This design comes from an exercise in tuning for small area and a short achievable clock period on the open sky130 flow, not from production work.
In this exercise RTL edits were held to simulation tests only and were not proved equivalent to the original.
Some runs may be left out. An edit can pass the tests and still lose a function that they never use.
In runs 1 to 6 the design's own scripts or RTL, not TritonCTS, make the clock network.
The flow treats the clock pin as an ideal source. Dropping or thinning the clock tree relies on that and would not hold on a real chip.
Power figures rest on the tool's default switching activity, not on a simulated workload.

===== flow/config.mk =====
export PLATFORM = sky130hd
export DESIGN_NAME = matrix_alu
export DESIGN_NICKNAME = matrix_alu
export VERILOG_FILES = /design/flow/design.v
export SDC_FILE = /design/flow/constraint.sdc
export NUM_CORES = 4
export LEC_CHECK = 0
export CAP_MARGIN = 20
export CORE_MARGIN = 2
export CORE_UTILIZATION = 65
export SETUP_SLACK_MARGIN = 1.0
export SLEW_MARGIN = 20
export SYNTH_HIERARCHICAL = 1
export SYNTH_MINIMUM_KEEP_SIZE = 0

===== flow/constraint.sdc =====
create_clock -name core_clock -period 6.5 [get_ports {clk}]
set_input_delay 1.3000 -clock core_clock [delete_from_list [all_inputs] [get_ports {clk}]]
set_output_delay 1.3000 -clock core_clock [all_outputs]
set_load 0.01 [all_outputs]

===== flow/design.v =====
module matrix_alu (
    input  wire         clk,
    input  wire         resetn,
    input  wire [31:0]  A,
    input  wire [31:0]  B,
    input  wire [1:0]   op,
    output wire [127:0] C
);
    reg        as_q, sub_q, mul_q, kro_q;
    always @(posedge clk or negedge resetn) begin
        if (!resetn) begin
            as_q  <= 1'b0;
            sub_q <= 1'b0;
            mul_q <= 1'b0;
            kro_q <= 1'b0;
        end else begin
            as_q  <= ~op[1];
            sub_q <= (op == 2'b01);
            mul_q <= (op == 2'b10);
            kro_q <= (op == 2'b11);
        end
    end
    wire [31:0] bx = (op == 2'b01) ? ~B : B;
    reg [7:0] a_q [0:3];
    reg [7:0] t_q [0:3];
    reg [3:0] d1_q [0:3], d2_q [0:3], d3_q [0:3];
    genvar gi, gk;
    generate
        for (gi = 0; gi < 4; gi = gi + 1) begin : g_in
            wire [7:0] ai = A[31-8*gi -: 8];
            wire [7:0] bi = bx[31-8*gi -: 8];
            always @(posedge clk) begin
                a_q[gi] <= ai;
                t_q[gi] <= ai + {ai[6:0], 1'b0};
            end
            for (gk = 0; gk < 4; gk = gk + 1) begin : g_dig
                always @(posedge clk) begin
                    d1_q[gi][gk] <= (bi[2*gk+1 -: 2] == 2'd1);
                    d2_q[gi][gk] <= (bi[2*gk+1 -: 2] == 2'd2);
                    d3_q[gi][gk] <= (bi[2*gk+1 -: 2] == 2'd3);
                end
            end
        end
    endgenerate
    wire [7:0] a0 = a_q[0], a1 = a_q[1], a2 = a_q[2], a3 = a_q[3];
    wire [7:0] t0 = t_q[0], t1 = t_q[1], t2 = t_q[2], t3 = t_q[3];
    wire [3:0] d1_0 = d1_q[0], d1_1 = d1_q[1], d1_2 = d1_q[2], d1_3 = d1_q[3];
    wire [3:0] d2_0 = d2_q[0], d2_1 = d2_q[1], d2_2 = d2_q[2], d2_3 = d2_q[3];
    wire [3:0] d3_0 = d3_q[0], d3_1 = d3_q[1], d3_2 = d3_q[2], d3_3 = d3_q[3];
    wire [7:0] b0, b1, b2, b3;
    generate
        for (gk = 0; gk < 4; gk = gk + 1) begin : g_b
            assign b0[2*gk] = d1_0[gk] | d3_0[gk];  assign b0[2*gk+1] = d2_0[gk] | d3_0[gk];
            assign b1[2*gk] = d1_1[gk] | d3_1[gk];  assign b1[2*gk+1] = d2_1[gk] | d3_1[gk];
            assign b2[2*gk] = d1_2[gk] | d3_2[gk];  assign b2[2*gk+1] = d2_2[gk] | d3_2[gk];
            assign b3[2*gk] = d1_3[gk] | d3_3[gk];  assign b3[2*gk+1] = d2_3[gk] | d3_3[gk];
        end
    endgenerate
    wire m00_pp0_0;
    wire m00_u0_0;
    assign m00_u0_0 = d1_0[0] & a0[0];
    assign m00_pp0_0 = ~((d3_0[0] & t0[0]) | m00_u0_0);
    wire m00_pp0_1;
    wire m00_u0_1;
    ao22m u_m00_u0_1 (.a1(d1_0[0]), .a2(a0[1]), .b1(d2_0[0]), .b2(a0[0]), .y(m00_u0_1));
    assign m00_pp0_1 = ~((d3_0[0] & t0[1]) | m00_u0_1);
    wire m00_pp0_2;
    wire m00_u0_2;
    ao22m u_m00_u0_2 (.a1(d1_0[0]), .a2(a0[2]), .b1(d2_0[0]), .b2(a0[1]), .y(m00_u0_2));
    assign m00_pp0_2 = ~((d3_0[0] & t0[2]) | m00_u0_2);
    wire m00_pp0_3;
    wire m00_u0_3;
    ao22m u_m00_u0_3 (.a1(d1_0[0]), .a2(a0[3]), .b1(d2_0[0]), .b2(a0[2]), .y(m00_u0_3));
    assign m00_pp0_3 = ~((d3_0[0] & t0[3]) | m00_u0_3);
    wire m00_pp0_4;
    wire m00_u0_4;
    ao22m u_m00_u0_4 (.a1(d1_0[0]), .a2(a0[4]), .b1(d2_0[0]), .b2(a0[3]), .y(m00_u0_4));
    assign m00_pp0_4 = ~((d3_0[0] & t0[4]) | m00_u0_4);
    wire m00_pp0_5;
    wire m00_u0_5;
    ao22m u_m00_u0_5 (.a1(d1_0[0]), .a2(a0[5]), .b1(d2_0[0]), .b2(a0[4]), .y(m00_u0_5));
    assign m00_pp0_5 = ~((d3_0[0] & t0[5]) | m00_u0_5);
    wire m00_pp0_6;
    wire m00_u0_6;
    ao22m u_m00_u0_6 (.a1(d1_0[0]), .a2(a0[6]), .b1(d2_0[0]), .b2(a0[5]), .y(m00_u0_6));
    assign m00_pp0_6 = ~((d3_0[0] & t0[6]) | m00_u0_6);
    wire m00_pp0_7;
    wire m00_u0_7;
    ao22m u_m00_u0_7 (.a1(d1_0[0]), .a2(a0[7]), .b1(d2_0[0]), .b2(a0[6]), .y(m00_u0_7));
    assign m00_pp0_7 = ~((d3_0[0] & t0[7]) | m00_u0_7);
    wire m00_pp1_0;
    wire m00_u1_0;
    assign m00_u1_0 = d1_0[1] & a0[0];
    assign m00_pp1_0 = ~((d3_0[1] & t0[0]) | m00_u1_0);
    wire m00_pp1_1;
    wire m00_u1_1;
    ao22m u_m00_u1_1 (.a1(d1_0[1]), .a2(a0[1]), .b1(d2_0[1]), .b2(a0[0]), .y(m00_u1_1));
    assign m00_pp1_1 = ~((d3_0[1] & t0[1]) | m00_u1_1);
    wire m00_pp1_2;
    wire m00_u1_2;
    ao22m u_m00_u1_2 (.a1(d1_0[1]), .a2(a0[2]), .b1(d2_0[1]), .b2(a0[1]), .y(m00_u1_2));
    assign m00_pp1_2 = ~((d3_0[1] & t0[2]) | m00_u1_2);
    wire m00_pp1_3;
    wire m00_u1_3;
    ao22m u_m00_u1_3 (.a1(d1_0[1]), .a2(a0[3]), .b1(d2_0[1]), .b2(a0[2]), .y(m00_u1_3));
    assign m00_pp1_3 = ~((d3_0[1] & t0[3]) | m00_u1_3);
    wire m00_pp1_4;
    wire m00_u1_4;
    ao22m u_m00_u1_4 (.a1(d1_0[1]), .a2(a0[4]), .b1(d2_0[1]), .b2(a0[3]), .y(m00_u1_4));
    assign m00_pp1_4 = ~((d3_0[1] & t0[4]) | m00_u1_4);
    wire m00_pp1_5;
    wire m00_u1_5;
    ao22m u_m00_u1_5 (.a1(d1_0[1]), .a2(a0[5]), .b1(d2_0[1]), .b2(a0[4]), .y(m00_u1_5));
    assign m00_pp1_5 = ~((d3_0[1] & t0[5]) | m00_u1_5);
    wire m00_pp2_0;
    wire m00_u2_0;
    assign m00_u2_0 = d1_0[2] & a0[0];
    assign m00_pp2_0 = ~((d3_0[2] & t0[0]) | m00_u2_0);
    wire m00_pp2_1;
    wire m00_u2_1;
    ao22m u_m00_u2_1 (.a1(d1_0[2]), .a2(a0[1]), .b1(d2_0[2]), .b2(a0[0]), .y(m00_u2_1));
    assign m00_pp2_1 = ~((d3_0[2] & t0[1]) | m00_u2_1);
    wire m00_pp2_2;
    wire m00_u2_2;
    ao22m u_m00_u2_2 (.a1(d1_0[2]), .a2(a0[2]), .b1(d2_0[2]), .b2(a0[1]), .y(m00_u2_2));
    assign m00_pp2_2 = ~((d3_0[2] & t0[2]) | m00_u2_2);
    wire m00_pp2_3;
    wire m00_u2_3;
    ao22m u_m00_u2_3 (.a1(d1_0[2]), .a2(a0[3]), .b1(d2_0[2]), .b2(a0[2]), .y(m00_u2_3));
    assign m00_pp2_3 = ~((d3_0[2] & t0[3]) | m00_u2_3);
    wire m00_pp3_0;
    wire m00_u3_0;
    assign m00_u3_0 = d1_0[3] & a0[0];
    assign m00_pp3_0 = ~((d3_0[3] & t0[0]) | m00_u3_0);
    wire m00_pp3_1;
    wire m00_u3_1;
    ao22m u_m00_u3_1 (.a1(d1_0[3]), .a2(a0[1]), .b1(d2_0[3]), .b2(a0[0]), .y(m00_u3_1));
    assign m00_pp3_1 = ~((d3_0[3] & t0[1]) | m00_u3_1);
    wire m00_h1;
    wire m00_k2;
    xnor2m u_m00_h1 (.a(m00_pp0_2), .b(m00_pp1_0), .y(m00_h1));
    or2m u_m00_k2 (.a(m00_pp0_2), .b(m00_pp1_0), .y(m00_k2));
    wire m00_s3;
    wire m00_c4;
    fa u_m00_s3 (.a(m00_pp0_3), .b(m00_pp1_1), .ci(m00_k2), .s(m00_s3), .co(m00_c4));
    wire m00_s5;
    wire m00_c6;
    fa u_m00_s5 (.a(m00_pp0_4), .b(m00_pp1_2), .ci(m00_pp2_0), .s(m00_s5), .co(m00_c6));
    wire m00_h7;
    wire m00_k8;
    xnor2m u_m00_h7 (.a(m00_s5), .b(m00_c4), .y(m00_h7));
    or2m u_m00_k8 (.a(m00_s5), .b(m00_c4), .y(m00_k8));
    wire m00_s9;
    wire m00_c10;
    fa u_m00_s9 (.a(m00_pp0_5), .b(m00_pp1_3), .ci(m00_pp2_1), .s(m00_s9), .co(m00_c10));
    wire m00_s11;
    wire m00_c12;
    fa u_m00_s11 (.a(m00_c6), .b(m00_s9), .ci(m00_k8), .s(m00_s11), .co(m00_c12));
    wire m00_s13;
    wire m00_c14;
    fa u_m00_s13 (.a(m00_pp0_6), .b(m00_pp1_4), .ci(m00_pp2_2), .s(m00_s13), .co(m00_c14));
    wire m00_s15;
    wire m00_c16;
    fa u_m00_s15 (.a(m00_pp3_0), .b(m00_c10), .ci(m00_s13), .s(m00_s15), .co(m00_c16));
    wire m00_h17;
    wire m00_k18;
    xnor2m u_m00_h17 (.a(m00_s15), .b(m00_c12), .y(m00_h17));
    or2m u_m00_k18 (.a(m00_s15), .b(m00_c12), .y(m00_k18));
    wire m00_x19;
    assign m00_x19 = m00_pp0_7 ^ m00_pp1_5;
    wire m00_x20;
    assign m00_x20 = m00_pp2_3 ^ m00_pp3_1;
    wire m00_x21;
    assign m00_x21 = m00_x19 ^ m00_x20;
    wire m00_x22;
    assign m00_x22 = m00_x21 ^ m00_c14;
    wire m00_x23;
    assign m00_x23 = m00_x22 ^ m00_c16;
    wire m00_x24;
    assign m00_x24 = m00_x23 ^ m00_k18;
    wire [7:0] p00 = {~m00_x24, ~m00_h17, ~m00_s11, ~m00_h7, ~m00_s3, ~m00_h1, ~m00_pp0_1, ~m00_pp0_0};
    wire m01_pp0_0;
    wire m01_u0_0;
    assign m01_u0_0 = d1_1[0] & a0[0];
    assign m01_pp0_0 = ~((d3_1[0] & t0[0]) | m01_u0_0);
    wire m01_pp0_1;
    wire m01_u0_1;
    ao22m u_m01_u0_1 (.a1(d1_1[0]), .a2(a0[1]), .b1(d2_1[0]), .b2(a0[0]), .y(m01_u0_1));
    assign m01_pp0_1 = ~((d3_1[0] & t0[1]) | m01_u0_1);
    wire m01_pp0_2;
    wire m01_u0_2;
    ao22m u_m01_u0_2 (.a1(d1_1[0]), .a2(a0[2]), .b1(d2_1[0]), .b2(a0[1]), .y(m01_u0_2));
    assign m01_pp0_2 = ~((d3_1[0] & t0[2]) | m01_u0_2);
    wire m01_pp0_3;
    wire m01_u0_3;
    ao22m u_m01_u0_3 (.a1(d1_1[0]), .a2(a0[3]), .b1(d2_1[0]), .b2(a0[2]), .y(m01_u0_3));
    assign m01_pp0_3 = ~((d3_1[0] & t0[3]) | m01_u0_3);
    wire m01_pp0_4;
    wire m01_u0_4;
    ao22m u_m01_u0_4 (.a1(d1_1[0]), .a2(a0[4]), .b1(d2_1[0]), .b2(a0[3]), .y(m01_u0_4));
    assign m01_pp0_4 = ~((d3_1[0] & t0[4]) | m01_u0_4);
    wire m01_pp0_5;
    wire m01_u0_5;
    ao22m u_m01_u0_5 (.a1(d1_1[0]), .a2(a0[5]), .b1(d2_1[0]), .b2(a0[4]), .y(m01_u0_5));
    assign m01_pp0_5 = ~((d3_1[0] & t0[5]) | m01_u0_5);
    wire m01_pp0_6;
    wire m01_u0_6;
    ao22m u_m01_u0_6 (.a1(d1_1[0]), .a2(a0[6]), .b1(d2_1[0]), .b2(a0[5]), .y(m01_u0_6));
    assign m01_pp0_6 = ~((d3_1[0] & t0[6]) | m01_u0_6);
    wire m01_pp0_7;
    wire m01_u0_7;
    ao22m u_m01_u0_7 (.a1(d1_1[0]), .a2(a0[7]), .b1(d2_1[0]), .b2(a0[6]), .y(m01_u0_7));
    assign m01_pp0_7 = ~((d3_1[0] & t0[7]) | m01_u0_7);
    wire m01_pp1_0;
    wire m01_u1_0;
    assign m01_u1_0 = d1_1[1] & a0[0];
    assign m01_pp1_0 = ~((d3_1[1] & t0[0]) | m01_u1_0);
    wire m01_pp1_1;
    wire m01_u1_1;
    ao22m u_m01_u1_1 (.a1(d1_1[1]), .a2(a0[1]), .b1(d2_1[1]), .b2(a0[0]), .y(m01_u1_1));
    assign m01_pp1_1 = ~((d3_1[1] & t0[1]) | m01_u1_1);
    wire m01_pp1_2;
    wire m01_u1_2;
    ao22m u_m01_u1_2 (.a1(d1_1[1]), .a2(a0[2]), .b1(d2_1[1]), .b2(a0[1]), .y(m01_u1_2));
    assign m01_pp1_2 = ~((d3_1[1] & t0[2]) | m01_u1_2);
    wire m01_pp1_3;
    wire m01_u1_3;
    ao22m u_m01_u1_3 (.a1(d1_1[1]), .a2(a0[3]), .b1(d2_1[1]), .b2(a0[2]), .y(m01_u1_3));
    assign m01_pp1_3 = ~((d3_1[1] & t0[3]) | m01_u1_3);
    wire m01_pp1_4;
    wire m01_u1_4;
    ao22m u_m01_u1_4 (.a1(d1_1[1]), .a2(a0[4]), .b1(d2_1[1]), .b2(a0[3]), .y(m01_u1_4));
    assign m01_pp1_4 = ~((d3_1[1] & t0[4]) | m01_u1_4);
    wire m01_pp1_5;
    wire m01_u1_5;
    ao22m u_m01_u1_5 (.a1(d1_1[1]), .a2(a0[5]), .b1(d2_1[1]), .b2(a0[4]), .y(m01_u1_5));
    assign m01_pp1_5 = ~((d3_1[1] & t0[5]) | m01_u1_5);
    wire m01_pp2_0;
    wire m01_u2_0;
    assign m01_u2_0 = d1_1[2] & a0[0];
    assign m01_pp2_0 = ~((d3_1[2] & t0[0]) | m01_u2_0);
    wire m01_pp2_1;
    wire m01_u2_1;
    ao22m u_m01_u2_1 (.a1(d1_1[2]), .a2(a0[1]), .b1(d2_1[2]), .b2(a0[0]), .y(m01_u2_1));
    assign m01_pp2_1 = ~((d3_1[2] & t0[1]) | m01_u2_1);
    wire m01_pp2_2;
    wire m01_u2_2;
    ao22m u_m01_u2_2 (.a1(d1_1[2]), .a2(a0[2]), .b1(d2_1[2]), .b2(a0[1]), .y(m01_u2_2));
    assign m01_pp2_2 = ~((d3_1[2] & t0[2]) | m01_u2_2);
    wire m01_pp2_3;
    wire m01_u2_3;
    ao22m u_m01_u2_3 (.a1(d1_1[2]), .a2(a0[3]), .b1(d2_1[2]), .b2(a0[2]), .y(m01_u2_3));
    assign m01_pp2_3 = ~((d3_1[2] & t0[3]) | m01_u2_3);
    wire m01_pp3_0;
    wire m01_u3_0;
    assign m01_u3_0 = d1_1[3] & a0[0];
    assign m01_pp3_0 = ~((d3_1[3] & t0[0]) | m01_u3_0);
    wire m01_pp3_1;
    wire m01_u3_1;
    ao22m u_m01_u3_1 (.a1(d1_1[3]), .a2(a0[1]), .b1(d2_1[3]), .b2(a0[0]), .y(m01_u3_1));
    assign m01_pp3_1 = ~((d3_1[3] & t0[1]) | m01_u3_1);
    wire m01_h25;
    wire m01_k26;
    xnor2m u_m01_h25 (.a(m01_pp0_2), .b(m01_pp1_0), .y(m01_h25));
    or2m u_m01_k26 (.a(m01_pp0_2), .b(m01_pp1_0), .y(m01_k26));
    wire m01_s27;
    wire m01_c28;
    fa u_m01_s27 (.a(m01_pp0_3), .b(m01_pp1_1), .ci(m01_k26), .s(m01_s27), .co(m01_c28));
    wire m01_s29;
    wire m01_c30;
    fa u_m01_s29 (.a(m01_pp0_4), .b(m01_pp1_2), .ci(m01_pp2_0), .s(m01_s29), .co(m01_c30));
    wire m01_h31;
    wire m01_k32;
    xnor2m u_m01_h31 (.a(m01_s29), .b(m01_c28), .y(m01_h31));
    or2m u_m01_k32 (.a(m01_s29), .b(m01_c28), .y(m01_k32));
    wire m01_s33;
    wire m01_c34;
    fa u_m01_s33 (.a(m01_pp0_5), .b(m01_pp1_3), .ci(m01_pp2_1), .s(m01_s33), .co(m01_c34));
    wire m01_s35;
    wire m01_c36;
    fa u_m01_s35 (.a(m01_c30), .b(m01_s33), .ci(m01_k32), .s(m01_s35), .co(m01_c36));
    wire m01_s37;
    wire m01_c38;
    fa u_m01_s37 (.a(m01_pp0_6), .b(m01_pp1_4), .ci(m01_pp2_2), .s(m01_s37), .co(m01_c38));
    wire m01_s39;
    wire m01_c40;
    fa u_m01_s39 (.a(m01_pp3_0), .b(m01_c34), .ci(m01_s37), .s(m01_s39), .co(m01_c40));
    wire m01_h41;
    wire m01_k42;
    xnor2m u_m01_h41 (.a(m01_s39), .b(m01_c36), .y(m01_h41));
    or2m u_m01_k42 (.a(m01_s39), .b(m01_c36), .y(m01_k42));
    wire m01_x43;
    assign m01_x43 = m01_pp0_7 ^ m01_pp1_5;
    wire m01_x44;
    assign m01_x44 = m01_pp2_3 ^ m01_pp3_1;
    wire m01_x45;
    assign m01_x45 = m01_x43 ^ m01_x44;
    wire m01_x46;
    assign m01_x46 = m01_x45 ^ m01_c38;
    wire m01_x47;
    assign m01_x47 = m01_x46 ^ m01_c40;
    wire m01_x48;
    assign m01_x48 = m01_x47 ^ m01_k42;
    wire [7:0] p01 = {~m01_x48, ~m01_h41, ~m01_s35, ~m01_h31, ~m01_s27, ~m01_h25, ~m01_pp0_1, ~m01_pp0_0};
    wire m02_pp0_0;
    wire m02_u0_0;
    assign m02_u0_0 = d1_2[0] & a0[0];
    assign m02_pp0_0 = ~((d3_2[0] & t0[0]) | m02_u0_0);
    wire m02_pp0_1;
    wire m02_u0_1;
    ao22m u_m02_u0_1 (.a1(d1_2[0]), .a2(a0[1]), .b1(d2_2[0]), .b2(a0[0]), .y(m02_u0_1));
    assign m02_pp0_1 = ~((d3_2[0] & t0[1]) | m02_u0_1);
    wire m02_pp0_2;
    wire m02_u0_2;
    ao22m u_m02_u0_2 (.a1(d1_2[0]), .a2(a0[2]), .b1(d2_2[0]), .b2(a0[1]), .y(m02_u0_2));
    assign m02_pp0_2 = ~((d3_2[0] & t0[2]) | m02_u0_2);
    wire m02_pp0_3;
    wire m02_u0_3;
    ao22m u_m02_u0_3 (.a1(d1_2[0]), .a2(a0[3]), .b1(d2_2[0]), .b2(a0[2]), .y(m02_u0_3));
    assign m02_pp0_3 = ~((d3_2[0] & t0[3]) | m02_u0_3);
    wire m02_pp0_4;
    wire m02_u0_4;
    ao22m u_m02_u0_4 (.a1(d1_2[0]), .a2(a0[4]), .b1(d2_2[0]), .b2(a0[3]), .y(m02_u0_4));
    assign m02_pp0_4 = ~((d3_2[0] & t0[4]) | m02_u0_4);
    wire m02_pp0_5;
    wire m02_u0_5;
    ao22m u_m02_u0_5 (.a1(d1_2[0]), .a2(a0[5]), .b1(d2_2[0]), .b2(a0[4]), .y(m02_u0_5));
    assign m02_pp0_5 = ~((d3_2[0] & t0[5]) | m02_u0_5);
    wire m02_pp0_6;
    wire m02_u0_6;
    ao22m u_m02_u0_6 (.a1(d1_2[0]), .a2(a0[6]), .b1(d2_2[0]), .b2(a0[5]), .y(m02_u0_6));
    assign m02_pp0_6 = ~((d3_2[0] & t0[6]) | m02_u0_6);
    wire m02_pp0_7;
    wire m02_u0_7;
    ao22m u_m02_u0_7 (.a1(d1_2[0]), .a2(a0[7]), .b1(d2_2[0]), .b2(a0[6]), .y(m02_u0_7));
    assign m02_pp0_7 = ~((d3_2[0] & t0[7]) | m02_u0_7);
    wire m02_pp1_0;
    wire m02_u1_0;
    assign m02_u1_0 = d1_2[1] & a0[0];
    assign m02_pp1_0 = ~((d3_2[1] & t0[0]) | m02_u1_0);
    wire m02_pp1_1;
    wire m02_u1_1;
    ao22m u_m02_u1_1 (.a1(d1_2[1]), .a2(a0[1]), .b1(d2_2[1]), .b2(a0[0]), .y(m02_u1_1));
    assign m02_pp1_1 = ~((d3_2[1] & t0[1]) | m02_u1_1);
    wire m02_pp1_2;
    wire m02_u1_2;
    ao22m u_m02_u1_2 (.a1(d1_2[1]), .a2(a0[2]), .b1(d2_2[1]), .b2(a0[1]), .y(m02_u1_2));
    assign m02_pp1_2 = ~((d3_2[1] & t0[2]) | m02_u1_2);
    wire m02_pp1_3;
    wire m02_u1_3;
    ao22m u_m02_u1_3 (.a1(d1_2[1]), .a2(a0[3]), .b1(d2_2[1]), .b2(a0[2]), .y(m02_u1_3));
    assign m02_pp1_3 = ~((d3_2[1] & t0[3]) | m02_u1_3);
    wire m02_pp1_4;
    wire m02_u1_4;
    ao22m u_m02_u1_4 (.a1(d1_2[1]), .a2(a0[4]), .b1(d2_2[1]), .b2(a0[3]), .y(m02_u1_4));
    assign m02_pp1_4 = ~((d3_2[1] & t0[4]) | m02_u1_4);
    wire m02_pp1_5;
    wire m02_u1_5;
    ao22m u_m02_u1_5 (.a1(d1_2[1]), .a2(a0[5]), .b1(d2_2[1]), .b2(a0[4]), .y(m02_u1_5));
    assign m02_pp1_5 = ~((d3_2[1] & t0[5]) | m02_u1_5);
    wire m02_pp2_0;
    wire m02_u2_0;
    assign m02_u2_0 = d1_2[2] & a0[0];
    assign m02_pp2_0 = ~((d3_2[2] & t0[0]) | m02_u2_0);
    wire m02_pp2_1;
    wire m02_u2_1;
    ao22m u_m02_u2_1 (.a1(d1_2[2]), .a2(a0[1]), .b1(d2_2[2]), .b2(a0[0]), .y(m02_u2_1));
    assign m02_pp2_1 = ~((d3_2[2] & t0[1]) | m02_u2_1);
    wire m02_pp2_2;
    wire m02_u2_2;
    ao22m u_m02_u2_2 (.a1(d1_2[2]), .a2(a0[2]), .b1(d2_2[2]), .b2(a0[1]), .y(m02_u2_2));
    assign m02_pp2_2 = ~((d3_2[2] & t0[2]) | m02_u2_2);
    wire m02_pp2_3;
    wire m02_u2_3;
    ao22m u_m02_u2_3 (.a1(d1_2[2]), .a2(a0[3]), .b1(d2_2[2]), .b2(a0[2]), .y(m02_u2_3));
    assign m02_pp2_3 = ~((d3_2[2] & t0[3]) | m02_u2_3);
    wire m02_pp3_0;
    wire m02_u3_0;
    assign m02_u3_0 = d1_2[3] & a0[0];
    assign m02_pp3_0 = ~((d3_2[3] & t0[0]) | m02_u3_0);
    wire m02_pp3_1;
    wire m02_u3_1;
    ao22m u_m02_u3_1 (.a1(d1_2[3]), .a2(a0[1]), .b1(d2_2[3]), .b2(a0[0]), .y(m02_u3_1));
    assign m02_pp3_1 = ~((d3_2[3] & t0[1]) | m02_u3_1);
    wire m02_h49;
    wire m02_k50;
    xnor2m u_m02_h49 (.a(m02_pp0_2), .b(m02_pp1_0), .y(m02_h49));
    or2m u_m02_k50 (.a(m02_pp0_2), .b(m02_pp1_0), .y(m02_k50));
    wire m02_s51;
    wire m02_c52;
    fa u_m02_s51 (.a(m02_pp0_3), .b(m02_pp1_1), .ci(m02_k50), .s(m02_s51), .co(m02_c52));
    wire m02_s53;
    wire m02_c54;
    fa u_m02_s53 (.a(m02_pp0_4), .b(m02_pp1_2), .ci(m02_pp2_0), .s(m02_s53), .co(m02_c54));
    wire m02_h55;
    wire m02_k56;
    xnor2m u_m02_h55 (.a(m02_s53), .b(m02_c52), .y(m02_h55));
    or2m u_m02_k56 (.a(m02_s53), .b(m02_c52), .y(m02_k56));
    wire m02_s57;
    wire m02_c58;
    fa u_m02_s57 (.a(m02_pp0_5), .b(m02_pp1_3), .ci(m02_pp2_1), .s(m02_s57), .co(m02_c58));
    wire m02_s59;
    wire m02_c60;
    fa u_m02_s59 (.a(m02_c54), .b(m02_s57), .ci(m02_k56), .s(m02_s59), .co(m02_c60));
    wire m02_s61;
    wire m02_c62;
    fa u_m02_s61 (.a(m02_pp0_6), .b(m02_pp1_4), .ci(m02_pp2_2), .s(m02_s61), .co(m02_c62));
    wire m02_s63;
    wire m02_c64;
    fa u_m02_s63 (.a(m02_pp3_0), .b(m02_c58), .ci(m02_s61), .s(m02_s63), .co(m02_c64));
    wire m02_h65;
    wire m02_k66;
    xnor2m u_m02_h65 (.a(m02_s63), .b(m02_c60), .y(m02_h65));
    or2m u_m02_k66 (.a(m02_s63), .b(m02_c60), .y(m02_k66));
    wire m02_x67;
    assign m02_x67 = m02_pp0_7 ^ m02_pp1_5;
    wire m02_x68;
    assign m02_x68 = m02_pp2_3 ^ m02_pp3_1;
    wire m02_x69;
    assign m02_x69 = m02_x67 ^ m02_x68;
    wire m02_x70;
    assign m02_x70 = m02_x69 ^ m02_c62;
    wire m02_x71;
    assign m02_x71 = m02_x70 ^ m02_c64;
    wire m02_x72;
    assign m02_x72 = m02_x71 ^ m02_k66;
    wire [7:0] p02 = {~m02_x72, ~m02_h65, ~m02_s59, ~m02_h55, ~m02_s51, ~m02_h49, ~m02_pp0_1, ~m02_pp0_0};
    wire m03_pp0_0;
    wire m03_u0_0;
    assign m03_u0_0 = d1_3[0] & a0[0];
    assign m03_pp0_0 = ~((d3_3[0] & t0[0]) | m03_u0_0);
    wire m03_pp0_1;
    wire m03_u0_1;
    ao22m u_m03_u0_1 (.a1(d1_3[0]), .a2(a0[1]), .b1(d2_3[0]), .b2(a0[0]), .y(m03_u0_1));
    assign m03_pp0_1 = ~((d3_3[0] & t0[1]) | m03_u0_1);
    wire m03_pp0_2;
    wire m03_u0_2;
    ao22m u_m03_u0_2 (.a1(d1_3[0]), .a2(a0[2]), .b1(d2_3[0]), .b2(a0[1]), .y(m03_u0_2));
    assign m03_pp0_2 = ~((d3_3[0] & t0[2]) | m03_u0_2);
    wire m03_pp0_3;
    wire m03_u0_3;
    ao22m u_m03_u0_3 (.a1(d1_3[0]), .a2(a0[3]), .b1(d2_3[0]), .b2(a0[2]), .y(m03_u0_3));
    assign m03_pp0_3 = ~((d3_3[0] & t0[3]) | m03_u0_3);
    wire m03_pp0_4;
    wire m03_u0_4;
    ao22m u_m03_u0_4 (.a1(d1_3[0]), .a2(a0[4]), .b1(d2_3[0]), .b2(a0[3]), .y(m03_u0_4));
    assign m03_pp0_4 = ~((d3_3[0] & t0[4]) | m03_u0_4);
    wire m03_pp0_5;
    wire m03_u0_5;
    ao22m u_m03_u0_5 (.a1(d1_3[0]), .a2(a0[5]), .b1(d2_3[0]), .b2(a0[4]), .y(m03_u0_5));
    assign m03_pp0_5 = ~((d3_3[0] & t0[5]) | m03_u0_5);
    wire m03_pp0_6;
    wire m03_u0_6;
    ao22m u_m03_u0_6 (.a1(d1_3[0]), .a2(a0[6]), .b1(d2_3[0]), .b2(a0[5]), .y(m03_u0_6));
    assign m03_pp0_6 = ~((d3_3[0] & t0[6]) | m03_u0_6);
    wire m03_pp0_7;
    wire m03_u0_7;
    ao22m u_m03_u0_7 (.a1(d1_3[0]), .a2(a0[7]), .b1(d2_3[0]), .b2(a0[6]), .y(m03_u0_7));
    assign m03_pp0_7 = ~((d3_3[0] & t0[7]) | m03_u0_7);
    wire m03_pp1_0;
    wire m03_u1_0;
    assign m03_u1_0 = d1_3[1] & a0[0];
    assign m03_pp1_0 = ~((d3_3[1] & t0[0]) | m03_u1_0);
    wire m03_pp1_1;
    wire m03_u1_1;
    ao22m u_m03_u1_1 (.a1(d1_3[1]), .a2(a0[1]), .b1(d2_3[1]), .b2(a0[0]), .y(m03_u1_1));
    assign m03_pp1_1 = ~((d3_3[1] & t0[1]) | m03_u1_1);
    wire m03_pp1_2;
    wire m03_u1_2;
    ao22m u_m03_u1_2 (.a1(d1_3[1]), .a2(a0[2]), .b1(d2_3[1]), .b2(a0[1]), .y(m03_u1_2));
    assign m03_pp1_2 = ~((d3_3[1] & t0[2]) | m03_u1_2);
    wire m03_pp1_3;
    wire m03_u1_3;
    ao22m u_m03_u1_3 (.a1(d1_3[1]), .a2(a0[3]), .b1(d2_3[1]), .b2(a0[2]), .y(m03_u1_3));
    assign m03_pp1_3 = ~((d3_3[1] & t0[3]) | m03_u1_3);
    wire m03_pp1_4;
    wire m03_u1_4;
    ao22m u_m03_u1_4 (.a1(d1_3[1]), .a2(a0[4]), .b1(d2_3[1]), .b2(a0[3]), .y(m03_u1_4));
    assign m03_pp1_4 = ~((d3_3[1] & t0[4]) | m03_u1_4);
    wire m03_pp1_5;
    wire m03_u1_5;
    ao22m u_m03_u1_5 (.a1(d1_3[1]), .a2(a0[5]), .b1(d2_3[1]), .b2(a0[4]), .y(m03_u1_5));
    assign m03_pp1_5 = ~((d3_3[1] & t0[5]) | m03_u1_5);
    wire m03_pp2_0;
    wire m03_u2_0;
    assign m03_u2_0 = d1_3[2] & a0[0];
    assign m03_pp2_0 = ~((d3_3[2] & t0[0]) | m03_u2_0);
    wire m03_pp2_1;
    wire m03_u2_1;
    ao22m u_m03_u2_1 (.a1(d1_3[2]), .a2(a0[1]), .b1(d2_3[2]), .b2(a0[0]), .y(m03_u2_1));
    assign m03_pp2_1 = ~((d3_3[2] & t0[1]) | m03_u2_1);
    wire m03_pp2_2;
    wire m03_u2_2;
    ao22m u_m03_u2_2 (.a1(d1_3[2]), .a2(a0[2]), .b1(d2_3[2]), .b2(a0[1]), .y(m03_u2_2));
    assign m03_pp2_2 = ~((d3_3[2] & t0[2]) | m03_u2_2);
    wire m03_pp2_3;
    wire m03_u2_3;
    ao22m u_m03_u2_3 (.a1(d1_3[2]), .a2(a0[3]), .b1(d2_3[2]), .b2(a0[2]), .y(m03_u2_3));
    assign m03_pp2_3 = ~((d3_3[2] & t0[3]) | m03_u2_3);
    wire m03_pp3_0;
    wire m03_u3_0;
    assign m03_u3_0 = d1_3[3] & a0[0];
    assign m03_pp3_0 = ~((d3_3[3] & t0[0]) | m03_u3_0);
    wire m03_pp3_1;
    wire m03_u3_1;
    ao22m u_m03_u3_1 (.a1(d1_3[3]), .a2(a0[1]), .b1(d2_3[3]), .b2(a0[0]), .y(m03_u3_1));
    assign m03_pp3_1 = ~((d3_3[3] & t0[1]) | m03_u3_1);
    wire m03_h73;
    wire m03_k74;
    xnor2m u_m03_h73 (.a(m03_pp0_2), .b(m03_pp1_0), .y(m03_h73));
    or2m u_m03_k74 (.a(m03_pp0_2), .b(m03_pp1_0), .y(m03_k74));
    wire m03_s75;
    wire m03_c76;
    fa u_m03_s75 (.a(m03_pp0_3), .b(m03_pp1_1), .ci(m03_k74), .s(m03_s75), .co(m03_c76));
    wire m03_s77;
    wire m03_c78;
    fa u_m03_s77 (.a(m03_pp0_4), .b(m03_pp1_2), .ci(m03_pp2_0), .s(m03_s77), .co(m03_c78));
    wire m03_h79;
    wire m03_k80;
    xnor2m u_m03_h79 (.a(m03_s77), .b(m03_c76), .y(m03_h79));
    or2m u_m03_k80 (.a(m03_s77), .b(m03_c76), .y(m03_k80));
    wire m03_s81;
    wire m03_c82;
    fa u_m03_s81 (.a(m03_pp0_5), .b(m03_pp1_3), .ci(m03_pp2_1), .s(m03_s81), .co(m03_c82));
    wire m03_s83;
    wire m03_c84;
    fa u_m03_s83 (.a(m03_c78), .b(m03_s81), .ci(m03_k80), .s(m03_s83), .co(m03_c84));
    wire m03_s85;
    wire m03_c86;
    fa u_m03_s85 (.a(m03_pp0_6), .b(m03_pp1_4), .ci(m03_pp2_2), .s(m03_s85), .co(m03_c86));
    wire m03_s87;
    wire m03_c88;
    fa u_m03_s87 (.a(m03_pp3_0), .b(m03_c82), .ci(m03_s85), .s(m03_s87), .co(m03_c88));
    wire m03_h89;
    wire m03_k90;
    xnor2m u_m03_h89 (.a(m03_s87), .b(m03_c84), .y(m03_h89));
    or2m u_m03_k90 (.a(m03_s87), .b(m03_c84), .y(m03_k90));
    wire m03_x91;
    assign m03_x91 = m03_pp0_7 ^ m03_pp1_5;
    wire m03_x92;
    assign m03_x92 = m03_pp2_3 ^ m03_pp3_1;
    wire m03_x93;
    assign m03_x93 = m03_x91 ^ m03_x92;
    wire m03_x94;
    assign m03_x94 = m03_x93 ^ m03_c86;
    wire m03_x95;
    assign m03_x95 = m03_x94 ^ m03_c88;
    wire m03_x96;
    assign m03_x96 = m03_x95 ^ m03_k90;
    wire [7:0] p03 = {~m03_x96, ~m03_h89, ~m03_s83, ~m03_h79, ~m03_s75, ~m03_h73, ~m03_pp0_1, ~m03_pp0_0};
    wire m10_pp0_0;
    wire m10_u0_0;
    assign m10_u0_0 = d1_0[0] & a1[0];
    assign m10_pp0_0 = ~((d3_0[0] & t1[0]) | m10_u0_0);
    wire m10_pp0_1;
    wire m10_u0_1;
    ao22m u_m10_u0_1 (.a1(d1_0[0]), .a2(a1[1]), .b1(d2_0[0]), .b2(a1[0]), .y(m10_u0_1));
    assign m10_pp0_1 = ~((d3_0[0] & t1[1]) | m10_u0_1);
    wire m10_pp0_2;
    wire m10_u0_2;
    ao22m u_m10_u0_2 (.a1(d1_0[0]), .a2(a1[2]), .b1(d2_0[0]), .b2(a1[1]), .y(m10_u0_2));
    assign m10_pp0_2 = ~((d3_0[0] & t1[2]) | m10_u0_2);
    wire m10_pp0_3;
    wire m10_u0_3;
    ao22m u_m10_u0_3 (.a1(d1_0[0]), .a2(a1[3]), .b1(d2_0[0]), .b2(a1[2]), .y(m10_u0_3));
    assign m10_pp0_3 = ~((d3_0[0] & t1[3]) | m10_u0_3);
    wire m10_pp0_4;
    wire m10_u0_4;
    ao22m u_m10_u0_4 (.a1(d1_0[0]), .a2(a1[4]), .b1(d2_0[0]), .b2(a1[3]), .y(m10_u0_4));
    assign m10_pp0_4 = ~((d3_0[0] & t1[4]) | m10_u0_4);
    wire m10_pp0_5;
    wire m10_u0_5;
    ao22m u_m10_u0_5 (.a1(d1_0[0]), .a2(a1[5]), .b1(d2_0[0]), .b2(a1[4]), .y(m10_u0_5));
    assign m10_pp0_5 = ~((d3_0[0] & t1[5]) | m10_u0_5);
    wire m10_pp0_6;
    wire m10_u0_6;
    ao22m u_m10_u0_6 (.a1(d1_0[0]), .a2(a1[6]), .b1(d2_0[0]), .b2(a1[5]), .y(m10_u0_6));
    assign m10_pp0_6 = ~((d3_0[0] & t1[6]) | m10_u0_6);
    wire m10_pp0_7;
    wire m10_u0_7;
    ao22m u_m10_u0_7 (.a1(d1_0[0]), .a2(a1[7]), .b1(d2_0[0]), .b2(a1[6]), .y(m10_u0_7));
    assign m10_pp0_7 = ~((d3_0[0] & t1[7]) | m10_u0_7);
    wire m10_pp1_0;
    wire m10_u1_0;
    assign m10_u1_0 = d1_0[1] & a1[0];
    assign m10_pp1_0 = ~((d3_0[1] & t1[0]) | m10_u1_0);
    wire m10_pp1_1;
    wire m10_u1_1;
    ao22m u_m10_u1_1 (.a1(d1_0[1]), .a2(a1[1]), .b1(d2_0[1]), .b2(a1[0]), .y(m10_u1_1));
    assign m10_pp1_1 = ~((d3_0[1] & t1[1]) | m10_u1_1);
    wire m10_pp1_2;
    wire m10_u1_2;
    ao22m u_m10_u1_2 (.a1(d1_0[1]), .a2(a1[2]), .b1(d2_0[1]), .b2(a1[1]), .y(m10_u1_2));
    assign m10_pp1_2 = ~((d3_0[1] & t1[2]) | m10_u1_2);
    wire m10_pp1_3;
    wire m10_u1_3;
    ao22m u_m10_u1_3 (.a1(d1_0[1]), .a2(a1[3]), .b1(d2_0[1]), .b2(a1[2]), .y(m10_u1_3));
    assign m10_pp1_3 = ~((d3_0[1] & t1[3]) | m10_u1_3);
    wire m10_pp1_4;
    wire m10_u1_4;
    ao22m u_m10_u1_4 (.a1(d1_0[1]), .a2(a1[4]), .b1(d2_0[1]), .b2(a1[3]), .y(m10_u1_4));
    assign m10_pp1_4 = ~((d3_0[1] & t1[4]) | m10_u1_4);
    wire m10_pp1_5;
    wire m10_u1_5;
    ao22m u_m10_u1_5 (.a1(d1_0[1]), .a2(a1[5]), .b1(d2_0[1]), .b2(a1[4]), .y(m10_u1_5));
    assign m10_pp1_5 = ~((d3_0[1] & t1[5]) | m10_u1_5);
    wire m10_pp2_0;
    wire m10_u2_0;
    assign m10_u2_0 = d1_0[2] & a1[0];
    assign m10_pp2_0 = ~((d3_0[2] & t1[0]) | m10_u2_0);
    wire m10_pp2_1;
    wire m10_u2_1;
    ao22m u_m10_u2_1 (.a1(d1_0[2]), .a2(a1[1]), .b1(d2_0[2]), .b2(a1[0]), .y(m10_u2_1));
    assign m10_pp2_1 = ~((d3_0[2] & t1[1]) | m10_u2_1);
    wire m10_pp2_2;
    wire m10_u2_2;
    ao22m u_m10_u2_2 (.a1(d1_0[2]), .a2(a1[2]), .b1(d2_0[2]), .b2(a1[1]), .y(m10_u2_2));
    assign m10_pp2_2 = ~((d3_0[2] & t1[2]) | m10_u2_2);
    wire m10_pp2_3;
    wire m10_u2_3;
    ao22m u_m10_u2_3 (.a1(d1_0[2]), .a2(a1[3]), .b1(d2_0[2]), .b2(a1[2]), .y(m10_u2_3));
    assign m10_pp2_3 = ~((d3_0[2] & t1[3]) | m10_u2_3);
    wire m10_pp3_0;
    wire m10_u3_0;
    assign m10_u3_0 = d1_0[3] & a1[0];
    assign m10_pp3_0 = ~((d3_0[3] & t1[0]) | m10_u3_0);
    wire m10_pp3_1;
    wire m10_u3_1;
    ao22m u_m10_u3_1 (.a1(d1_0[3]), .a2(a1[1]), .b1(d2_0[3]), .b2(a1[0]), .y(m10_u3_1));
    assign m10_pp3_1 = ~((d3_0[3] & t1[1]) | m10_u3_1);
    wire m10_h97;
    wire m10_k98;
    xnor2m u_m10_h97 (.a(m10_pp0_2), .b(m10_pp1_0), .y(m10_h97));
    or2m u_m10_k98 (.a(m10_pp0_2), .b(m10_pp1_0), .y(m10_k98));
    wire m10_s99;
    wire m10_c100;
    fa u_m10_s99 (.a(m10_pp0_3), .b(m10_pp1_1), .ci(m10_k98), .s(m10_s99), .co(m10_c100));
    wire m10_s101;
    wire m10_c102;
    fa u_m10_s101 (.a(m10_pp0_4), .b(m10_pp1_2), .ci(m10_pp2_0), .s(m10_s101), .co(m10_c102));
    wire m10_h103;
    wire m10_k104;
    xnor2m u_m10_h103 (.a(m10_s101), .b(m10_c100), .y(m10_h103));
    or2m u_m10_k104 (.a(m10_s101), .b(m10_c100), .y(m10_k104));
    wire m10_s105;
    wire m10_c106;
    fa u_m10_s105 (.a(m10_pp0_5), .b(m10_pp1_3), .ci(m10_pp2_1), .s(m10_s105), .co(m10_c106));
    wire m10_s107;
    wire m10_c108;
    fa u_m10_s107 (.a(m10_c102), .b(m10_s105), .ci(m10_k104), .s(m10_s107), .co(m10_c108));
    wire m10_s109;
    wire m10_c110;
    fa u_m10_s109 (.a(m10_pp0_6), .b(m10_pp1_4), .ci(m10_pp2_2), .s(m10_s109), .co(m10_c110));
    wire m10_s111;
    wire m10_c112;
    fa u_m10_s111 (.a(m10_pp3_0), .b(m10_c106), .ci(m10_s109), .s(m10_s111), .co(m10_c112));
    wire m10_h113;
    wire m10_k114;
    xnor2m u_m10_h113 (.a(m10_s111), .b(m10_c108), .y(m10_h113));
    or2m u_m10_k114 (.a(m10_s111), .b(m10_c108), .y(m10_k114));
    wire m10_x115;
    assign m10_x115 = m10_pp0_7 ^ m10_pp1_5;
    wire m10_x116;
    assign m10_x116 = m10_pp2_3 ^ m10_pp3_1;
    wire m10_x117;
    assign m10_x117 = m10_x115 ^ m10_x116;
    wire m10_x118;
    assign m10_x118 = m10_x117 ^ m10_c110;
    wire m10_x119;
    assign m10_x119 = m10_x118 ^ m10_c112;
    wire m10_x120;
    assign m10_x120 = m10_x119 ^ m10_k114;
    wire [7:0] p10 = {~m10_x120, ~m10_h113, ~m10_s107, ~m10_h103, ~m10_s99, ~m10_h97, ~m10_pp0_1, ~m10_pp0_0};
    wire m11_pp0_0;
    wire m11_u0_0;
    assign m11_u0_0 = d1_1[0] & a1[0];
    assign m11_pp0_0 = ~((d3_1[0] & t1[0]) | m11_u0_0);
    wire m11_pp0_1;
    wire m11_u0_1;
    ao22m u_m11_u0_1 (.a1(d1_1[0]), .a2(a1[1]), .b1(d2_1[0]), .b2(a1[0]), .y(m11_u0_1));
    assign m11_pp0_1 = ~((d3_1[0] & t1[1]) | m11_u0_1);
    wire m11_pp0_2;
    wire m11_u0_2;
    ao22m u_m11_u0_2 (.a1(d1_1[0]), .a2(a1[2]), .b1(d2_1[0]), .b2(a1[1]), .y(m11_u0_2));
    assign m11_pp0_2 = ~((d3_1[0] & t1[2]) | m11_u0_2);
    wire m11_pp0_3;
    wire m11_u0_3;
    ao22m u_m11_u0_3 (.a1(d1_1[0]), .a2(a1[3]), .b1(d2_1[0]), .b2(a1[2]), .y(m11_u0_3));
    assign m11_pp0_3 = ~((d3_1[0] & t1[3]) | m11_u0_3);
    wire m11_pp0_4;
    wire m11_u0_4;
    ao22m u_m11_u0_4 (.a1(d1_1[0]), .a2(a1[4]), .b1(d2_1[0]), .b2(a1[3]), .y(m11_u0_4));
    assign m11_pp0_4 = ~((d3_1[0] & t1[4]) | m11_u0_4);
    wire m11_pp0_5;
    wire m11_u0_5;
    ao22m u_m11_u0_5 (.a1(d1_1[0]), .a2(a1[5]), .b1(d2_1[0]), .b2(a1[4]), .y(m11_u0_5));
    assign m11_pp0_5 = ~((d3_1[0] & t1[5]) | m11_u0_5);
    wire m11_pp0_6;
    wire m11_u0_6;
    ao22m u_m11_u0_6 (.a1(d1_1[0]), .a2(a1[6]), .b1(d2_1[0]), .b2(a1[5]), .y(m11_u0_6));
    assign m11_pp0_6 = ~((d3_1[0] & t1[6]) | m11_u0_6);
    wire m11_pp0_7;
    wire m11_u0_7;
    ao22m u_m11_u0_7 (.a1(d1_1[0]), .a2(a1[7]), .b1(d2_1[0]), .b2(a1[6]), .y(m11_u0_7));
    assign m11_pp0_7 = ~((d3_1[0] & t1[7]) | m11_u0_7);
    wire m11_pp1_0;
    wire m11_u1_0;
    assign m11_u1_0 = d1_1[1] & a1[0];
    assign m11_pp1_0 = ~((d3_1[1] & t1[0]) | m11_u1_0);
    wire m11_pp1_1;
    wire m11_u1_1;
    ao22m u_m11_u1_1 (.a1(d1_1[1]), .a2(a1[1]), .b1(d2_1[1]), .b2(a1[0]), .y(m11_u1_1));
    assign m11_pp1_1 = ~((d3_1[1] & t1[1]) | m11_u1_1);
    wire m11_pp1_2;
    wire m11_u1_2;
    ao22m u_m11_u1_2 (.a1(d1_1[1]), .a2(a1[2]), .b1(d2_1[1]), .b2(a1[1]), .y(m11_u1_2));
    assign m11_pp1_2 = ~((d3_1[1] & t1[2]) | m11_u1_2);
    wire m11_pp1_3;
    wire m11_u1_3;
    ao22m u_m11_u1_3 (.a1(d1_1[1]), .a2(a1[3]), .b1(d2_1[1]), .b2(a1[2]), .y(m11_u1_3));
    assign m11_pp1_3 = ~((d3_1[1] & t1[3]) | m11_u1_3);
    wire m11_pp1_4;
    wire m11_u1_4;
    ao22m u_m11_u1_4 (.a1(d1_1[1]), .a2(a1[4]), .b1(d2_1[1]), .b2(a1[3]), .y(m11_u1_4));
    assign m11_pp1_4 = ~((d3_1[1] & t1[4]) | m11_u1_4);
    wire m11_pp1_5;
    wire m11_u1_5;
    ao22m u_m11_u1_5 (.a1(d1_1[1]), .a2(a1[5]), .b1(d2_1[1]), .b2(a1[4]), .y(m11_u1_5));
    assign m11_pp1_5 = ~((d3_1[1] & t1[5]) | m11_u1_5);
    wire m11_pp2_0;
    wire m11_u2_0;
    assign m11_u2_0 = d1_1[2] & a1[0];
    assign m11_pp2_0 = ~((d3_1[2] & t1[0]) | m11_u2_0);
    wire m11_pp2_1;
    wire m11_u2_1;
    ao22m u_m11_u2_1 (.a1(d1_1[2]), .a2(a1[1]), .b1(d2_1[2]), .b2(a1[0]), .y(m11_u2_1));
    assign m11_pp2_1 = ~((d3_1[2] & t1[1]) | m11_u2_1);
    wire m11_pp2_2;
    wire m11_u2_2;
    ao22m u_m11_u2_2 (.a1(d1_1[2]), .a2(a1[2]), .b1(d2_1[2]), .b2(a1[1]), .y(m11_u2_2));
    assign m11_pp2_2 = ~((d3_1[2] & t1[2]) | m11_u2_2);
    wire m11_pp2_3;
    wire m11_u2_3;
    ao22m u_m11_u2_3 (.a1(d1_1[2]), .a2(a1[3]), .b1(d2_1[2]), .b2(a1[2]), .y(m11_u2_3));
    assign m11_pp2_3 = ~((d3_1[2] & t1[3]) | m11_u2_3);
    wire m11_pp3_0;
    wire m11_u3_0;
    assign m11_u3_0 = d1_1[3] & a1[0];
    assign m11_pp3_0 = ~((d3_1[3] & t1[0]) | m11_u3_0);
    wire m11_pp3_1;
    wire m11_u3_1;
    ao22m u_m11_u3_1 (.a1(d1_1[3]), .a2(a1[1]), .b1(d2_1[3]), .b2(a1[0]), .y(m11_u3_1));
    assign m11_pp3_1 = ~((d3_1[3] & t1[1]) | m11_u3_1);
    wire m11_h121;
    wire m11_k122;
    xnor2m u_m11_h121 (.a(m11_pp0_2), .b(m11_pp1_0), .y(m11_h121));
    or2m u_m11_k122 (.a(m11_pp0_2), .b(m11_pp1_0), .y(m11_k122));
    wire m11_s123;
    wire m11_c124;
    fa u_m11_s123 (.a(m11_pp0_3), .b(m11_pp1_1), .ci(m11_k122), .s(m11_s123), .co(m11_c124));
    wire m11_s125;
    wire m11_c126;
    fa u_m11_s125 (.a(m11_pp0_4), .b(m11_pp1_2), .ci(m11_pp2_0), .s(m11_s125), .co(m11_c126));
    wire m11_h127;
    wire m11_k128;
    xnor2m u_m11_h127 (.a(m11_s125), .b(m11_c124), .y(m11_h127));
    or2m u_m11_k128 (.a(m11_s125), .b(m11_c124), .y(m11_k128));
    wire m11_s129;
    wire m11_c130;
    fa u_m11_s129 (.a(m11_pp0_5), .b(m11_pp1_3), .ci(m11_pp2_1), .s(m11_s129), .co(m11_c130));
    wire m11_s131;
    wire m11_c132;
    fa u_m11_s131 (.a(m11_c126), .b(m11_s129), .ci(m11_k128), .s(m11_s131), .co(m11_c132));
    wire m11_s133;
    wire m11_c134;
    fa u_m11_s133 (.a(m11_pp0_6), .b(m11_pp1_4), .ci(m11_pp2_2), .s(m11_s133), .co(m11_c134));
    wire m11_s135;
    wire m11_c136;
    fa u_m11_s135 (.a(m11_pp3_0), .b(m11_c130), .ci(m11_s133), .s(m11_s135), .co(m11_c136));
    wire m11_h137;
    wire m11_k138;
    xnor2m u_m11_h137 (.a(m11_s135), .b(m11_c132), .y(m11_h137));
    or2m u_m11_k138 (.a(m11_s135), .b(m11_c132), .y(m11_k138));
    wire m11_x139;
    assign m11_x139 = m11_pp0_7 ^ m11_pp1_5;
    wire m11_x140;
    assign m11_x140 = m11_pp2_3 ^ m11_pp3_1;
    wire m11_x141;
    assign m11_x141 = m11_x139 ^ m11_x140;
    wire m11_x142;
    assign m11_x142 = m11_x141 ^ m11_c134;
    wire m11_x143;
    assign m11_x143 = m11_x142 ^ m11_c136;
    wire m11_x144;
    assign m11_x144 = m11_x143 ^ m11_k138;
    wire [7:0] p11 = {~m11_x144, ~m11_h137, ~m11_s131, ~m11_h127, ~m11_s123, ~m11_h121, ~m11_pp0_1, ~m11_pp0_0};
    wire m12_pp0_0;
    wire m12_u0_0;
    assign m12_u0_0 = d1_2[0] & a1[0];
    assign m12_pp0_0 = ~((d3_2[0] & t1[0]) | m12_u0_0);
    wire m12_pp0_1;
    wire m12_u0_1;
    ao22m u_m12_u0_1 (.a1(d1_2[0]), .a2(a1[1]), .b1(d2_2[0]), .b2(a1[0]), .y(m12_u0_1));
    assign m12_pp0_1 = ~((d3_2[0] & t1[1]) | m12_u0_1);
    wire m12_pp0_2;
    wire m12_u0_2;
    ao22m u_m12_u0_2 (.a1(d1_2[0]), .a2(a1[2]), .b1(d2_2[0]), .b2(a1[1]), .y(m12_u0_2));
    assign m12_pp0_2 = ~((d3_2[0] & t1[2]) | m12_u0_2);
    wire m12_pp0_3;
    wire m12_u0_3;
    ao22m u_m12_u0_3 (.a1(d1_2[0]), .a2(a1[3]), .b1(d2_2[0]), .b2(a1[2]), .y(m12_u0_3));
    assign m12_pp0_3 = ~((d3_2[0] & t1[3]) | m12_u0_3);
    wire m12_pp0_4;
    wire m12_u0_4;
    ao22m u_m12_u0_4 (.a1(d1_2[0]), .a2(a1[4]), .b1(d2_2[0]), .b2(a1[3]), .y(m12_u0_4));
    assign m12_pp0_4 = ~((d3_2[0] & t1[4]) | m12_u0_4);
    wire m12_pp0_5;
    wire m12_u0_5;
    ao22m u_m12_u0_5 (.a1(d1_2[0]), .a2(a1[5]), .b1(d2_2[0]), .b2(a1[4]), .y(m12_u0_5));
    assign m12_pp0_5 = ~((d3_2[0] & t1[5]) | m12_u0_5);
    wire m12_pp0_6;
    wire m12_u0_6;
    ao22m u_m12_u0_6 (.a1(d1_2[0]), .a2(a1[6]), .b1(d2_2[0]), .b2(a1[5]), .y(m12_u0_6));
    assign m12_pp0_6 = ~((d3_2[0] & t1[6]) | m12_u0_6);
    wire m12_pp0_7;
    wire m12_u0_7;
    ao22m u_m12_u0_7 (.a1(d1_2[0]), .a2(a1[7]), .b1(d2_2[0]), .b2(a1[6]), .y(m12_u0_7));
    assign m12_pp0_7 = ~((d3_2[0] & t1[7]) | m12_u0_7);
    wire m12_pp1_0;
    wire m12_u1_0;
    assign m12_u1_0 = d1_2[1] & a1[0];
    assign m12_pp1_0 = ~((d3_2[1] & t1[0]) | m12_u1_0);
    wire m12_pp1_1;
    wire m12_u1_1;
    ao22m u_m12_u1_1 (.a1(d1_2[1]), .a2(a1[1]), .b1(d2_2[1]), .b2(a1[0]), .y(m12_u1_1));
    assign m12_pp1_1 = ~((d3_2[1] & t1[1]) | m12_u1_1);
    wire m12_pp1_2;
    wire m12_u1_2;
    ao22m u_m12_u1_2 (.a1(d1_2[1]), .a2(a1[2]), .b1(d2_2[1]), .b2(a1[1]), .y(m12_u1_2));
    assign m12_pp1_2 = ~((d3_2[1] & t1[2]) | m12_u1_2);
    wire m12_pp1_3;
    wire m12_u1_3;
    ao22m u_m12_u1_3 (.a1(d1_2[1]), .a2(a1[3]), .b1(d2_2[1]), .b2(a1[2]), .y(m12_u1_3));
    assign m12_pp1_3 = ~((d3_2[1] & t1[3]) | m12_u1_3);
    wire m12_pp1_4;
    wire m12_u1_4;
    ao22m u_m12_u1_4 (.a1(d1_2[1]), .a2(a1[4]), .b1(d2_2[1]), .b2(a1[3]), .y(m12_u1_4));
    assign m12_pp1_4 = ~((d3_2[1] & t1[4]) | m12_u1_4);
    wire m12_pp1_5;
    wire m12_u1_5;
    ao22m u_m12_u1_5 (.a1(d1_2[1]), .a2(a1[5]), .b1(d2_2[1]), .b2(a1[4]), .y(m12_u1_5));
    assign m12_pp1_5 = ~((d3_2[1] & t1[5]) | m12_u1_5);
    wire m12_pp2_0;
    wire m12_u2_0;
    assign m12_u2_0 = d1_2[2] & a1[0];
    assign m12_pp2_0 = ~((d3_2[2] & t1[0]) | m12_u2_0);
    wire m12_pp2_1;
    wire m12_u2_1;
    ao22m u_m12_u2_1 (.a1(d1_2[2]), .a2(a1[1]), .b1(d2_2[2]), .b2(a1[0]), .y(m12_u2_1));
    assign m12_pp2_1 = ~((d3_2[2] & t1[1]) | m12_u2_1);
    wire m12_pp2_2;
    wire m12_u2_2;
    ao22m u_m12_u2_2 (.a1(d1_2[2]), .a2(a1[2]), .b1(d2_2[2]), .b2(a1[1]), .y(m12_u2_2));
    assign m12_pp2_2 = ~((d3_2[2] & t1[2]) | m12_u2_2);
    wire m12_pp2_3;
    wire m12_u2_3;
    ao22m u_m12_u2_3 (.a1(d1_2[2]), .a2(a1[3]), .b1(d2_2[2]), .b2(a1[2]), .y(m12_u2_3));
    assign m12_pp2_3 = ~((d3_2[2] & t1[3]) | m12_u2_3);
    wire m12_pp3_0;
    wire m12_u3_0;
    assign m12_u3_0 = d1_2[3] & a1[0];
    assign m12_pp3_0 = ~((d3_2[3] & t1[0]) | m12_u3_0);
    wire m12_pp3_1;
    wire m12_u3_1;
    ao22m u_m12_u3_1 (.a1(d1_2[3]), .a2(a1[1]), .b1(d2_2[3]), .b2(a1[0]), .y(m12_u3_1));
    assign m12_pp3_1 = ~((d3_2[3] & t1[1]) | m12_u3_1);
    wire m12_h145;
    wire m12_k146;
    xnor2m u_m12_h145 (.a(m12_pp0_2), .b(m12_pp1_0), .y(m12_h145));
    or2m u_m12_k146 (.a(m12_pp0_2), .b(m12_pp1_0), .y(m12_k146));
    wire m12_s147;
    wire m12_c148;
    fa u_m12_s147 (.a(m12_pp0_3), .b(m12_pp1_1), .ci(m12_k146), .s(m12_s147), .co(m12_c148));
    wire m12_s149;
    wire m12_c150;
    fa u_m12_s149 (.a(m12_pp0_4), .b(m12_pp1_2), .ci(m12_pp2_0), .s(m12_s149), .co(m12_c150));
    wire m12_h151;
    wire m12_k152;
    xnor2m u_m12_h151 (.a(m12_s149), .b(m12_c148), .y(m12_h151));
    or2m u_m12_k152 (.a(m12_s149), .b(m12_c148), .y(m12_k152));
    wire m12_s153;
    wire m12_c154;
    fa u_m12_s153 (.a(m12_pp0_5), .b(m12_pp1_3), .ci(m12_pp2_1), .s(m12_s153), .co(m12_c154));
    wire m12_s155;
    wire m12_c156;
    fa u_m12_s155 (.a(m12_c150), .b(m12_s153), .ci(m12_k152), .s(m12_s155), .co(m12_c156));
    wire m12_s157;
    wire m12_c158;
    fa u_m12_s157 (.a(m12_pp0_6), .b(m12_pp1_4), .ci(m12_pp2_2), .s(m12_s157), .co(m12_c158));
    wire m12_s159;
    wire m12_c160;
    fa u_m12_s159 (.a(m12_pp3_0), .b(m12_c154), .ci(m12_s157), .s(m12_s159), .co(m12_c160));
    wire m12_h161;
    wire m12_k162;
    xnor2m u_m12_h161 (.a(m12_s159), .b(m12_c156), .y(m12_h161));
    or2m u_m12_k162 (.a(m12_s159), .b(m12_c156), .y(m12_k162));
    wire m12_x163;
    assign m12_x163 = m12_pp0_7 ^ m12_pp1_5;
    wire m12_x164;
    assign m12_x164 = m12_pp2_3 ^ m12_pp3_1;
    wire m12_x165;
    assign m12_x165 = m12_x163 ^ m12_x164;
    wire m12_x166;
    assign m12_x166 = m12_x165 ^ m12_c158;
    wire m12_x167;
    assign m12_x167 = m12_x166 ^ m12_c160;
    wire m12_x168;
    assign m12_x168 = m12_x167 ^ m12_k162;
    wire [7:0] p12 = {~m12_x168, ~m12_h161, ~m12_s155, ~m12_h151, ~m12_s147, ~m12_h145, ~m12_pp0_1, ~m12_pp0_0};
    wire m13_pp0_0;
    wire m13_u0_0;
    assign m13_u0_0 = d1_3[0] & a1[0];
    assign m13_pp0_0 = ~((d3_3[0] & t1[0]) | m13_u0_0);
    wire m13_pp0_1;
    wire m13_u0_1;
    ao22m u_m13_u0_1 (.a1(d1_3[0]), .a2(a1[1]), .b1(d2_3[0]), .b2(a1[0]), .y(m13_u0_1));
    assign m13_pp0_1 = ~((d3_3[0] & t1[1]) | m13_u0_1);
    wire m13_pp0_2;
    wire m13_u0_2;
    ao22m u_m13_u0_2 (.a1(d1_3[0]), .a2(a1[2]), .b1(d2_3[0]), .b2(a1[1]), .y(m13_u0_2));
    assign m13_pp0_2 = ~((d3_3[0] & t1[2]) | m13_u0_2);
    wire m13_pp0_3;
    wire m13_u0_3;
    ao22m u_m13_u0_3 (.a1(d1_3[0]), .a2(a1[3]), .b1(d2_3[0]), .b2(a1[2]), .y(m13_u0_3));
    assign m13_pp0_3 = ~((d3_3[0] & t1[3]) | m13_u0_3);
    wire m13_pp0_4;
    wire m13_u0_4;
    ao22m u_m13_u0_4 (.a1(d1_3[0]), .a2(a1[4]), .b1(d2_3[0]), .b2(a1[3]), .y(m13_u0_4));
    assign m13_pp0_4 = ~((d3_3[0] & t1[4]) | m13_u0_4);
    wire m13_pp0_5;
    wire m13_u0_5;
    ao22m u_m13_u0_5 (.a1(d1_3[0]), .a2(a1[5]), .b1(d2_3[0]), .b2(a1[4]), .y(m13_u0_5));
    assign m13_pp0_5 = ~((d3_3[0] & t1[5]) | m13_u0_5);
    wire m13_pp0_6;
    wire m13_u0_6;
    ao22m u_m13_u0_6 (.a1(d1_3[0]), .a2(a1[6]), .b1(d2_3[0]), .b2(a1[5]), .y(m13_u0_6));
    assign m13_pp0_6 = ~((d3_3[0] & t1[6]) | m13_u0_6);
    wire m13_pp0_7;
    wire m13_u0_7;
    ao22m u_m13_u0_7 (.a1(d1_3[0]), .a2(a1[7]), .b1(d2_3[0]), .b2(a1[6]), .y(m13_u0_7));
    assign m13_pp0_7 = ~((d3_3[0] & t1[7]) | m13_u0_7);
    wire m13_pp1_0;
    wire m13_u1_0;
    assign m13_u1_0 = d1_3[1] & a1[0];
    assign m13_pp1_0 = ~((d3_3[1] & t1[0]) | m13_u1_0);
    wire m13_pp1_1;
    wire m13_u1_1;
    ao22m u_m13_u1_1 (.a1(d1_3[1]), .a2(a1[1]), .b1(d2_3[1]), .b2(a1[0]), .y(m13_u1_1));
    assign m13_pp1_1 = ~((d3_3[1] & t1[1]) | m13_u1_1);
    wire m13_pp1_2;
    wire m13_u1_2;
    ao22m u_m13_u1_2 (.a1(d1_3[1]), .a2(a1[2]), .b1(d2_3[1]), .b2(a1[1]), .y(m13_u1_2));
    assign m13_pp1_2 = ~((d3_3[1] & t1[2]) | m13_u1_2);
    wire m13_pp1_3;
    wire m13_u1_3;
    ao22m u_m13_u1_3 (.a1(d1_3[1]), .a2(a1[3]), .b1(d2_3[1]), .b2(a1[2]), .y(m13_u1_3));
    assign m13_pp1_3 = ~((d3_3[1] & t1[3]) | m13_u1_3);
    wire m13_pp1_4;
    wire m13_u1_4;
    ao22m u_m13_u1_4 (.a1(d1_3[1]), .a2(a1[4]), .b1(d2_3[1]), .b2(a1[3]), .y(m13_u1_4));
    assign m13_pp1_4 = ~((d3_3[1] & t1[4]) | m13_u1_4);
    wire m13_pp1_5;
    wire m13_u1_5;
    ao22m u_m13_u1_5 (.a1(d1_3[1]), .a2(a1[5]), .b1(d2_3[1]), .b2(a1[4]), .y(m13_u1_5));
    assign m13_pp1_5 = ~((d3_3[1] & t1[5]) | m13_u1_5);
    wire m13_pp2_0;
    wire m13_u2_0;
    assign m13_u2_0 = d1_3[2] & a1[0];
    assign m13_pp2_0 = ~((d3_3[2] & t1[0]) | m13_u2_0);
    wire m13_pp2_1;
    wire m13_u2_1;
    ao22m u_m13_u2_1 (.a1(d1_3[2]), .a2(a1[1]), .b1(d2_3[2]), .b2(a1[0]), .y(m13_u2_1));
    assign m13_pp2_1 = ~((d3_3[2] & t1[1]) | m13_u2_1);
    wire m13_pp2_2;
    wire m13_u2_2;
    ao22m u_m13_u2_2 (.a1(d1_3[2]), .a2(a1[2]), .b1(d2_3[2]), .b2(a1[1]), .y(m13_u2_2));
    assign m13_pp2_2 = ~((d3_3[2] & t1[2]) | m13_u2_2);
    wire m13_pp2_3;
    wire m13_u2_3;
    ao22m u_m13_u2_3 (.a1(d1_3[2]), .a2(a1[3]), .b1(d2_3[2]), .b2(a1[2]), .y(m13_u2_3));
    assign m13_pp2_3 = ~((d3_3[2] & t1[3]) | m13_u2_3);
    wire m13_pp3_0;
    wire m13_u3_0;
    assign m13_u3_0 = d1_3[3] & a1[0];
    assign m13_pp3_0 = ~((d3_3[3] & t1[0]) | m13_u3_0);
    wire m13_pp3_1;
    wire m13_u3_1;
    ao22m u_m13_u3_1 (.a1(d1_3[3]), .a2(a1[1]), .b1(d2_3[3]), .b2(a1[0]), .y(m13_u3_1));
    assign m13_pp3_1 = ~((d3_3[3] & t1[1]) | m13_u3_1);
    wire m13_h169;
    wire m13_k170;
    xnor2m u_m13_h169 (.a(m13_pp0_2), .b(m13_pp1_0), .y(m13_h169));
    or2m u_m13_k170 (.a(m13_pp0_2), .b(m13_pp1_0), .y(m13_k170));
    wire m13_s171;
    wire m13_c172;
    fa u_m13_s171 (.a(m13_pp0_3), .b(m13_pp1_1), .ci(m13_k170), .s(m13_s171), .co(m13_c172));
    wire m13_s173;
    wire m13_c174;
    fa u_m13_s173 (.a(m13_pp0_4), .b(m13_pp1_2), .ci(m13_pp2_0), .s(m13_s173), .co(m13_c174));
    wire m13_h175;
    wire m13_k176;
    xnor2m u_m13_h175 (.a(m13_s173), .b(m13_c172), .y(m13_h175));
    or2m u_m13_k176 (.a(m13_s173), .b(m13_c172), .y(m13_k176));
    wire m13_s177;
    wire m13_c178;
    fa u_m13_s177 (.a(m13_pp0_5), .b(m13_pp1_3), .ci(m13_pp2_1), .s(m13_s177), .co(m13_c178));
    wire m13_s179;
    wire m13_c180;
    fa u_m13_s179 (.a(m13_c174), .b(m13_s177), .ci(m13_k176), .s(m13_s179), .co(m13_c180));
    wire m13_s181;
    wire m13_c182;
    fa u_m13_s181 (.a(m13_pp0_6), .b(m13_pp1_4), .ci(m13_pp2_2), .s(m13_s181), .co(m13_c182));
    wire m13_s183;
    wire m13_c184;
    fa u_m13_s183 (.a(m13_pp3_0), .b(m13_c178), .ci(m13_s181), .s(m13_s183), .co(m13_c184));
    wire m13_h185;
    wire m13_k186;
    xnor2m u_m13_h185 (.a(m13_s183), .b(m13_c180), .y(m13_h185));
    or2m u_m13_k186 (.a(m13_s183), .b(m13_c180), .y(m13_k186));
    wire m13_x187;
    assign m13_x187 = m13_pp0_7 ^ m13_pp1_5;
    wire m13_x188;
    assign m13_x188 = m13_pp2_3 ^ m13_pp3_1;
    wire m13_x189;
    assign m13_x189 = m13_x187 ^ m13_x188;
    wire m13_x190;
    assign m13_x190 = m13_x189 ^ m13_c182;
    wire m13_x191;
    assign m13_x191 = m13_x190 ^ m13_c184;
    wire m13_x192;
    assign m13_x192 = m13_x191 ^ m13_k186;
    wire [7:0] p13 = {~m13_x192, ~m13_h185, ~m13_s179, ~m13_h175, ~m13_s171, ~m13_h169, ~m13_pp0_1, ~m13_pp0_0};
    wire m20_pp0_0;
    wire m20_u0_0;
    assign m20_u0_0 = d1_0[0] & a2[0];
    assign m20_pp0_0 = ~((d3_0[0] & t2[0]) | m20_u0_0);
    wire m20_pp0_1;
    wire m20_u0_1;
    ao22m u_m20_u0_1 (.a1(d1_0[0]), .a2(a2[1]), .b1(d2_0[0]), .b2(a2[0]), .y(m20_u0_1));
    assign m20_pp0_1 = ~((d3_0[0] & t2[1]) | m20_u0_1);
    wire m20_pp0_2;
    wire m20_u0_2;
    ao22m u_m20_u0_2 (.a1(d1_0[0]), .a2(a2[2]), .b1(d2_0[0]), .b2(a2[1]), .y(m20_u0_2));
    assign m20_pp0_2 = ~((d3_0[0] & t2[2]) | m20_u0_2);
    wire m20_pp0_3;
    wire m20_u0_3;
    ao22m u_m20_u0_3 (.a1(d1_0[0]), .a2(a2[3]), .b1(d2_0[0]), .b2(a2[2]), .y(m20_u0_3));
    assign m20_pp0_3 = ~((d3_0[0] & t2[3]) | m20_u0_3);
    wire m20_pp0_4;
    wire m20_u0_4;
    ao22m u_m20_u0_4 (.a1(d1_0[0]), .a2(a2[4]), .b1(d2_0[0]), .b2(a2[3]), .y(m20_u0_4));
    assign m20_pp0_4 = ~((d3_0[0] & t2[4]) | m20_u0_4);
    wire m20_pp0_5;
    wire m20_u0_5;
    ao22m u_m20_u0_5 (.a1(d1_0[0]), .a2(a2[5]), .b1(d2_0[0]), .b2(a2[4]), .y(m20_u0_5));
    assign m20_pp0_5 = ~((d3_0[0] & t2[5]) | m20_u0_5);
    wire m20_pp0_6;
    wire m20_u0_6;
    ao22m u_m20_u0_6 (.a1(d1_0[0]), .a2(a2[6]), .b1(d2_0[0]), .b2(a2[5]), .y(m20_u0_6));
    assign m20_pp0_6 = ~((d3_0[0] & t2[6]) | m20_u0_6);
    wire m20_pp0_7;
    wire m20_u0_7;
    ao22m u_m20_u0_7 (.a1(d1_0[0]), .a2(a2[7]), .b1(d2_0[0]), .b2(a2[6]), .y(m20_u0_7));
    assign m20_pp0_7 = ~((d3_0[0] & t2[7]) | m20_u0_7);
    wire m20_pp1_0;
    wire m20_u1_0;
    assign m20_u1_0 = d1_0[1] & a2[0];
    assign m20_pp1_0 = ~((d3_0[1] & t2[0]) | m20_u1_0);
    wire m20_pp1_1;
    wire m20_u1_1;
    ao22m u_m20_u1_1 (.a1(d1_0[1]), .a2(a2[1]), .b1(d2_0[1]), .b2(a2[0]), .y(m20_u1_1));
    assign m20_pp1_1 = ~((d3_0[1] & t2[1]) | m20_u1_1);
    wire m20_pp1_2;
    wire m20_u1_2;
    ao22m u_m20_u1_2 (.a1(d1_0[1]), .a2(a2[2]), .b1(d2_0[1]), .b2(a2[1]), .y(m20_u1_2));
    assign m20_pp1_2 = ~((d3_0[1] & t2[2]) | m20_u1_2);
    wire m20_pp1_3;
    wire m20_u1_3;
    ao22m u_m20_u1_3 (.a1(d1_0[1]), .a2(a2[3]), .b1(d2_0[1]), .b2(a2[2]), .y(m20_u1_3));
    assign m20_pp1_3 = ~((d3_0[1] & t2[3]) | m20_u1_3);
    wire m20_pp1_4;
    wire m20_u1_4;
    ao22m u_m20_u1_4 (.a1(d1_0[1]), .a2(a2[4]), .b1(d2_0[1]), .b2(a2[3]), .y(m20_u1_4));
    assign m20_pp1_4 = ~((d3_0[1] & t2[4]) | m20_u1_4);
    wire m20_pp1_5;
    wire m20_u1_5;
    ao22m u_m20_u1_5 (.a1(d1_0[1]), .a2(a2[5]), .b1(d2_0[1]), .b2(a2[4]), .y(m20_u1_5));
    assign m20_pp1_5 = ~((d3_0[1] & t2[5]) | m20_u1_5);
    wire m20_pp2_0;
    wire m20_u2_0;
    assign m20_u2_0 = d1_0[2] & a2[0];
    assign m20_pp2_0 = ~((d3_0[2] & t2[0]) | m20_u2_0);
    wire m20_pp2_1;
    wire m20_u2_1;
    ao22m u_m20_u2_1 (.a1(d1_0[2]), .a2(a2[1]), .b1(d2_0[2]), .b2(a2[0]), .y(m20_u2_1));
    assign m20_pp2_1 = ~((d3_0[2] & t2[1]) | m20_u2_1);
    wire m20_pp2_2;
    wire m20_u2_2;
    ao22m u_m20_u2_2 (.a1(d1_0[2]), .a2(a2[2]), .b1(d2_0[2]), .b2(a2[1]), .y(m20_u2_2));
    assign m20_pp2_2 = ~((d3_0[2] & t2[2]) | m20_u2_2);
    wire m20_pp2_3;
    wire m20_u2_3;
    ao22m u_m20_u2_3 (.a1(d1_0[2]), .a2(a2[3]), .b1(d2_0[2]), .b2(a2[2]), .y(m20_u2_3));
    assign m20_pp2_3 = ~((d3_0[2] & t2[3]) | m20_u2_3);
    wire m20_pp3_0;
    wire m20_u3_0;
    assign m20_u3_0 = d1_0[3] & a2[0];
    assign m20_pp3_0 = ~((d3_0[3] & t2[0]) | m20_u3_0);
    wire m20_pp3_1;
    wire m20_u3_1;
    ao22m u_m20_u3_1 (.a1(d1_0[3]), .a2(a2[1]), .b1(d2_0[3]), .b2(a2[0]), .y(m20_u3_1));
    assign m20_pp3_1 = ~((d3_0[3] & t2[1]) | m20_u3_1);
    wire m20_h193;
    wire m20_k194;
    xnor2m u_m20_h193 (.a(m20_pp0_2), .b(m20_pp1_0), .y(m20_h193));
    or2m u_m20_k194 (.a(m20_pp0_2), .b(m20_pp1_0), .y(m20_k194));
    wire m20_s195;
    wire m20_c196;
    fa u_m20_s195 (.a(m20_pp0_3), .b(m20_pp1_1), .ci(m20_k194), .s(m20_s195), .co(m20_c196));
    wire m20_s197;
    wire m20_c198;
    fa u_m20_s197 (.a(m20_pp0_4), .b(m20_pp1_2), .ci(m20_pp2_0), .s(m20_s197), .co(m20_c198));
    wire m20_h199;
    wire m20_k200;
    xnor2m u_m20_h199 (.a(m20_s197), .b(m20_c196), .y(m20_h199));
    or2m u_m20_k200 (.a(m20_s197), .b(m20_c196), .y(m20_k200));
    wire m20_s201;
    wire m20_c202;
    fa u_m20_s201 (.a(m20_pp0_5), .b(m20_pp1_3), .ci(m20_pp2_1), .s(m20_s201), .co(m20_c202));
    wire m20_s203;
    wire m20_c204;
    fa u_m20_s203 (.a(m20_c198), .b(m20_s201), .ci(m20_k200), .s(m20_s203), .co(m20_c204));
    wire m20_s205;
    wire m20_c206;
    fa u_m20_s205 (.a(m20_pp0_6), .b(m20_pp1_4), .ci(m20_pp2_2), .s(m20_s205), .co(m20_c206));
    wire m20_s207;
    wire m20_c208;
    fa u_m20_s207 (.a(m20_pp3_0), .b(m20_c202), .ci(m20_s205), .s(m20_s207), .co(m20_c208));
    wire m20_h209;
    wire m20_k210;
    xnor2m u_m20_h209 (.a(m20_s207), .b(m20_c204), .y(m20_h209));
    or2m u_m20_k210 (.a(m20_s207), .b(m20_c204), .y(m20_k210));
    wire m20_x211;
    assign m20_x211 = m20_pp0_7 ^ m20_pp1_5;
    wire m20_x212;
    assign m20_x212 = m20_pp2_3 ^ m20_pp3_1;
    wire m20_x213;
    assign m20_x213 = m20_x211 ^ m20_x212;
    wire m20_x214;
    assign m20_x214 = m20_x213 ^ m20_c206;
    wire m20_x215;
    assign m20_x215 = m20_x214 ^ m20_c208;
    wire m20_x216;
    assign m20_x216 = m20_x215 ^ m20_k210;
    wire [7:0] p20 = {~m20_x216, ~m20_h209, ~m20_s203, ~m20_h199, ~m20_s195, ~m20_h193, ~m20_pp0_1, ~m20_pp0_0};
    wire m21_pp0_0;
    wire m21_u0_0;
    assign m21_u0_0 = d1_1[0] & a2[0];
    assign m21_pp0_0 = ~((d3_1[0] & t2[0]) | m21_u0_0);
    wire m21_pp0_1;
    wire m21_u0_1;
    ao22m u_m21_u0_1 (.a1(d1_1[0]), .a2(a2[1]), .b1(d2_1[0]), .b2(a2[0]), .y(m21_u0_1));
    assign m21_pp0_1 = ~((d3_1[0] & t2[1]) | m21_u0_1);
    wire m21_pp0_2;
    wire m21_u0_2;
    ao22m u_m21_u0_2 (.a1(d1_1[0]), .a2(a2[2]), .b1(d2_1[0]), .b2(a2[1]), .y(m21_u0_2));
    assign m21_pp0_2 = ~((d3_1[0] & t2[2]) | m21_u0_2);
    wire m21_pp0_3;
    wire m21_u0_3;
    ao22m u_m21_u0_3 (.a1(d1_1[0]), .a2(a2[3]), .b1(d2_1[0]), .b2(a2[2]), .y(m21_u0_3));
    assign m21_pp0_3 = ~((d3_1[0] & t2[3]) | m21_u0_3);
    wire m21_pp0_4;
    wire m21_u0_4;
    ao22m u_m21_u0_4 (.a1(d1_1[0]), .a2(a2[4]), .b1(d2_1[0]), .b2(a2[3]), .y(m21_u0_4));
    assign m21_pp0_4 = ~((d3_1[0] & t2[4]) | m21_u0_4);
    wire m21_pp0_5;
    wire m21_u0_5;
    ao22m u_m21_u0_5 (.a1(d1_1[0]), .a2(a2[5]), .b1(d2_1[0]), .b2(a2[4]), .y(m21_u0_5));
    assign m21_pp0_5 = ~((d3_1[0] & t2[5]) | m21_u0_5);
    wire m21_pp0_6;
    wire m21_u0_6;
    ao22m u_m21_u0_6 (.a1(d1_1[0]), .a2(a2[6]), .b1(d2_1[0]), .b2(a2[5]), .y(m21_u0_6));
    assign m21_pp0_6 = ~((d3_1[0] & t2[6]) | m21_u0_6);
    wire m21_pp0_7;
    wire m21_u0_7;
    ao22m u_m21_u0_7 (.a1(d1_1[0]), .a2(a2[7]), .b1(d2_1[0]), .b2(a2[6]), .y(m21_u0_7));
    assign m21_pp0_7 = ~((d3_1[0] & t2[7]) | m21_u0_7);
    wire m21_pp1_0;
    wire m21_u1_0;
    assign m21_u1_0 = d1_1[1] & a2[0];
    assign m21_pp1_0 = ~((d3_1[1] & t2[0]) | m21_u1_0);
    wire m21_pp1_1;
    wire m21_u1_1;
    ao22m u_m21_u1_1 (.a1(d1_1[1]), .a2(a2[1]), .b1(d2_1[1]), .b2(a2[0]), .y(m21_u1_1));
    assign m21_pp1_1 = ~((d3_1[1] & t2[1]) | m21_u1_1);
    wire m21_pp1_2;
    wire m21_u1_2;
    ao22m u_m21_u1_2 (.a1(d1_1[1]), .a2(a2[2]), .b1(d2_1[1]), .b2(a2[1]), .y(m21_u1_2));
    assign m21_pp1_2 = ~((d3_1[1] & t2[2]) | m21_u1_2);
    wire m21_pp1_3;
    wire m21_u1_3;
    ao22m u_m21_u1_3 (.a1(d1_1[1]), .a2(a2[3]), .b1(d2_1[1]), .b2(a2[2]), .y(m21_u1_3));
    assign m21_pp1_3 = ~((d3_1[1] & t2[3]) | m21_u1_3);
    wire m21_pp1_4;
    wire m21_u1_4;
    ao22m u_m21_u1_4 (.a1(d1_1[1]), .a2(a2[4]), .b1(d2_1[1]), .b2(a2[3]), .y(m21_u1_4));
    assign m21_pp1_4 = ~((d3_1[1] & t2[4]) | m21_u1_4);
    wire m21_pp1_5;
    wire m21_u1_5;
    ao22m u_m21_u1_5 (.a1(d1_1[1]), .a2(a2[5]), .b1(d2_1[1]), .b2(a2[4]), .y(m21_u1_5));
    assign m21_pp1_5 = ~((d3_1[1] & t2[5]) | m21_u1_5);
    wire m21_pp2_0;
    wire m21_u2_0;
    assign m21_u2_0 = d1_1[2] & a2[0];
    assign m21_pp2_0 = ~((d3_1[2] & t2[0]) | m21_u2_0);
    wire m21_pp2_1;
    wire m21_u2_1;
    ao22m u_m21_u2_1 (.a1(d1_1[2]), .a2(a2[1]), .b1(d2_1[2]), .b2(a2[0]), .y(m21_u2_1));
    assign m21_pp2_1 = ~((d3_1[2] & t2[1]) | m21_u2_1);
    wire m21_pp2_2;
    wire m21_u2_2;
    ao22m u_m21_u2_2 (.a1(d1_1[2]), .a2(a2[2]), .b1(d2_1[2]), .b2(a2[1]), .y(m21_u2_2));
    assign m21_pp2_2 = ~((d3_1[2] & t2[2]) | m21_u2_2);
    wire m21_pp2_3;
    wire m21_u2_3;
    ao22m u_m21_u2_3 (.a1(d1_1[2]), .a2(a2[3]), .b1(d2_1[2]), .b2(a2[2]), .y(m21_u2_3));
    assign m21_pp2_3 = ~((d3_1[2] & t2[3]) | m21_u2_3);
    wire m21_pp3_0;
    wire m21_u3_0;
    assign m21_u3_0 = d1_1[3] & a2[0];
    assign m21_pp3_0 = ~((d3_1[3] & t2[0]) | m21_u3_0);
    wire m21_pp3_1;
    wire m21_u3_1;
    ao22m u_m21_u3_1 (.a1(d1_1[3]), .a2(a2[1]), .b1(d2_1[3]), .b2(a2[0]), .y(m21_u3_1));
    assign m21_pp3_1 = ~((d3_1[3] & t2[1]) | m21_u3_1);
    wire m21_h217;
    wire m21_k218;
    xnor2m u_m21_h217 (.a(m21_pp0_2), .b(m21_pp1_0), .y(m21_h217));
    or2m u_m21_k218 (.a(m21_pp0_2), .b(m21_pp1_0), .y(m21_k218));
    wire m21_s219;
    wire m21_c220;
    fa u_m21_s219 (.a(m21_pp0_3), .b(m21_pp1_1), .ci(m21_k218), .s(m21_s219), .co(m21_c220));
    wire m21_s221;
    wire m21_c222;
    fa u_m21_s221 (.a(m21_pp0_4), .b(m21_pp1_2), .ci(m21_pp2_0), .s(m21_s221), .co(m21_c222));
    wire m21_h223;
    wire m21_k224;
    xnor2m u_m21_h223 (.a(m21_s221), .b(m21_c220), .y(m21_h223));
    or2m u_m21_k224 (.a(m21_s221), .b(m21_c220), .y(m21_k224));
    wire m21_s225;
    wire m21_c226;
    fa u_m21_s225 (.a(m21_pp0_5), .b(m21_pp1_3), .ci(m21_pp2_1), .s(m21_s225), .co(m21_c226));
    wire m21_s227;
    wire m21_c228;
    fa u_m21_s227 (.a(m21_c222), .b(m21_s225), .ci(m21_k224), .s(m21_s227), .co(m21_c228));
    wire m21_s229;
    wire m21_c230;
    fa u_m21_s229 (.a(m21_pp0_6), .b(m21_pp1_4), .ci(m21_pp2_2), .s(m21_s229), .co(m21_c230));
    wire m21_s231;
    wire m21_c232;
    fa u_m21_s231 (.a(m21_pp3_0), .b(m21_c226), .ci(m21_s229), .s(m21_s231), .co(m21_c232));
    wire m21_h233;
    wire m21_k234;
    xnor2m u_m21_h233 (.a(m21_s231), .b(m21_c228), .y(m21_h233));
    or2m u_m21_k234 (.a(m21_s231), .b(m21_c228), .y(m21_k234));
    wire m21_x235;
    assign m21_x235 = m21_pp0_7 ^ m21_pp1_5;
    wire m21_x236;
    assign m21_x236 = m21_pp2_3 ^ m21_pp3_1;
    wire m21_x237;
    assign m21_x237 = m21_x235 ^ m21_x236;
    wire m21_x238;
    assign m21_x238 = m21_x237 ^ m21_c230;
    wire m21_x239;
    assign m21_x239 = m21_x238 ^ m21_c232;
    wire m21_x240;
    assign m21_x240 = m21_x239 ^ m21_k234;
    wire [7:0] p21 = {~m21_x240, ~m21_h233, ~m21_s227, ~m21_h223, ~m21_s219, ~m21_h217, ~m21_pp0_1, ~m21_pp0_0};
    wire m22_pp0_0;
    wire m22_u0_0;
    assign m22_u0_0 = d1_2[0] & a2[0];
    assign m22_pp0_0 = ~((d3_2[0] & t2[0]) | m22_u0_0);
    wire m22_pp0_1;
    wire m22_u0_1;
    ao22m u_m22_u0_1 (.a1(d1_2[0]), .a2(a2[1]), .b1(d2_2[0]), .b2(a2[0]), .y(m22_u0_1));
    assign m22_pp0_1 = ~((d3_2[0] & t2[1]) | m22_u0_1);
    wire m22_pp0_2;
    wire m22_u0_2;
    ao22m u_m22_u0_2 (.a1(d1_2[0]), .a2(a2[2]), .b1(d2_2[0]), .b2(a2[1]), .y(m22_u0_2));
    assign m22_pp0_2 = ~((d3_2[0] & t2[2]) | m22_u0_2);
    wire m22_pp0_3;
    wire m22_u0_3;
    ao22m u_m22_u0_3 (.a1(d1_2[0]), .a2(a2[3]), .b1(d2_2[0]), .b2(a2[2]), .y(m22_u0_3));
    assign m22_pp0_3 = ~((d3_2[0] & t2[3]) | m22_u0_3);
    wire m22_pp0_4;
    wire m22_u0_4;
    ao22m u_m22_u0_4 (.a1(d1_2[0]), .a2(a2[4]), .b1(d2_2[0]), .b2(a2[3]), .y(m22_u0_4));
    assign m22_pp0_4 = ~((d3_2[0] & t2[4]) | m22_u0_4);
    wire m22_pp0_5;
    wire m22_u0_5;
    ao22m u_m22_u0_5 (.a1(d1_2[0]), .a2(a2[5]), .b1(d2_2[0]), .b2(a2[4]), .y(m22_u0_5));
    assign m22_pp0_5 = ~((d3_2[0] & t2[5]) | m22_u0_5);
    wire m22_pp0_6;
    wire m22_u0_6;
    ao22m u_m22_u0_6 (.a1(d1_2[0]), .a2(a2[6]), .b1(d2_2[0]), .b2(a2[5]), .y(m22_u0_6));
    assign m22_pp0_6 = ~((d3_2[0] & t2[6]) | m22_u0_6);
    wire m22_pp0_7;
    wire m22_u0_7;
    ao22m u_m22_u0_7 (.a1(d1_2[0]), .a2(a2[7]), .b1(d2_2[0]), .b2(a2[6]), .y(m22_u0_7));
    assign m22_pp0_7 = ~((d3_2[0] & t2[7]) | m22_u0_7);
    wire m22_pp1_0;
    wire m22_u1_0;
    assign m22_u1_0 = d1_2[1] & a2[0];
    assign m22_pp1_0 = ~((d3_2[1] & t2[0]) | m22_u1_0);
    wire m22_pp1_1;
    wire m22_u1_1;
    ao22m u_m22_u1_1 (.a1(d1_2[1]), .a2(a2[1]), .b1(d2_2[1]), .b2(a2[0]), .y(m22_u1_1));
    assign m22_pp1_1 = ~((d3_2[1] & t2[1]) | m22_u1_1);
    wire m22_pp1_2;
    wire m22_u1_2;
    ao22m u_m22_u1_2 (.a1(d1_2[1]), .a2(a2[2]), .b1(d2_2[1]), .b2(a2[1]), .y(m22_u1_2));
    assign m22_pp1_2 = ~((d3_2[1] & t2[2]) | m22_u1_2);
    wire m22_pp1_3;
    wire m22_u1_3;
    ao22m u_m22_u1_3 (.a1(d1_2[1]), .a2(a2[3]), .b1(d2_2[1]), .b2(a2[2]), .y(m22_u1_3));
    assign m22_pp1_3 = ~((d3_2[1] & t2[3]) | m22_u1_3);
    wire m22_pp1_4;
    wire m22_u1_4;
    ao22m u_m22_u1_4 (.a1(d1_2[1]), .a2(a2[4]), .b1(d2_2[1]), .b2(a2[3]), .y(m22_u1_4));
    assign m22_pp1_4 = ~((d3_2[1] & t2[4]) | m22_u1_4);
    wire m22_pp1_5;
    wire m22_u1_5;
    ao22m u_m22_u1_5 (.a1(d1_2[1]), .a2(a2[5]), .b1(d2_2[1]), .b2(a2[4]), .y(m22_u1_5));
    assign m22_pp1_5 = ~((d3_2[1] & t2[5]) | m22_u1_5);
    wire m22_pp2_0;
    wire m22_u2_0;
    assign m22_u2_0 = d1_2[2] & a2[0];
    assign m22_pp2_0 = ~((d3_2[2] & t2[0]) | m22_u2_0);
    wire m22_pp2_1;
    wire m22_u2_1;
    ao22m u_m22_u2_1 (.a1(d1_2[2]), .a2(a2[1]), .b1(d2_2[2]), .b2(a2[0]), .y(m22_u2_1));
    assign m22_pp2_1 = ~((d3_2[2] & t2[1]) | m22_u2_1);
    wire m22_pp2_2;
    wire m22_u2_2;
    ao22m u_m22_u2_2 (.a1(d1_2[2]), .a2(a2[2]), .b1(d2_2[2]), .b2(a2[1]), .y(m22_u2_2));
    assign m22_pp2_2 = ~((d3_2[2] & t2[2]) | m22_u2_2);
    wire m22_pp2_3;
    wire m22_u2_3;
    ao22m u_m22_u2_3 (.a1(d1_2[2]), .a2(a2[3]), .b1(d2_2[2]), .b2(a2[2]), .y(m22_u2_3));
    assign m22_pp2_3 = ~((d3_2[2] & t2[3]) | m22_u2_3);
    wire m22_pp3_0;
    wire m22_u3_0;
    assign m22_u3_0 = d1_2[3] & a2[0];
    assign m22_pp3_0 = ~((d3_2[3] & t2[0]) | m22_u3_0);
    wire m22_pp3_1;
    wire m22_u3_1;
    ao22m u_m22_u3_1 (.a1(d1_2[3]), .a2(a2[1]), .b1(d2_2[3]), .b2(a2[0]), .y(m22_u3_1));
    assign m22_pp3_1 = ~((d3_2[3] & t2[1]) | m22_u3_1);
    wire m22_h241;
    wire m22_k242;
    xnor2m u_m22_h241 (.a(m22_pp0_2), .b(m22_pp1_0), .y(m22_h241));
    or2m u_m22_k242 (.a(m22_pp0_2), .b(m22_pp1_0), .y(m22_k242));
    wire m22_s243;
    wire m22_c244;
    fa u_m22_s243 (.a(m22_pp0_3), .b(m22_pp1_1), .ci(m22_k242), .s(m22_s243), .co(m22_c244));
    wire m22_s245;
    wire m22_c246;
    fa u_m22_s245 (.a(m22_pp0_4), .b(m22_pp1_2), .ci(m22_pp2_0), .s(m22_s245), .co(m22_c246));
    wire m22_h247;
    wire m22_k248;
    xnor2m u_m22_h247 (.a(m22_s245), .b(m22_c244), .y(m22_h247));
    or2m u_m22_k248 (.a(m22_s245), .b(m22_c244), .y(m22_k248));
    wire m22_s249;
    wire m22_c250;
    fa u_m22_s249 (.a(m22_pp0_5), .b(m22_pp1_3), .ci(m22_pp2_1), .s(m22_s249), .co(m22_c250));
    wire m22_s251;
    wire m22_c252;
    fa u_m22_s251 (.a(m22_c246), .b(m22_s249), .ci(m22_k248), .s(m22_s251), .co(m22_c252));
    wire m22_s253;
    wire m22_c254;
    fa u_m22_s253 (.a(m22_pp0_6), .b(m22_pp1_4), .ci(m22_pp2_2), .s(m22_s253), .co(m22_c254));
    wire m22_s255;
    wire m22_c256;
    fa u_m22_s255 (.a(m22_pp3_0), .b(m22_c250), .ci(m22_s253), .s(m22_s255), .co(m22_c256));
    wire m22_h257;
    wire m22_k258;
    xnor2m u_m22_h257 (.a(m22_s255), .b(m22_c252), .y(m22_h257));
    or2m u_m22_k258 (.a(m22_s255), .b(m22_c252), .y(m22_k258));
    wire m22_x259;
    assign m22_x259 = m22_pp0_7 ^ m22_pp1_5;
    wire m22_x260;
    assign m22_x260 = m22_pp2_3 ^ m22_pp3_1;
    wire m22_x261;
    assign m22_x261 = m22_x259 ^ m22_x260;
    wire m22_x262;
    assign m22_x262 = m22_x261 ^ m22_c254;
    wire m22_x263;
    assign m22_x263 = m22_x262 ^ m22_c256;
    wire m22_x264;
    assign m22_x264 = m22_x263 ^ m22_k258;
    wire [7:0] p22 = {~m22_x264, ~m22_h257, ~m22_s251, ~m22_h247, ~m22_s243, ~m22_h241, ~m22_pp0_1, ~m22_pp0_0};
    wire m23_pp0_0;
    wire m23_u0_0;
    assign m23_u0_0 = d1_3[0] & a2[0];
    assign m23_pp0_0 = ~((d3_3[0] & t2[0]) | m23_u0_0);
    wire m23_pp0_1;
    wire m23_u0_1;
    ao22m u_m23_u0_1 (.a1(d1_3[0]), .a2(a2[1]), .b1(d2_3[0]), .b2(a2[0]), .y(m23_u0_1));
    assign m23_pp0_1 = ~((d3_3[0] & t2[1]) | m23_u0_1);
    wire m23_pp0_2;
    wire m23_u0_2;
    ao22m u_m23_u0_2 (.a1(d1_3[0]), .a2(a2[2]), .b1(d2_3[0]), .b2(a2[1]), .y(m23_u0_2));
    assign m23_pp0_2 = ~((d3_3[0] & t2[2]) | m23_u0_2);
    wire m23_pp0_3;
    wire m23_u0_3;
    ao22m u_m23_u0_3 (.a1(d1_3[0]), .a2(a2[3]), .b1(d2_3[0]), .b2(a2[2]), .y(m23_u0_3));
    assign m23_pp0_3 = ~((d3_3[0] & t2[3]) | m23_u0_3);
    wire m23_pp0_4;
    wire m23_u0_4;
    ao22m u_m23_u0_4 (.a1(d1_3[0]), .a2(a2[4]), .b1(d2_3[0]), .b2(a2[3]), .y(m23_u0_4));
    assign m23_pp0_4 = ~((d3_3[0] & t2[4]) | m23_u0_4);
    wire m23_pp0_5;
    wire m23_u0_5;
    ao22m u_m23_u0_5 (.a1(d1_3[0]), .a2(a2[5]), .b1(d2_3[0]), .b2(a2[4]), .y(m23_u0_5));
    assign m23_pp0_5 = ~((d3_3[0] & t2[5]) | m23_u0_5);
    wire m23_pp0_6;
    wire m23_u0_6;
    ao22m u_m23_u0_6 (.a1(d1_3[0]), .a2(a2[6]), .b1(d2_3[0]), .b2(a2[5]), .y(m23_u0_6));
    assign m23_pp0_6 = ~((d3_3[0] & t2[6]) | m23_u0_6);
    wire m23_pp0_7;
    wire m23_u0_7;
    ao22m u_m23_u0_7 (.a1(d1_3[0]), .a2(a2[7]), .b1(d2_3[0]), .b2(a2[6]), .y(m23_u0_7));
    assign m23_pp0_7 = ~((d3_3[0] & t2[7]) | m23_u0_7);
    wire m23_pp1_0;
    wire m23_u1_0;
    assign m23_u1_0 = d1_3[1] & a2[0];
    assign m23_pp1_0 = ~((d3_3[1] & t2[0]) | m23_u1_0);
    wire m23_pp1_1;
    wire m23_u1_1;
    ao22m u_m23_u1_1 (.a1(d1_3[1]), .a2(a2[1]), .b1(d2_3[1]), .b2(a2[0]), .y(m23_u1_1));
    assign m23_pp1_1 = ~((d3_3[1] & t2[1]) | m23_u1_1);
    wire m23_pp1_2;
    wire m23_u1_2;
    ao22m u_m23_u1_2 (.a1(d1_3[1]), .a2(a2[2]), .b1(d2_3[1]), .b2(a2[1]), .y(m23_u1_2));
    assign m23_pp1_2 = ~((d3_3[1] & t2[2]) | m23_u1_2);
    wire m23_pp1_3;
    wire m23_u1_3;
    ao22m u_m23_u1_3 (.a1(d1_3[1]), .a2(a2[3]), .b1(d2_3[1]), .b2(a2[2]), .y(m23_u1_3));
    assign m23_pp1_3 = ~((d3_3[1] & t2[3]) | m23_u1_3);
    wire m23_pp1_4;
    wire m23_u1_4;
    ao22m u_m23_u1_4 (.a1(d1_3[1]), .a2(a2[4]), .b1(d2_3[1]), .b2(a2[3]), .y(m23_u1_4));
    assign m23_pp1_4 = ~((d3_3[1] & t2[4]) | m23_u1_4);
    wire m23_pp1_5;
    wire m23_u1_5;
    ao22m u_m23_u1_5 (.a1(d1_3[1]), .a2(a2[5]), .b1(d2_3[1]), .b2(a2[4]), .y(m23_u1_5));
    assign m23_pp1_5 = ~((d3_3[1] & t2[5]) | m23_u1_5);
    wire m23_pp2_0;
    wire m23_u2_0;
    assign m23_u2_0 = d1_3[2] & a2[0];
    assign m23_pp2_0 = ~((d3_3[2] & t2[0]) | m23_u2_0);
    wire m23_pp2_1;
    wire m23_u2_1;
    ao22m u_m23_u2_1 (.a1(d1_3[2]), .a2(a2[1]), .b1(d2_3[2]), .b2(a2[0]), .y(m23_u2_1));
    assign m23_pp2_1 = ~((d3_3[2] & t2[1]) | m23_u2_1);
    wire m23_pp2_2;
    wire m23_u2_2;
    ao22m u_m23_u2_2 (.a1(d1_3[2]), .a2(a2[2]), .b1(d2_3[2]), .b2(a2[1]), .y(m23_u2_2));
    assign m23_pp2_2 = ~((d3_3[2] & t2[2]) | m23_u2_2);
    wire m23_pp2_3;
    wire m23_u2_3;
    ao22m u_m23_u2_3 (.a1(d1_3[2]), .a2(a2[3]), .b1(d2_3[2]), .b2(a2[2]), .y(m23_u2_3));
    assign m23_pp2_3 = ~((d3_3[2] & t2[3]) | m23_u2_3);
    wire m23_pp3_0;
    wire m23_u3_0;
    assign m23_u3_0 = d1_3[3] & a2[0];
    assign m23_pp3_0 = ~((d3_3[3] & t2[0]) | m23_u3_0);
    wire m23_pp3_1;
    wire m23_u3_1;
    ao22m u_m23_u3_1 (.a1(d1_3[3]), .a2(a2[1]), .b1(d2_3[3]), .b2(a2[0]), .y(m23_u3_1));
    assign m23_pp3_1 = ~((d3_3[3] & t2[1]) | m23_u3_1);
    wire m23_h265;
    wire m23_k266;
    xnor2m u_m23_h265 (.a(m23_pp0_2), .b(m23_pp1_0), .y(m23_h265));
    or2m u_m23_k266 (.a(m23_pp0_2), .b(m23_pp1_0), .y(m23_k266));
    wire m23_s267;
    wire m23_c268;
    fa u_m23_s267 (.a(m23_pp0_3), .b(m23_pp1_1), .ci(m23_k266), .s(m23_s267), .co(m23_c268));
    wire m23_s269;
    wire m23_c270;
    fa u_m23_s269 (.a(m23_pp0_4), .b(m23_pp1_2), .ci(m23_pp2_0), .s(m23_s269), .co(m23_c270));
    wire m23_h271;
    wire m23_k272;
    xnor2m u_m23_h271 (.a(m23_s269), .b(m23_c268), .y(m23_h271));
    or2m u_m23_k272 (.a(m23_s269), .b(m23_c268), .y(m23_k272));
    wire m23_s273;
    wire m23_c274;
    fa u_m23_s273 (.a(m23_pp0_5), .b(m23_pp1_3), .ci(m23_pp2_1), .s(m23_s273), .co(m23_c274));
    wire m23_s275;
    wire m23_c276;
    fa u_m23_s275 (.a(m23_c270), .b(m23_s273), .ci(m23_k272), .s(m23_s275), .co(m23_c276));
    wire m23_s277;
    wire m23_c278;
    fa u_m23_s277 (.a(m23_pp0_6), .b(m23_pp1_4), .ci(m23_pp2_2), .s(m23_s277), .co(m23_c278));
    wire m23_s279;
    wire m23_c280;
    fa u_m23_s279 (.a(m23_pp3_0), .b(m23_c274), .ci(m23_s277), .s(m23_s279), .co(m23_c280));
    wire m23_h281;
    wire m23_k282;
    xnor2m u_m23_h281 (.a(m23_s279), .b(m23_c276), .y(m23_h281));
    or2m u_m23_k282 (.a(m23_s279), .b(m23_c276), .y(m23_k282));
    wire m23_x283;
    assign m23_x283 = m23_pp0_7 ^ m23_pp1_5;
    wire m23_x284;
    assign m23_x284 = m23_pp2_3 ^ m23_pp3_1;
    wire m23_x285;
    assign m23_x285 = m23_x283 ^ m23_x284;
    wire m23_x286;
    assign m23_x286 = m23_x285 ^ m23_c278;
    wire m23_x287;
    assign m23_x287 = m23_x286 ^ m23_c280;
    wire m23_x288;
    assign m23_x288 = m23_x287 ^ m23_k282;
    wire [7:0] p23 = {~m23_x288, ~m23_h281, ~m23_s275, ~m23_h271, ~m23_s267, ~m23_h265, ~m23_pp0_1, ~m23_pp0_0};
    wire m30_pp0_0;
    wire m30_u0_0;
    assign m30_u0_0 = d1_0[0] & a3[0];
    assign m30_pp0_0 = ~((d3_0[0] & t3[0]) | m30_u0_0);
    wire m30_pp0_1;
    wire m30_u0_1;
    ao22m u_m30_u0_1 (.a1(d1_0[0]), .a2(a3[1]), .b1(d2_0[0]), .b2(a3[0]), .y(m30_u0_1));
    assign m30_pp0_1 = ~((d3_0[0] & t3[1]) | m30_u0_1);
    wire m30_pp0_2;
    wire m30_u0_2;
    ao22m u_m30_u0_2 (.a1(d1_0[0]), .a2(a3[2]), .b1(d2_0[0]), .b2(a3[1]), .y(m30_u0_2));
    assign m30_pp0_2 = ~((d3_0[0] & t3[2]) | m30_u0_2);
    wire m30_pp0_3;
    wire m30_u0_3;
    ao22m u_m30_u0_3 (.a1(d1_0[0]), .a2(a3[3]), .b1(d2_0[0]), .b2(a3[2]), .y(m30_u0_3));
    assign m30_pp0_3 = ~((d3_0[0] & t3[3]) | m30_u0_3);
    wire m30_pp0_4;
    wire m30_u0_4;
    ao22m u_m30_u0_4 (.a1(d1_0[0]), .a2(a3[4]), .b1(d2_0[0]), .b2(a3[3]), .y(m30_u0_4));
    assign m30_pp0_4 = ~((d3_0[0] & t3[4]) | m30_u0_4);
    wire m30_pp0_5;
    wire m30_u0_5;
    ao22m u_m30_u0_5 (.a1(d1_0[0]), .a2(a3[5]), .b1(d2_0[0]), .b2(a3[4]), .y(m30_u0_5));
    assign m30_pp0_5 = ~((d3_0[0] & t3[5]) | m30_u0_5);
    wire m30_pp0_6;
    wire m30_u0_6;
    ao22m u_m30_u0_6 (.a1(d1_0[0]), .a2(a3[6]), .b1(d2_0[0]), .b2(a3[5]), .y(m30_u0_6));
    assign m30_pp0_6 = ~((d3_0[0] & t3[6]) | m30_u0_6);
    wire m30_pp0_7;
    wire m30_u0_7;
    ao22m u_m30_u0_7 (.a1(d1_0[0]), .a2(a3[7]), .b1(d2_0[0]), .b2(a3[6]), .y(m30_u0_7));
    assign m30_pp0_7 = ~((d3_0[0] & t3[7]) | m30_u0_7);
    wire m30_pp1_0;
    wire m30_u1_0;
    assign m30_u1_0 = d1_0[1] & a3[0];
    assign m30_pp1_0 = ~((d3_0[1] & t3[0]) | m30_u1_0);
    wire m30_pp1_1;
    wire m30_u1_1;
    ao22m u_m30_u1_1 (.a1(d1_0[1]), .a2(a3[1]), .b1(d2_0[1]), .b2(a3[0]), .y(m30_u1_1));
    assign m30_pp1_1 = ~((d3_0[1] & t3[1]) | m30_u1_1);
    wire m30_pp1_2;
    wire m30_u1_2;
    ao22m u_m30_u1_2 (.a1(d1_0[1]), .a2(a3[2]), .b1(d2_0[1]), .b2(a3[1]), .y(m30_u1_2));
    assign m30_pp1_2 = ~((d3_0[1] & t3[2]) | m30_u1_2);
    wire m30_pp1_3;
    wire m30_u1_3;
    ao22m u_m30_u1_3 (.a1(d1_0[1]), .a2(a3[3]), .b1(d2_0[1]), .b2(a3[2]), .y(m30_u1_3));
    assign m30_pp1_3 = ~((d3_0[1] & t3[3]) | m30_u1_3);
    wire m30_pp1_4;
    wire m30_u1_4;
    ao22m u_m30_u1_4 (.a1(d1_0[1]), .a2(a3[4]), .b1(d2_0[1]), .b2(a3[3]), .y(m30_u1_4));
    assign m30_pp1_4 = ~((d3_0[1] & t3[4]) | m30_u1_4);
    wire m30_pp1_5;
    wire m30_u1_5;
    ao22m u_m30_u1_5 (.a1(d1_0[1]), .a2(a3[5]), .b1(d2_0[1]), .b2(a3[4]), .y(m30_u1_5));
    assign m30_pp1_5 = ~((d3_0[1] & t3[5]) | m30_u1_5);
    wire m30_pp2_0;
    wire m30_u2_0;
    assign m30_u2_0 = d1_0[2] & a3[0];
    assign m30_pp2_0 = ~((d3_0[2] & t3[0]) | m30_u2_0);
    wire m30_pp2_1;
    wire m30_u2_1;
    ao22m u_m30_u2_1 (.a1(d1_0[2]), .a2(a3[1]), .b1(d2_0[2]), .b2(a3[0]), .y(m30_u2_1));
    assign m30_pp2_1 = ~((d3_0[2] & t3[1]) | m30_u2_1);
    wire m30_pp2_2;
    wire m30_u2_2;
    ao22m u_m30_u2_2 (.a1(d1_0[2]), .a2(a3[2]), .b1(d2_0[2]), .b2(a3[1]), .y(m30_u2_2));
    assign m30_pp2_2 = ~((d3_0[2] & t3[2]) | m30_u2_2);
    wire m30_pp2_3;
    wire m30_u2_3;
    ao22m u_m30_u2_3 (.a1(d1_0[2]), .a2(a3[3]), .b1(d2_0[2]), .b2(a3[2]), .y(m30_u2_3));
    assign m30_pp2_3 = ~((d3_0[2] & t3[3]) | m30_u2_3);
    wire m30_pp3_0;
    wire m30_u3_0;
    assign m30_u3_0 = d1_0[3] & a3[0];
    assign m30_pp3_0 = ~((d3_0[3] & t3[0]) | m30_u3_0);
    wire m30_pp3_1;
    wire m30_u3_1;
    ao22m u_m30_u3_1 (.a1(d1_0[3]), .a2(a3[1]), .b1(d2_0[3]), .b2(a3[0]), .y(m30_u3_1));
    assign m30_pp3_1 = ~((d3_0[3] & t3[1]) | m30_u3_1);
    wire m30_h289;
    wire m30_k290;
    xnor2m u_m30_h289 (.a(m30_pp0_2), .b(m30_pp1_0), .y(m30_h289));
    or2m u_m30_k290 (.a(m30_pp0_2), .b(m30_pp1_0), .y(m30_k290));
    wire m30_s291;
    wire m30_c292;
    fa u_m30_s291 (.a(m30_pp0_3), .b(m30_pp1_1), .ci(m30_k290), .s(m30_s291), .co(m30_c292));
    wire m30_s293;
    wire m30_c294;
    fa u_m30_s293 (.a(m30_pp0_4), .b(m30_pp1_2), .ci(m30_pp2_0), .s(m30_s293), .co(m30_c294));
    wire m30_h295;
    wire m30_k296;
    xnor2m u_m30_h295 (.a(m30_s293), .b(m30_c292), .y(m30_h295));
    or2m u_m30_k296 (.a(m30_s293), .b(m30_c292), .y(m30_k296));
    wire m30_s297;
    wire m30_c298;
    fa u_m30_s297 (.a(m30_pp0_5), .b(m30_pp1_3), .ci(m30_pp2_1), .s(m30_s297), .co(m30_c298));
    wire m30_s299;
    wire m30_c300;
    fa u_m30_s299 (.a(m30_c294), .b(m30_s297), .ci(m30_k296), .s(m30_s299), .co(m30_c300));
    wire m30_s301;
    wire m30_c302;
    fa u_m30_s301 (.a(m30_pp0_6), .b(m30_pp1_4), .ci(m30_pp2_2), .s(m30_s301), .co(m30_c302));
    wire m30_s303;
    wire m30_c304;
    fa u_m30_s303 (.a(m30_pp3_0), .b(m30_c298), .ci(m30_s301), .s(m30_s303), .co(m30_c304));
    wire m30_h305;
    wire m30_k306;
    xnor2m u_m30_h305 (.a(m30_s303), .b(m30_c300), .y(m30_h305));
    or2m u_m30_k306 (.a(m30_s303), .b(m30_c300), .y(m30_k306));
    wire m30_x307;
    assign m30_x307 = m30_pp0_7 ^ m30_pp1_5;
    wire m30_x308;
    assign m30_x308 = m30_pp2_3 ^ m30_pp3_1;
    wire m30_x309;
    assign m30_x309 = m30_x307 ^ m30_x308;
    wire m30_x310;
    assign m30_x310 = m30_x309 ^ m30_c302;
    wire m30_x311;
    assign m30_x311 = m30_x310 ^ m30_c304;
    wire m30_x312;
    assign m30_x312 = m30_x311 ^ m30_k306;
    wire [7:0] p30 = {~m30_x312, ~m30_h305, ~m30_s299, ~m30_h295, ~m30_s291, ~m30_h289, ~m30_pp0_1, ~m30_pp0_0};
    wire m31_pp0_0;
    wire m31_u0_0;
    assign m31_u0_0 = d1_1[0] & a3[0];
    assign m31_pp0_0 = ~((d3_1[0] & t3[0]) | m31_u0_0);
    wire m31_pp0_1;
    wire m31_u0_1;
    ao22m u_m31_u0_1 (.a1(d1_1[0]), .a2(a3[1]), .b1(d2_1[0]), .b2(a3[0]), .y(m31_u0_1));
    assign m31_pp0_1 = ~((d3_1[0] & t3[1]) | m31_u0_1);
    wire m31_pp0_2;
    wire m31_u0_2;
    ao22m u_m31_u0_2 (.a1(d1_1[0]), .a2(a3[2]), .b1(d2_1[0]), .b2(a3[1]), .y(m31_u0_2));
    assign m31_pp0_2 = ~((d3_1[0] & t3[2]) | m31_u0_2);
    wire m31_pp0_3;
    wire m31_u0_3;
    ao22m u_m31_u0_3 (.a1(d1_1[0]), .a2(a3[3]), .b1(d2_1[0]), .b2(a3[2]), .y(m31_u0_3));
    assign m31_pp0_3 = ~((d3_1[0] & t3[3]) | m31_u0_3);
    wire m31_pp0_4;
    wire m31_u0_4;
    ao22m u_m31_u0_4 (.a1(d1_1[0]), .a2(a3[4]), .b1(d2_1[0]), .b2(a3[3]), .y(m31_u0_4));
    assign m31_pp0_4 = ~((d3_1[0] & t3[4]) | m31_u0_4);
    wire m31_pp0_5;
    wire m31_u0_5;
    ao22m u_m31_u0_5 (.a1(d1_1[0]), .a2(a3[5]), .b1(d2_1[0]), .b2(a3[4]), .y(m31_u0_5));
    assign m31_pp0_5 = ~((d3_1[0] & t3[5]) | m31_u0_5);
    wire m31_pp0_6;
    wire m31_u0_6;
    ao22m u_m31_u0_6 (.a1(d1_1[0]), .a2(a3[6]), .b1(d2_1[0]), .b2(a3[5]), .y(m31_u0_6));
    assign m31_pp0_6 = ~((d3_1[0] & t3[6]) | m31_u0_6);
    wire m31_pp0_7;
    wire m31_u0_7;
    ao22m u_m31_u0_7 (.a1(d1_1[0]), .a2(a3[7]), .b1(d2_1[0]), .b2(a3[6]), .y(m31_u0_7));
    assign m31_pp0_7 = ~((d3_1[0] & t3[7]) | m31_u0_7);
    wire m31_pp1_0;
    wire m31_u1_0;
    assign m31_u1_0 = d1_1[1] & a3[0];
    assign m31_pp1_0 = ~((d3_1[1] & t3[0]) | m31_u1_0);
    wire m31_pp1_1;
    wire m31_u1_1;
    ao22m u_m31_u1_1 (.a1(d1_1[1]), .a2(a3[1]), .b1(d2_1[1]), .b2(a3[0]), .y(m31_u1_1));
    assign m31_pp1_1 = ~((d3_1[1] & t3[1]) | m31_u1_1);
    wire m31_pp1_2;
    wire m31_u1_2;
    ao22m u_m31_u1_2 (.a1(d1_1[1]), .a2(a3[2]), .b1(d2_1[1]), .b2(a3[1]), .y(m31_u1_2));
    assign m31_pp1_2 = ~((d3_1[1] & t3[2]) | m31_u1_2);
    wire m31_pp1_3;
    wire m31_u1_3;
    ao22m u_m31_u1_3 (.a1(d1_1[1]), .a2(a3[3]), .b1(d2_1[1]), .b2(a3[2]), .y(m31_u1_3));
    assign m31_pp1_3 = ~((d3_1[1] & t3[3]) | m31_u1_3);
    wire m31_pp1_4;
    wire m31_u1_4;
    ao22m u_m31_u1_4 (.a1(d1_1[1]), .a2(a3[4]), .b1(d2_1[1]), .b2(a3[3]), .y(m31_u1_4));
    assign m31_pp1_4 = ~((d3_1[1] & t3[4]) | m31_u1_4);
    wire m31_pp1_5;
    wire m31_u1_5;
    ao22m u_m31_u1_5 (.a1(d1_1[1]), .a2(a3[5]), .b1(d2_1[1]), .b2(a3[4]), .y(m31_u1_5));
    assign m31_pp1_5 = ~((d3_1[1] & t3[5]) | m31_u1_5);
    wire m31_pp2_0;
    wire m31_u2_0;
    assign m31_u2_0 = d1_1[2] & a3[0];
    assign m31_pp2_0 = ~((d3_1[2] & t3[0]) | m31_u2_0);
    wire m31_pp2_1;
    wire m31_u2_1;
    ao22m u_m31_u2_1 (.a1(d1_1[2]), .a2(a3[1]), .b1(d2_1[2]), .b2(a3[0]), .y(m31_u2_1));
    assign m31_pp2_1 = ~((d3_1[2] & t3[1]) | m31_u2_1);
    wire m31_pp2_2;
    wire m31_u2_2;
    ao22m u_m31_u2_2 (.a1(d1_1[2]), .a2(a3[2]), .b1(d2_1[2]), .b2(a3[1]), .y(m31_u2_2));
    assign m31_pp2_2 = ~((d3_1[2] & t3[2]) | m31_u2_2);
    wire m31_pp2_3;
    wire m31_u2_3;
    ao22m u_m31_u2_3 (.a1(d1_1[2]), .a2(a3[3]), .b1(d2_1[2]), .b2(a3[2]), .y(m31_u2_3));
    assign m31_pp2_3 = ~((d3_1[2] & t3[3]) | m31_u2_3);
    wire m31_pp3_0;
    wire m31_u3_0;
    assign m31_u3_0 = d1_1[3] & a3[0];
    assign m31_pp3_0 = ~((d3_1[3] & t3[0]) | m31_u3_0);
    wire m31_pp3_1;
    wire m31_u3_1;
    ao22m u_m31_u3_1 (.a1(d1_1[3]), .a2(a3[1]), .b1(d2_1[3]), .b2(a3[0]), .y(m31_u3_1));
    assign m31_pp3_1 = ~((d3_1[3] & t3[1]) | m31_u3_1);
    wire m31_h313;
    wire m31_k314;
    xnor2m u_m31_h313 (.a(m31_pp0_2), .b(m31_pp1_0), .y(m31_h313));
    or2m u_m31_k314 (.a(m31_pp0_2), .b(m31_pp1_0), .y(m31_k314));
    wire m31_s315;
    wire m31_c316;
    fa u_m31_s315 (.a(m31_pp0_3), .b(m31_pp1_1), .ci(m31_k314), .s(m31_s315), .co(m31_c316));
    wire m31_s317;
    wire m31_c318;
    fa u_m31_s317 (.a(m31_pp0_4), .b(m31_pp1_2), .ci(m31_pp2_0), .s(m31_s317), .co(m31_c318));
    wire m31_h319;
    wire m31_k320;
    xnor2m u_m31_h319 (.a(m31_s317), .b(m31_c316), .y(m31_h319));
    or2m u_m31_k320 (.a(m31_s317), .b(m31_c316), .y(m31_k320));
    wire m31_s321;
    wire m31_c322;
    fa u_m31_s321 (.a(m31_pp0_5), .b(m31_pp1_3), .ci(m31_pp2_1), .s(m31_s321), .co(m31_c322));
    wire m31_s323;
    wire m31_c324;
    fa u_m31_s323 (.a(m31_c318), .b(m31_s321), .ci(m31_k320), .s(m31_s323), .co(m31_c324));
    wire m31_s325;
    wire m31_c326;
    fa u_m31_s325 (.a(m31_pp0_6), .b(m31_pp1_4), .ci(m31_pp2_2), .s(m31_s325), .co(m31_c326));
    wire m31_s327;
    wire m31_c328;
    fa u_m31_s327 (.a(m31_pp3_0), .b(m31_c322), .ci(m31_s325), .s(m31_s327), .co(m31_c328));
    wire m31_h329;
    wire m31_k330;
    xnor2m u_m31_h329 (.a(m31_s327), .b(m31_c324), .y(m31_h329));
    or2m u_m31_k330 (.a(m31_s327), .b(m31_c324), .y(m31_k330));
    wire m31_x331;
    assign m31_x331 = m31_pp0_7 ^ m31_pp1_5;
    wire m31_x332;
    assign m31_x332 = m31_pp2_3 ^ m31_pp3_1;
    wire m31_x333;
    assign m31_x333 = m31_x331 ^ m31_x332;
    wire m31_x334;
    assign m31_x334 = m31_x333 ^ m31_c326;
    wire m31_x335;
    assign m31_x335 = m31_x334 ^ m31_c328;
    wire m31_x336;
    assign m31_x336 = m31_x335 ^ m31_k330;
    wire [7:0] p31 = {~m31_x336, ~m31_h329, ~m31_s323, ~m31_h319, ~m31_s315, ~m31_h313, ~m31_pp0_1, ~m31_pp0_0};
    wire m32_pp0_0;
    wire m32_u0_0;
    assign m32_u0_0 = d1_2[0] & a3[0];
    assign m32_pp0_0 = ~((d3_2[0] & t3[0]) | m32_u0_0);
    wire m32_pp0_1;
    wire m32_u0_1;
    ao22m u_m32_u0_1 (.a1(d1_2[0]), .a2(a3[1]), .b1(d2_2[0]), .b2(a3[0]), .y(m32_u0_1));
    assign m32_pp0_1 = ~((d3_2[0] & t3[1]) | m32_u0_1);
    wire m32_pp0_2;
    wire m32_u0_2;
    ao22m u_m32_u0_2 (.a1(d1_2[0]), .a2(a3[2]), .b1(d2_2[0]), .b2(a3[1]), .y(m32_u0_2));
    assign m32_pp0_2 = ~((d3_2[0] & t3[2]) | m32_u0_2);
    wire m32_pp0_3;
    wire m32_u0_3;
    ao22m u_m32_u0_3 (.a1(d1_2[0]), .a2(a3[3]), .b1(d2_2[0]), .b2(a3[2]), .y(m32_u0_3));
    assign m32_pp0_3 = ~((d3_2[0] & t3[3]) | m32_u0_3);
    wire m32_pp0_4;
    wire m32_u0_4;
    ao22m u_m32_u0_4 (.a1(d1_2[0]), .a2(a3[4]), .b1(d2_2[0]), .b2(a3[3]), .y(m32_u0_4));
    assign m32_pp0_4 = ~((d3_2[0] & t3[4]) | m32_u0_4);
    wire m32_pp0_5;
    wire m32_u0_5;
    ao22m u_m32_u0_5 (.a1(d1_2[0]), .a2(a3[5]), .b1(d2_2[0]), .b2(a3[4]), .y(m32_u0_5));
    assign m32_pp0_5 = ~((d3_2[0] & t3[5]) | m32_u0_5);
    wire m32_pp0_6;
    wire m32_u0_6;
    ao22m u_m32_u0_6 (.a1(d1_2[0]), .a2(a3[6]), .b1(d2_2[0]), .b2(a3[5]), .y(m32_u0_6));
    assign m32_pp0_6 = ~((d3_2[0] & t3[6]) | m32_u0_6);
    wire m32_pp0_7;
    wire m32_u0_7;
    ao22m u_m32_u0_7 (.a1(d1_2[0]), .a2(a3[7]), .b1(d2_2[0]), .b2(a3[6]), .y(m32_u0_7));
    assign m32_pp0_7 = ~((d3_2[0] & t3[7]) | m32_u0_7);
    wire m32_pp1_0;
    wire m32_u1_0;
    assign m32_u1_0 = d1_2[1] & a3[0];
    assign m32_pp1_0 = ~((d3_2[1] & t3[0]) | m32_u1_0);
    wire m32_pp1_1;
    wire m32_u1_1;
    ao22m u_m32_u1_1 (.a1(d1_2[1]), .a2(a3[1]), .b1(d2_2[1]), .b2(a3[0]), .y(m32_u1_1));
    assign m32_pp1_1 = ~((d3_2[1] & t3[1]) | m32_u1_1);
    wire m32_pp1_2;
    wire m32_u1_2;
    ao22m u_m32_u1_2 (.a1(d1_2[1]), .a2(a3[2]), .b1(d2_2[1]), .b2(a3[1]), .y(m32_u1_2));
    assign m32_pp1_2 = ~((d3_2[1] & t3[2]) | m32_u1_2);
    wire m32_pp1_3;
    wire m32_u1_3;
    ao22m u_m32_u1_3 (.a1(d1_2[1]), .a2(a3[3]), .b1(d2_2[1]), .b2(a3[2]), .y(m32_u1_3));
    assign m32_pp1_3 = ~((d3_2[1] & t3[3]) | m32_u1_3);
    wire m32_pp1_4;
    wire m32_u1_4;
    ao22m u_m32_u1_4 (.a1(d1_2[1]), .a2(a3[4]), .b1(d2_2[1]), .b2(a3[3]), .y(m32_u1_4));
    assign m32_pp1_4 = ~((d3_2[1] & t3[4]) | m32_u1_4);
    wire m32_pp1_5;
    wire m32_u1_5;
    ao22m u_m32_u1_5 (.a1(d1_2[1]), .a2(a3[5]), .b1(d2_2[1]), .b2(a3[4]), .y(m32_u1_5));
    assign m32_pp1_5 = ~((d3_2[1] & t3[5]) | m32_u1_5);
    wire m32_pp2_0;
    wire m32_u2_0;
    assign m32_u2_0 = d1_2[2] & a3[0];
    assign m32_pp2_0 = ~((d3_2[2] & t3[0]) | m32_u2_0);
    wire m32_pp2_1;
    wire m32_u2_1;
    ao22m u_m32_u2_1 (.a1(d1_2[2]), .a2(a3[1]), .b1(d2_2[2]), .b2(a3[0]), .y(m32_u2_1));
    assign m32_pp2_1 = ~((d3_2[2] & t3[1]) | m32_u2_1);
    wire m32_pp2_2;
    wire m32_u2_2;
    ao22m u_m32_u2_2 (.a1(d1_2[2]), .a2(a3[2]), .b1(d2_2[2]), .b2(a3[1]), .y(m32_u2_2));
    assign m32_pp2_2 = ~((d3_2[2] & t3[2]) | m32_u2_2);
    wire m32_pp2_3;
    wire m32_u2_3;
    ao22m u_m32_u2_3 (.a1(d1_2[2]), .a2(a3[3]), .b1(d2_2[2]), .b2(a3[2]), .y(m32_u2_3));
    assign m32_pp2_3 = ~((d3_2[2] & t3[3]) | m32_u2_3);
    wire m32_pp3_0;
    wire m32_u3_0;
    assign m32_u3_0 = d1_2[3] & a3[0];
    assign m32_pp3_0 = ~((d3_2[3] & t3[0]) | m32_u3_0);
    wire m32_pp3_1;
    wire m32_u3_1;
    ao22m u_m32_u3_1 (.a1(d1_2[3]), .a2(a3[1]), .b1(d2_2[3]), .b2(a3[0]), .y(m32_u3_1));
    assign m32_pp3_1 = ~((d3_2[3] & t3[1]) | m32_u3_1);
    wire m32_h337;
    wire m32_k338;
    xnor2m u_m32_h337 (.a(m32_pp0_2), .b(m32_pp1_0), .y(m32_h337));
    or2m u_m32_k338 (.a(m32_pp0_2), .b(m32_pp1_0), .y(m32_k338));
    wire m32_s339;
    wire m32_c340;
    fa u_m32_s339 (.a(m32_pp0_3), .b(m32_pp1_1), .ci(m32_k338), .s(m32_s339), .co(m32_c340));
    wire m32_s341;
    wire m32_c342;
    fa u_m32_s341 (.a(m32_pp0_4), .b(m32_pp1_2), .ci(m32_pp2_0), .s(m32_s341), .co(m32_c342));
    wire m32_h343;
    wire m32_k344;
    xnor2m u_m32_h343 (.a(m32_s341), .b(m32_c340), .y(m32_h343));
    or2m u_m32_k344 (.a(m32_s341), .b(m32_c340), .y(m32_k344));
    wire m32_s345;
    wire m32_c346;
    fa u_m32_s345 (.a(m32_pp0_5), .b(m32_pp1_3), .ci(m32_pp2_1), .s(m32_s345), .co(m32_c346));
    wire m32_s347;
    wire m32_c348;
    fa u_m32_s347 (.a(m32_c342), .b(m32_s345), .ci(m32_k344), .s(m32_s347), .co(m32_c348));
    wire m32_s349;
    wire m32_c350;
    fa u_m32_s349 (.a(m32_pp0_6), .b(m32_pp1_4), .ci(m32_pp2_2), .s(m32_s349), .co(m32_c350));
    wire m32_s351;
    wire m32_c352;
    fa u_m32_s351 (.a(m32_pp3_0), .b(m32_c346), .ci(m32_s349), .s(m32_s351), .co(m32_c352));
    wire m32_h353;
    wire m32_k354;
    xnor2m u_m32_h353 (.a(m32_s351), .b(m32_c348), .y(m32_h353));
    or2m u_m32_k354 (.a(m32_s351), .b(m32_c348), .y(m32_k354));
    wire m32_x355;
    assign m32_x355 = m32_pp0_7 ^ m32_pp1_5;
    wire m32_x356;
    assign m32_x356 = m32_pp2_3 ^ m32_pp3_1;
    wire m32_x357;
    assign m32_x357 = m32_x355 ^ m32_x356;
    wire m32_x358;
    assign m32_x358 = m32_x357 ^ m32_c350;
    wire m32_x359;
    assign m32_x359 = m32_x358 ^ m32_c352;
    wire m32_x360;
    assign m32_x360 = m32_x359 ^ m32_k354;
    wire [7:0] p32 = {~m32_x360, ~m32_h353, ~m32_s347, ~m32_h343, ~m32_s339, ~m32_h337, ~m32_pp0_1, ~m32_pp0_0};
    wire m33_pp0_0;
    wire m33_u0_0;
    assign m33_u0_0 = d1_3[0] & a3[0];
    assign m33_pp0_0 = ~((d3_3[0] & t3[0]) | m33_u0_0);
    wire m33_pp0_1;
    wire m33_u0_1;
    ao22m u_m33_u0_1 (.a1(d1_3[0]), .a2(a3[1]), .b1(d2_3[0]), .b2(a3[0]), .y(m33_u0_1));
    assign m33_pp0_1 = ~((d3_3[0] & t3[1]) | m33_u0_1);
    wire m33_pp0_2;
    wire m33_u0_2;
    ao22m u_m33_u0_2 (.a1(d1_3[0]), .a2(a3[2]), .b1(d2_3[0]), .b2(a3[1]), .y(m33_u0_2));
    assign m33_pp0_2 = ~((d3_3[0] & t3[2]) | m33_u0_2);
    wire m33_pp0_3;
    wire m33_u0_3;
    ao22m u_m33_u0_3 (.a1(d1_3[0]), .a2(a3[3]), .b1(d2_3[0]), .b2(a3[2]), .y(m33_u0_3));
    assign m33_pp0_3 = ~((d3_3[0] & t3[3]) | m33_u0_3);
    wire m33_pp0_4;
    wire m33_u0_4;
    ao22m u_m33_u0_4 (.a1(d1_3[0]), .a2(a3[4]), .b1(d2_3[0]), .b2(a3[3]), .y(m33_u0_4));
    assign m33_pp0_4 = ~((d3_3[0] & t3[4]) | m33_u0_4);
    wire m33_pp0_5;
    wire m33_u0_5;
    ao22m u_m33_u0_5 (.a1(d1_3[0]), .a2(a3[5]), .b1(d2_3[0]), .b2(a3[4]), .y(m33_u0_5));
    assign m33_pp0_5 = ~((d3_3[0] & t3[5]) | m33_u0_5);
    wire m33_pp0_6;
    wire m33_u0_6;
    ao22m u_m33_u0_6 (.a1(d1_3[0]), .a2(a3[6]), .b1(d2_3[0]), .b2(a3[5]), .y(m33_u0_6));
    assign m33_pp0_6 = ~((d3_3[0] & t3[6]) | m33_u0_6);
    wire m33_pp0_7;
    wire m33_u0_7;
    ao22m u_m33_u0_7 (.a1(d1_3[0]), .a2(a3[7]), .b1(d2_3[0]), .b2(a3[6]), .y(m33_u0_7));
    assign m33_pp0_7 = ~((d3_3[0] & t3[7]) | m33_u0_7);
    wire m33_pp1_0;
    wire m33_u1_0;
    assign m33_u1_0 = d1_3[1] & a3[0];
    assign m33_pp1_0 = ~((d3_3[1] & t3[0]) | m33_u1_0);
    wire m33_pp1_1;
    wire m33_u1_1;
    ao22m u_m33_u1_1 (.a1(d1_3[1]), .a2(a3[1]), .b1(d2_3[1]), .b2(a3[0]), .y(m33_u1_1));
    assign m33_pp1_1 = ~((d3_3[1] & t3[1]) | m33_u1_1);
    wire m33_pp1_2;
    wire m33_u1_2;
    ao22m u_m33_u1_2 (.a1(d1_3[1]), .a2(a3[2]), .b1(d2_3[1]), .b2(a3[1]), .y(m33_u1_2));
    assign m33_pp1_2 = ~((d3_3[1] & t3[2]) | m33_u1_2);
    wire m33_pp1_3;
    wire m33_u1_3;
    ao22m u_m33_u1_3 (.a1(d1_3[1]), .a2(a3[3]), .b1(d2_3[1]), .b2(a3[2]), .y(m33_u1_3));
    assign m33_pp1_3 = ~((d3_3[1] & t3[3]) | m33_u1_3);
    wire m33_pp1_4;
    wire m33_u1_4;
    ao22m u_m33_u1_4 (.a1(d1_3[1]), .a2(a3[4]), .b1(d2_3[1]), .b2(a3[3]), .y(m33_u1_4));
    assign m33_pp1_4 = ~((d3_3[1] & t3[4]) | m33_u1_4);
    wire m33_pp1_5;
    wire m33_u1_5;
    ao22m u_m33_u1_5 (.a1(d1_3[1]), .a2(a3[5]), .b1(d2_3[1]), .b2(a3[4]), .y(m33_u1_5));
    assign m33_pp1_5 = ~((d3_3[1] & t3[5]) | m33_u1_5);
    wire m33_pp2_0;
    wire m33_u2_0;
    assign m33_u2_0 = d1_3[2] & a3[0];
    assign m33_pp2_0 = ~((d3_3[2] & t3[0]) | m33_u2_0);
    wire m33_pp2_1;
    wire m33_u2_1;
    ao22m u_m33_u2_1 (.a1(d1_3[2]), .a2(a3[1]), .b1(d2_3[2]), .b2(a3[0]), .y(m33_u2_1));
    assign m33_pp2_1 = ~((d3_3[2] & t3[1]) | m33_u2_1);
    wire m33_pp2_2;
    wire m33_u2_2;
    ao22m u_m33_u2_2 (.a1(d1_3[2]), .a2(a3[2]), .b1(d2_3[2]), .b2(a3[1]), .y(m33_u2_2));
    assign m33_pp2_2 = ~((d3_3[2] & t3[2]) | m33_u2_2);
    wire m33_pp2_3;
    wire m33_u2_3;
    ao22m u_m33_u2_3 (.a1(d1_3[2]), .a2(a3[3]), .b1(d2_3[2]), .b2(a3[2]), .y(m33_u2_3));
    assign m33_pp2_3 = ~((d3_3[2] & t3[3]) | m33_u2_3);
    wire m33_pp3_0;
    wire m33_u3_0;
    assign m33_u3_0 = d1_3[3] & a3[0];
    assign m33_pp3_0 = ~((d3_3[3] & t3[0]) | m33_u3_0);
    wire m33_pp3_1;
    wire m33_u3_1;
    ao22m u_m33_u3_1 (.a1(d1_3[3]), .a2(a3[1]), .b1(d2_3[3]), .b2(a3[0]), .y(m33_u3_1));
    assign m33_pp3_1 = ~((d3_3[3] & t3[1]) | m33_u3_1);
    wire m33_h361;
    wire m33_k362;
    xnor2m u_m33_h361 (.a(m33_pp0_2), .b(m33_pp1_0), .y(m33_h361));
    or2m u_m33_k362 (.a(m33_pp0_2), .b(m33_pp1_0), .y(m33_k362));
    wire m33_s363;
    wire m33_c364;
    fa u_m33_s363 (.a(m33_pp0_3), .b(m33_pp1_1), .ci(m33_k362), .s(m33_s363), .co(m33_c364));
    wire m33_s365;
    wire m33_c366;
    fa u_m33_s365 (.a(m33_pp0_4), .b(m33_pp1_2), .ci(m33_pp2_0), .s(m33_s365), .co(m33_c366));
    wire m33_h367;
    wire m33_k368;
    xnor2m u_m33_h367 (.a(m33_s365), .b(m33_c364), .y(m33_h367));
    or2m u_m33_k368 (.a(m33_s365), .b(m33_c364), .y(m33_k368));
    wire m33_s369;
    wire m33_c370;
    fa u_m33_s369 (.a(m33_pp0_5), .b(m33_pp1_3), .ci(m33_pp2_1), .s(m33_s369), .co(m33_c370));
    wire m33_s371;
    wire m33_c372;
    fa u_m33_s371 (.a(m33_c366), .b(m33_s369), .ci(m33_k368), .s(m33_s371), .co(m33_c372));
    wire m33_s373;
    wire m33_c374;
    fa u_m33_s373 (.a(m33_pp0_6), .b(m33_pp1_4), .ci(m33_pp2_2), .s(m33_s373), .co(m33_c374));
    wire m33_s375;
    wire m33_c376;
    fa u_m33_s375 (.a(m33_pp3_0), .b(m33_c370), .ci(m33_s373), .s(m33_s375), .co(m33_c376));
    wire m33_h377;
    wire m33_k378;
    xnor2m u_m33_h377 (.a(m33_s375), .b(m33_c372), .y(m33_h377));
    or2m u_m33_k378 (.a(m33_s375), .b(m33_c372), .y(m33_k378));
    wire m33_x379;
    assign m33_x379 = m33_pp0_7 ^ m33_pp1_5;
    wire m33_x380;
    assign m33_x380 = m33_pp2_3 ^ m33_pp3_1;
    wire m33_x381;
    assign m33_x381 = m33_x379 ^ m33_x380;
    wire m33_x382;
    assign m33_x382 = m33_x381 ^ m33_c374;
    wire m33_x383;
    assign m33_x383 = m33_x382 ^ m33_c376;
    wire m33_x384;
    assign m33_x384 = m33_x383 ^ m33_k378;
    wire [7:0] p33 = {~m33_x384, ~m33_h377, ~m33_s371, ~m33_h367, ~m33_s363, ~m33_h361, ~m33_pp0_1, ~m33_pp0_0};
    assign C[127:120] = {8{kro_q}} & p00;
    assign C[119:112] = {8{kro_q}} & p01;
    assign C[111:104] = {8{kro_q}} & p10;
    assign C[103:96] = {8{kro_q}} & p11;
    assign C[95:88] = {8{kro_q}} & p02;
    assign C[87:80] = {8{kro_q}} & p03;
    assign C[79:72] = {8{kro_q}} & p12;
    assign C[71:64] = {8{kro_q}} & p13;
    assign C[63:56] = {8{kro_q}} & p20;
    assign C[55:48] = {8{kro_q}} & p21;
    assign C[47:40] = {8{kro_q}} & p30;
    assign C[39:32] = {8{kro_q}} & p31;
    wire [7:0] x0 = ({8{mul_q}} & p00) | ({8{as_q}} & a0);
    wire [7:0] y0 = ({8{mul_q}} & p12) | ({8{kro_q}} & p22) | ({8{as_q}} & b0);
    wire [7:0] rh0;
    wire [7:0] rg0 = x0 & y0;
    wire [8:0] rc0;
    assign rc0[0] = sub_q;
    xor2m u_rh0_0 (.a(x0[0]), .b(y0[0]), .y(rh0[0]));
    assign rc0[1] = rg0[0] | (rh0[0] & rc0[0]);
    xor2m u_rh0_1 (.a(x0[1]), .b(y0[1]), .y(rh0[1]));
    assign rc0[2] = rg0[1] | (rh0[1] & rc0[1]);
    xor2m u_rh0_2 (.a(x0[2]), .b(y0[2]), .y(rh0[2]));
    assign rc0[3] = rg0[2] | (rh0[2] & rc0[2]);
    xor2m u_rh0_3 (.a(x0[3]), .b(y0[3]), .y(rh0[3]));
    assign rc0[4] = rg0[3] | (rh0[3] & rc0[3]);
    xor2m u_rh0_4 (.a(x0[4]), .b(y0[4]), .y(rh0[4]));
    assign rc0[5] = rg0[4] | (rh0[4] & rc0[4]);
    xor2m u_rh0_5 (.a(x0[5]), .b(y0[5]), .y(rh0[5]));
    assign rc0[6] = rg0[5] | (rh0[5] & rc0[5]);
    xor2m u_rh0_6 (.a(x0[6]), .b(y0[6]), .y(rh0[6]));
    assign rc0[7] = rg0[6] | (rh0[6] & rc0[6]);
    xor2m u_rh0_7 (.a(x0[7]), .b(y0[7]), .y(rh0[7]));
    assign rc0[8] = rg0[7] | (rh0[7] & rc0[7]);
    xor2m u_rs0_0 (.a(rh0[0]), .b(rc0[0]), .y(C[24]));
    xor2m u_rs0_1 (.a(rh0[1]), .b(rc0[1]), .y(C[25]));
    xor2m u_rs0_2 (.a(rh0[2]), .b(rc0[2]), .y(C[26]));
    xor2m u_rs0_3 (.a(rh0[3]), .b(rc0[3]), .y(C[27]));
    xor2m u_rs0_4 (.a(rh0[4]), .b(rc0[4]), .y(C[28]));
    xor2m u_rs0_5 (.a(rh0[5]), .b(rc0[5]), .y(C[29]));
    xor2m u_rs0_6 (.a(rh0[6]), .b(rc0[6]), .y(C[30]));
    xor2m u_rs0_7 (.a(rh0[7]), .b(rc0[7]), .y(C[31]));
    wire [7:0] x1 = ({8{mul_q}} & p01) | ({8{as_q}} & a1);
    wire [7:0] y1 = ({8{mul_q}} & p13) | ({8{kro_q}} & p23) | ({8{as_q}} & b1);
    wire [7:0] rh1;
    wire [7:0] rg1 = x1 & y1;
    wire [8:0] rc1;
    assign rc1[0] = sub_q;
    xor2m u_rh1_0 (.a(x1[0]), .b(y1[0]), .y(rh1[0]));
    assign rc1[1] = rg1[0] | (rh1[0] & rc1[0]);
    xor2m u_rh1_1 (.a(x1[1]), .b(y1[1]), .y(rh1[1]));
    assign rc1[2] = rg1[1] | (rh1[1] & rc1[1]);
    xor2m u_rh1_2 (.a(x1[2]), .b(y1[2]), .y(rh1[2]));
    assign rc1[3] = rg1[2] | (rh1[2] & rc1[2]);
    xor2m u_rh1_3 (.a(x1[3]), .b(y1[3]), .y(rh1[3]));
    assign rc1[4] = rg1[3] | (rh1[3] & rc1[3]);
    xor2m u_rh1_4 (.a(x1[4]), .b(y1[4]), .y(rh1[4]));
    assign rc1[5] = rg1[4] | (rh1[4] & rc1[4]);
    xor2m u_rh1_5 (.a(x1[5]), .b(y1[5]), .y(rh1[5]));
    assign rc1[6] = rg1[5] | (rh1[5] & rc1[5]);
    xor2m u_rh1_6 (.a(x1[6]), .b(y1[6]), .y(rh1[6]));
    assign rc1[7] = rg1[6] | (rh1[6] & rc1[6]);
    xor2m u_rh1_7 (.a(x1[7]), .b(y1[7]), .y(rh1[7]));
    assign rc1[8] = rg1[7] | (rh1[7] & rc1[7]);
    xor2m u_rs1_0 (.a(rh1[0]), .b(rc1[0]), .y(C[16]));
    xor2m u_rs1_1 (.a(rh1[1]), .b(rc1[1]), .y(C[17]));
    xor2m u_rs1_2 (.a(rh1[2]), .b(rc1[2]), .y(C[18]));
    xor2m u_rs1_3 (.a(rh1[3]), .b(rc1[3]), .y(C[19]));
    xor2m u_rs1_4 (.a(rh1[4]), .b(rc1[4]), .y(C[20]));
    xor2m u_rs1_5 (.a(rh1[5]), .b(rc1[5]), .y(C[21]));
    xor2m u_rs1_6 (.a(rh1[6]), .b(rc1[6]), .y(C[22]));
    xor2m u_rs1_7 (.a(rh1[7]), .b(rc1[7]), .y(C[23]));
    wire [7:0] x2 = ({8{mul_q}} & p20) | ({8{as_q}} & a2);
    wire [7:0] y2 = ({8{mul_q | kro_q}} & p32) | ({8{as_q}} & b2);
    wire [7:0] rh2;
    wire [7:0] rg2 = x2 & y2;
    wire [8:0] rc2;
    assign rc2[0] = sub_q;
    xor2m u_rh2_0 (.a(x2[0]), .b(y2[0]), .y(rh2[0]));
    assign rc2[1] = rg2[0] | (rh2[0] & rc2[0]);
    xor2m u_rh2_1 (.a(x2[1]), .b(y2[1]), .y(rh2[1]));
    assign rc2[2] = rg2[1] | (rh2[1] & rc2[1]);
    xor2m u_rh2_2 (.a(x2[2]), .b(y2[2]), .y(rh2[2]));
    assign rc2[3] = rg2[2] | (rh2[2] & rc2[2]);
    xor2m u_rh2_3 (.a(x2[3]), .b(y2[3]), .y(rh2[3]));
    assign rc2[4] = rg2[3] | (rh2[3] & rc2[3]);
    xor2m u_rh2_4 (.a(x2[4]), .b(y2[4]), .y(rh2[4]));
    assign rc2[5] = rg2[4] | (rh2[4] & rc2[4]);
    xor2m u_rh2_5 (.a(x2[5]), .b(y2[5]), .y(rh2[5]));
    assign rc2[6] = rg2[5] | (rh2[5] & rc2[5]);
    xor2m u_rh2_6 (.a(x2[6]), .b(y2[6]), .y(rh2[6]));
    assign rc2[7] = rg2[6] | (rh2[6] & rc2[6]);
    xor2m u_rh2_7 (.a(x2[7]), .b(y2[7]), .y(rh2[7]));
    assign rc2[8] = rg2[7] | (rh2[7] & rc2[7]);
    xor2m u_rs2_0 (.a(rh2[0]), .b(rc2[0]), .y(C[8]));
    xor2m u_rs2_1 (.a(rh2[1]), .b(rc2[1]), .y(C[9]));
    xor2m u_rs2_2 (.a(rh2[2]), .b(rc2[2]), .y(C[10]));
    xor2m u_rs2_3 (.a(rh2[3]), .b(rc2[3]), .y(C[11]));
    xor2m u_rs2_4 (.a(rh2[4]), .b(rc2[4]), .y(C[12]));
    xor2m u_rs2_5 (.a(rh2[5]), .b(rc2[5]), .y(C[13]));
    xor2m u_rs2_6 (.a(rh2[6]), .b(rc2[6]), .y(C[14]));
    xor2m u_rs2_7 (.a(rh2[7]), .b(rc2[7]), .y(C[15]));
    wire [7:0] x3 = ({8{mul_q}} & p21) | ({8{as_q}} & a3);
    wire [7:0] y3 = ({8{mul_q | kro_q}} & p33) | ({8{as_q}} & b3);
    wire [7:0] rh3;
    wire [7:0] rg3 = x3 & y3;
    wire [8:0] rc3;
    assign rc3[0] = sub_q;
    xor2m u_rh3_0 (.a(x3[0]), .b(y3[0]), .y(rh3[0]));
    assign rc3[1] = rg3[0] | (rh3[0] & rc3[0]);
    xor2m u_rh3_1 (.a(x3[1]), .b(y3[1]), .y(rh3[1]));
    assign rc3[2] = rg3[1] | (rh3[1] & rc3[1]);
    xor2m u_rh3_2 (.a(x3[2]), .b(y3[2]), .y(rh3[2]));
    assign rc3[3] = rg3[2] | (rh3[2] & rc3[2]);
    xor2m u_rh3_3 (.a(x3[3]), .b(y3[3]), .y(rh3[3]));
    assign rc3[4] = rg3[3] | (rh3[3] & rc3[3]);
    xor2m u_rh3_4 (.a(x3[4]), .b(y3[4]), .y(rh3[4]));
    assign rc3[5] = rg3[4] | (rh3[4] & rc3[4]);
    xor2m u_rh3_5 (.a(x3[5]), .b(y3[5]), .y(rh3[5]));
    assign rc3[6] = rg3[5] | (rh3[5] & rc3[5]);
    xor2m u_rh3_6 (.a(x3[6]), .b(y3[6]), .y(rh3[6]));
    assign rc3[7] = rg3[6] | (rh3[6] & rc3[6]);
    xor2m u_rh3_7 (.a(x3[7]), .b(y3[7]), .y(rh3[7]));
    assign rc3[8] = rg3[7] | (rh3[7] & rc3[7]);
    xor2m u_rs3_0 (.a(rh3[0]), .b(rc3[0]), .y(C[0]));
    xor2m u_rs3_1 (.a(rh3[1]), .b(rc3[1]), .y(C[1]));
    xor2m u_rs3_2 (.a(rh3[2]), .b(rc3[2]), .y(C[2]));
    xor2m u_rs3_3 (.a(rh3[3]), .b(rc3[3]), .y(C[3]));
    xor2m u_rs3_4 (.a(rh3[4]), .b(rc3[4]), .y(C[4]));
    xor2m u_rs3_5 (.a(rh3[5]), .b(rc3[5]), .y(C[5]));
    xor2m u_rs3_6 (.a(rh3[6]), .b(rc3[6]), .y(C[6]));
    xor2m u_rs3_7 (.a(rh3[7]), .b(rc3[7]), .y(C[7]));
endmodule
module fa (input wire a, input wire b, input wire ci, output wire s, output wire co);
    assign s  = a ^ b ^ ci;
    assign co = (a & b) | (ci & (a ^ b));
endmodule
module ha (input wire a, input wire b, output wire s, output wire co);
    assign s  = a ^ b;
    assign co = a & b;
endmodule
module xor2m (input wire a, input wire b, output wire y);
    assign y = a ^ b;
endmodule
module xnor2m (input wire a, input wire b, output wire y);
    assign y = ~(a ^ b);
endmodule
module or2m (input wire a, input wire b, output wire y);
    assign y = a | b;
endmodule
module ao22m (input wire a1, input wire a2, input wire b1, input wire b2, output wire y);
    assign y = (a1 & a2) | (b1 & b2);
endmodule
module aoi21m (input wire a1, input wire a2, input wire b, output wire y);
    assign y = ~((a1 & a2) | b);
endmodule
module add8 (input wire [7:0] x, input wire [7:0] y, output wire [7:0] s);
    wire [7:0] g0 = x & y, p0 = x ^ y;
    wire [7:0] g1, p1, g2, p2, g3;
    assign g1[0] = g0[0]; assign p1[0] = p0[0];
    assign g1[7:1] = g0[7:1] | (p0[7:1] & g0[6:0]);
    assign p1[7:1] = p0[7:1] & p0[6:0];
    assign g2[1:0] = g1[1:0]; assign p2[1:0] = p1[1:0];
    assign g2[7:2] = g1[7:2] | (p1[7:2] & g1[5:0]);
    assign p2[7:2] = p1[7:2] & p1[5:0];
    assign g3[3:0] = g2[3:0];
    assign g3[7:4] = g2[7:4] | (p2[7:4] & g2[3:0]);
    assign s = p0 ^ {g3[6:0], 1'b0};
endmodule

===== flow/flow/run.sh =====
#!/bin/bash
# Own layout flow: the standard ORFS flow (standard synthesis unchanged),
# with small, fast port buffers (buf_2 instead of the default delay buffer),
# after CTS a one-level clock tree (flow/clock_tree.tcl), and clock nets
# routed on met3 and up.
set -euo pipefail
bash standard.sh BUFFER_PORTS_ARGS="-buffer_cell sky130_fd_sc_hd__buf_2" \
  POST_CTS_TCL="$PWD/flow/clock_tree.tcl" MIN_CLK_ROUTING_LAYER=met3 \
  finish > orfs_flow.log 2>&1

===== flow/flow/clock_tree.tcl =====
# POST_CTS hook: replace the clock tree that CTS built with a single level of
# buffers: the clock port drives NBUF clkbuf_16 cells, each placed at the
# centre of its group of registers and driving that group directly. Every
# register gets the same one-buffer clock path, so the tree adds less
# insertion delay than the two-level tree.
set nbuf 4
if { [info exists ::env(CLK_NBUF)] } { set nbuf $::env(CLK_NBUF) }
set levels 1
if { [info exists ::env(CLK_LEVELS)] } { set levels $::env(CLK_LEVELS) }
set block [ord::get_db_block]
set clk_port_net [[$block findBTerm clk] getNet]

# registers: every instance with a CLK pin
set sinks {}
foreach inst [$block getInsts] {
  set it [$inst findITerm CLK]
  if { $it != "NULL" && $it != "" } { lappend sinks $it }
}
# old tree: clock nets other than the port net, and the cells driving them
set old_insts {}
set old_nets {}
foreach net [$block getNets] {
  if { [$net getSigType] != "CLOCK" } { continue }
  if { $net == $clk_port_net } { continue }
  lappend old_nets $net
}
foreach net $old_nets {
  foreach it [$net getITerms] {
    set inst [$it getInst]
    if { [[$inst getMaster] getName] ne "" && [$inst findITerm CLK] == "NULL" } {
      if { [lsearch $old_insts $inst] < 0 } { lappend old_insts $inst }
    }
  }
}
foreach it [$clk_port_net getITerms] {
  set inst [$it getInst]
  if { [$inst findITerm CLK] == "NULL" && [lsearch $old_insts $inst] < 0 } { lappend old_insts $inst }
}
puts "clock_tree: [llength $sinks] registers, removing [llength $old_insts] cells and [llength $old_nets] nets"
foreach it $sinks { $it disconnect }
foreach inst $old_insts { odb::dbInst_destroy $inst }
foreach net $old_nets { odb::dbNet_destroy $net }

# group registers by x into nbuf equal slices, sorted by x then y
set pts {}
foreach it $sinks {
  set bb [[$it getInst] getBBox]
  lappend pts [list [expr {([$bb xMin] + [$bb xMax]) / 2}] [expr {([$bb yMin] + [$bb yMax]) / 2}] $it]
}
# recursive bisection: split each group in half along its wider side
proc split_groups { pts parts } {
  if { $parts <= 1 } { return [list $pts] }
  set xs {}; set ys {}
  foreach p $pts { lappend xs [lindex $p 0]; lappend ys [lindex $p 1] }
  set xs [lsort -integer $xs]; set ys [lsort -integer $ys]
  set dx [expr { [lindex $xs end] - [lindex $xs 0] }]
  set dy [expr { [lindex $ys end] - [lindex $ys 0] }]
  set idx [expr { $dx >= $dy ? 0 : 1 }]
  set pts [lsort -integer -index $idx $pts]
  set h [expr { [llength $pts] / 2 }]
  set k [expr { $parts / 2 }]
  return [concat [split_groups [lrange $pts 0 [expr {$h - 1}]] $k] \
                 [split_groups [lrange $pts $h end] $k]]
}
set groups [split_groups $pts $nbuf]
set master [[ord::get_db] findMaster sky130_fd_sc_hd__clkbuf_16]
# nleaf groups of registers, each driven by a leaf buffer at its centre;
# with two levels, the port drives nbuf buffers that each drive
# nleaf/nbuf leaf buffers
set nleaf [expr { $nbuf * $levels }]
set groups [split_groups $pts $nleaf]
set leaves {}
set g 0
foreach grp $groups {
  set sx 0; set sy 0
  foreach p $grp { incr sx [lindex $p 0]; incr sy [lindex $p 1] }
  set cx [expr { $sx / [llength $grp] }]
  set cy [expr { $sy / [llength $grp] }]
  set inst [odb::dbInst_create $block $master clkbuf_leaf_$g]
  $inst setLocation $cx $cy
  $inst setPlacementStatus PLACED
  set net [odb::dbNet_create $block clknet_leaf_$g]
  $net setSigType CLOCK
  [$inst findITerm X] connect $net
  foreach p $grp { [lindex $p 2] connect $net }
  lappend leaves [list $cx $cy $inst]
  incr g
}
if { $levels == 1 } {
  foreach l $leaves { [[lindex $l 2] findITerm A] connect $clk_port_net }
} else {
  set g 0
  foreach grp [split_groups $leaves $nbuf] {
    set sx 0; set sy 0
    foreach p $grp { incr sx [lindex $p 0]; incr sy [lindex $p 1] }
    set inst [odb::dbInst_create $block $master clkbuf_root_$g]
    $inst setLocation [expr { $sx / [llength $grp] }] [expr { $sy / [llength $grp] }]
    $inst setPlacementStatus PLACED
    set net [odb::dbNet_create $block clknet_root_$g]
    $net setSigType CLOCK
    [$inst findITerm A] connect $clk_port_net
    [$inst findITerm X] connect $net
    foreach p $grp { [[lindex $p 2] findITerm A] connect $net }
    incr g
  }
}
detailed_placement
check_placement -verbose
estimate_parasitics -placement
global_connect
report_clock_skew
report_worst_slack
report_check_types -max_slew -max_capacitance

===== flow/standard.sh =====
#!/bin/bash
# synth_recipe.tcl (not shown) runs the flow's synth.tcl, then flattens the netlist and writes it again
# the make line also repeats each setting of config.mk as NAME=value (left out here)
make -C /OpenROAD-flow-scripts/flow DESIGN_CONFIG=/design/flow/config.mk WORK_HOME=/design/flow/orfs CLKGATE_MAP_FILE= SYNTH_SCRIPT=/design/flow/synth_recipe.tcl "${@:-finish}"

**Run 1: routing congestion**

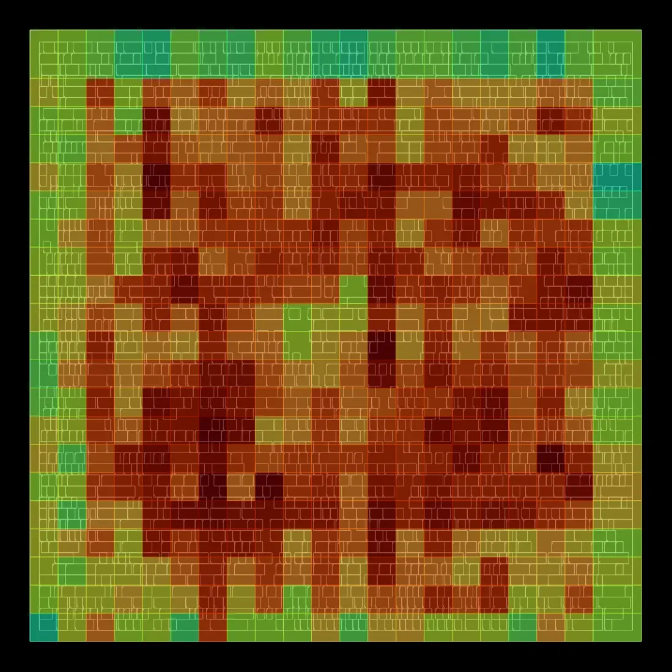
aggregate global-route resource usage: 0.470
met2 track demand over resource: 0.687

**Run 1: selected gate families**

Scale bar: 50 microns.
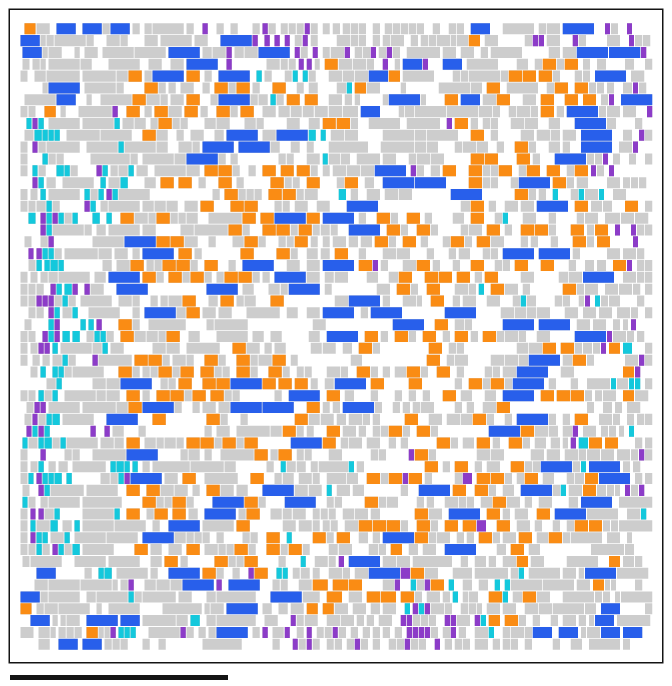
Orange is non-inverting ao/oa cells, cells 296, where spread over the die. Cyan is nand cells, cells 140, where spread over the die. Purple is nor cells, cells 129, where spread over the die. Blue is fa/ha/maj cells, cells 124, where spread over the die.
share of cell area taken by multi-input logic gates: 0.710
most common library cell in the layout ignoring fill and taps: sky130_fd_sc_hd__a21oi_1
count of non-filler cells in the finished layout: 2177

**Run 1: met2 routing**

Scale bar: 50 microns.
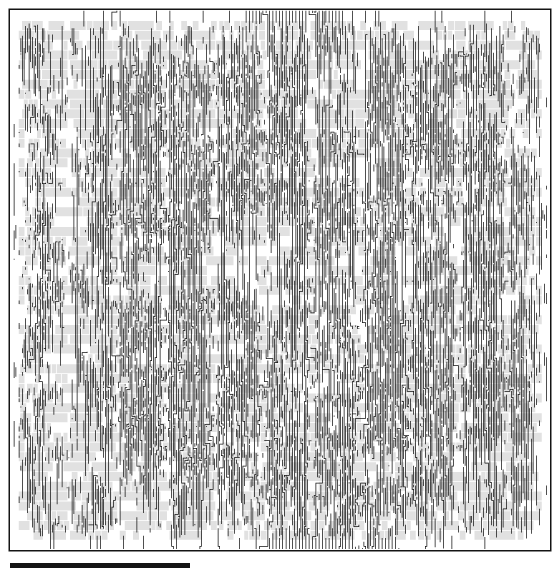
The layer holds 42% of the routed length. 1742 nets have wire on it.

**Run 1: wire density map**

Scale bar: 50 microns. The die is cut into 30 by 30 equal tiles; dark blue is low, red is high, scaled to the fullest tile. Values are wire area over tile area, all layers added.
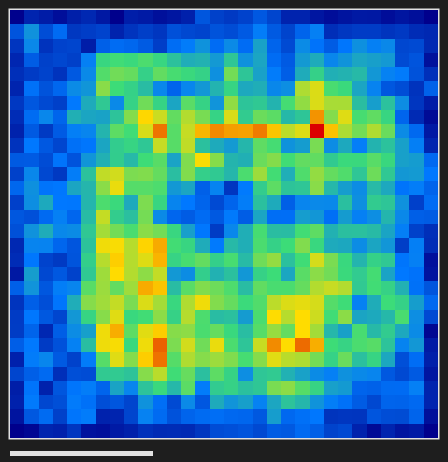
The fullest tile reaches 1.2. 0.80% of the tiles are nearly empty. The emptiest ninth of the die: top left.
drt wl/cell: 24.8 microns
wire length after detailed routing: 54.0 mm
number of vias in the routed layout: 15400

==> impl_metrics.xml, run 1 <==
<?xml version="1.0" encoding="UTF-8"?>
<metrics>
  <group name="grt">
    <metric name="met3_usage" unit="">0.169</metric>
    <metric name="gr-usage-met1" unit="">0.591</metric>
    <metric name="total_global_routing_overflow" unit="">0</metric>
    <metric name="layer_carrying_the_most_global_route_usage" unit="">met2</metric>
    <metric name="grt_pass1_wl" unit="mm">81.3</metric>
    <metric name="first_global_vias" unit="">14800</metric>
    <metric name="grt_start_max_net_pins" unit="">66</metric>
    <metric name="antenna_found_initial" unit="">2</metric>
  </group>
  <group name="power_and_ir_drop">
    <metric name="leakagePower" unit="nW">6.51</metric>
    <metric name="max-vdd-ir-drop" unit="mV">0.258</metric>
    <metric name="cellPowerDensity" unit="nW/um^2">243</metric>
    <metric name="post-layout-total-power" unit="mW">3.76</metric>
  </group>
  <group name="layout">
    <metric name="regArea" unit="sq um">2310</metric>
    <metric name="finish.utilization" unit="">0.739</metric>
    <metric name="flow.area_growth_from_synthesis" unit="%">12.0</metric>
    <metric name="fill_cell_total_of_the_finished_layout" unit="">1714</metric>
    <metric name="dominant-cell-class" unit="">multi-input gates</metric>
    <metric name="flops_and_latches" unit="">112</metric>
    <metric name="layout-drive-gt1-share" unit="">0.172</metric>
    <metric name="n_all_inverters" unit="">39</metric>
    <metric name="num-nets-final" unit="">2094</metric>
    <metric name="sh_seq_area" unit="">0.149</metric>
    <metric name="postLayoutCellArea" unit="sq um">15500</metric>
    <metric name="final_cell_mix" unit="">sky130_fd_sc_hd__a21oi_1, sky130_fd_sc_hd__a22o_1, sky130_fd_sc_hd__buf_2, sky130_fd_sc_hd__xnor2_1, sky130_fd_sc_hd__o21ai_0</metric>
    <metric name="antenna-diode-count" unit="">2</metric>
    <metric name="comb.multi_input.count" unit="">1470</metric>
    <metric name="multi_input_comb_area" unit="sq um">11000</metric>
  </group>
  <group name="logic_synthesis">
    <metric name="syn_area_per_cell" unit="sq um">8.05</metric>
    <metric name="post-synth-top-count-cell" unit="">sky130_fd_sc_hd__a21oi_1</metric>
    <metric name="seq_area_frac_synth" unit="">0.164</metric>
    <metric name="synthesis.area" unit="sq um">13800</metric>
    <metric name="synth.lib_cells_used.distinct" unit="">52</metric>
    <metric name="asyncSetResetFlopFracSynth" unit="">0.0357</metric>
    <metric name="synth-warning-count" unit="">12</metric>
    <metric name="synth_cells" unit="">1718</metric>
    <metric name="synth.top_cells.by_count" unit="">sky130_fd_sc_hd__a21oi_1, sky130_fd_sc_hd__a22o_1, sky130_fd_sc_hd__xnor2_1</metric>
    <metric name="synth_top_cell_area_share" unit="">0.172</metric>
    <metric name="leading_area_contributor_after_synthesis" unit="">sky130_fd_sc_hd__a22o_1</metric>
    <metric name="synthTopCellsByArea" unit="">sky130_fd_sc_hd__a22o_1, sky130_fd_sc_hd__dfxtp_1, sky130_fd_sc_hd__fa_1</metric>
    <metric name="synth_flop_cell" unit="">sky130_fd_sc_hd__dfxtp_1</metric>
    <metric name="synth_seq_cells" unit="">112</metric>
    <metric name="synth-edff-count" unit="">0</metric>
    <metric name="total_nets_after_synthesis" unit="">1910</metric>
  </group>
  <group name="floorplan">
    <metric name="initial_utilization" unit="">0.660</metric>
    <metric name="top_level_pins" unit="">196</metric>
    <metric name="num_rows" unit="">53</metric>
    <metric name="die-area" unit="sq um">22500</metric>
    <metric name="tap_cells" unit="">275</metric>
    <metric name="die_height" unit="microns">150</metric>
    <metric name="width_of_the_die" unit="microns">150</metric>
    <metric name="coreArea" unit="sq um">21000</metric>
  </group>
  <group name="setup_path">
    <metric name="cp_data_required_time" unit="ns">5.20</metric>
    <metric name="crit_type" unit="">register to output pin</metric>
    <metric name="worstSetupEndpointType" unit="">output pin</metric>
    <metric name="worst-path-max-fanout" unit="">8</metric>
    <metric name="cp.arrival" unit="ns">4.08</metric>
    <metric name="crit_path_start_kind" unit="">register</metric>
  </group>
  <group name="drt">
    <metric name="detail_route.vias_per_cell" unit="">7.09</metric>
    <metric name="initialDrtViolationCount" unit="">2627</metric>
    <metric name="drtPass1Iterations" unit="">8</metric>
    <metric name="drt_drc_violations_left" unit="">0</metric>
    <metric name="postRouteAntennaNets" unit="">0</metric>
  </group>
  <group name="timing">
    <metric name="slew_headroom" unit="">0.313</metric>
    <metric name="setup_tns" unit="ns">0</metric>
    <metric name="drv_slew" unit="">0</metric>
    <metric name="finalHoldWorstSlack" unit="ns">0.898</metric>
    <metric name="hold_viol" unit="">0</metric>
    <metric name="timing.final.crit_share" unit="">0.827</metric>
    <metric name="total_of_endpoints_with_negative_setup_slack_in_the_final_report" unit="">0</metric>
    <metric name="fin_ws" unit="ns">1.12</metric>
    <metric name="timing.final.crit_period" unit="ns">5.38</metric>
    <metric name="max_frequency" unit="GHz">0.186</metric>
    <metric name="setup_repair_after_global_routing_missed_its_margin" unit="">yes</metric>
    <metric name="tightestPinTransition" unit="ns">1.03</metric>
  </group>
  <group name="placement">
    <metric name="final_hpwl_dp" unit="mm">38.3</metric>
    <metric name="dpl_cell_area" unit="sq um">15300</metric>
    <metric name="place_worst_setup_slack" unit="ns">1.11</metric>
    <metric name="gp_congestion" unit="">1.02</metric>
    <metric name="port_buffers" unit="">195</metric>
    <metric name="placed_cells" unit="">2171</metric>
  </group>
  <group name="hold_path">
    <metric name="hold_path.class" unit="">input pin to async pin</metric>
  </group>
  <group name="job">
    <metric name="maxCapViolCount" unit="">0</metric>
  </group>
  <group name="status">
    <metric name="run_status" unit="">timing/DRC/antenna clean</metric>
  </group>
  <group name="clock_tree">
    <metric name="tritoncts_num_sinks" unit="">112</metric>
    <metric name="clock_pin_slew_of_the_registers_on_the_worst_case_setup_and_hold_paths" unit="ns">0.12</metric>
  </group>
</metrics>
run 1: modules after synthesis, one instance, submodules excluded:
module / copies in the design / cells / area [sq um] / flops+latches
xnor2m: 48 / 1 / 8.76 / 0
ao22m: 256 / 1 / 8.76 / 0
fa: 96 / 1 / 20.0 / 0
or2m: 48 / 1 / 6.26 / 0
xor2m: 64 / 1 / 8.76 / 0
matrix_alu: 1 / 1206 / 8380 / 112
run 1: layer usage:
metal,vias to the layer above,share of wire
li1,6576,-
met3,406,0.16
met4,2,0.071
met1,7075,0.35
met2,1371,0.42
met5,-,0.00083
run 1: registers in the layout, summed over array words and instances, names as in the netlist:
name,flops
t_q,32
a_q,28
d1_q,16
d2_q,16
d3_q,16
as_q,1
kro_q,1
mul_q,1
sub_q,1
run 1: worst max-delay path, stage by stage, from the launching register on:
cell and delay, ns:
sky130_fd_sc_hd__dfxtp_1 0.81, sky130_fd_sc_hd__a21oi_1 0.20, sky130_fd_sc_hd__or2_1 0.28, sky130_fd_sc_hd__fa_1 0.42, sky130_fd_sc_hd__or2_1 0.27, sky130_fd_sc_hd__fa_1 0.49
sky130_fd_sc_hd__o21ai_0 0.36, sky130_fd_sc_hd__xor2_1 0.18, sky130_fd_sc_hd__or3_1 0.38, sky130_fd_sc_hd__o21ai_0 0.10, sky130_fd_sc_hd__a31oi_1 0.09, sky130_fd_sc_hd__xor2_1 0.17
sky130_fd_sc_hd__buf_2 0.15
run 1: cell families (layout without fill, tap and decap cells):
| family | after synthesis | after routing | synth area share |
|---|---|---|---|
| flip-flops | 112 | 112 | 0.164 |
| buffers and inverters | 136 | 318 | 0.0415 |
| AND/OR/NAND/NOR | 356 | 356 | 0.116 |
| other | 0 | 2 | 0 |
| XOR/XNOR | 232 | 232 | 0.147 |
| adder cells (fa/ha/maj) | 124 | 124 | 0.167 |
| AO/OA/AOI/OAI | 758 | 758 | 0.366 |
run 1: how the worst max path moves through the flow:
stage	to	startpoint
3_3_place_gp	C[7]	d1_q[3][1]
5_1_grt	C[23]	d2_q[1][0]
2_1_floorplan	C[7]	t_q[2][0]
6_report	C[15]	d3_q[0][0]
3_5_place_dp	C[23]	d1_q[3][1]
run 1: power by group:
| part | leakage, nW | internal (mW) | switching [mW] |
|---|---|---|---|
| registers | 0.962 | 0.756 | 0.266 |
| clock network | 0.0493 | 0.115 | 0.185 |
| logic | 5.50 | 1.08 | 1.35 |
| total | 6.51 | 1.95 | 1.81 |
**Run 1: placed cells, one color a class**

Fill, decap, tap and diode cells in gray.
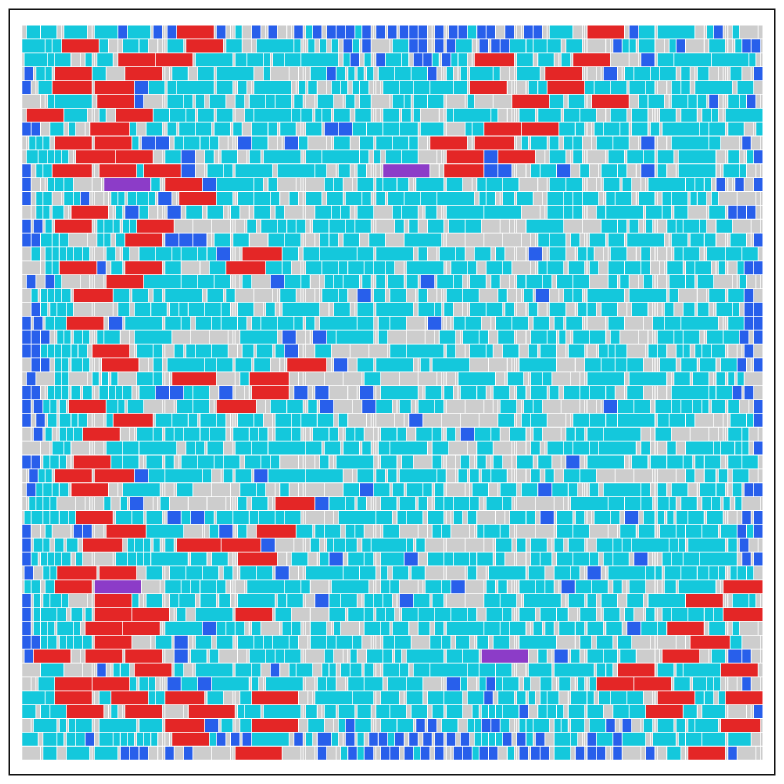

## Run 2: what changed since run 1
--- a/flow/config.mk
+++ b/flow/config.mk
@@ -8,7 +8,7 @@
 export CAP_MARGIN = 20
 export CORE_MARGIN = 2
 export CORE_UTILIZATION = 65
-export SETUP_SLACK_MARGIN = 1.0
+export SETUP_SLACK_MARGIN = 1.2
 export SLEW_MARGIN = 20
 export SYNTH_HIERARCHICAL = 1
 export SYNTH_MINIMUM_KEEP_SIZE = 0
**Run 2: placed cells, one color a class**

Fill, decap, tap and diode cells in gray.
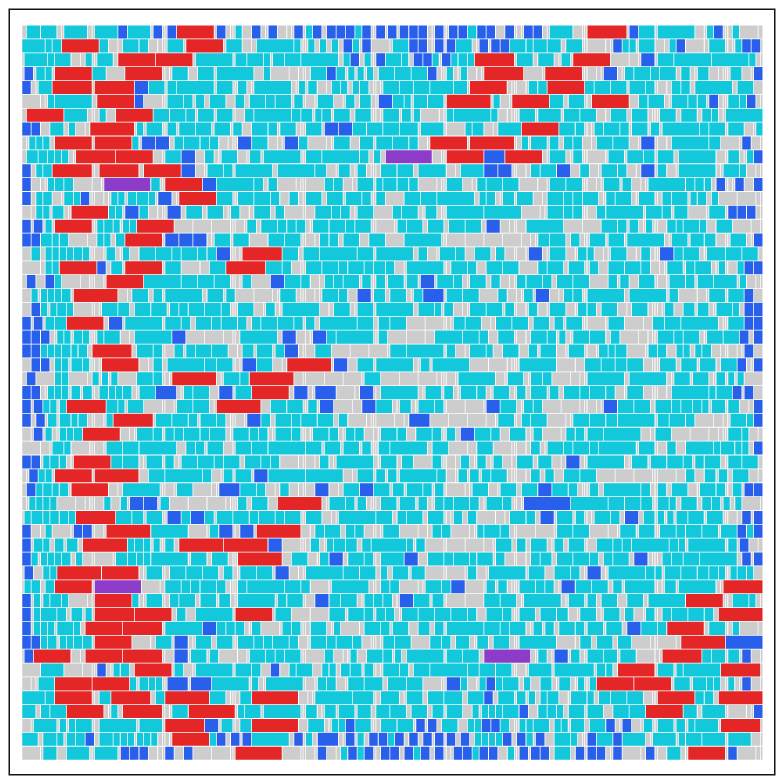
Red is registers, cells 112. Blue is remaining buffers and delay cells, cells 284. Cyan is remaining logic cells, cells 1509. Purple is clock-net drivers, cells 4.
final std cell area, no fill: 15700 sq um
row count: 53
final core utilization: 0.749

**Run 2: met2 routing**

Scale bar: 50 microns.
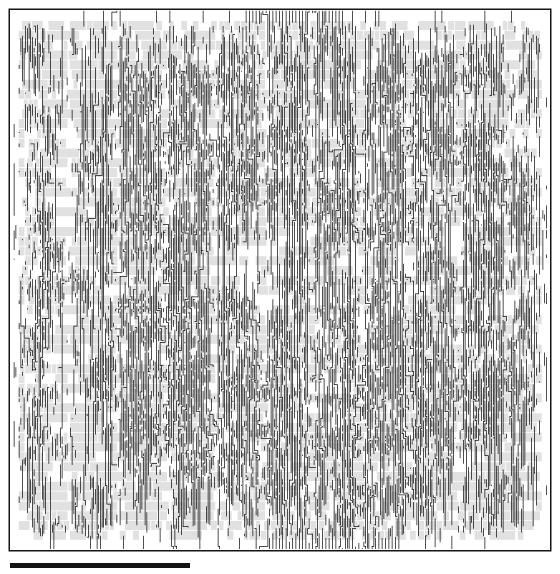
1755 nets have wire on it. The layer carries 23.0 mm of wire. The longest straight run is 59.8 microns.

**Run 2: routing congestion**

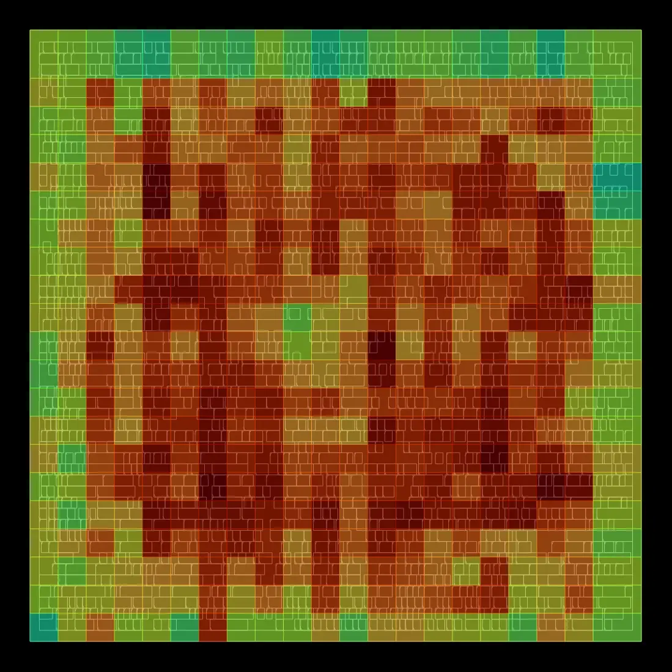
drt wl/cell: 25.0 microns
aggregate global-route resource usage: 0.472
met1 demand-to-capacity share in global routing: 0.599

==> run 2 against run 1 <==
  * Sequential power barely moved
  * First-iteration DRC count is 8.3% higher
  * Cell count grew 0.37%
  * Final area grew 1.4%
  * Sequential cell count stayed put
  * Combinational power about the same
  * Largest cell class unchanged
  * Highest routed layer is now met4
  * Global-route usage grew 0.19 points
==> impl_metrics.xml, run 2 <==
<?xml version="1.0" encoding="UTF-8"?>
<metrics>
  <group name="status">
    <metric name="run_status" unit="">timing/DRC/antenna clean</metric>
  </group>
  <group name="power_and_ir_drop">
    <metric name="power.share.combinational" unit="">0.653</metric>
    <metric name="pwr-share-seq" unit="">0.269</metric>
    <metric name="cellPowerDensity" unit="nW/um^2">241</metric>
    <metric name="leakagePower" unit="nW">6.59</metric>
    <metric name="clockPowerShare" unit="">0.078</metric>
    <metric name="p_int" unit="mW">1.97</metric>
    <metric name="max-vdd-ir-drop" unit="mV">0.253</metric>
    <metric name="p_switching" unit="mW">1.81</metric>
    <metric name="sw_frac_of_total" unit="">0.479</metric>
  </group>
  <group name="layout">
    <metric name="flow.area_growth_from_synthesis" unit="%">13.6</metric>
    <metric name="reg.largest.list" unit="">t_q (32), a_q (28)</metric>
    <metric name="final_cell_mix" unit="">sky130_fd_sc_hd__a21oi_1, sky130_fd_sc_hd__a22o_1, sky130_fd_sc_hd__buf_2, sky130_fd_sc_hd__xnor2_1, sky130_fd_sc_hd__o21ai_0</metric>
    <metric name="layout-drive-gt1-share" unit="">0.186</metric>
    <metric name="num-nets-final" unit="">2103</metric>
    <metric name="regMostFlops" unit="">t_q</metric>
    <metric name="layout.cells.most_common" unit="">sky130_fd_sc_hd__a21oi_1</metric>
    <metric name="largest_register_ff_count" unit="">32</metric>
  </group>
  <group name="drt">
    <metric name="detail_route.vias_per_cell" unit="">7.11</metric>
    <metric name="postRouteAntennaNets" unit="">0</metric>
    <metric name="routed-via-count" unit="">15500</metric>
    <metric name="drtPass1Iterations" unit="">9</metric>
    <metric name="routed_wl" unit="mm">54.6</metric>
    <metric name="initialDrtViolationCount" unit="">2844</metric>
    <metric name="drt_drc_violations_left" unit="">0</metric>
  </group>
  <group name="timing">
    <metric name="drv_slew" unit="">0</metric>
    <metric name="timing.final.crit_share" unit="">0.797</metric>
    <metric name="max_frequency" unit="GHz">0.193</metric>
    <metric name="setup_repair_after_global_routing_missed_its_margin" unit="">yes</metric>
    <metric name="timing.final.crit_period" unit="ns">5.18</metric>
    <metric name="fin_ws" unit="ns">1.32</metric>
    <metric name="tightestPinTransition" unit="ns">1.05</metric>
    <metric name="slew_headroom" unit="">0.300</metric>
    <metric name="hold_viol" unit="">0</metric>
    <metric name="total_of_endpoints_with_negative_setup_slack_in_the_final_report" unit="">0</metric>
    <metric name="setup_tns" unit="ns">0</metric>
  </group>
  <group name="grt">
    <metric name="total_global_routing_overflow" unit="">0</metric>
    <metric name="grt_pass1_wl" unit="mm">81.7</metric>
    <metric name="grt_start_max_net_pins" unit="">66</metric>
    <metric name="antenna_found_initial" unit="">1</metric>
    <metric name="first_global_vias" unit="">14900</metric>
  </group>
  <group name="setup_path">
    <metric name="crit_type" unit="">register to output pin</metric>
    <metric name="cp.arrival" unit="ns">3.88</metric>
    <metric name="critPathSlowestCell" unit="">sky130_fd_sc_hd__fa_1</metric>
    <metric name="cpPeakStageDelay" unit="ns">0.48</metric>
    <metric name="cpMostUsedCell" unit="">sky130_fd_sc_hd__xnor2_1</metric>
    <metric name="path_delay_family" unit="">adder cells</metric>
    <metric name="cp_data_required_time" unit="ns">5.20</metric>
    <metric name="worst-path-max-fanout" unit="">13</metric>
    <metric name="cp_num_buf_inv" unit="">2</metric>
    <metric name="crit_path_start_kind" unit="">register</metric>
    <metric name="cells_traversed_along_the_worst_timing_path" unit="">buf_4, a22o_1, a21oi_1, fa_1, or2_1, fa_1, or2_1, xnor2_1, xnor2_1, xnor2_1, o21ai_0, xor2_1, xor2_1, buf_2</metric>
    <metric name="worstSetupEndpointType" unit="">output pin</metric>
  </group>
  <group name="logic_synthesis">
    <metric name="synth_flop_cell" unit="">sky130_fd_sc_hd__dfxtp_1</metric>
    <metric name="asyncSetResetFlopFracSynth" unit="">0.0357</metric>
    <metric name="post-synth-top-count-cell" unit="">sky130_fd_sc_hd__a21oi_1</metric>
    <metric name="synth_cells" unit="">1718</metric>
    <metric name="synth.lib_cells_used.distinct" unit="">52</metric>
    <metric name="synth-edff-count" unit="">0</metric>
    <metric name="leading_area_contributor_after_synthesis" unit="">sky130_fd_sc_hd__a22o_1</metric>
    <metric name="synth.top_cells.by_count" unit="">sky130_fd_sc_hd__a21oi_1, sky130_fd_sc_hd__a22o_1, sky130_fd_sc_hd__xnor2_1</metric>
    <metric name="synthTopCellsByArea" unit="">sky130_fd_sc_hd__a22o_1, sky130_fd_sc_hd__dfxtp_1, sky130_fd_sc_hd__fa_1</metric>
    <metric name="synth_seq_cells" unit="">112</metric>
    <metric name="syn_area_per_cell" unit="sq um">8.05</metric>
    <metric name="synth_top_cell_area_share" unit="">0.172</metric>
    <metric name="total_nets_after_synthesis" unit="">1910</metric>
    <metric name="synthesis.area" unit="sq um">13800</metric>
    <metric name="synth-warning-count" unit="">12</metric>
    <metric name="seq_area_frac_synth" unit="">0.164</metric>
  </group>
  <group name="floorplan">
    <metric name="initial_utilization" unit="">0.660</metric>
    <metric name="die-area" unit="sq um">22500</metric>
    <metric name="width_of_the_die" unit="microns">150</metric>
    <metric name="coreArea" unit="sq um">21000</metric>
    <metric name="top_level_pins" unit="">196</metric>
    <metric name="die_height" unit="microns">150</metric>
  </group>
  <group name="placement">
    <metric name="gp_congestion" unit="">1.02</metric>
    <metric name="place_worst_setup_slack" unit="ns">1.11</metric>
    <metric name="final_hpwl_dp" unit="mm">38.3</metric>
    <metric name="port_buffers" unit="">195</metric>
  </group>
  <group name="clock_tree">
    <metric name="clock_pin_slew_of_the_registers_on_the_worst_case_setup_and_hold_paths" unit="ns">0.12</metric>
    <metric name="tritoncts_num_sinks" unit="">112</metric>
  </group>
  <group name="job">
    <metric name="maxCapViolCount" unit="">0</metric>
  </group>
  <group name="hold_path">
    <metric name="hold_path.class" unit="">input pin to async pin</metric>
  </group>
</metrics>
run 2: cell counts after synthesis:
Identical to the previous run, type by type.
run 2: path summary, 6_finish.rpt:
kind | startpoint | to | cells past startpoint
setup / recovery | d2_q[2][1] | C[15] | 14
hold / removal | resetn | sub_q | 1
max in group asynchronous | resetn | as_q | 1
min in group core_clock | A[31] | a_q[0][7] | 1
run 2: logic make-up after synthesis:
| family | count (synthesis) | synth area share |
|---|---|---|
| AOI/OAI and AO/OA | 758 | 0.366 |
| and+or+nand+nor | 356 | 0.116 |
| xor gates and xnor gates | 232 | 0.147 |
| buffers and inverters | 136 | 0.0415 |
| adders and majority gates | 124 | 0.167 |
| DFF | 112 | 0.164 |
run 2: final cells by class:
type | count | area, sq um
buffer | 4 | 100
timing repair buffer | 284 | 1710
multi-input combinational | 1470 | 11000
fill | 1677 | 5250
sequential | 112 | 2370
antenna | 1 | 2.50
inverter | 39 | 151
tap | 275 | 344
run 2: power by group through the flow:
| stage | logic [mW] | registers [mW] | clock network [mW] |
|---|---|---|---|
| 3_5_place_dp | 2.35 | 1.00 | 0 |
| 3_3_place_gp | 2.30 | 1.00 | 0 |
| 5_1_grt | 2.66 | 1.01 | 0.316 |
| 2_1_floorplan | 1.71 | 0.871 | 0 |
| 6_report | 2.47 | 1.02 | 0.296 |
run 2: layer usage:
layer  GRT usage  wire [microns]  vias up  part of all wire
met2       0.694           23000     1434              0.42
met5           0               0        -                 0
met3       0.156            8400      362              0.15
met4       0.291            4000        0             0.073
li1            -               -     6592                 -
met1       0.599           19200     7148              0.35
run 2: per-stage QoR:
| step | cells | cell area [sq um] | power, mW | util | hold slack [ns] |
|---|---|---|---|---|---|
| finish | 2185 | 15700 | 3.79 | 0.749 | 0.899 |
| global route | 2184 | 15700 | 3.98 | 0.749 | 0.901 |
| detailed placement | 2171 | 15300 | 3.35 | 0.731 | 1.11 |
| global placement | 2171 | 15300 | 3.30 | 0.731 | 1.11 |
| floorplan | 1718 | 13800 | 2.58 | - | 1.00 |
run 2: per-module statistics from Yosys, one instance, submodules excluded:
module | cells | flops+latches
matrix_alu | 1206 | 112
fa | 1 | 0
ao22m | 1 | 0
xnor2m | 1 | 0
xor2m | 1 | 0
or2m | 1 | 0
**Run 2: selected gate families**

Scale bar: 50 microns.
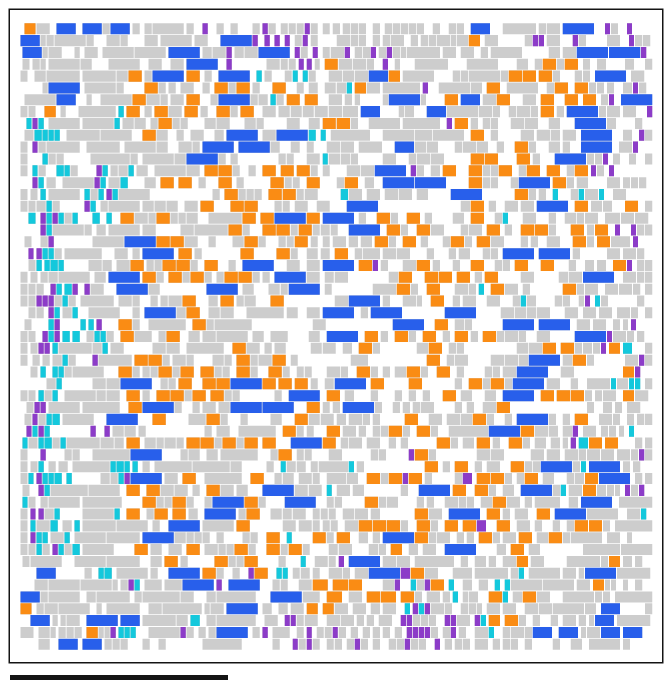

## Run 3: what changed since run 2
--- a/flow/config.mk
+++ b/flow/config.mk
@@ -8,7 +8,7 @@
 export CAP_MARGIN = 20
 export CORE_MARGIN = 2
 export CORE_UTILIZATION = 65
-export SETUP_SLACK_MARGIN = 1.2
+export SETUP_SLACK_MARGIN = 1.4
 export SLEW_MARGIN = 20
 export SYNTH_HIERARCHICAL = 1
 export SYNTH_MINIMUM_KEEP_SIZE = 0
**Run 3: selected gate families**

Scale bar: 50 microns.
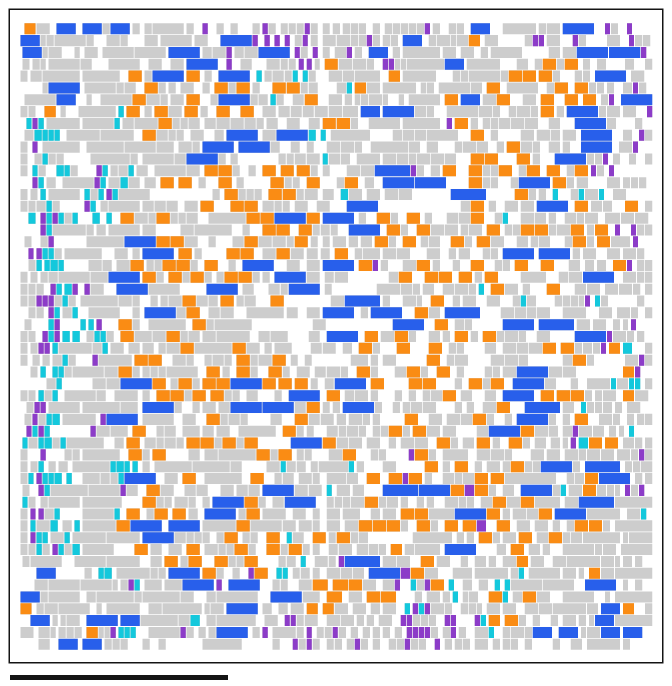
Orange is non-inverting ao/oa cells, cells 296, where spread over the die. Cyan is nand cells, cells 140, where spread over the die. Blue is fa/ha/maj cells, cells 124, where spread over the die. Purple is nor cells, cells 129, where spread over the die.

**Run 3: wire density map**

Scale bar: 50 microns. The die is cut into 30 by 30 equal tiles; dark blue is low, red is high, scaled to the fullest tile. Values are wire area over tile area, all layers added.
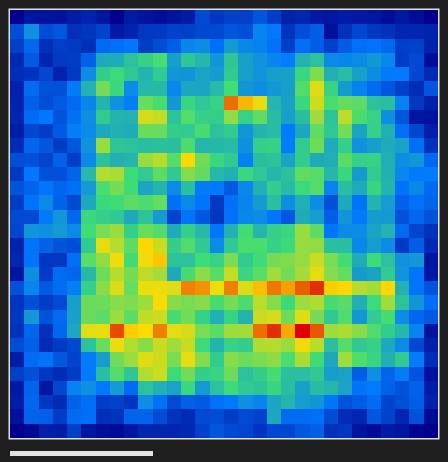
24% of the tiles are over half the peak. The fullest tile reaches 1.4. 0.80% of the tiles are nearly empty. The emptiest ninth of the die: top left. The mean over all tiles is 0.50.

==> run 3 against run 2 <==
  * Still clean on timing, DRC and antenna
  * Via count rose by 4.5%
  * Total power rose by 5.3%
  * Worst hold slack got worse by 0.0057 ns
  * Setup slack improved by 0.085 ns
  * Global-route usage rose by 2.3 points
  * Critical path depth did not move
==> impl_metrics.xml, run 3 <==
<?xml version="1.0" encoding="UTF-8"?>
<metrics>
  <group name="setup_path">
    <metric name="cp_data_required_time" unit="ns">5.20</metric>
    <metric name="worstSetupEndpointType" unit="">output pin</metric>
    <metric name="cpPeakStageDelay" unit="ns">0.51</metric>
    <metric name="crit_type" unit="">register to output pin</metric>
    <metric name="crit_path_start_kind" unit="">register</metric>
    <metric name="critical_path.startpoint" unit="">d2_q[1][0]</metric>
    <metric name="critPathSlowestCell" unit="">sky130_fd_sc_hd__fa_1</metric>
    <metric name="timing.critical_path.to" unit="">C[7]</metric>
    <metric name="worst-path-max-fanout" unit="">6</metric>
    <metric name="cells_traversed_along_the_worst_timing_path" unit="">buf_8, buf_4, a22o_1, a21oi_2, fa_1, fa_1, or2_1, xor2_2, xnor2_2, xnor2_2, a22o_1, xor2_1, xor2_1, buf_2</metric>
    <metric name="cp.arrival" unit="ns">3.80</metric>
  </group>
  <group name="layout">
    <metric name="layout-drive-gt1-share" unit="">0.242</metric>
    <metric name="largest_register_ff_count" unit="">32</metric>
    <metric name="reg.largest.list" unit="">t_q (32), a_q (28)</metric>
    <metric name="num-nets-final" unit="">2167</metric>
    <metric name="final_cell_mix" unit="">sky130_fd_sc_hd__a22o_1, sky130_fd_sc_hd__a21oi_1, sky130_fd_sc_hd__buf_2, sky130_fd_sc_hd__xnor2_1, sky130_fd_sc_hd__buf_4</metric>
    <metric name="flow.area_growth_from_synthesis" unit="%">19.5</metric>
    <metric name="regMostFlops" unit="">t_q</metric>
    <metric name="postLayoutCellArea" unit="sq um">16500</metric>
    <metric name="layout.cells.most_common" unit="">sky130_fd_sc_hd__a22o_1</metric>
    <metric name="finish.utilization" unit="">0.788</metric>
  </group>
  <group name="timing">
    <metric name="max_frequency" unit="GHz">0.196</metric>
    <metric name="drv_slew" unit="">0</metric>
    <metric name="fin_ws" unit="ns">1.40</metric>
    <metric name="setup_tns" unit="ns">0</metric>
    <metric name="setup_repair_after_global_routing_missed_its_margin" unit="">yes</metric>
    <metric name="hold_viol" unit="">0</metric>
    <metric name="tightestPinTransition" unit="ns">1.06</metric>
    <metric name="timing.final.crit_share" unit="">0.784</metric>
    <metric name="total_of_endpoints_with_negative_setup_slack_in_the_final_report" unit="">0</metric>
    <metric name="timing.final.crit_period" unit="ns">5.10</metric>
    <metric name="slew_headroom" unit="">0.292</metric>
  </group>
  <group name="placement">
    <metric name="final_hpwl_dp" unit="mm">38.3</metric>
    <metric name="dpl_cell_area" unit="sq um">15300</metric>
    <metric name="place_worst_setup_slack" unit="ns">1.11</metric>
    <metric name="port_buffers" unit="">195</metric>
    <metric name="gp_congestion" unit="">1.02</metric>
  </group>
  <group name="power_and_ir_drop">
    <metric name="leakagePower" unit="nW">6.99</metric>
    <metric name="cellPowerDensity" unit="nW/um^2">241</metric>
    <metric name="max-vdd-ir-drop" unit="mV">0.240</metric>
    <metric name="post-layout-total-power" unit="mW">3.99</metric>
  </group>
  <group name="grt">
    <metric name="antenna_found_initial" unit="">3</metric>
    <metric name="grt_pass1_wl" unit="mm">85.4</metric>
    <metric name="first_global_vias" unit="">15500</metric>
    <metric name="total_global_routing_overflow" unit="">0</metric>
    <metric name="grt_use_total" unit="">0.495</metric>
    <metric name="grt_start_max_net_pins" unit="">66</metric>
  </group>
  <group name="logic_synthesis">
    <metric name="synth-warning-count" unit="">12</metric>
    <metric name="synthesis.area" unit="sq um">13800</metric>
    <metric name="synth_cells" unit="">1718</metric>
    <metric name="synthTopCellsByArea" unit="">sky130_fd_sc_hd__a22o_1, sky130_fd_sc_hd__dfxtp_1, sky130_fd_sc_hd__fa_1</metric>
    <metric name="seq_area_frac_synth" unit="">0.164</metric>
    <metric name="post-synth-top-count-cell" unit="">sky130_fd_sc_hd__a21oi_1</metric>
    <metric name="synth-edff-count" unit="">0</metric>
    <metric name="synth_flop_cell" unit="">sky130_fd_sc_hd__dfxtp_1</metric>
    <metric name="synth_seq_cells" unit="">112</metric>
    <metric name="asyncSetResetFlopFracSynth" unit="">0.0357</metric>
    <metric name="synth.lib_cells_used.distinct" unit="">52</metric>
    <metric name="syn_area_per_cell" unit="sq um">8.05</metric>
    <metric name="total_nets_after_synthesis" unit="">1910</metric>
    <metric name="synth.top_cells.by_count" unit="">sky130_fd_sc_hd__a21oi_1, sky130_fd_sc_hd__a22o_1, sky130_fd_sc_hd__xnor2_1</metric>
    <metric name="leading_area_contributor_after_synthesis" unit="">sky130_fd_sc_hd__a22o_1</metric>
    <metric name="synth_top_cell_area_share" unit="">0.172</metric>
  </group>
  <group name="floorplan">
    <metric name="initial_utilization" unit="">0.660</metric>
    <metric name="num_rows" unit="">53</metric>
    <metric name="die-area" unit="sq um">22500</metric>
    <metric name="top_level_pins" unit="">196</metric>
    <metric name="die_height" unit="microns">150</metric>
    <metric name="coreArea" unit="sq um">21000</metric>
    <metric name="width_of_the_die" unit="microns">150</metric>
  </group>
  <group name="hold_path">
    <metric name="hold_path.class" unit="">input pin to async pin</metric>
  </group>
  <group name="clock_tree">
    <metric name="clock_pin_slew_of_the_registers_on_the_worst_case_setup_and_hold_paths" unit="ns">0.12</metric>
    <metric name="tritoncts_num_sinks" unit="">112</metric>
  </group>
  <group name="status">
    <metric name="run_status" unit="">timing/DRC/antenna clean</metric>
  </group>
  <group name="job">
    <metric name="maxCapViolCount" unit="">0</metric>
  </group>
  <group name="drt">
    <metric name="drtPass1Iterations" unit="">13</metric>
    <metric name="routedWlPerCell" unit="microns">25.5</metric>
    <metric name="initialDrtViolationCount" unit="">2899</metric>
    <metric name="postRouteAntennaNets" unit="">0</metric>
    <metric name="routed_wl" unit="mm">57.5</metric>
    <metric name="drt_drc_violations_left" unit="">0</metric>
    <metric name="detail_route.vias_per_cell" unit="">7.22</metric>
    <metric name="routed-via-count" unit="">16200</metric>
  </group>
</metrics>
**Run 3: placed cells, one color a class**

Fill, decap, tap and diode cells in gray.
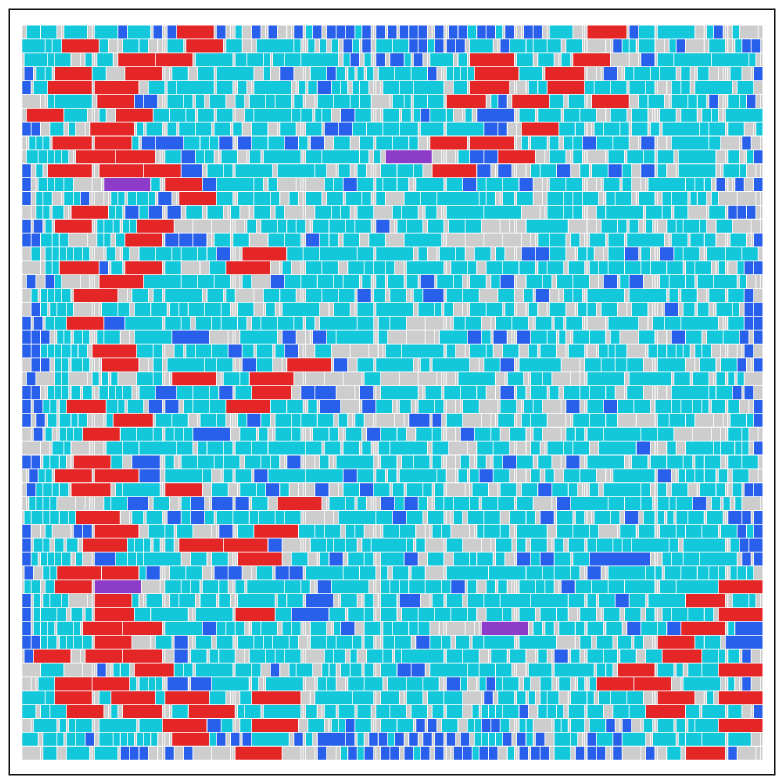
Cyan is remaining logic cells, cells 1509. Red is registers, cells 112. Blue is remaining buffers and delay cells, cells 348. Purple is clock-net drivers, cells 4.

-- run 3: modules after synthesis (local to each module, per instance) --
module,cells,copies in the design
xnor2m,1,48
fa,1,96
ao22m,1,256
or2m,1,48
xor2m,1,64
matrix_alu,1206,1
-- run 3: stage by stage --
step,std cells,hold WS [ns]
2_1_floorplan,1718,1.00
3_3_place_gp,2171,1.11
3_5_place_dp,2171,1.11
5_1_grt,2248,0.901
6_report,2249,0.894
-- run 3: cell families (layout without fill, tap and decap cells) --
| group | Yosys count | in the layout | synth area share |
|---|---|---|---|
| XOR/XNOR | 232 | 232 | 0.147 |
| adder cells (fa/ha/maj) | 124 | 124 | 0.167 |
| other | 0 | 1 | 0 |
| buffers and inverters | 136 | 391 | 0.0415 |
| flip-flops | 112 | 112 | 0.164 |
| AO/OA/AOI/OAI | 758 | 758 | 0.366 |
| AND/OR/NAND/NOR | 356 | 356 | 0.116 |
-- run 3: how the worst min path moves through the flow --
stage	cells after the start	end	slack, ns	startpoint
final	1	sub_q	0.89	resetn
after global routing	1	as_q	0.90	resetn
after detailed placement	1	as_q	1.11	resetn
after global placement	1	kro_q	1.11	resetn
after floorplan	0	as_q	1.00	resetn
-- run 3: report_power, final --
| part | total [mW] | switching, mW | internal [mW] |
|---|---|---|---|
| registers | 1.01 | 0.255 | 0.754 |
| logic | 2.68 | 1.46 | 1.22 |
| clock network | 0.304 | 0.189 | 0.115 |
| total | 3.99 | 1.90 | 2.09 |
-- run 3: layer usage --
metal	vias to the layer above	GRT usage	part of all wire
li1	6717	-	-
met1	7463	0.607	0.34
met2	1568	0.714	0.41
met3	475	0.189	0.17
met4	6	0.329	0.083
met5	-	0.0636	0.0033
-- run 3: critical path, delay by kind of cell (launching register included) --
kind	cells	cell delay [ns]
compound gates	3	0.66
buf+inv	3	0.42
flops	1	0.41
simple gates	1	0.28
fa+ha+maj	2	0.95
xor+xnor	5	0.88
-- run 3: area by class of cell --
type	count	area (sq um)
antenna	1	2.50
timing repair buffer	348	2300
inverter	39	151
sequential	112	2430
fill	1507	4430
tap	275	344
multi-input combinational	1470	11200
buffer	4	100
**Run 3: met2 routing**

Scale bar: 50 microns.
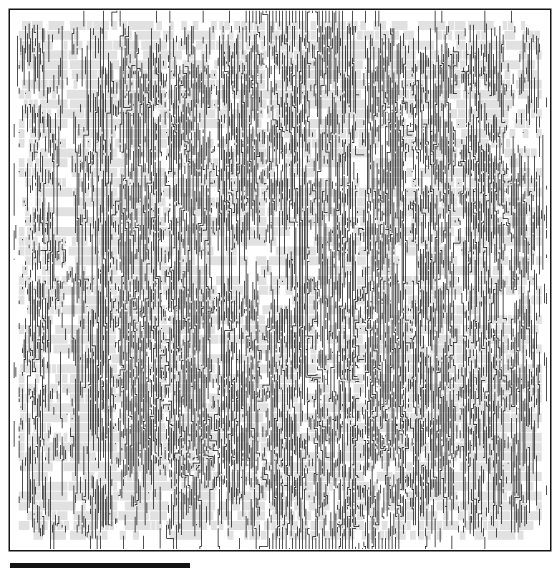

## Run 4: what changed since run 3
--- a/flow/config.mk
+++ b/flow/config.mk
@@ -8,7 +8,7 @@
 export CAP_MARGIN = 20
 export CORE_MARGIN = 2
 export CORE_UTILIZATION = 65
-export SETUP_SLACK_MARGIN = 1.4
+export SETUP_SLACK_MARGIN = 1.6
 export SLEW_MARGIN = 20
 export SYNTH_HIERARCHICAL = 1
 export SYNTH_MINIMUM_KEEP_SIZE = 0
**Run 4: met2 routing**

Scale bar: 50 microns.
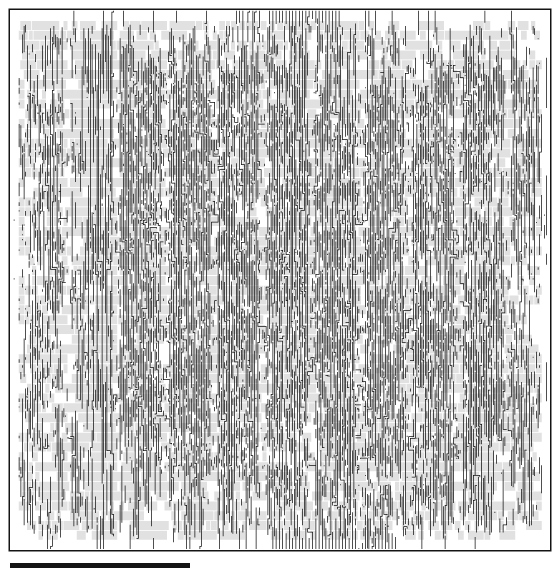
The layer carries 23.0 mm of wire. The layer holds 39% of the routed length.
number of vias in the routed layout: 16300
met2 track demand over resource: 0.708
wire length after detailed routing: 58.5 mm

**Run 4: routing congestion**

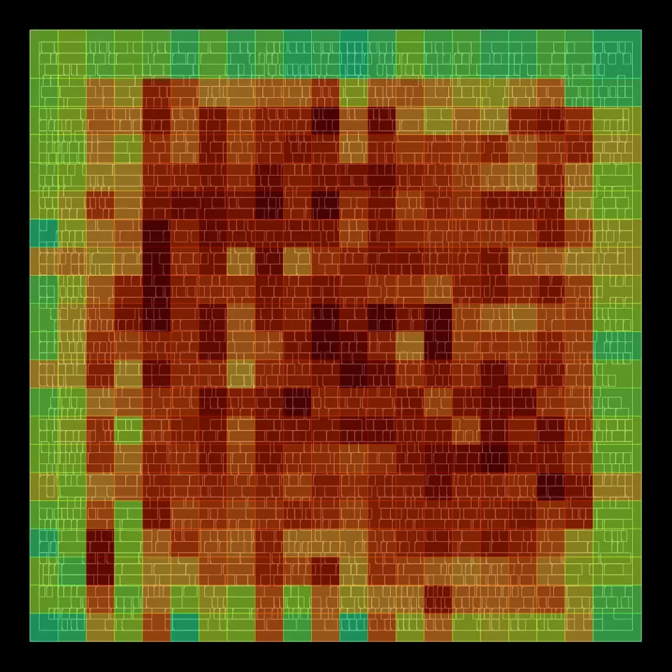
aggregate global-route resource usage: 0.505
Global Route met3 Usage: 0.235
final core utilization: 0.809
layer carrying the most global-route usage: met2

==> run 4 against run 3 <==
  * Critical path type unchanged
  * Sequential share of layout area shrank 0.22 points
  * Cell count grew 0.89%
  * Total power grew 3.1%
  * Highest routed layer unchanged
  * Combinational power grew 4%
  * Largest power group unchanged
  * Via count grew 0.60%
==> impl_metrics.xml, run 4 <==
<?xml version="1.0" encoding="UTF-8"?>
<metrics>
  <group name="placement">
    <metric name="port_buffers" unit="">195</metric>
    <metric name="gp_congestion" unit="">1.00</metric>
    <metric name="placed_cells" unit="">2162</metric>
    <metric name="dpl_cell_area" unit="sq um">15300</metric>
  </group>
  <group name="logic_synthesis">
    <metric name="asyncSetResetFlopFracSynth" unit="">0.0357</metric>
    <metric name="synth_seq_cells" unit="">112</metric>
    <metric name="synth.top_cells.by_count" unit="">sky130_fd_sc_hd__a21oi_1, sky130_fd_sc_hd__a22o_1, sky130_fd_sc_hd__xnor2_1</metric>
    <metric name="syn_area_per_cell" unit="sq um">8.05</metric>
    <metric name="synthSimpleGateAreaFrac" unit="">0.116</metric>
    <metric name="synth_top_family_by_area" unit="">compound AO/OA/AOI/OAI gates</metric>
    <metric name="synth-warning-count" unit="">12</metric>
    <metric name="share_of_the_synthesized_area_in_compound_gates_ao_oa_aoi_oai" unit="">0.366</metric>
    <metric name="synthAdderAreaFrac" unit="">0.167</metric>
    <metric name="post_synth_xor_area_fraction" unit="">0.147</metric>
    <metric name="synth-edff-count" unit="">0</metric>
    <metric name="synth.lib_cells_used.distinct" unit="">52</metric>
    <metric name="post_synth_mux_area_share" unit="">0</metric>
    <metric name="synth_flop_cell" unit="">sky130_fd_sc_hd__dfxtp_1</metric>
    <metric name="seq_area_frac_synth" unit="">0.164</metric>
    <metric name="synthTopCellsByArea" unit="">sky130_fd_sc_hd__a22o_1, sky130_fd_sc_hd__dfxtp_1, sky130_fd_sc_hd__fa_1</metric>
    <metric name="synth_top_cell_area_share" unit="">0.172</metric>
  </group>
  <group name="timing">
    <metric name="tightestPinTransition" unit="ns">1.02</metric>
    <metric name="setup_tns" unit="ns">0</metric>
    <metric name="total_of_endpoints_with_negative_setup_slack_in_the_final_report" unit="">0</metric>
    <metric name="drv_slew" unit="">0</metric>
    <metric name="timing.final.crit_period" unit="ns">5.07</metric>
    <metric name="slew_headroom" unit="">0.319</metric>
  </group>
  <group name="setup_path">
    <metric name="crit_path_start_kind" unit="">register</metric>
    <metric name="critPathSlowestCell" unit="">sky130_fd_sc_hd__dfxtp_2</metric>
    <metric name="cp_num_buf_inv" unit="">1</metric>
    <metric name="timing.critical_path.to" unit="">C[15]</metric>
    <metric name="worst-path-max-fanout" unit="">12</metric>
    <metric name="critical_path.startpoint" unit="">t_q[3][2]</metric>
    <metric name="cp.arrival" unit="ns">3.77</metric>
    <metric name="crit_type" unit="">register to output pin</metric>
    <metric name="cpPeakStageDelay" unit="ns">0.58</metric>
  </group>
  <group name="layout">
    <metric name="largest_register_ff_count" unit="">32</metric>
    <metric name="postLayoutCellArea" unit="sq um">17000</metric>
    <metric name="regMostFlops" unit="">t_q</metric>
    <metric name="final_cell_mix" unit="">sky130_fd_sc_hd__a22o_1, sky130_fd_sc_hd__a21oi_1, sky130_fd_sc_hd__buf_2, sky130_fd_sc_hd__xnor2_1, sky130_fd_sc_hd__buf_4</metric>
    <metric name="reg.largest.list" unit="">t_q (32), a_q (28)</metric>
    <metric name="fill_cell_total_of_the_finished_layout" unit="">1447</metric>
    <metric name="flow.area_growth_from_synthesis" unit="%">22.7</metric>
  </group>
  <group name="hold_path">
    <metric name="hold_path.class" unit="">input pin to async pin</metric>
  </group>
  <group name="job">
    <metric name="maxCapViolCount" unit="">0</metric>
  </group>
  <group name="power_and_ir_drop">
    <metric name="cellPowerDensity" unit="nW/um^2">242</metric>
    <metric name="clockPowerShare" unit="">0.073</metric>
    <metric name="p_int" unit="mW">2.14</metric>
    <metric name="power.share.combinational" unit="">0.678</metric>
    <metric name="p_switching" unit="mW">1.97</metric>
    <metric name="sw_frac_of_total" unit="">0.478</metric>
    <metric name="leakagePower" unit="nW">7.17</metric>
  </group>
  <group name="status">
    <metric name="run_status" unit="">timing/DRC/antenna clean</metric>
  </group>
  <group name="grt">
    <metric name="gr-usage-met1" unit="">0.621</metric>
    <metric name="antenna_found_initial" unit="">3</metric>
    <metric name="first_global_vias" unit="">15300</metric>
    <metric name="grt_start_max_net_pins" unit="">66</metric>
  </group>
  <group name="drt">
    <metric name="detail_route.vias_per_cell" unit="">7.20</metric>
    <metric name="initialDrtViolationCount" unit="">2933</metric>
    <metric name="drtPass1Iterations" unit="">12</metric>
    <metric name="routedWlPerCell" unit="microns">25.8</metric>
  </group>
  <group name="floorplan">
    <metric name="initial_utilization" unit="">0.660</metric>
    <metric name="top_level_pins" unit="">196</metric>
    <metric name="coreArea" unit="sq um">21000</metric>
    <metric name="die_height" unit="microns">150</metric>
    <metric name="die-area" unit="sq um">22500</metric>
    <metric name="num_rows" unit="">53</metric>
  </group>
  <group name="clock_tree">
    <metric name="tritoncts_num_sinks" unit="">112</metric>
  </group>
</metrics>
**Run 4: selected gate families**

Scale bar: 50 microns.
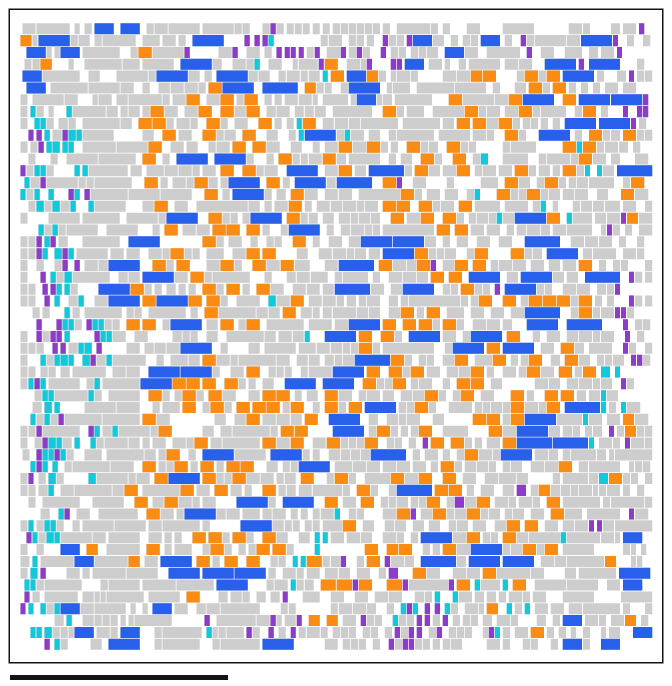
Cyan is nand cells, cells 140, where spread over the die. Purple is nor cells, cells 129, where spread over the die. Blue is fa/ha/maj cells, cells 124, where spread over the die. Orange is non-inverting ao/oa cells, cells 296.
share of cell area taken by multi-input logic gates: 0.667
count of non-filler cells in the finished layout: 2269
most common library cell in the layout ignoring fill and taps: sky130_fd_sc_hd__a22o_1

[run 4: changes by cell type in the layout (fill, tap and decap cells not counted), sizes merged]
cell    before  now
diode        1    2
bufbuf       1    4
buf        347  363
[run 4: layout make-up]
cell class,instances,area share
buffer,4,0.00590
sequential,112,0.145
multi-input combinational,1470,0.667
tap,275,0.0203
inverter,39,0.00893
antenna,2,0.000295
timing repair buffer,367,0.152
[run 4: kinds of logic after synthesis]
logic type,Yosys count
AO/OA/AOI/OAI,758
XOR/XNOR,232
adder cells (fa/ha/maj),124
buffers and inverters,136
flip-flops,112
AND/OR/NAND/NOR,356
[run 4: how the worst min path moves through the flow]
stage | start | end | slack, ns | cells past startpoint
6_report | resetn | sub_q | 0.89 | 1
3_3_place_gp | resetn | kro_q | 1.11 | 1
5_1_grt | resetn | sub_q | 0.90 | 1
2_1_floorplan | resetn | as_q | 1.00 | 0
3_5_place_dp | resetn | kro_q | 1.11 | 1
[run 4: per-module statistics from Yosys (local to each module, per instance)]
module,flip-flops and latches,area [sq um]
ao22m,0,8.76
fa,0,20.0
matrix_alu,112,8380
or2m,0,6.26
xnor2m,0,8.76
xor2m,0,8.76
[run 4: through the flow]
step	hold slack, ns	power (mW)
floorplan	1.00	2.58
global placement	1.11	3.30
detailed placement	1.11	3.35
global route	0.901	4.29
finish	0.892	4.11
[run 4: power by group through the flow]
stage	Combinational, mW	Sequential (mW)	Clock [mW]
2_1_floorplan	1.71	0.872	0
3_3_place_gp	2.29	1.01	0
3_5_place_dp	2.34	1.01	0
5_1_grt	2.96	1.01	0.322
6_report	2.79	1.02	0.302
[run 4: routing by layer]
layer  up-vias  wire (microns)
li1       6757               -
met1      7393           19700
met2      1658           23000
met3       517           10500
met4         2            5370
met5         -              13
**Run 4: wire density map**

Scale bar: 50 microns. The die is cut into 30 by 30 equal tiles; dark blue is low, red is high, scaled to the fullest tile. Values are wire area over tile area, all layers added.
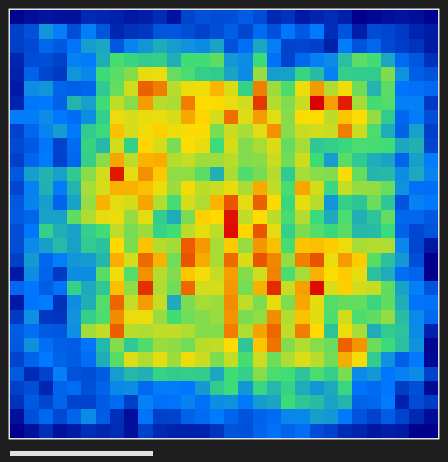

## Run 5: what changed since run 4
--- a/flow/config.mk
+++ b/flow/config.mk
@@ -8,7 +8,7 @@
 export CAP_MARGIN = 20
 export CORE_MARGIN = 2
 export CORE_UTILIZATION = 65
-export SETUP_SLACK_MARGIN = 1.6
+export SETUP_SLACK_MARGIN = 1.3
 export SLEW_MARGIN = 20
 export SYNTH_HIERARCHICAL = 1
 export SYNTH_MINIMUM_KEEP_SIZE = 0
**Run 5: wire density map**

Scale bar: 50 microns. The die is cut into 30 by 30 equal tiles; dark blue is low, red is high, scaled to the fullest tile. Values are wire area over tile area, all layers added.
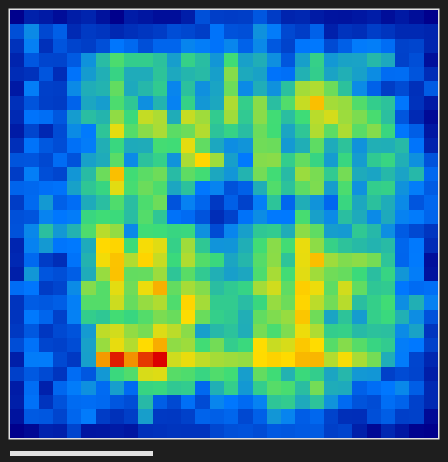
The fullest tile reaches 1.3. The mean over all tiles is 0.47. 0.80% of the tiles are nearly empty. 26% of the tiles are over half the peak. The emptiest ninth of the die: top left.
drt wl/cell: 25.2 microns
number of vias in the routed layout: 16000
wire length after detailed routing: 55.9 mm
aggregate global-route resource usage: 0.479

**Run 5: placed cells, one color a class**

Fill, decap, tap and diode cells in gray.
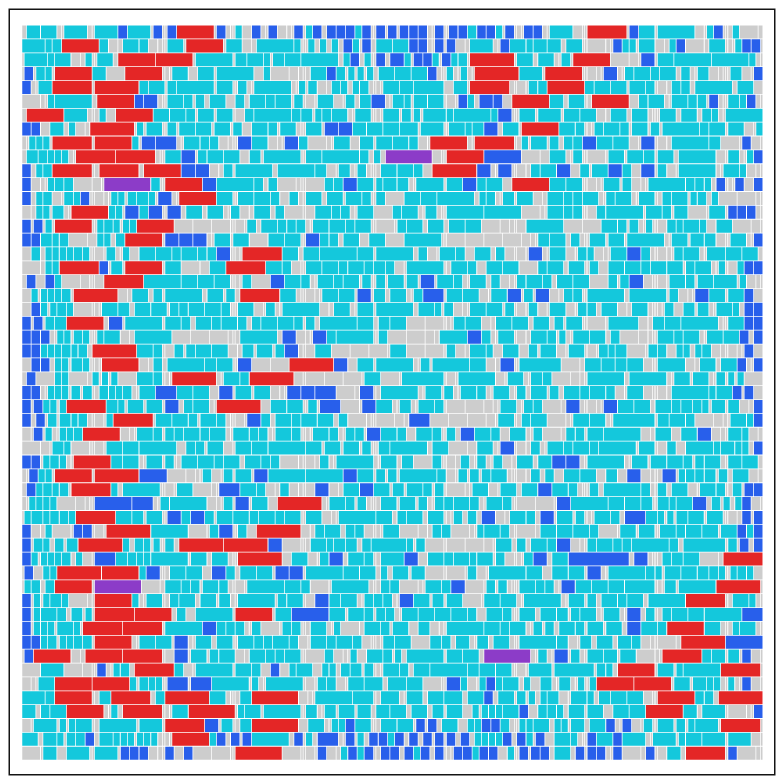
Purple is clock-net drivers, cells 4. Cyan is remaining logic cells, cells 1509. Red is registers, cells 112. Blue is remaining buffers and delay cells, cells 320.
sequential portion of the cell area: 0.148
standard cell core area: 21000 sq um

**Run 5: met2 routing**

Scale bar: 50 microns.
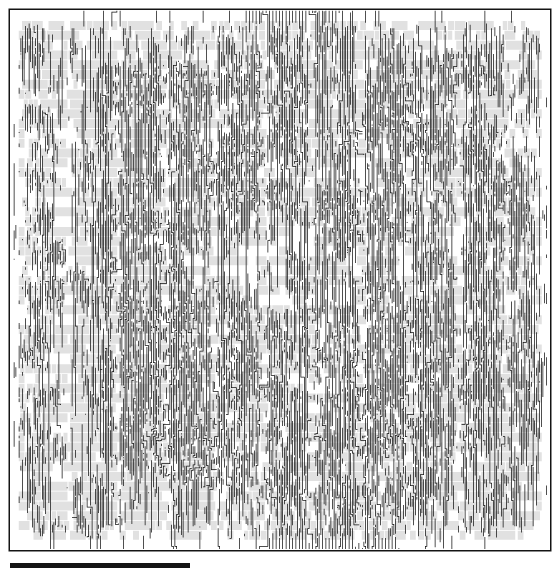
The layer holds 41% of the routed length. 1802 nets have wire on it.

==> run 5 against run 4 <==
  * Still clean on timing, DRC and antenna
  * Global-route usage shrank 2.6 points
  * Setup slack lost 0.064 ns
  * Via count shrank 2.0%
  * Clock power is essentially flat
  * Maximum frequency shrank 1.2%
  * Largest cell class unchanged
  * Largest power group unchanged
==> impl_metrics.xml, run 5 <==
<?xml version="1.0" encoding="UTF-8"?>
<metrics>
  <group name="power_and_ir_drop">
    <metric name="max-vdd-ir-drop" unit="mV">0.230</metric>
    <metric name="cellPowerDensity" unit="nW/um^2">242</metric>
    <metric name="leakagePower" unit="nW">6.81</metric>
    <metric name="post-layout-total-power" unit="mW">3.90</metric>
  </group>
  <group name="logic_synthesis">
    <metric name="seq_area_frac_synth" unit="">0.164</metric>
    <metric name="leading_area_contributor_after_synthesis" unit="">sky130_fd_sc_hd__a22o_1</metric>
    <metric name="total_nets_after_synthesis" unit="">1910</metric>
    <metric name="synth_cells" unit="">1718</metric>
    <metric name="synth-warning-count" unit="">12</metric>
    <metric name="syn_area_per_cell" unit="sq um">8.05</metric>
    <metric name="synth_flop_cell" unit="">sky130_fd_sc_hd__dfxtp_1</metric>
    <metric name="synth.lib_cells_used.distinct" unit="">52</metric>
    <metric name="synth_seq_cells" unit="">112</metric>
    <metric name="synthTopCellsByArea" unit="">sky130_fd_sc_hd__a22o_1, sky130_fd_sc_hd__dfxtp_1, sky130_fd_sc_hd__fa_1</metric>
    <metric name="synth.top_cells.by_count" unit="">sky130_fd_sc_hd__a21oi_1, sky130_fd_sc_hd__a22o_1, sky130_fd_sc_hd__xnor2_1</metric>
    <metric name="synthesis.area" unit="sq um">13800</metric>
    <metric name="synth_top_cell_area_share" unit="">0.172</metric>
    <metric name="synth-edff-count" unit="">0</metric>
    <metric name="post-synth-top-count-cell" unit="">sky130_fd_sc_hd__a21oi_1</metric>
    <metric name="asyncSetResetFlopFracSynth" unit="">0.0357</metric>
  </group>
  <group name="drt">
    <metric name="drt_drc_violations_left" unit="">0</metric>
    <metric name="initialDrtViolationCount" unit="">3011</metric>
    <metric name="postRouteAntennaNets" unit="">0</metric>
    <metric name="drtPass1Iterations" unit="">10</metric>
    <metric name="detail_route.vias_per_cell" unit="">7.21</metric>
  </group>
  <group name="floorplan">
    <metric name="initial_utilization" unit="">0.660</metric>
    <metric name="width_of_the_die" unit="microns">150</metric>
    <metric name="die-area" unit="sq um">22500</metric>
    <metric name="num_rows" unit="">53</metric>
    <metric name="die_height" unit="microns">150</metric>
    <metric name="top_level_pins" unit="">196</metric>
  </group>
  <group name="layout">
    <metric name="postLayoutCellArea" unit="sq um">16100</metric>
    <metric name="final_cell_mix" unit="">sky130_fd_sc_hd__a22o_1, sky130_fd_sc_hd__a21oi_1, sky130_fd_sc_hd__buf_2, sky130_fd_sc_hd__xnor2_1, sky130_fd_sc_hd__o21ai_0</metric>
    <metric name="layout.cells.most_common" unit="">sky130_fd_sc_hd__a22o_1</metric>
    <metric name="layout-drive-gt1-share" unit="">0.214</metric>
    <metric name="flow.area_growth_from_synthesis" unit="%">16.6</metric>
    <metric name="instances_no_fill" unit="">2221</metric>
    <metric name="regMostFlops" unit="">t_q</metric>
    <metric name="largest_register_ff_count" unit="">32</metric>
    <metric name="num-nets-final" unit="">2139</metric>
    <metric name="reg.largest.list" unit="">t_q (32), a_q (28)</metric>
  </group>
  <group name="grt">
    <metric name="grt_start_max_net_pins" unit="">66</metric>
    <metric name="antenna_found_initial" unit="">2</metric>
    <metric name="grt_pass1_wl" unit="mm">82.8</metric>
    <metric name="total_global_routing_overflow" unit="">0</metric>
    <metric name="first_global_vias" unit="">15100</metric>
  </group>
  <group name="timing">
    <metric name="tightestPinTransition" unit="ns">1.02</metric>
    <metric name="timing.final.crit_share" unit="">0.790</metric>
    <metric name="hold_viol" unit="">0</metric>
    <metric name="timing.final.crit_period" unit="ns">5.14</metric>
    <metric name="slew_headroom" unit="">0.317</metric>
    <metric name="drv_slew" unit="">0</metric>
    <metric name="setup_repair_after_global_routing_missed_its_margin" unit="">yes</metric>
    <metric name="setup_tns" unit="ns">0</metric>
    <metric name="total_of_endpoints_with_negative_setup_slack_in_the_final_report" unit="">0</metric>
    <metric name="fin_ws" unit="ns">1.36</metric>
    <metric name="max_frequency" unit="GHz">0.195</metric>
  </group>
  <group name="clock_tree">
    <metric name="clock_pin_slew_of_the_registers_on_the_worst_case_setup_and_hold_paths" unit="ns">0.12</metric>
    <metric name="tritoncts_num_sinks" unit="">112</metric>
  </group>
  <group name="placement">
    <metric name="placed_cells" unit="">2171</metric>
    <metric name="port_buffers" unit="">195</metric>
    <metric name="final_hpwl_dp" unit="mm">38.3</metric>
    <metric name="gp_congestion" unit="">1.02</metric>
    <metric name="place_worst_setup_slack" unit="ns">1.11</metric>
    <metric name="dpl_cell_area" unit="sq um">15300</metric>
  </group>
  <group name="setup_path">
    <metric name="cp_num_buf_inv" unit="">3</metric>
    <metric name="cells_traversed_along_the_worst_timing_path" unit="">buf_4, o21ai_0, o221ai_2, xor2_1, and3_1, a222oi_1, inv_1, a21o_1, xor2_1, buf_2</metric>
    <metric name="path_delay_family" unit="">compound AO/OA/AOI/OAI gates</metric>
    <metric name="critPathSlowestCell" unit="">sky130_fd_sc_hd__dfrtp_1</metric>
    <metric name="crit_path_start_kind" unit="">register</metric>
    <metric name="worst-path-max-fanout" unit="">39</metric>
    <metric name="worstSetupEndpointType" unit="">output pin</metric>
    <metric name="cpPeakStageDelay" unit="ns">0.95</metric>
    <metric name="cp.arrival" unit="ns">3.84</metric>
    <metric name="cp_data_required_time" unit="ns">5.20</metric>
    <metric name="crit_type" unit="">register to output pin</metric>
    <metric name="cpMostUsedCell" unit="">sky130_fd_sc_hd__xor2_1</metric>
  </group>
  <group name="hold_path">
    <metric name="hold_path.class" unit="">input pin to async pin</metric>
  </group>
  <group name="job">
    <metric name="maxCapViolCount" unit="">0</metric>
  </group>
  <group name="status">
    <metric name="run_status" unit="">timing/DRC/antenna clean</metric>
  </group>
</metrics>
[run 5: cell types whose count changed in the layout (fill, tap and decap cells not counted), moves of 9 or more]
cell,before,now
sky130_fd_sc_hd__dfxtp_1,43,52
sky130_fd_sc_hd__a21oi_2,32,9
sky130_fd_sc_hd__fa_1,83,96
sky130_fd_sc_hd__buf_4,133,105
sky130_fd_sc_hd__a21oi_1,244,268
sky130_fd_sc_hd__dfxtp_4,46,24
sky130_fd_sc_hd__o21ai_0,118,127
sky130_fd_sc_hd__fa_2,17,4
sky130_fd_sc_hd__dfxtp_2,19,32
[run 5: per-stage QoR]
step,hold slack [ns],util
final,0.897,0.769
after global routing,0.897,0.769
after detailed placement,1.11,0.731
after global placement,1.11,0.731
after floorplan,1.00,-
[run 5: kinds of logic after synthesis]
family	count (synthesis)	share of synthesized area
xor+xnor	232	0.147
buf+inv	136	0.0415
fa+ha+maj	124	0.167
compound gates	758	0.366
simple gates	356	0.116
flops	112	0.164
[run 5: Yosys stat by module (local to each module, per instance)]
module	cells	times used	flip-flops and latches	area, sq um
ao22m	1	256	0	8.76
fa	1	96	0	20.0
or2m	1	48	0	6.26
matrix_alu	1206	1	112	8380
xor2m	1	64	0	8.76
xnor2m	1	48	0	8.76
[run 5: final timing paths]
kind	from	to	slack (ns)	depth (start not counted)
setup / recovery	as_q	C[21]	1.36	10
hold / removal	resetn	sub_q	0.90	1
max in group asynchronous	resetn	as_q	5.48	1
min in group core_clock	A[31]	a_q[0][7]	1.23	1
[run 5: cell type report]
class / count / area (sq um)
sequential: 112 / 2390
fill: 1610 / 4830
antenna: 1 / 2.50
multi-input combinational: 1470 / 11100
tap: 275 / 344
buffer: 4 / 100
inverter: 39 / 151
timing repair buffer: 320 / 2050
[run 5: power breakdown]
group / internal (mW) / switching, mW / total [mW]
clock: 0.115 / 0.184 / 0.299
sequential: 0.755 / 0.258 / 1.01
combinational: 1.18 / 1.41 / 2.59
[run 5: per-layer routing]
layer,track usage,up-vias,share of wire
li1,-,6659,-
met1,0.604,7373,0.34
met2,0.695,1503,0.41
met3,0.166,471,0.16
met4,0.302,2,0.083
met5,0.0318,-,0.0017
**Run 5: routing congestion**

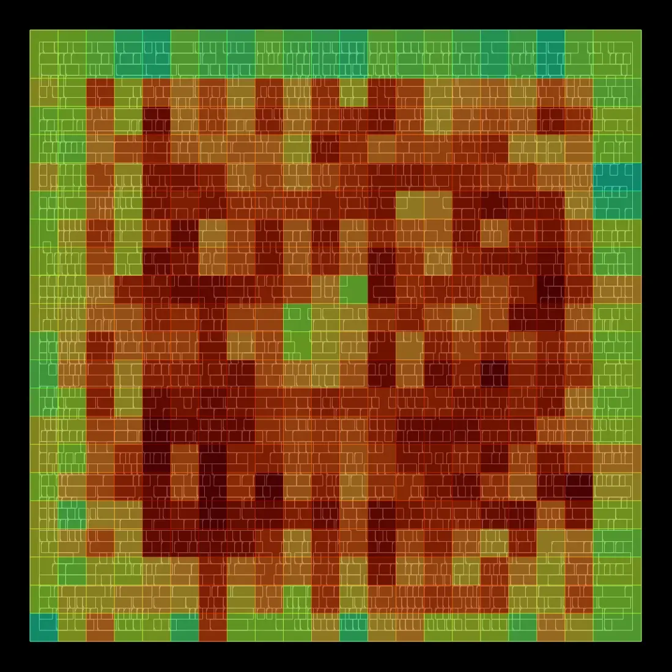

## Run 6: what changed since run 5
==> flow/flow/run.sh (replaced) <==
#!/bin/bash
# Own layout flow: the standard ORFS flow (standard synthesis unchanged),
# with small, fast port buffers (buf_1 instead of the default delay buffer),
# after CTS a one-level clock tree (flow/clock_tree.tcl), and clock nets
# routed on met3 and up.
set -euo pipefail
bash standard.sh BUFFER_PORTS_ARGS="-buffer_cell sky130_fd_sc_hd__buf_1" \
  POST_CTS_TCL="$PWD/flow/clock_tree.tcl" MIN_CLK_ROUTING_LAYER=met3 \
  finish > orfs_flow.log 2>&1
--- a/flow/config.mk
+++ b/flow/config.mk
@@ -8,7 +8,7 @@
 export CAP_MARGIN = 20
 export CORE_MARGIN = 2
 export CORE_UTILIZATION = 65
-export SETUP_SLACK_MARGIN = 1.3
+export SETUP_SLACK_MARGIN = 1.0
 export SLEW_MARGIN = 20
 export SYNTH_HIERARCHICAL = 1
 export SYNTH_MINIMUM_KEEP_SIZE = 0
**Run 6: routing congestion**

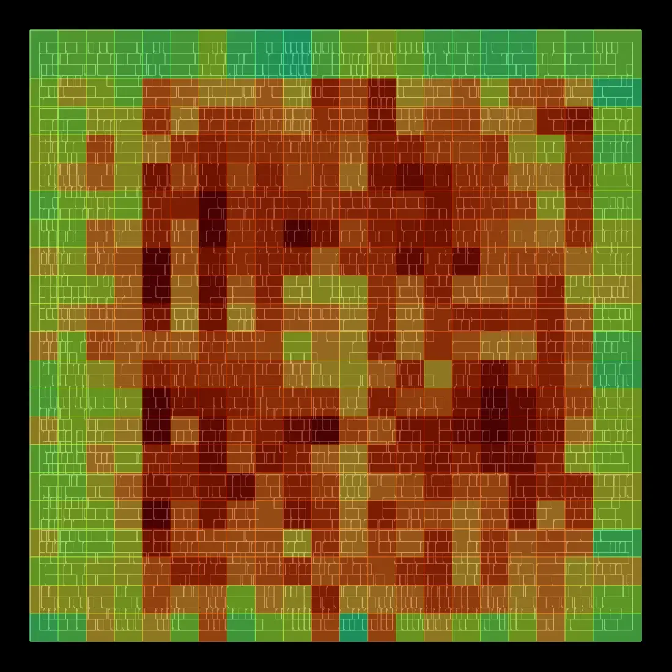
final core utilization: 0.731
met1 demand-to-capacity share in global routing: 0.603
aggregate global-route resource usage: 0.462
drt wl/cell: 24.4 microns

**Run 6: wire density map**

Scale bar: 50 microns. The die is cut into 30 by 30 equal tiles; dark blue is low, red is high, scaled to the fullest tile. Values are wire area over tile area, all layers added.
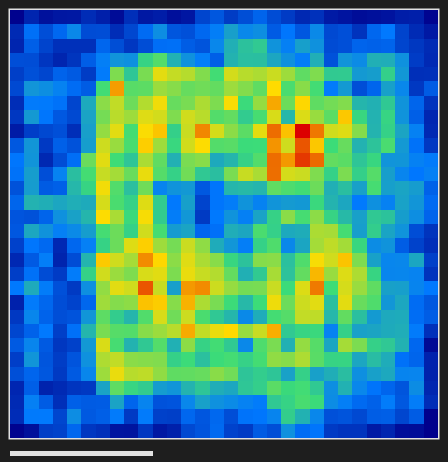
The fullest tile reaches 1.1. 32% of the tiles are over half the peak. 0.60% of the tiles are nearly empty. The mean over all tiles is 0.43.
wire length after detailed routing: 53.0 mm
number of vias in the routed layout: 15200

==> run 6 against run 5 <==
  * Still clean on timing, DRC and antenna
  * Final area decreased by 5.0%
  * Wire length decreased by 5.1%
  * First-iteration DRC count down 25%
  * Worst hold slack improved by 0.018 ns
  * Combinational power decreased by 8.1%
  * Setup slack got worse by 0.29 ns
  * Cell count fell by 1.9%
  * Die area is the same
==> impl_metrics.xml, run 6 <==
<?xml version="1.0" encoding="UTF-8"?>
<metrics>
  <group name="floorplan">
    <metric name="coreArea" unit="sq um">21000</metric>
    <metric name="width_of_the_die" unit="microns">150</metric>
    <metric name="die-area" unit="sq um">22500</metric>
    <metric name="die_height" unit="microns">150</metric>
    <metric name="top_level_pins" unit="">196</metric>
    <metric name="num_rows" unit="">53</metric>
    <metric name="initial_utilization" unit="">0.660</metric>
  </group>
  <group name="logic_synthesis">
    <metric name="synth-edff-count" unit="">0</metric>
    <metric name="post-synth-top-count-cell" unit="">sky130_fd_sc_hd__a21oi_1</metric>
    <metric name="synth_top_cell_area_share" unit="">0.172</metric>
    <metric name="synthTopCellsByArea" unit="">sky130_fd_sc_hd__a22o_1, sky130_fd_sc_hd__dfxtp_1, sky130_fd_sc_hd__fa_1</metric>
    <metric name="total_nets_after_synthesis" unit="">1910</metric>
    <metric name="synth_flop_cell" unit="">sky130_fd_sc_hd__dfxtp_1</metric>
    <metric name="synthesis.area" unit="sq um">13800</metric>
    <metric name="synth.top_cells.by_count" unit="">sky130_fd_sc_hd__a21oi_1, sky130_fd_sc_hd__a22o_1, sky130_fd_sc_hd__xnor2_1</metric>
    <metric name="syn_area_per_cell" unit="sq um">8.05</metric>
    <metric name="leading_area_contributor_after_synthesis" unit="">sky130_fd_sc_hd__a22o_1</metric>
    <metric name="seq_area_frac_synth" unit="">0.164</metric>
    <metric name="synth_cells" unit="">1718</metric>
    <metric name="asyncSetResetFlopFracSynth" unit="">0.0357</metric>
    <metric name="synth_seq_cells" unit="">112</metric>
    <metric name="synth.lib_cells_used.distinct" unit="">52</metric>
    <metric name="synth-warning-count" unit="">12</metric>
  </group>
  <group name="layout">
    <metric name="flow.area_growth_from_synthesis" unit="%">10.8</metric>
    <metric name="layout-drive-gt1-share" unit="">0.0725</metric>
    <metric name="layout.cells.most_common" unit="">sky130_fd_sc_hd__a21oi_1</metric>
    <metric name="regArea" unit="sq um">2320</metric>
    <metric name="final_cell_mix" unit="">sky130_fd_sc_hd__a21oi_1, sky130_fd_sc_hd__a22o_1, sky130_fd_sc_hd__buf_1, sky130_fd_sc_hd__xnor2_1, sky130_fd_sc_hd__o21ai_0</metric>
    <metric name="multi_input_comb_area" unit="sq um">11000</metric>
    <metric name="instances_no_fill" unit="">2178</metric>
    <metric name="largest_register_ff_count" unit="">32</metric>
    <metric name="fill_cell_total_of_the_finished_layout" unit="">1722</metric>
    <metric name="antenna-diode-count" unit="">0</metric>
    <metric name="reg.largest.list" unit="">t_q (32), a_q (28)</metric>
    <metric name="regMostFlops" unit="">t_q</metric>
    <metric name="num-nets-final" unit="">2097</metric>
  </group>
  <group name="job">
    <metric name="maxCapViolCount" unit="">0</metric>
  </group>
  <group name="timing">
    <metric name="setup_tns" unit="ns">0</metric>
    <metric name="drv_slew" unit="">0</metric>
    <metric name="slew_headroom" unit="">0.315</metric>
    <metric name="fin_ws" unit="ns">1.07</metric>
    <metric name="total_of_endpoints_with_negative_setup_slack_in_the_final_report" unit="">0</metric>
    <metric name="max_frequency" unit="GHz">0.184</metric>
    <metric name="hold_viol" unit="">0</metric>
    <metric name="timing.final.crit_period" unit="ns">5.43</metric>
    <metric name="tightestPinTransition" unit="ns">1.03</metric>
    <metric name="timing.final.crit_share" unit="">0.835</metric>
    <metric name="setup_repair_after_global_routing_missed_its_margin" unit="">yes</metric>
  </group>
  <group name="setup_path">
    <metric name="cpPeakStageDelay" unit="ns">0.74</metric>
    <metric name="worstSetupEndpointType" unit="">output pin</metric>
    <metric name="cells_traversed_along_the_worst_timing_path" unit="">a21oi_1, or2_1, fa_1, or2_1, fa_1, a2bb2oi_1, inv_1, xor2_1, o21ai_0, a22oi_2, a22o_1, xor2_1, buf_1</metric>
    <metric name="cp_data_required_time" unit="ns">5.20</metric>
    <metric name="crit_path_start_kind" unit="">register</metric>
    <metric name="crit_type" unit="">register to output pin</metric>
    <metric name="critPathSlowestCell" unit="">sky130_fd_sc_hd__dfxtp_1</metric>
    <metric name="worst-path-max-fanout" unit="">12</metric>
    <metric name="cp.arrival" unit="ns">4.13</metric>
  </group>
  <group name="drt">
    <metric name="route.top_layer_used" unit="">met5</metric>
    <metric name="postRouteAntennaNets" unit="">0</metric>
    <metric name="detail_route.vias_per_cell" unit="">6.98</metric>
    <metric name="drt_drc_violations_left" unit="">0</metric>
    <metric name="met2_wirelength" unit="mm">22.4</metric>
    <metric name="drtPass1Iterations" unit="">8</metric>
    <metric name="wl_met3" unit="mm">8.22</metric>
    <metric name="met1_length" unit="mm">19.0</metric>
    <metric name="initialDrtViolationCount" unit="">2252</metric>
  </group>
  <group name="placement">
    <metric name="gp_congestion" unit="">1.04</metric>
    <metric name="final_hpwl_dp" unit="mm">37.9</metric>
    <metric name="placed_cells" unit="">2171</metric>
    <metric name="port_buffers" unit="">195</metric>
    <metric name="place_worst_setup_slack" unit="ns">1.15</metric>
  </group>
  <group name="power_and_ir_drop">
    <metric name="cellPowerDensity" unit="nW/um^2">240</metric>
    <metric name="post-layout-total-power" unit="mW">3.68</metric>
    <metric name="max-vdd-ir-drop" unit="mV">0.205</metric>
    <metric name="leakagePower" unit="nW">5.87</metric>
  </group>
  <group name="clock_tree">
    <metric name="clock_pin_slew_of_the_registers_on_the_worst_case_setup_and_hold_paths" unit="ns">0.12</metric>
    <metric name="tritoncts_num_sinks" unit="">112</metric>
  </group>
  <group name="grt">
    <metric name="first_global_vias" unit="">14100</metric>
    <metric name="grt_start_max_net_pins" unit="">66</metric>
    <metric name="total_global_routing_overflow" unit="">0</metric>
    <metric name="grt_pass1_wl" unit="mm">79.5</metric>
    <metric name="antenna_found_initial" unit="">1</metric>
  </group>
  <group name="hold_path">
    <metric name="hold_path.class" unit="">input pin to async pin</metric>
  </group>
  <group name="status">
    <metric name="run_status" unit="">timing/DRC/antenna clean</metric>
  </group>
</metrics>
**Run 6: selected gate families**

Scale bar: 50 microns.
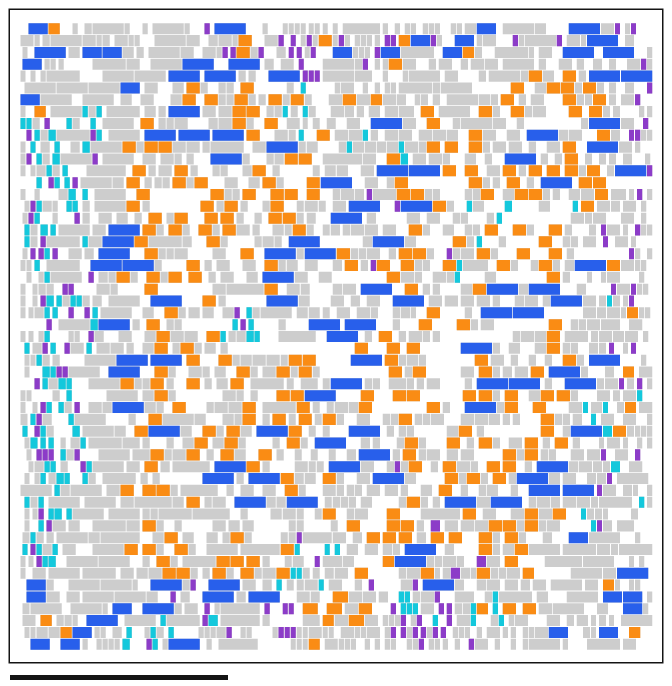
Cyan is nand cells, cells 140, where spread over the die. Blue is fa/ha/maj cells, cells 124, where spread over the die. Orange is non-inverting ao/oa cells, cells 296, where spread over the die. Purple is nor cells, cells 129, where spread over the die.

-- run 6: cell type report --
class | instances | area share
well taps | 275 | 0.0225
plain buffers | 4 | 0.00653
repair buffers | 278 | 0.0907
multi-input cells | 1470 | 0.719
inverters | 39 | 0.00988
flip-flops and latches | 112 | 0.152
-- run 6: worst max-delay path: cells and delay by family, from the launching register on --
family | cells | cell delay [ns]
buffers and inverters | 2 | 0.29
flip-flops | 1 | 0.74
AO/OA/AOI/OAI | 5 | 1.07
XOR/XNOR | 2 | 0.37
adder cells (fa/ha/maj) | 2 | 0.96
AND/OR/NAND/NOR | 2 | 0.52
-- run 6: modules after synthesis (local to each module, per instance) --
module      area, sq um  flops+latches  copies in the design  cells inside
ao22m              8.76              0                   256             1
or2m               6.26              0                    48             1
matrix_alu         8380            112                     1          1206
xor2m              8.76              0                    64             1
xnor2m             8.76              0                    48             1
fa                 20.0              0                    96             1
-- run 6: logic make-up (layout without fill, tap and decap cells) --
family | Yosys count | after routing | synth area share
xor+xnor | 232 | 232 | 0.147
compound gates | 758 | 758 | 0.366
buf+inv | 136 | 321 | 0.0415
simple gates | 356 | 356 | 0.116
flops | 112 | 112 | 0.164
fa+ha+maj | 124 | 124 | 0.167
-- run 6: power by group --
| group | internal, mW | switching (mW) | total, mW |
|---|---|---|---|
| sequential | 0.755 | 0.245 | 1.00 |
| clock | 0.115 | 0.189 | 0.303 |
| combinational | 1.02 | 1.35 | 2.38 |
-- run 6: metal layers --
layer  track usage  vias to the layer above
met3         0.148                      296
met2         0.681                     1291
met4         0.247                        2
met5             0                        -
met1         0.603                     7039
li1              -                     6575
-- run 6: stage by stage --
| step | utilization | hold WS (ns) | area (sq um) |
|---|---|---|---|
| 5_1_grt | 0.731 | 0.931 | 15300 |
| 3_5_place_dp | 0.720 | 1.14 | 15100 |
| 6_report | 0.731 | 0.915 | 15300 |
| 2_1_floorplan | - | 1.00 | 13800 |
| 3_3_place_gp | 0.720 | 1.12 | 15100 |
-- run 6: worst max-delay path by stage --
stage | endpoint | start | slack (ns)
final | C[23] | t_q[0][2] | 1.07
after global routing | C[7] | d1_q[1][0] | 0.99
after detailed placement | C[23] | d1_q[3][0] | 1.15
after global placement | C[23] | d1_q[3][0] | 1.20
after floorplan | C[7] | t_q[2][0] | 1.48
**Run 6: placed cells, one color a class**

Fill, decap, tap and diode cells in gray.
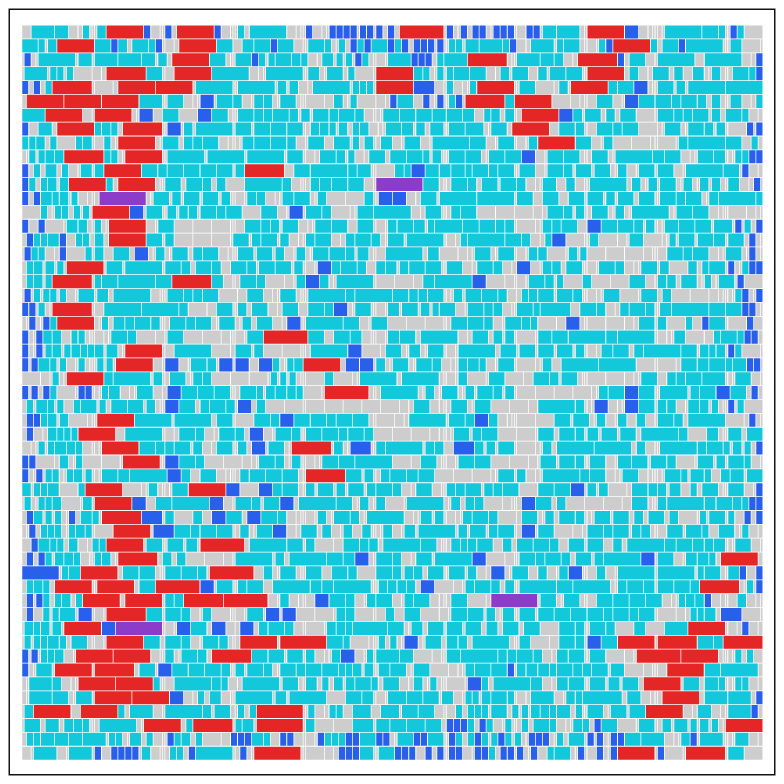

==> run 7: too many edits to list; what changed since run 6 <==
flow/design.v: 2195 -> 2068 lines; modules unchanged: 7
  matrix_alu: edited, 2159 -> 2035 lines
  removed: xor2m
==> flow/flow/run.sh (replaced) <==
#!/bin/bash
# Own layout flow: the standard ORFS flow (standard synthesis unchanged),
# with small, fast port buffers (buf_2 instead of the default delay buffer).
set -euo pipefail
bash standard.sh BUFFER_PORTS_ARGS="-buffer_cell sky130_fd_sc_hd__buf_2" finish > orfs_flow.log 2>&1
--- a/flow/config.mk
+++ b/flow/config.mk
@@ -8,5 +8,5 @@
 export CAP_MARGIN = 20
 export CORE_MARGIN = 2
-export CORE_UTILIZATION = 65
+export CORE_UTILIZATION = 40
 export SETUP_SLACK_MARGIN = 1.0
 export SLEW_MARGIN = 20
removed: flow/flow/clock_tree.tcl
**Run 7: placed cells, one color a class**

Fill, decap, tap and diode cells in gray.
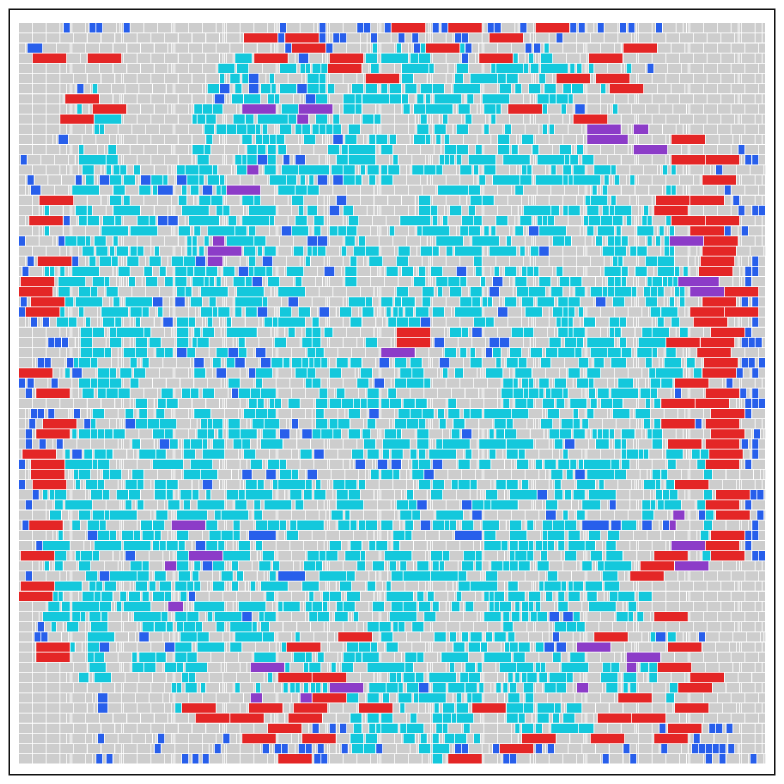
Red is registers, cells 128. Purple is clock drivers and dummy loads, cells 32. Blue is remaining buffers and delay cells, cells 302. Cyan is remaining logic cells, cells 1609.
final core utilization: 0.476
standard cell core area: 39700 sq um
final std cell area, no fill: 18900 sq um

**Run 7: routing congestion**

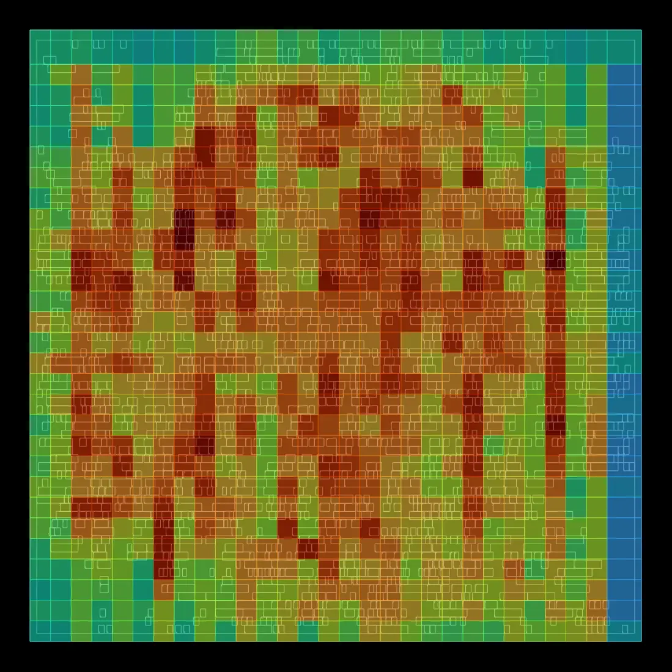
Global Route met3 Usage: 0.0746
met1 demand-to-capacity share in global routing: 0.430
drt wl/cell: 25.2 microns
aggregate global-route resource usage: 0.313
met2 track demand over resource: 0.465

==> run 7 against run 6 <==
  * Setup slack improved by 0.089 ns
  * Synthesized cell count increased by 6.5%
  * Clock power grew to 3.3 times the previous value
  * Final area rose by 23%
  * Sequential power about the same
  * Wire length increased by 24%
  * Critical endpoint is now c_q[31]
  * Still clean on timing, DRC and antenna
==> impl_metrics.xml, run 7 <==
<?xml version="1.0" encoding="UTF-8"?>
<metrics>
  <group name="layout">
    <metric name="regArea" unit="sq um">3200</metric>
    <metric name="reg.largest.list" unit="">c_q (128)</metric>
    <metric name="buffers_excl_clock" unit="">302</metric>
    <metric name="flops_and_latches" unit="">128</metric>
    <metric name="fill_cell_total_of_the_finished_layout" unit="">3940</metric>
    <metric name="multi_input_comb_area" unit="sq um">12300</metric>
    <metric name="multi_input_area_share" unit="">0.653</metric>
    <metric name="clkCellAreaFrac" unit="">0.0318</metric>
    <metric name="instances_no_fill" unit="">2598</metric>
    <metric name="num-nets-final" unit="">2310</metric>
    <metric name="bufAreaShareNonClock" unit="">0.0976</metric>
    <metric name="largest_register_ff_count" unit="">128</metric>
    <metric name="layout.cells.most_common" unit="">sky130_fd_sc_hd__a22o_1</metric>
    <metric name="dominant-cell-class" unit="">multi-input gates</metric>
    <metric name="regMostFlops" unit="">c_q</metric>
    <metric name="final_cell_mix" unit="">sky130_fd_sc_hd__a22o_1, sky130_fd_sc_hd__a21oi_1, sky130_fd_sc_hd__buf_2, sky130_fd_sc_hd__xnor2_1, sky130_fd_sc_hd__nor2_1</metric>
    <metric name="comb.multi_input.count" unit="">1544</metric>
    <metric name="n_all_inverters" unit="">65</metric>
    <metric name="clock_buffers" unit="">17</metric>
    <metric name="sh_seq_area" unit="">0.169</metric>
    <metric name="flow.area_growth_from_synthesis" unit="%">17.3</metric>
    <metric name="layout-drive-gt1-share" unit="">0.183</metric>
    <metric name="antenna-diode-count" unit="">2</metric>
  </group>
  <group name="timing">
    <metric name="setup_repair_after_global_routing_missed_its_margin" unit="">no</metric>
    <metric name="timing.final.crit_period" unit="ns">5.34</metric>
    <metric name="finalHoldWorstSlack" unit="ns">0.819</metric>
    <metric name="total_of_endpoints_with_negative_setup_slack_in_the_final_report" unit="">0</metric>
    <metric name="hold_viol" unit="">0</metric>
    <metric name="tightestPinTransition" unit="ns">0.941</metric>
    <metric name="fin_ws" unit="ns">1.16</metric>
    <metric name="setup_tns" unit="ns">0</metric>
    <metric name="slew_headroom" unit="">0.373</metric>
    <metric name="max_frequency" unit="GHz">0.187</metric>
    <metric name="timing.final.crit_share" unit="">0.821</metric>
    <metric name="drv_slew" unit="">0</metric>
  </group>
  <group name="drt">
    <metric name="wl_met3" unit="mm">7.34</metric>
    <metric name="drt_drc_violations_left" unit="">0</metric>
    <metric name="detail_route.vias_per_cell" unit="">6.12</metric>
    <metric name="route.top_layer_used" unit="">met5</metric>
    <metric name="met2_wirelength" unit="mm">28.3</metric>
    <metric name="postRouteAntennaNets" unit="">0</metric>
    <metric name="drtPass1Iterations" unit="">5</metric>
    <metric name="met1_length" unit="mm">27.0</metric>
    <metric name="initialDrtViolationCount" unit="">1796</metric>
  </group>
  <group name="setup_path">
    <metric name="crit_path_start_kind" unit="">input pin</metric>
    <metric name="worstSetupEndpointType" unit="">register</metric>
    <metric name="worst-path-max-fanout" unit="">5</metric>
    <metric name="cp_data_required_time" unit="ns">6.81</metric>
    <metric name="cp.arrival" unit="ns">5.65</metric>
    <metric name="crit_type" unit="">input pin to register</metric>
  </group>
  <group name="power_and_ir_drop">
    <metric name="post-layout-total-power" unit="mW">5.28</metric>
    <metric name="cellPowerDensity" unit="nW/um^2">279</metric>
    <metric name="p_int" unit="mW">2.94</metric>
    <metric name="power.share.combinational" unit="">0.623</metric>
    <metric name="clockPowerShare" unit="">0.191</metric>
    <metric name="p_switching" unit="mW">2.34</metric>
    <metric name="leakagePower" unit="nW">8.61</metric>
    <metric name="pwr-share-seq" unit="">0.186</metric>
    <metric name="sw_frac_of_total" unit="">0.443</metric>
    <metric name="max-vdd-ir-drop" unit="mV">0.203</metric>
  </group>
  <group name="floorplan">
    <metric name="tap_cells" unit="">525</metric>
    <metric name="die_height" unit="microns">205</metric>
    <metric name="num_rows" unit="">73</metric>
    <metric name="width_of_the_die" unit="microns">205</metric>
    <metric name="die-area" unit="sq um">41900</metric>
    <metric name="initial_utilization" unit="">0.405</metric>
    <metric name="top_level_pins" unit="">196</metric>
  </group>
  <group name="logic_synthesis">
    <metric name="synth_flop_cell" unit="">sky130_fd_sc_hd__dfrtp_1</metric>
    <metric name="post-synth-top-count-cell" unit="">sky130_fd_sc_hd__a21oi_1</metric>
    <metric name="synthSimpleGateAreaFrac" unit="">0.134</metric>
    <metric name="synth.lib_cells_used.distinct" unit="">58</metric>
    <metric name="synth-edff-count" unit="">0</metric>
    <metric name="post_synth_xor_area_fraction" unit="">0.134</metric>
    <metric name="seq_area_frac_synth" unit="">0.199</metric>
    <metric name="synth_seq_cells" unit="">128</metric>
    <metric name="synthAdderAreaFrac" unit="">0.193</metric>
    <metric name="total_nets_after_synthesis" unit="">2082</metric>
    <metric name="leading_area_contributor_after_synthesis" unit="">sky130_fd_sc_hd__dfrtp_1</metric>
    <metric name="post_synth_mux_area_share" unit="">0.0158</metric>
    <metric name="synthTopCellsByArea" unit="">sky130_fd_sc_hd__dfrtp_1, sky130_fd_sc_hd__a22o_1, sky130_fd_sc_hd__fa_1</metric>
    <metric name="synth-warning-count" unit="">7</metric>
    <metric name="synth_top_family_by_area" unit="">compound AO/OA/AOI/OAI gates</metric>
    <metric name="synthesis.area" unit="sq um">16100</metric>
    <metric name="asyncSetResetFlopFracSynth" unit="">1.00</metric>
    <metric name="synth_cells" unit="">1830</metric>
    <metric name="synth_top_cell_area_share" unit="">0.199</metric>
    <metric name="synth.top_cells.by_count" unit="">sky130_fd_sc_hd__a21oi_1, sky130_fd_sc_hd__a22o_1, sky130_fd_sc_hd__xnor2_1</metric>
    <metric name="syn_area_per_cell" unit="sq um">8.80</metric>
    <metric name="share_of_the_synthesized_area_in_compound_gates_ao_oa_aoi_oai" unit="">0.283</metric>
  </group>
  <group name="clock_tree">
    <metric name="clock_pin_slew_of_the_registers_on_the_worst_case_setup_and_hold_paths" unit="ns">0.08</metric>
    <metric name="htree_num_levels" unit="">4</metric>
    <metric name="cts_tree" unit="">done</metric>
    <metric name="numCtsBuffers" unit="">17</metric>
    <metric name="cts-root-buf" unit="">sky130_fd_sc_hd__clkbuf_16</metric>
    <metric name="buffer_depth_of_the_longest_clock_path" unit="">2</metric>
    <metric name="tritoncts_num_sinks" unit="">128</metric>
  </group>
  <group name="placement">
    <metric name="gp_congestion" unit="">1.03</metric>
    <metric name="final_hpwl_dp" unit="mm">48.0</metric>
    <metric name="port_buffers" unit="">195</metric>
    <metric name="place_worst_setup_slack" unit="ns">0.415</metric>
    <metric name="placed_cells" unit="">2558</metric>
    <metric name="dpl_cell_area" unit="sq um">18200</metric>
  </group>
  <group name="job">
    <metric name="maxCapViolCount" unit="">0</metric>
  </group>
  <group name="status">
    <metric name="run_status" unit="">timing/DRC/antenna clean</metric>
  </group>
  <group name="grt">
    <metric name="antenna_found_initial" unit="">7</metric>
    <metric name="first_global_vias" unit="">15500</metric>
    <metric name="grt_pass1_wl" unit="mm">97.2</metric>
    <metric name="total_global_routing_overflow" unit="">0</metric>
    <metric name="grt_start_max_net_pins" unit="">81</metric>
  </group>
  <group name="hold_path">
    <metric name="hold_path.class" unit="">input pin to async pin</metric>
  </group>
</metrics>
**Run 7: met2 routing**

Scale bar: 50 microns.
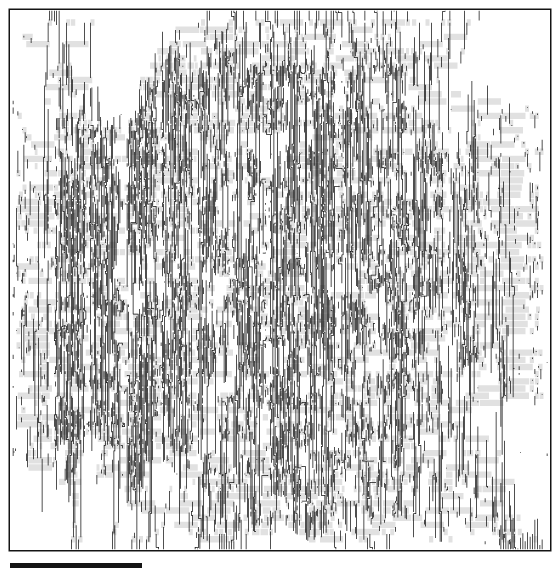
1887 nets have wire on it. The layer carries 28.3 mm of wire. The longest straight run is 81.9 microns. The wires run mostly vertical. The layer holds 43% of the routed length.
wire length after detailed routing: 65.5 mm
number of vias in the routed layout: 15900

==> run 7: modules after synthesis, one instance, submodules excluded <==
module	area [sq um]	times used	cells	flops+latches
fa	20.0	96	1	0
xnor2m	8.76	48	1	0
ao22m	8.76	256	1	0
or2m	6.26	48	1	0
matrix_alu	11200	1	1382	128
==> run 7: power groups by stage <==
| stage | sequential (mW) | combinational, mW | clock, mW |
|---|---|---|---|
| 2_1_floorplan | 1.06 | 2.10 | 0 |
| 3_3_place_gp | 0.998 | 3.15 | 0 |
| 3_5_place_dp | 0.998 | 3.19 | 0 |
| 4_1_cts | 0.985 | 3.21 | 1.03 |
| 5_1_grt | 0.996 | 3.56 | 1.06 |
| 6_report | 0.984 | 3.29 | 1.01 |
==> run 7: final timing paths <==
check / from / end / slack [ns] / cells past startpoint
worst max-delay path: A[25] / c_q[31] / 1.16 / 20
worst min-delay path: resetn / c_q[109] / 0.82 / 1
max in group asynchronous: resetn / c_q[56] / 4.44 / 2
min in group core_clock: B[8] / c_q[72] / 1.24 / 2
==> run 7: worst max-delay path, stage by stage <==
cell	delay [ns]
sky130_fd_sc_hd__buf_2	0.14
sky130_fd_sc_hd__ha_1	0.20
sky130_fd_sc_hd__inv_1	0.08
sky130_fd_sc_hd__fa_2	0.51
sky130_fd_sc_hd__buf_4	0.19
sky130_fd_sc_hd__nor2_1	0.11
sky130_fd_sc_hd__nor2_1	0.08
sky130_fd_sc_hd__or2_1	0.25
sky130_fd_sc_hd__fa_1	0.41
sky130_fd_sc_hd__or2_1	0.31
sky130_fd_sc_hd__fa_1	0.42
sky130_fd_sc_hd__xnor2_1	0.18
sky130_fd_sc_hd__buf_4	0.17
sky130_fd_sc_hd__inv_1	0.05
sky130_fd_sc_hd__ha_1	0.31
sky130_fd_sc_hd__o21ai_0	0.12
sky130_fd_sc_hd__a21oi_2	0.23
sky130_fd_sc_hd__xor2_1	0.23
sky130_fd_sc_hd__mux2i_1	0.21
sky130_fd_sc_hd__o221ai_1	0.12
==> run 7: repair_timing <==
item	CTS	global route
endpoints found under the hold margin	0	0
cloned	0	0
buffers inserted	0	6
gates resized for setup	2	21
pin swaps	0	3
setup endpoints to repair	2	7
hold buffers	0	0
==> run 7: layer usage <==
layer / vias to the layer above / global-route usage
li1: 7038 / -
met1: 7695 / 0.430
met2: 973 / 0.465
met3: 185 / 0.0746
met4: 10 / 0.138
met5: - / 0
**Run 7: wire density map**

Scale bar: 50 microns. The die is cut into 20 by 20 equal tiles; dark blue is low, red is high, scaled to the fullest tile. Values are wire area over tile area, all layers added.
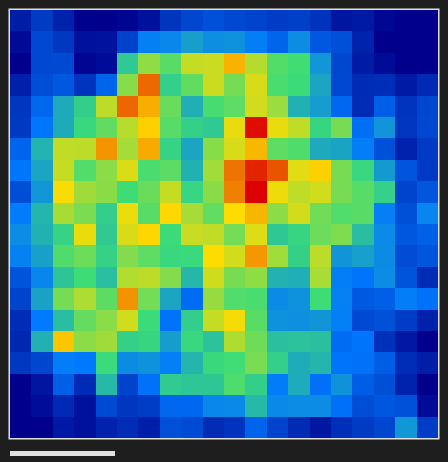

--- run 8: outline of the changes from run 7 ---
flow/design.v: 2068 -> 2938 lines; modules unchanged: 2
  matrix_alu: edited, 2035 -> 2930 lines
  removed: xnor2m, or2m, ao22m, aoi21m, add8
==> flow/run.sh (new file) <==
#!/bin/bash
# synth_recipe.tcl (not shown) runs the flow's synth.tcl, then flattens the netlist and writes it again
# the make line also repeats each setting of config.mk as NAME=value (left out here)
make -C /OpenROAD-flow-scripts/flow DESIGN_CONFIG=/design/flow/config.mk WORK_HOME=/design/flow/orfs CLKGATE_MAP_FILE= SYNTH_SCRIPT=/design/flow/synth_recipe.tcl finish
--- a/flow/config.mk
+++ b/flow/config.mk
@@ -9,5 +9,4 @@
 export CORE_MARGIN = 2
 export CORE_UTILIZATION = 40
-export SETUP_SLACK_MARGIN = 1.0
 export SLEW_MARGIN = 20
 export SYNTH_HIERARCHICAL = 1
removed: flow/flow/run.sh
removed: flow/standard.sh
**Run 8: wire density map**

Scale bar: 50 microns. The die is cut into 40 by 40 equal tiles; dark blue is low, red is high, scaled to the fullest tile. Values are wire area over tile area, all layers added.
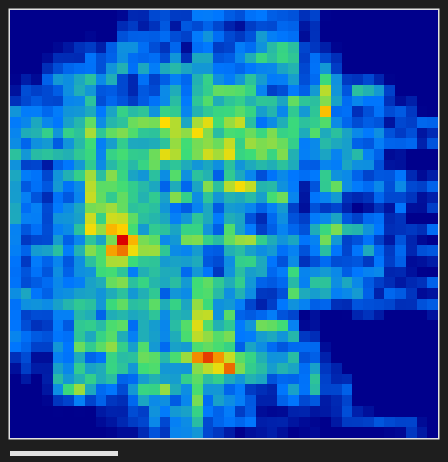
The fullest tile reaches 0.82. 17% of the tiles are nearly empty. 10% of the tiles are over half the peak. The emptiest ninth of the die: bottom right. The mean over all tiles is 0.21.
aggregate global-route resource usage: 0.265
drt wl/cell: 20.9 microns

**Run 8: met2 routing**

Scale bar: 50 microns.
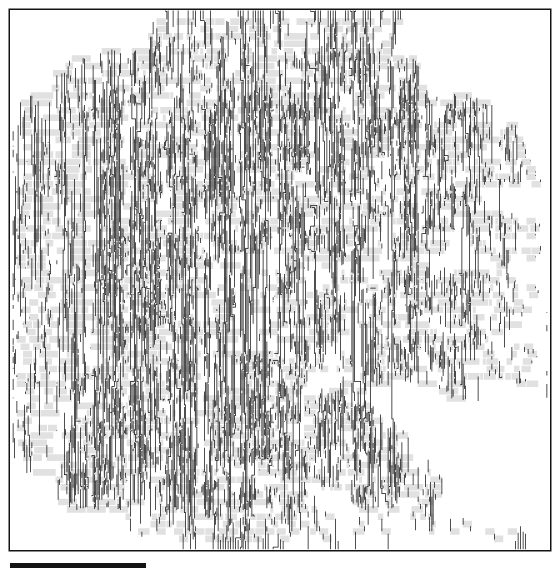
The longest straight run is 93.2 microns. 1994 nets have wire on it.
number of vias in the routed layout: 12400
met2 track demand over resource: 0.435
wire length after detailed routing: 50.4 mm

==> run 8 against run 7 <==
  * Critical path depth is 7 lower
  * Via count is 22% lower
  * Sequential cell count is 60 lower
  * Largest cell class unchanged
  * Maximum frequency is 16% lower
  * Synthesized cell count is 6.3% lower
  * Die area is 5.7% lower
  * Clock power is about 50% lower
  * Global-route usage is 4.7 points lower
  * Sequential power is 45% lower
  * Wire length is 23% lower
==> impl_metrics.xml, run 8 <==
<?xml version="1.0" encoding="UTF-8"?>
<metrics>
  <group name="logic_synthesis">
    <metric name="asyncSetResetFlopFracSynth" unit="">0.0588</metric>
    <metric name="seq_area_frac_synth" unit="">0.0910</metric>
    <metric name="synthTopCellsByArea" unit="">sky130_fd_sc_hd__fa_1, sky130_fd_sc_hd__nand2_1, sky130_fd_sc_hd__xnor2_1</metric>
    <metric name="post-synth-top-count-cell" unit="">sky130_fd_sc_hd__nand2_1</metric>
    <metric name="synthSimpleGateAreaFrac" unit="">0.190</metric>
    <metric name="synth_flop_cell" unit="">sky130_fd_sc_hd__dfxtp_1</metric>
    <metric name="syn_area_per_cell" unit="sq um">8.85</metric>
    <metric name="post_synth_xor_area_fraction" unit="">0.154</metric>
    <metric name="synth.lib_cells_used.distinct" unit="">22</metric>
    <metric name="synth_cells" unit="">1714</metric>
    <metric name="synth_seq_cells" unit="">68</metric>
    <metric name="synth_top_cell_area_share" unit="">0.385</metric>
    <metric name="synth-warning-count" unit="">7</metric>
    <metric name="post_synth_mux_area_share" unit="">0</metric>
    <metric name="synthesis.area" unit="sq um">15200</metric>
    <metric name="leading_area_contributor_after_synthesis" unit="">sky130_fd_sc_hd__fa_1</metric>
    <metric name="total_nets_after_synthesis" unit="">2174</metric>
    <metric name="synthAdderAreaFrac" unit="">0.468</metric>
    <metric name="synth.top_cells.by_count" unit="">sky130_fd_sc_hd__nand2_1, sky130_fd_sc_hd__fa_1, sky130_fd_sc_hd__xnor2_1</metric>
    <metric name="share_of_the_synthesized_area_in_compound_gates_ao_oa_aoi_oai" unit="">0.0251</metric>
    <metric name="synth_top_family_by_area" unit="">adder cells</metric>
    <metric name="synth-edff-count" unit="">0</metric>
  </group>
  <group name="grt">
    <metric name="total_global_routing_overflow" unit="">0</metric>
    <metric name="grt_pass1_wl" unit="mm">78.2</metric>
    <metric name="grt_start_max_net_pins" unit="">70</metric>
    <metric name="antenna_found_initial" unit="">0</metric>
    <metric name="first_global_vias" unit="">13400</metric>
  </group>
  <group name="placement">
    <metric name="place_worst_setup_slack" unit="ns">0.0274</metric>
    <metric name="dpl_cell_area" unit="sq um">18200</metric>
    <metric name="gp_congestion" unit="">0.905</metric>
    <metric name="final_hpwl_dp" unit="mm">40.3</metric>
    <metric name="placed_cells" unit="">2396</metric>
    <metric name="port_buffers" unit="">195</metric>
  </group>
  <group name="power_and_ir_drop">
    <metric name="clockPowerShare" unit="">0.092</metric>
    <metric name="p_int" unit="mW">3.05</metric>
    <metric name="p_switching" unit="mW">2.49</metric>
    <metric name="max-vdd-ir-drop" unit="mV">0.237</metric>
    <metric name="leakagePower" unit="nW">8.03</metric>
    <metric name="pwr-share-seq" unit="">0.098</metric>
    <metric name="post-layout-total-power" unit="mW">5.54</metric>
    <metric name="power.share.combinational" unit="">0.810</metric>
    <metric name="cellPowerDensity" unit="nW/um^2">295</metric>
    <metric name="sw_frac_of_total" unit="">0.450</metric>
  </group>
  <group name="layout">
    <metric name="instances_no_fill" unit="">2415</metric>
    <metric name="reg.largest.list" unit="">a_q (32), b_q (32)</metric>
    <metric name="num-nets-final" unit="">2359</metric>
    <metric name="layout-drive-gt1-share" unit="">0.0930</metric>
    <metric name="antenna-diode-count" unit="">0</metric>
    <metric name="postLayoutCellArea" unit="sq um">18800</metric>
    <metric name="layout.cells.most_common" unit="">sky130_fd_sc_hd__nand2_1</metric>
    <metric name="final_cell_mix" unit="">sky130_fd_sc_hd__nand2_1, sky130_fd_sc_hd__fa_1, sky130_fd_sc_hd__xnor2_1, sky130_fd_sc_hd__clkdlybuf4s50_1, sky130_fd_sc_hd__inv_1</metric>
    <metric name="fill_cell_total_of_the_finished_layout" unit="">3614</metric>
    <metric name="flow.area_growth_from_synthesis" unit="%">23.9</metric>
  </group>
  <group name="clock_tree">
    <metric name="holdBufCountCts" unit="">0</metric>
    <metric name="buffer_depth_of_the_longest_clock_path" unit="">2</metric>
    <metric name="clock_pin_slew_of_the_registers_on_the_worst_case_setup_and_hold_paths" unit="ns">0.07</metric>
    <metric name="htree_num_levels" unit="">3</metric>
    <metric name="numCtsBuffers" unit="">9</metric>
    <metric name="cts_tree" unit="">done</metric>
    <metric name="cts-root-buf" unit="">sky130_fd_sc_hd__clkbuf_16</metric>
    <metric name="tritoncts_num_sinks" unit="">68</metric>
  </group>
  <group name="floorplan">
    <metric name="width_of_the_die" unit="microns">199</metric>
    <metric name="die_height" unit="microns">199</metric>
    <metric name="num_rows" unit="">71</metric>
    <metric name="coreArea" unit="sq um">37500</metric>
    <metric name="initial_utilization" unit="">0.405</metric>
    <metric name="die-area" unit="sq um">39500</metric>
    <metric name="top_level_pins" unit="">196</metric>
  </group>
  <group name="drt">
    <metric name="drt_drc_violations_left" unit="">0</metric>
    <metric name="drtPass1Iterations" unit="">5</metric>
    <metric name="initialDrtViolationCount" unit="">1060</metric>
    <metric name="postRouteAntennaNets" unit="">0</metric>
    <metric name="detail_route.vias_per_cell" unit="">5.15</metric>
  </group>
  <group name="setup_path">
    <metric name="cp_data_required_time" unit="ns">5.20</metric>
    <metric name="critical_path.startpoint" unit="">b_q[16]</metric>
    <metric name="cp.arrival" unit="ns">5.03</metric>
    <metric name="crit_path_start_kind" unit="">register</metric>
    <metric name="worstSetupEndpointType" unit="">output pin</metric>
    <metric name="timing.critical_path.to" unit="">C[22]</metric>
    <metric name="worst-path-max-fanout" unit="">12</metric>
    <metric name="crit_type" unit="">register to output pin</metric>
  </group>
  <group name="hold_path">
    <metric name="hold_path.class" unit="">input pin to async pin</metric>
  </group>
  <group name="timing">
    <metric name="setup_repair_after_global_routing_missed_its_margin" unit="">yes</metric>
    <metric name="hold_viol" unit="">0</metric>
    <metric name="total_of_endpoints_with_negative_setup_slack_in_the_final_report" unit="">0</metric>
    <metric name="slew_headroom" unit="">0.302</metric>
    <metric name="max_frequency" unit="GHz">0.158</metric>
    <metric name="timing.final.crit_period" unit="ns">6.33</metric>
    <metric name="fin_ws" unit="ns">0.174</metric>
    <metric name="tightestPinTransition" unit="ns">1.05</metric>
    <metric name="finalHoldWorstSlack" unit="ns">1.16</metric>
    <metric name="timing.final.crit_share" unit="">0.973</metric>
    <metric name="setup_tns" unit="ns">0</metric>
    <metric name="drv_slew" unit="">0</metric>
  </group>
  <group name="job">
    <metric name="maxCapViolCount" unit="">0</metric>
  </group>
  <group name="status">
    <metric name="run_status" unit="">timing/DRC/antenna clean</metric>
  </group>
</metrics>
**Run 8: routing congestion**

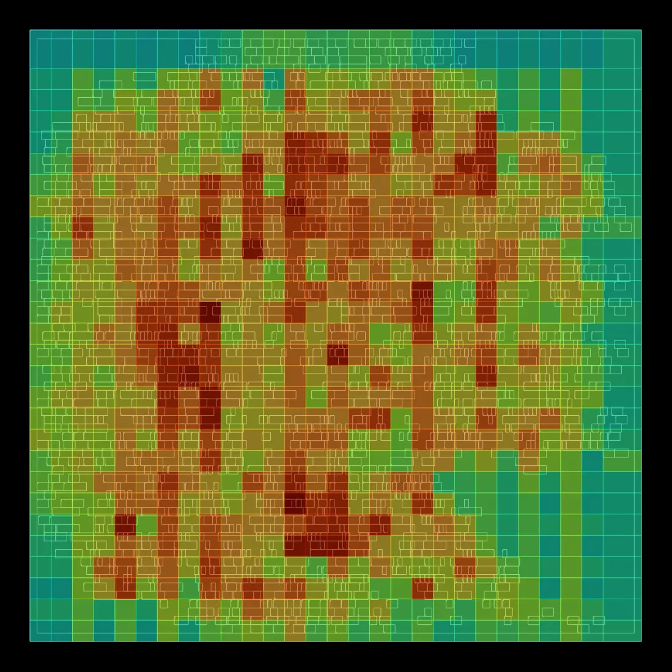
Global Route met3 Usage: 0.0454
met1 demand-to-capacity share in global routing: 0.363
final core utilization: 0.502

## run 8: changes by cell type after synthesis, sizes merged, moves of 31 or more
cell	change
nand2	+444
clkbuf	+44
inv	+71
and2	+96
dfrtp	-124
dfxtp	+64
a22o	-256
nor2	-153
or2	-48
a21oi	-259
a21o	-31
fa	+184
nor2b	-39
a22oi	+32
## run 8: Yosys stat by module (local to each module, per instance)
module	flip-flops and latches	times used	cells
matrix_alu	68	1	1422
fa	0	292	1
## run 8: critical path: stages (launching register included)
cell	delay, ns
sky130_fd_sc_hd__dfxtp_4	0.41
sky130_fd_sc_hd__buf_12	0.16
sky130_fd_sc_hd__nand2_1	0.08
sky130_fd_sc_hd__fa_1	0.54
sky130_fd_sc_hd__inv_1	0.04
sky130_fd_sc_hd__ha_1	0.29
sky130_fd_sc_hd__inv_1	0.06
sky130_fd_sc_hd__fa_1	0.42
sky130_fd_sc_hd__fa_1	0.46
sky130_fd_sc_hd__fa_1	0.44
sky130_fd_sc_hd__fa_1	0.39
sky130_fd_sc_hd__fa_1	0.46
sky130_fd_sc_hd__o21ai_0	0.31
sky130_fd_sc_hd__clkdlybuf4s50_1	0.62
## run 8: area by class of cell
type | instances | area (sq um) | area share
inverter | 135 | 507 | 0.0269
clock buffer | 10 | 229 | 0.0122
sequential | 68 | 1450 | 0.0773
timing repair buffer | 316 | 3150 | 0.168
clock inverter | 6 | 72.6 | 0.00386
tap | 511 | 639 | 0.0340
multi-input combinational | 1369 | 12700 | 0.678
## run 8: repair_timing
action | in CTS | in global routing
cloned | 0 | 1
setup endpoints to repair | 13 | 19
resized for setup | 32 | 75
endpoints found under the hold margin | 0 | 0
pin swaps | 2 | 14
buffers inserted | 0 | 3
## run 8: per-layer routing
| layer | GRT usage | up-vias | part of all wire |
|---|---|---|---|
| met5 | 0 | - | 0 |
| met4 | 0.0721 | 0 | 0.026 |
| met3 | 0.0454 | 83 | 0.081 |
| met2 | 0.435 | 581 | 0.47 |
| met1 | 0.363 | 6309 | 0.43 |
| li1 | - | 5475 | - |
## run 8: power by group through the flow
stage	registers, mW	clock network [mW]	logic [mW]
2_1_floorplan	0.490	0	2.93
3_3_place_gp	0.543	0	4.39
3_5_place_dp	0.543	0	4.43
4_1_cts	0.536	0.516	4.47
5_1_grt	0.543	0.537	5.02
6_report	0.541	0.510	4.49

## Gallery

Selected gate families.
Scale bar: 50 microns.
shot_01.png
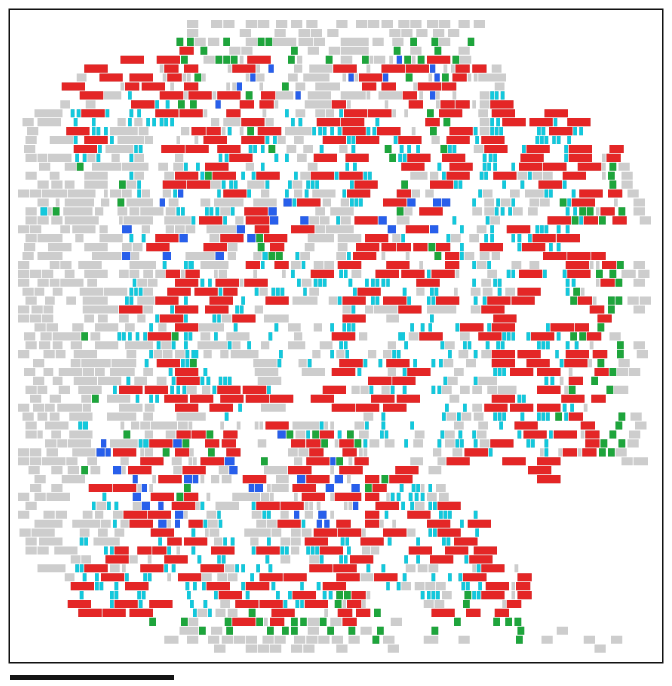
shot_02.png
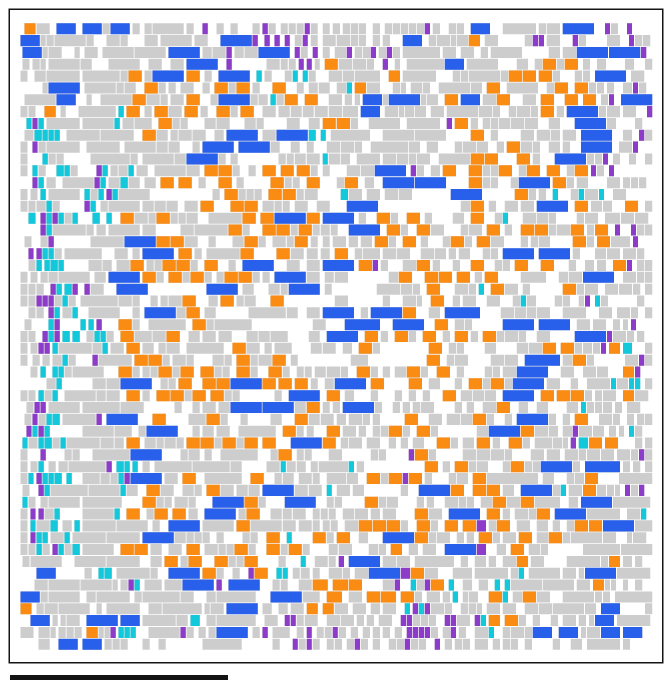
shot_03.png
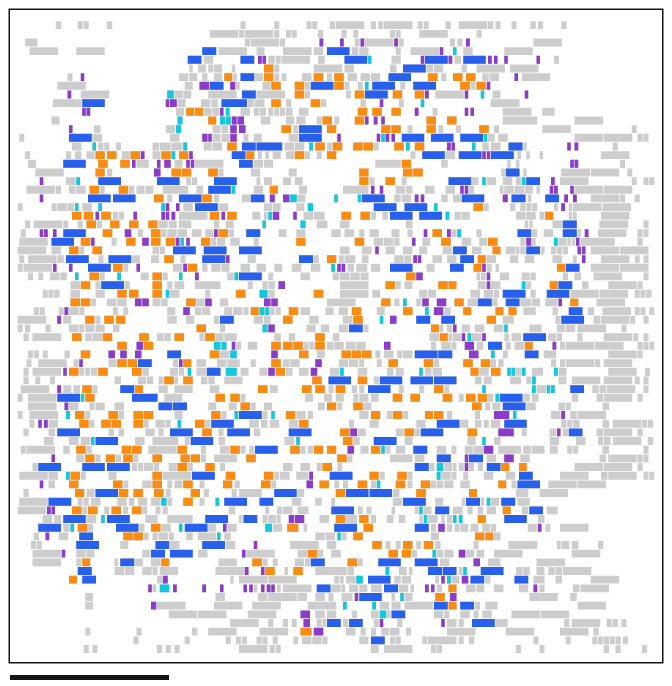
- shot_02.png = run 5
- shot_01.png = run 8
- shot_03.png = run 7
- smallest die: shot_02.png

## port drivers added, routing unchanged
How much do the figures lean on ideal ports? The routed layouts below were timed once more, with nothing changed but the port constraints.
Step 1 assumes that a clkbuf_16 drives the clock port and a buf_2 every other input.
Step 2, shift: input delay + t, output delay - t, t = (earliest + latest rising clock arrival at the registers) / 2. This alone moves slack from input paths to output paths.
Slacks: no drivers / after step 1 / after step 2; pairs: no drivers / after step 1.
| run | t (ns) | setup WS [ns] | worst hold slack (ns) | worst slew at a driven data input, ns | cell pins on the clock port's net |
|---|---|---|---|---|---|
| run 1 | 0.268 | 1.123 / 1.024 / 1.292 | 0.898 / 0.835 / 1.103 | 0.04 | 4 |
| run 2 | 0.268 | 1.317 / 1.217 / 1.484 | 0.899 / 0.835 / 1.102 | 0.04 | 4 |
| run 3 | 0.274 | 1.402 / 1.298 / 1.573 | 0.894 / 0.826 / 1.100 | 0.04 | 4 |
| run 4 | 0.270 | 1.427 / 1.328 / 1.598 | 0.892 / 0.822 / 1.093 | 0.04 | 4 |
| run 5 | 0.270 | 1.364 / 1.262 / 1.532 | 0.897 / 0.834 / 1.104 | 0.04 | 4 |
| run 6 | 0.270 | 1.073 / 0.974 / 1.244 | 0.915 / 0.838 / 1.109 | 0.04 | 4 |
| run 7 | 0.522 | 1.162 / 1.197 / 0.675 | 0.819 / 0.799 / 1.320 | 0.13 | 1 |
| run 8 | 0.386 | 0.174 / 0.128 / 0.513 | 1.160 / 1.148 / 1.534 | 0.05 | 1 |
After both steps every run listed still meets setup and hold. The setup slack of run 7, which loses most, moves by +0.035 ns with the drivers and by -0.487 ns with both steps.
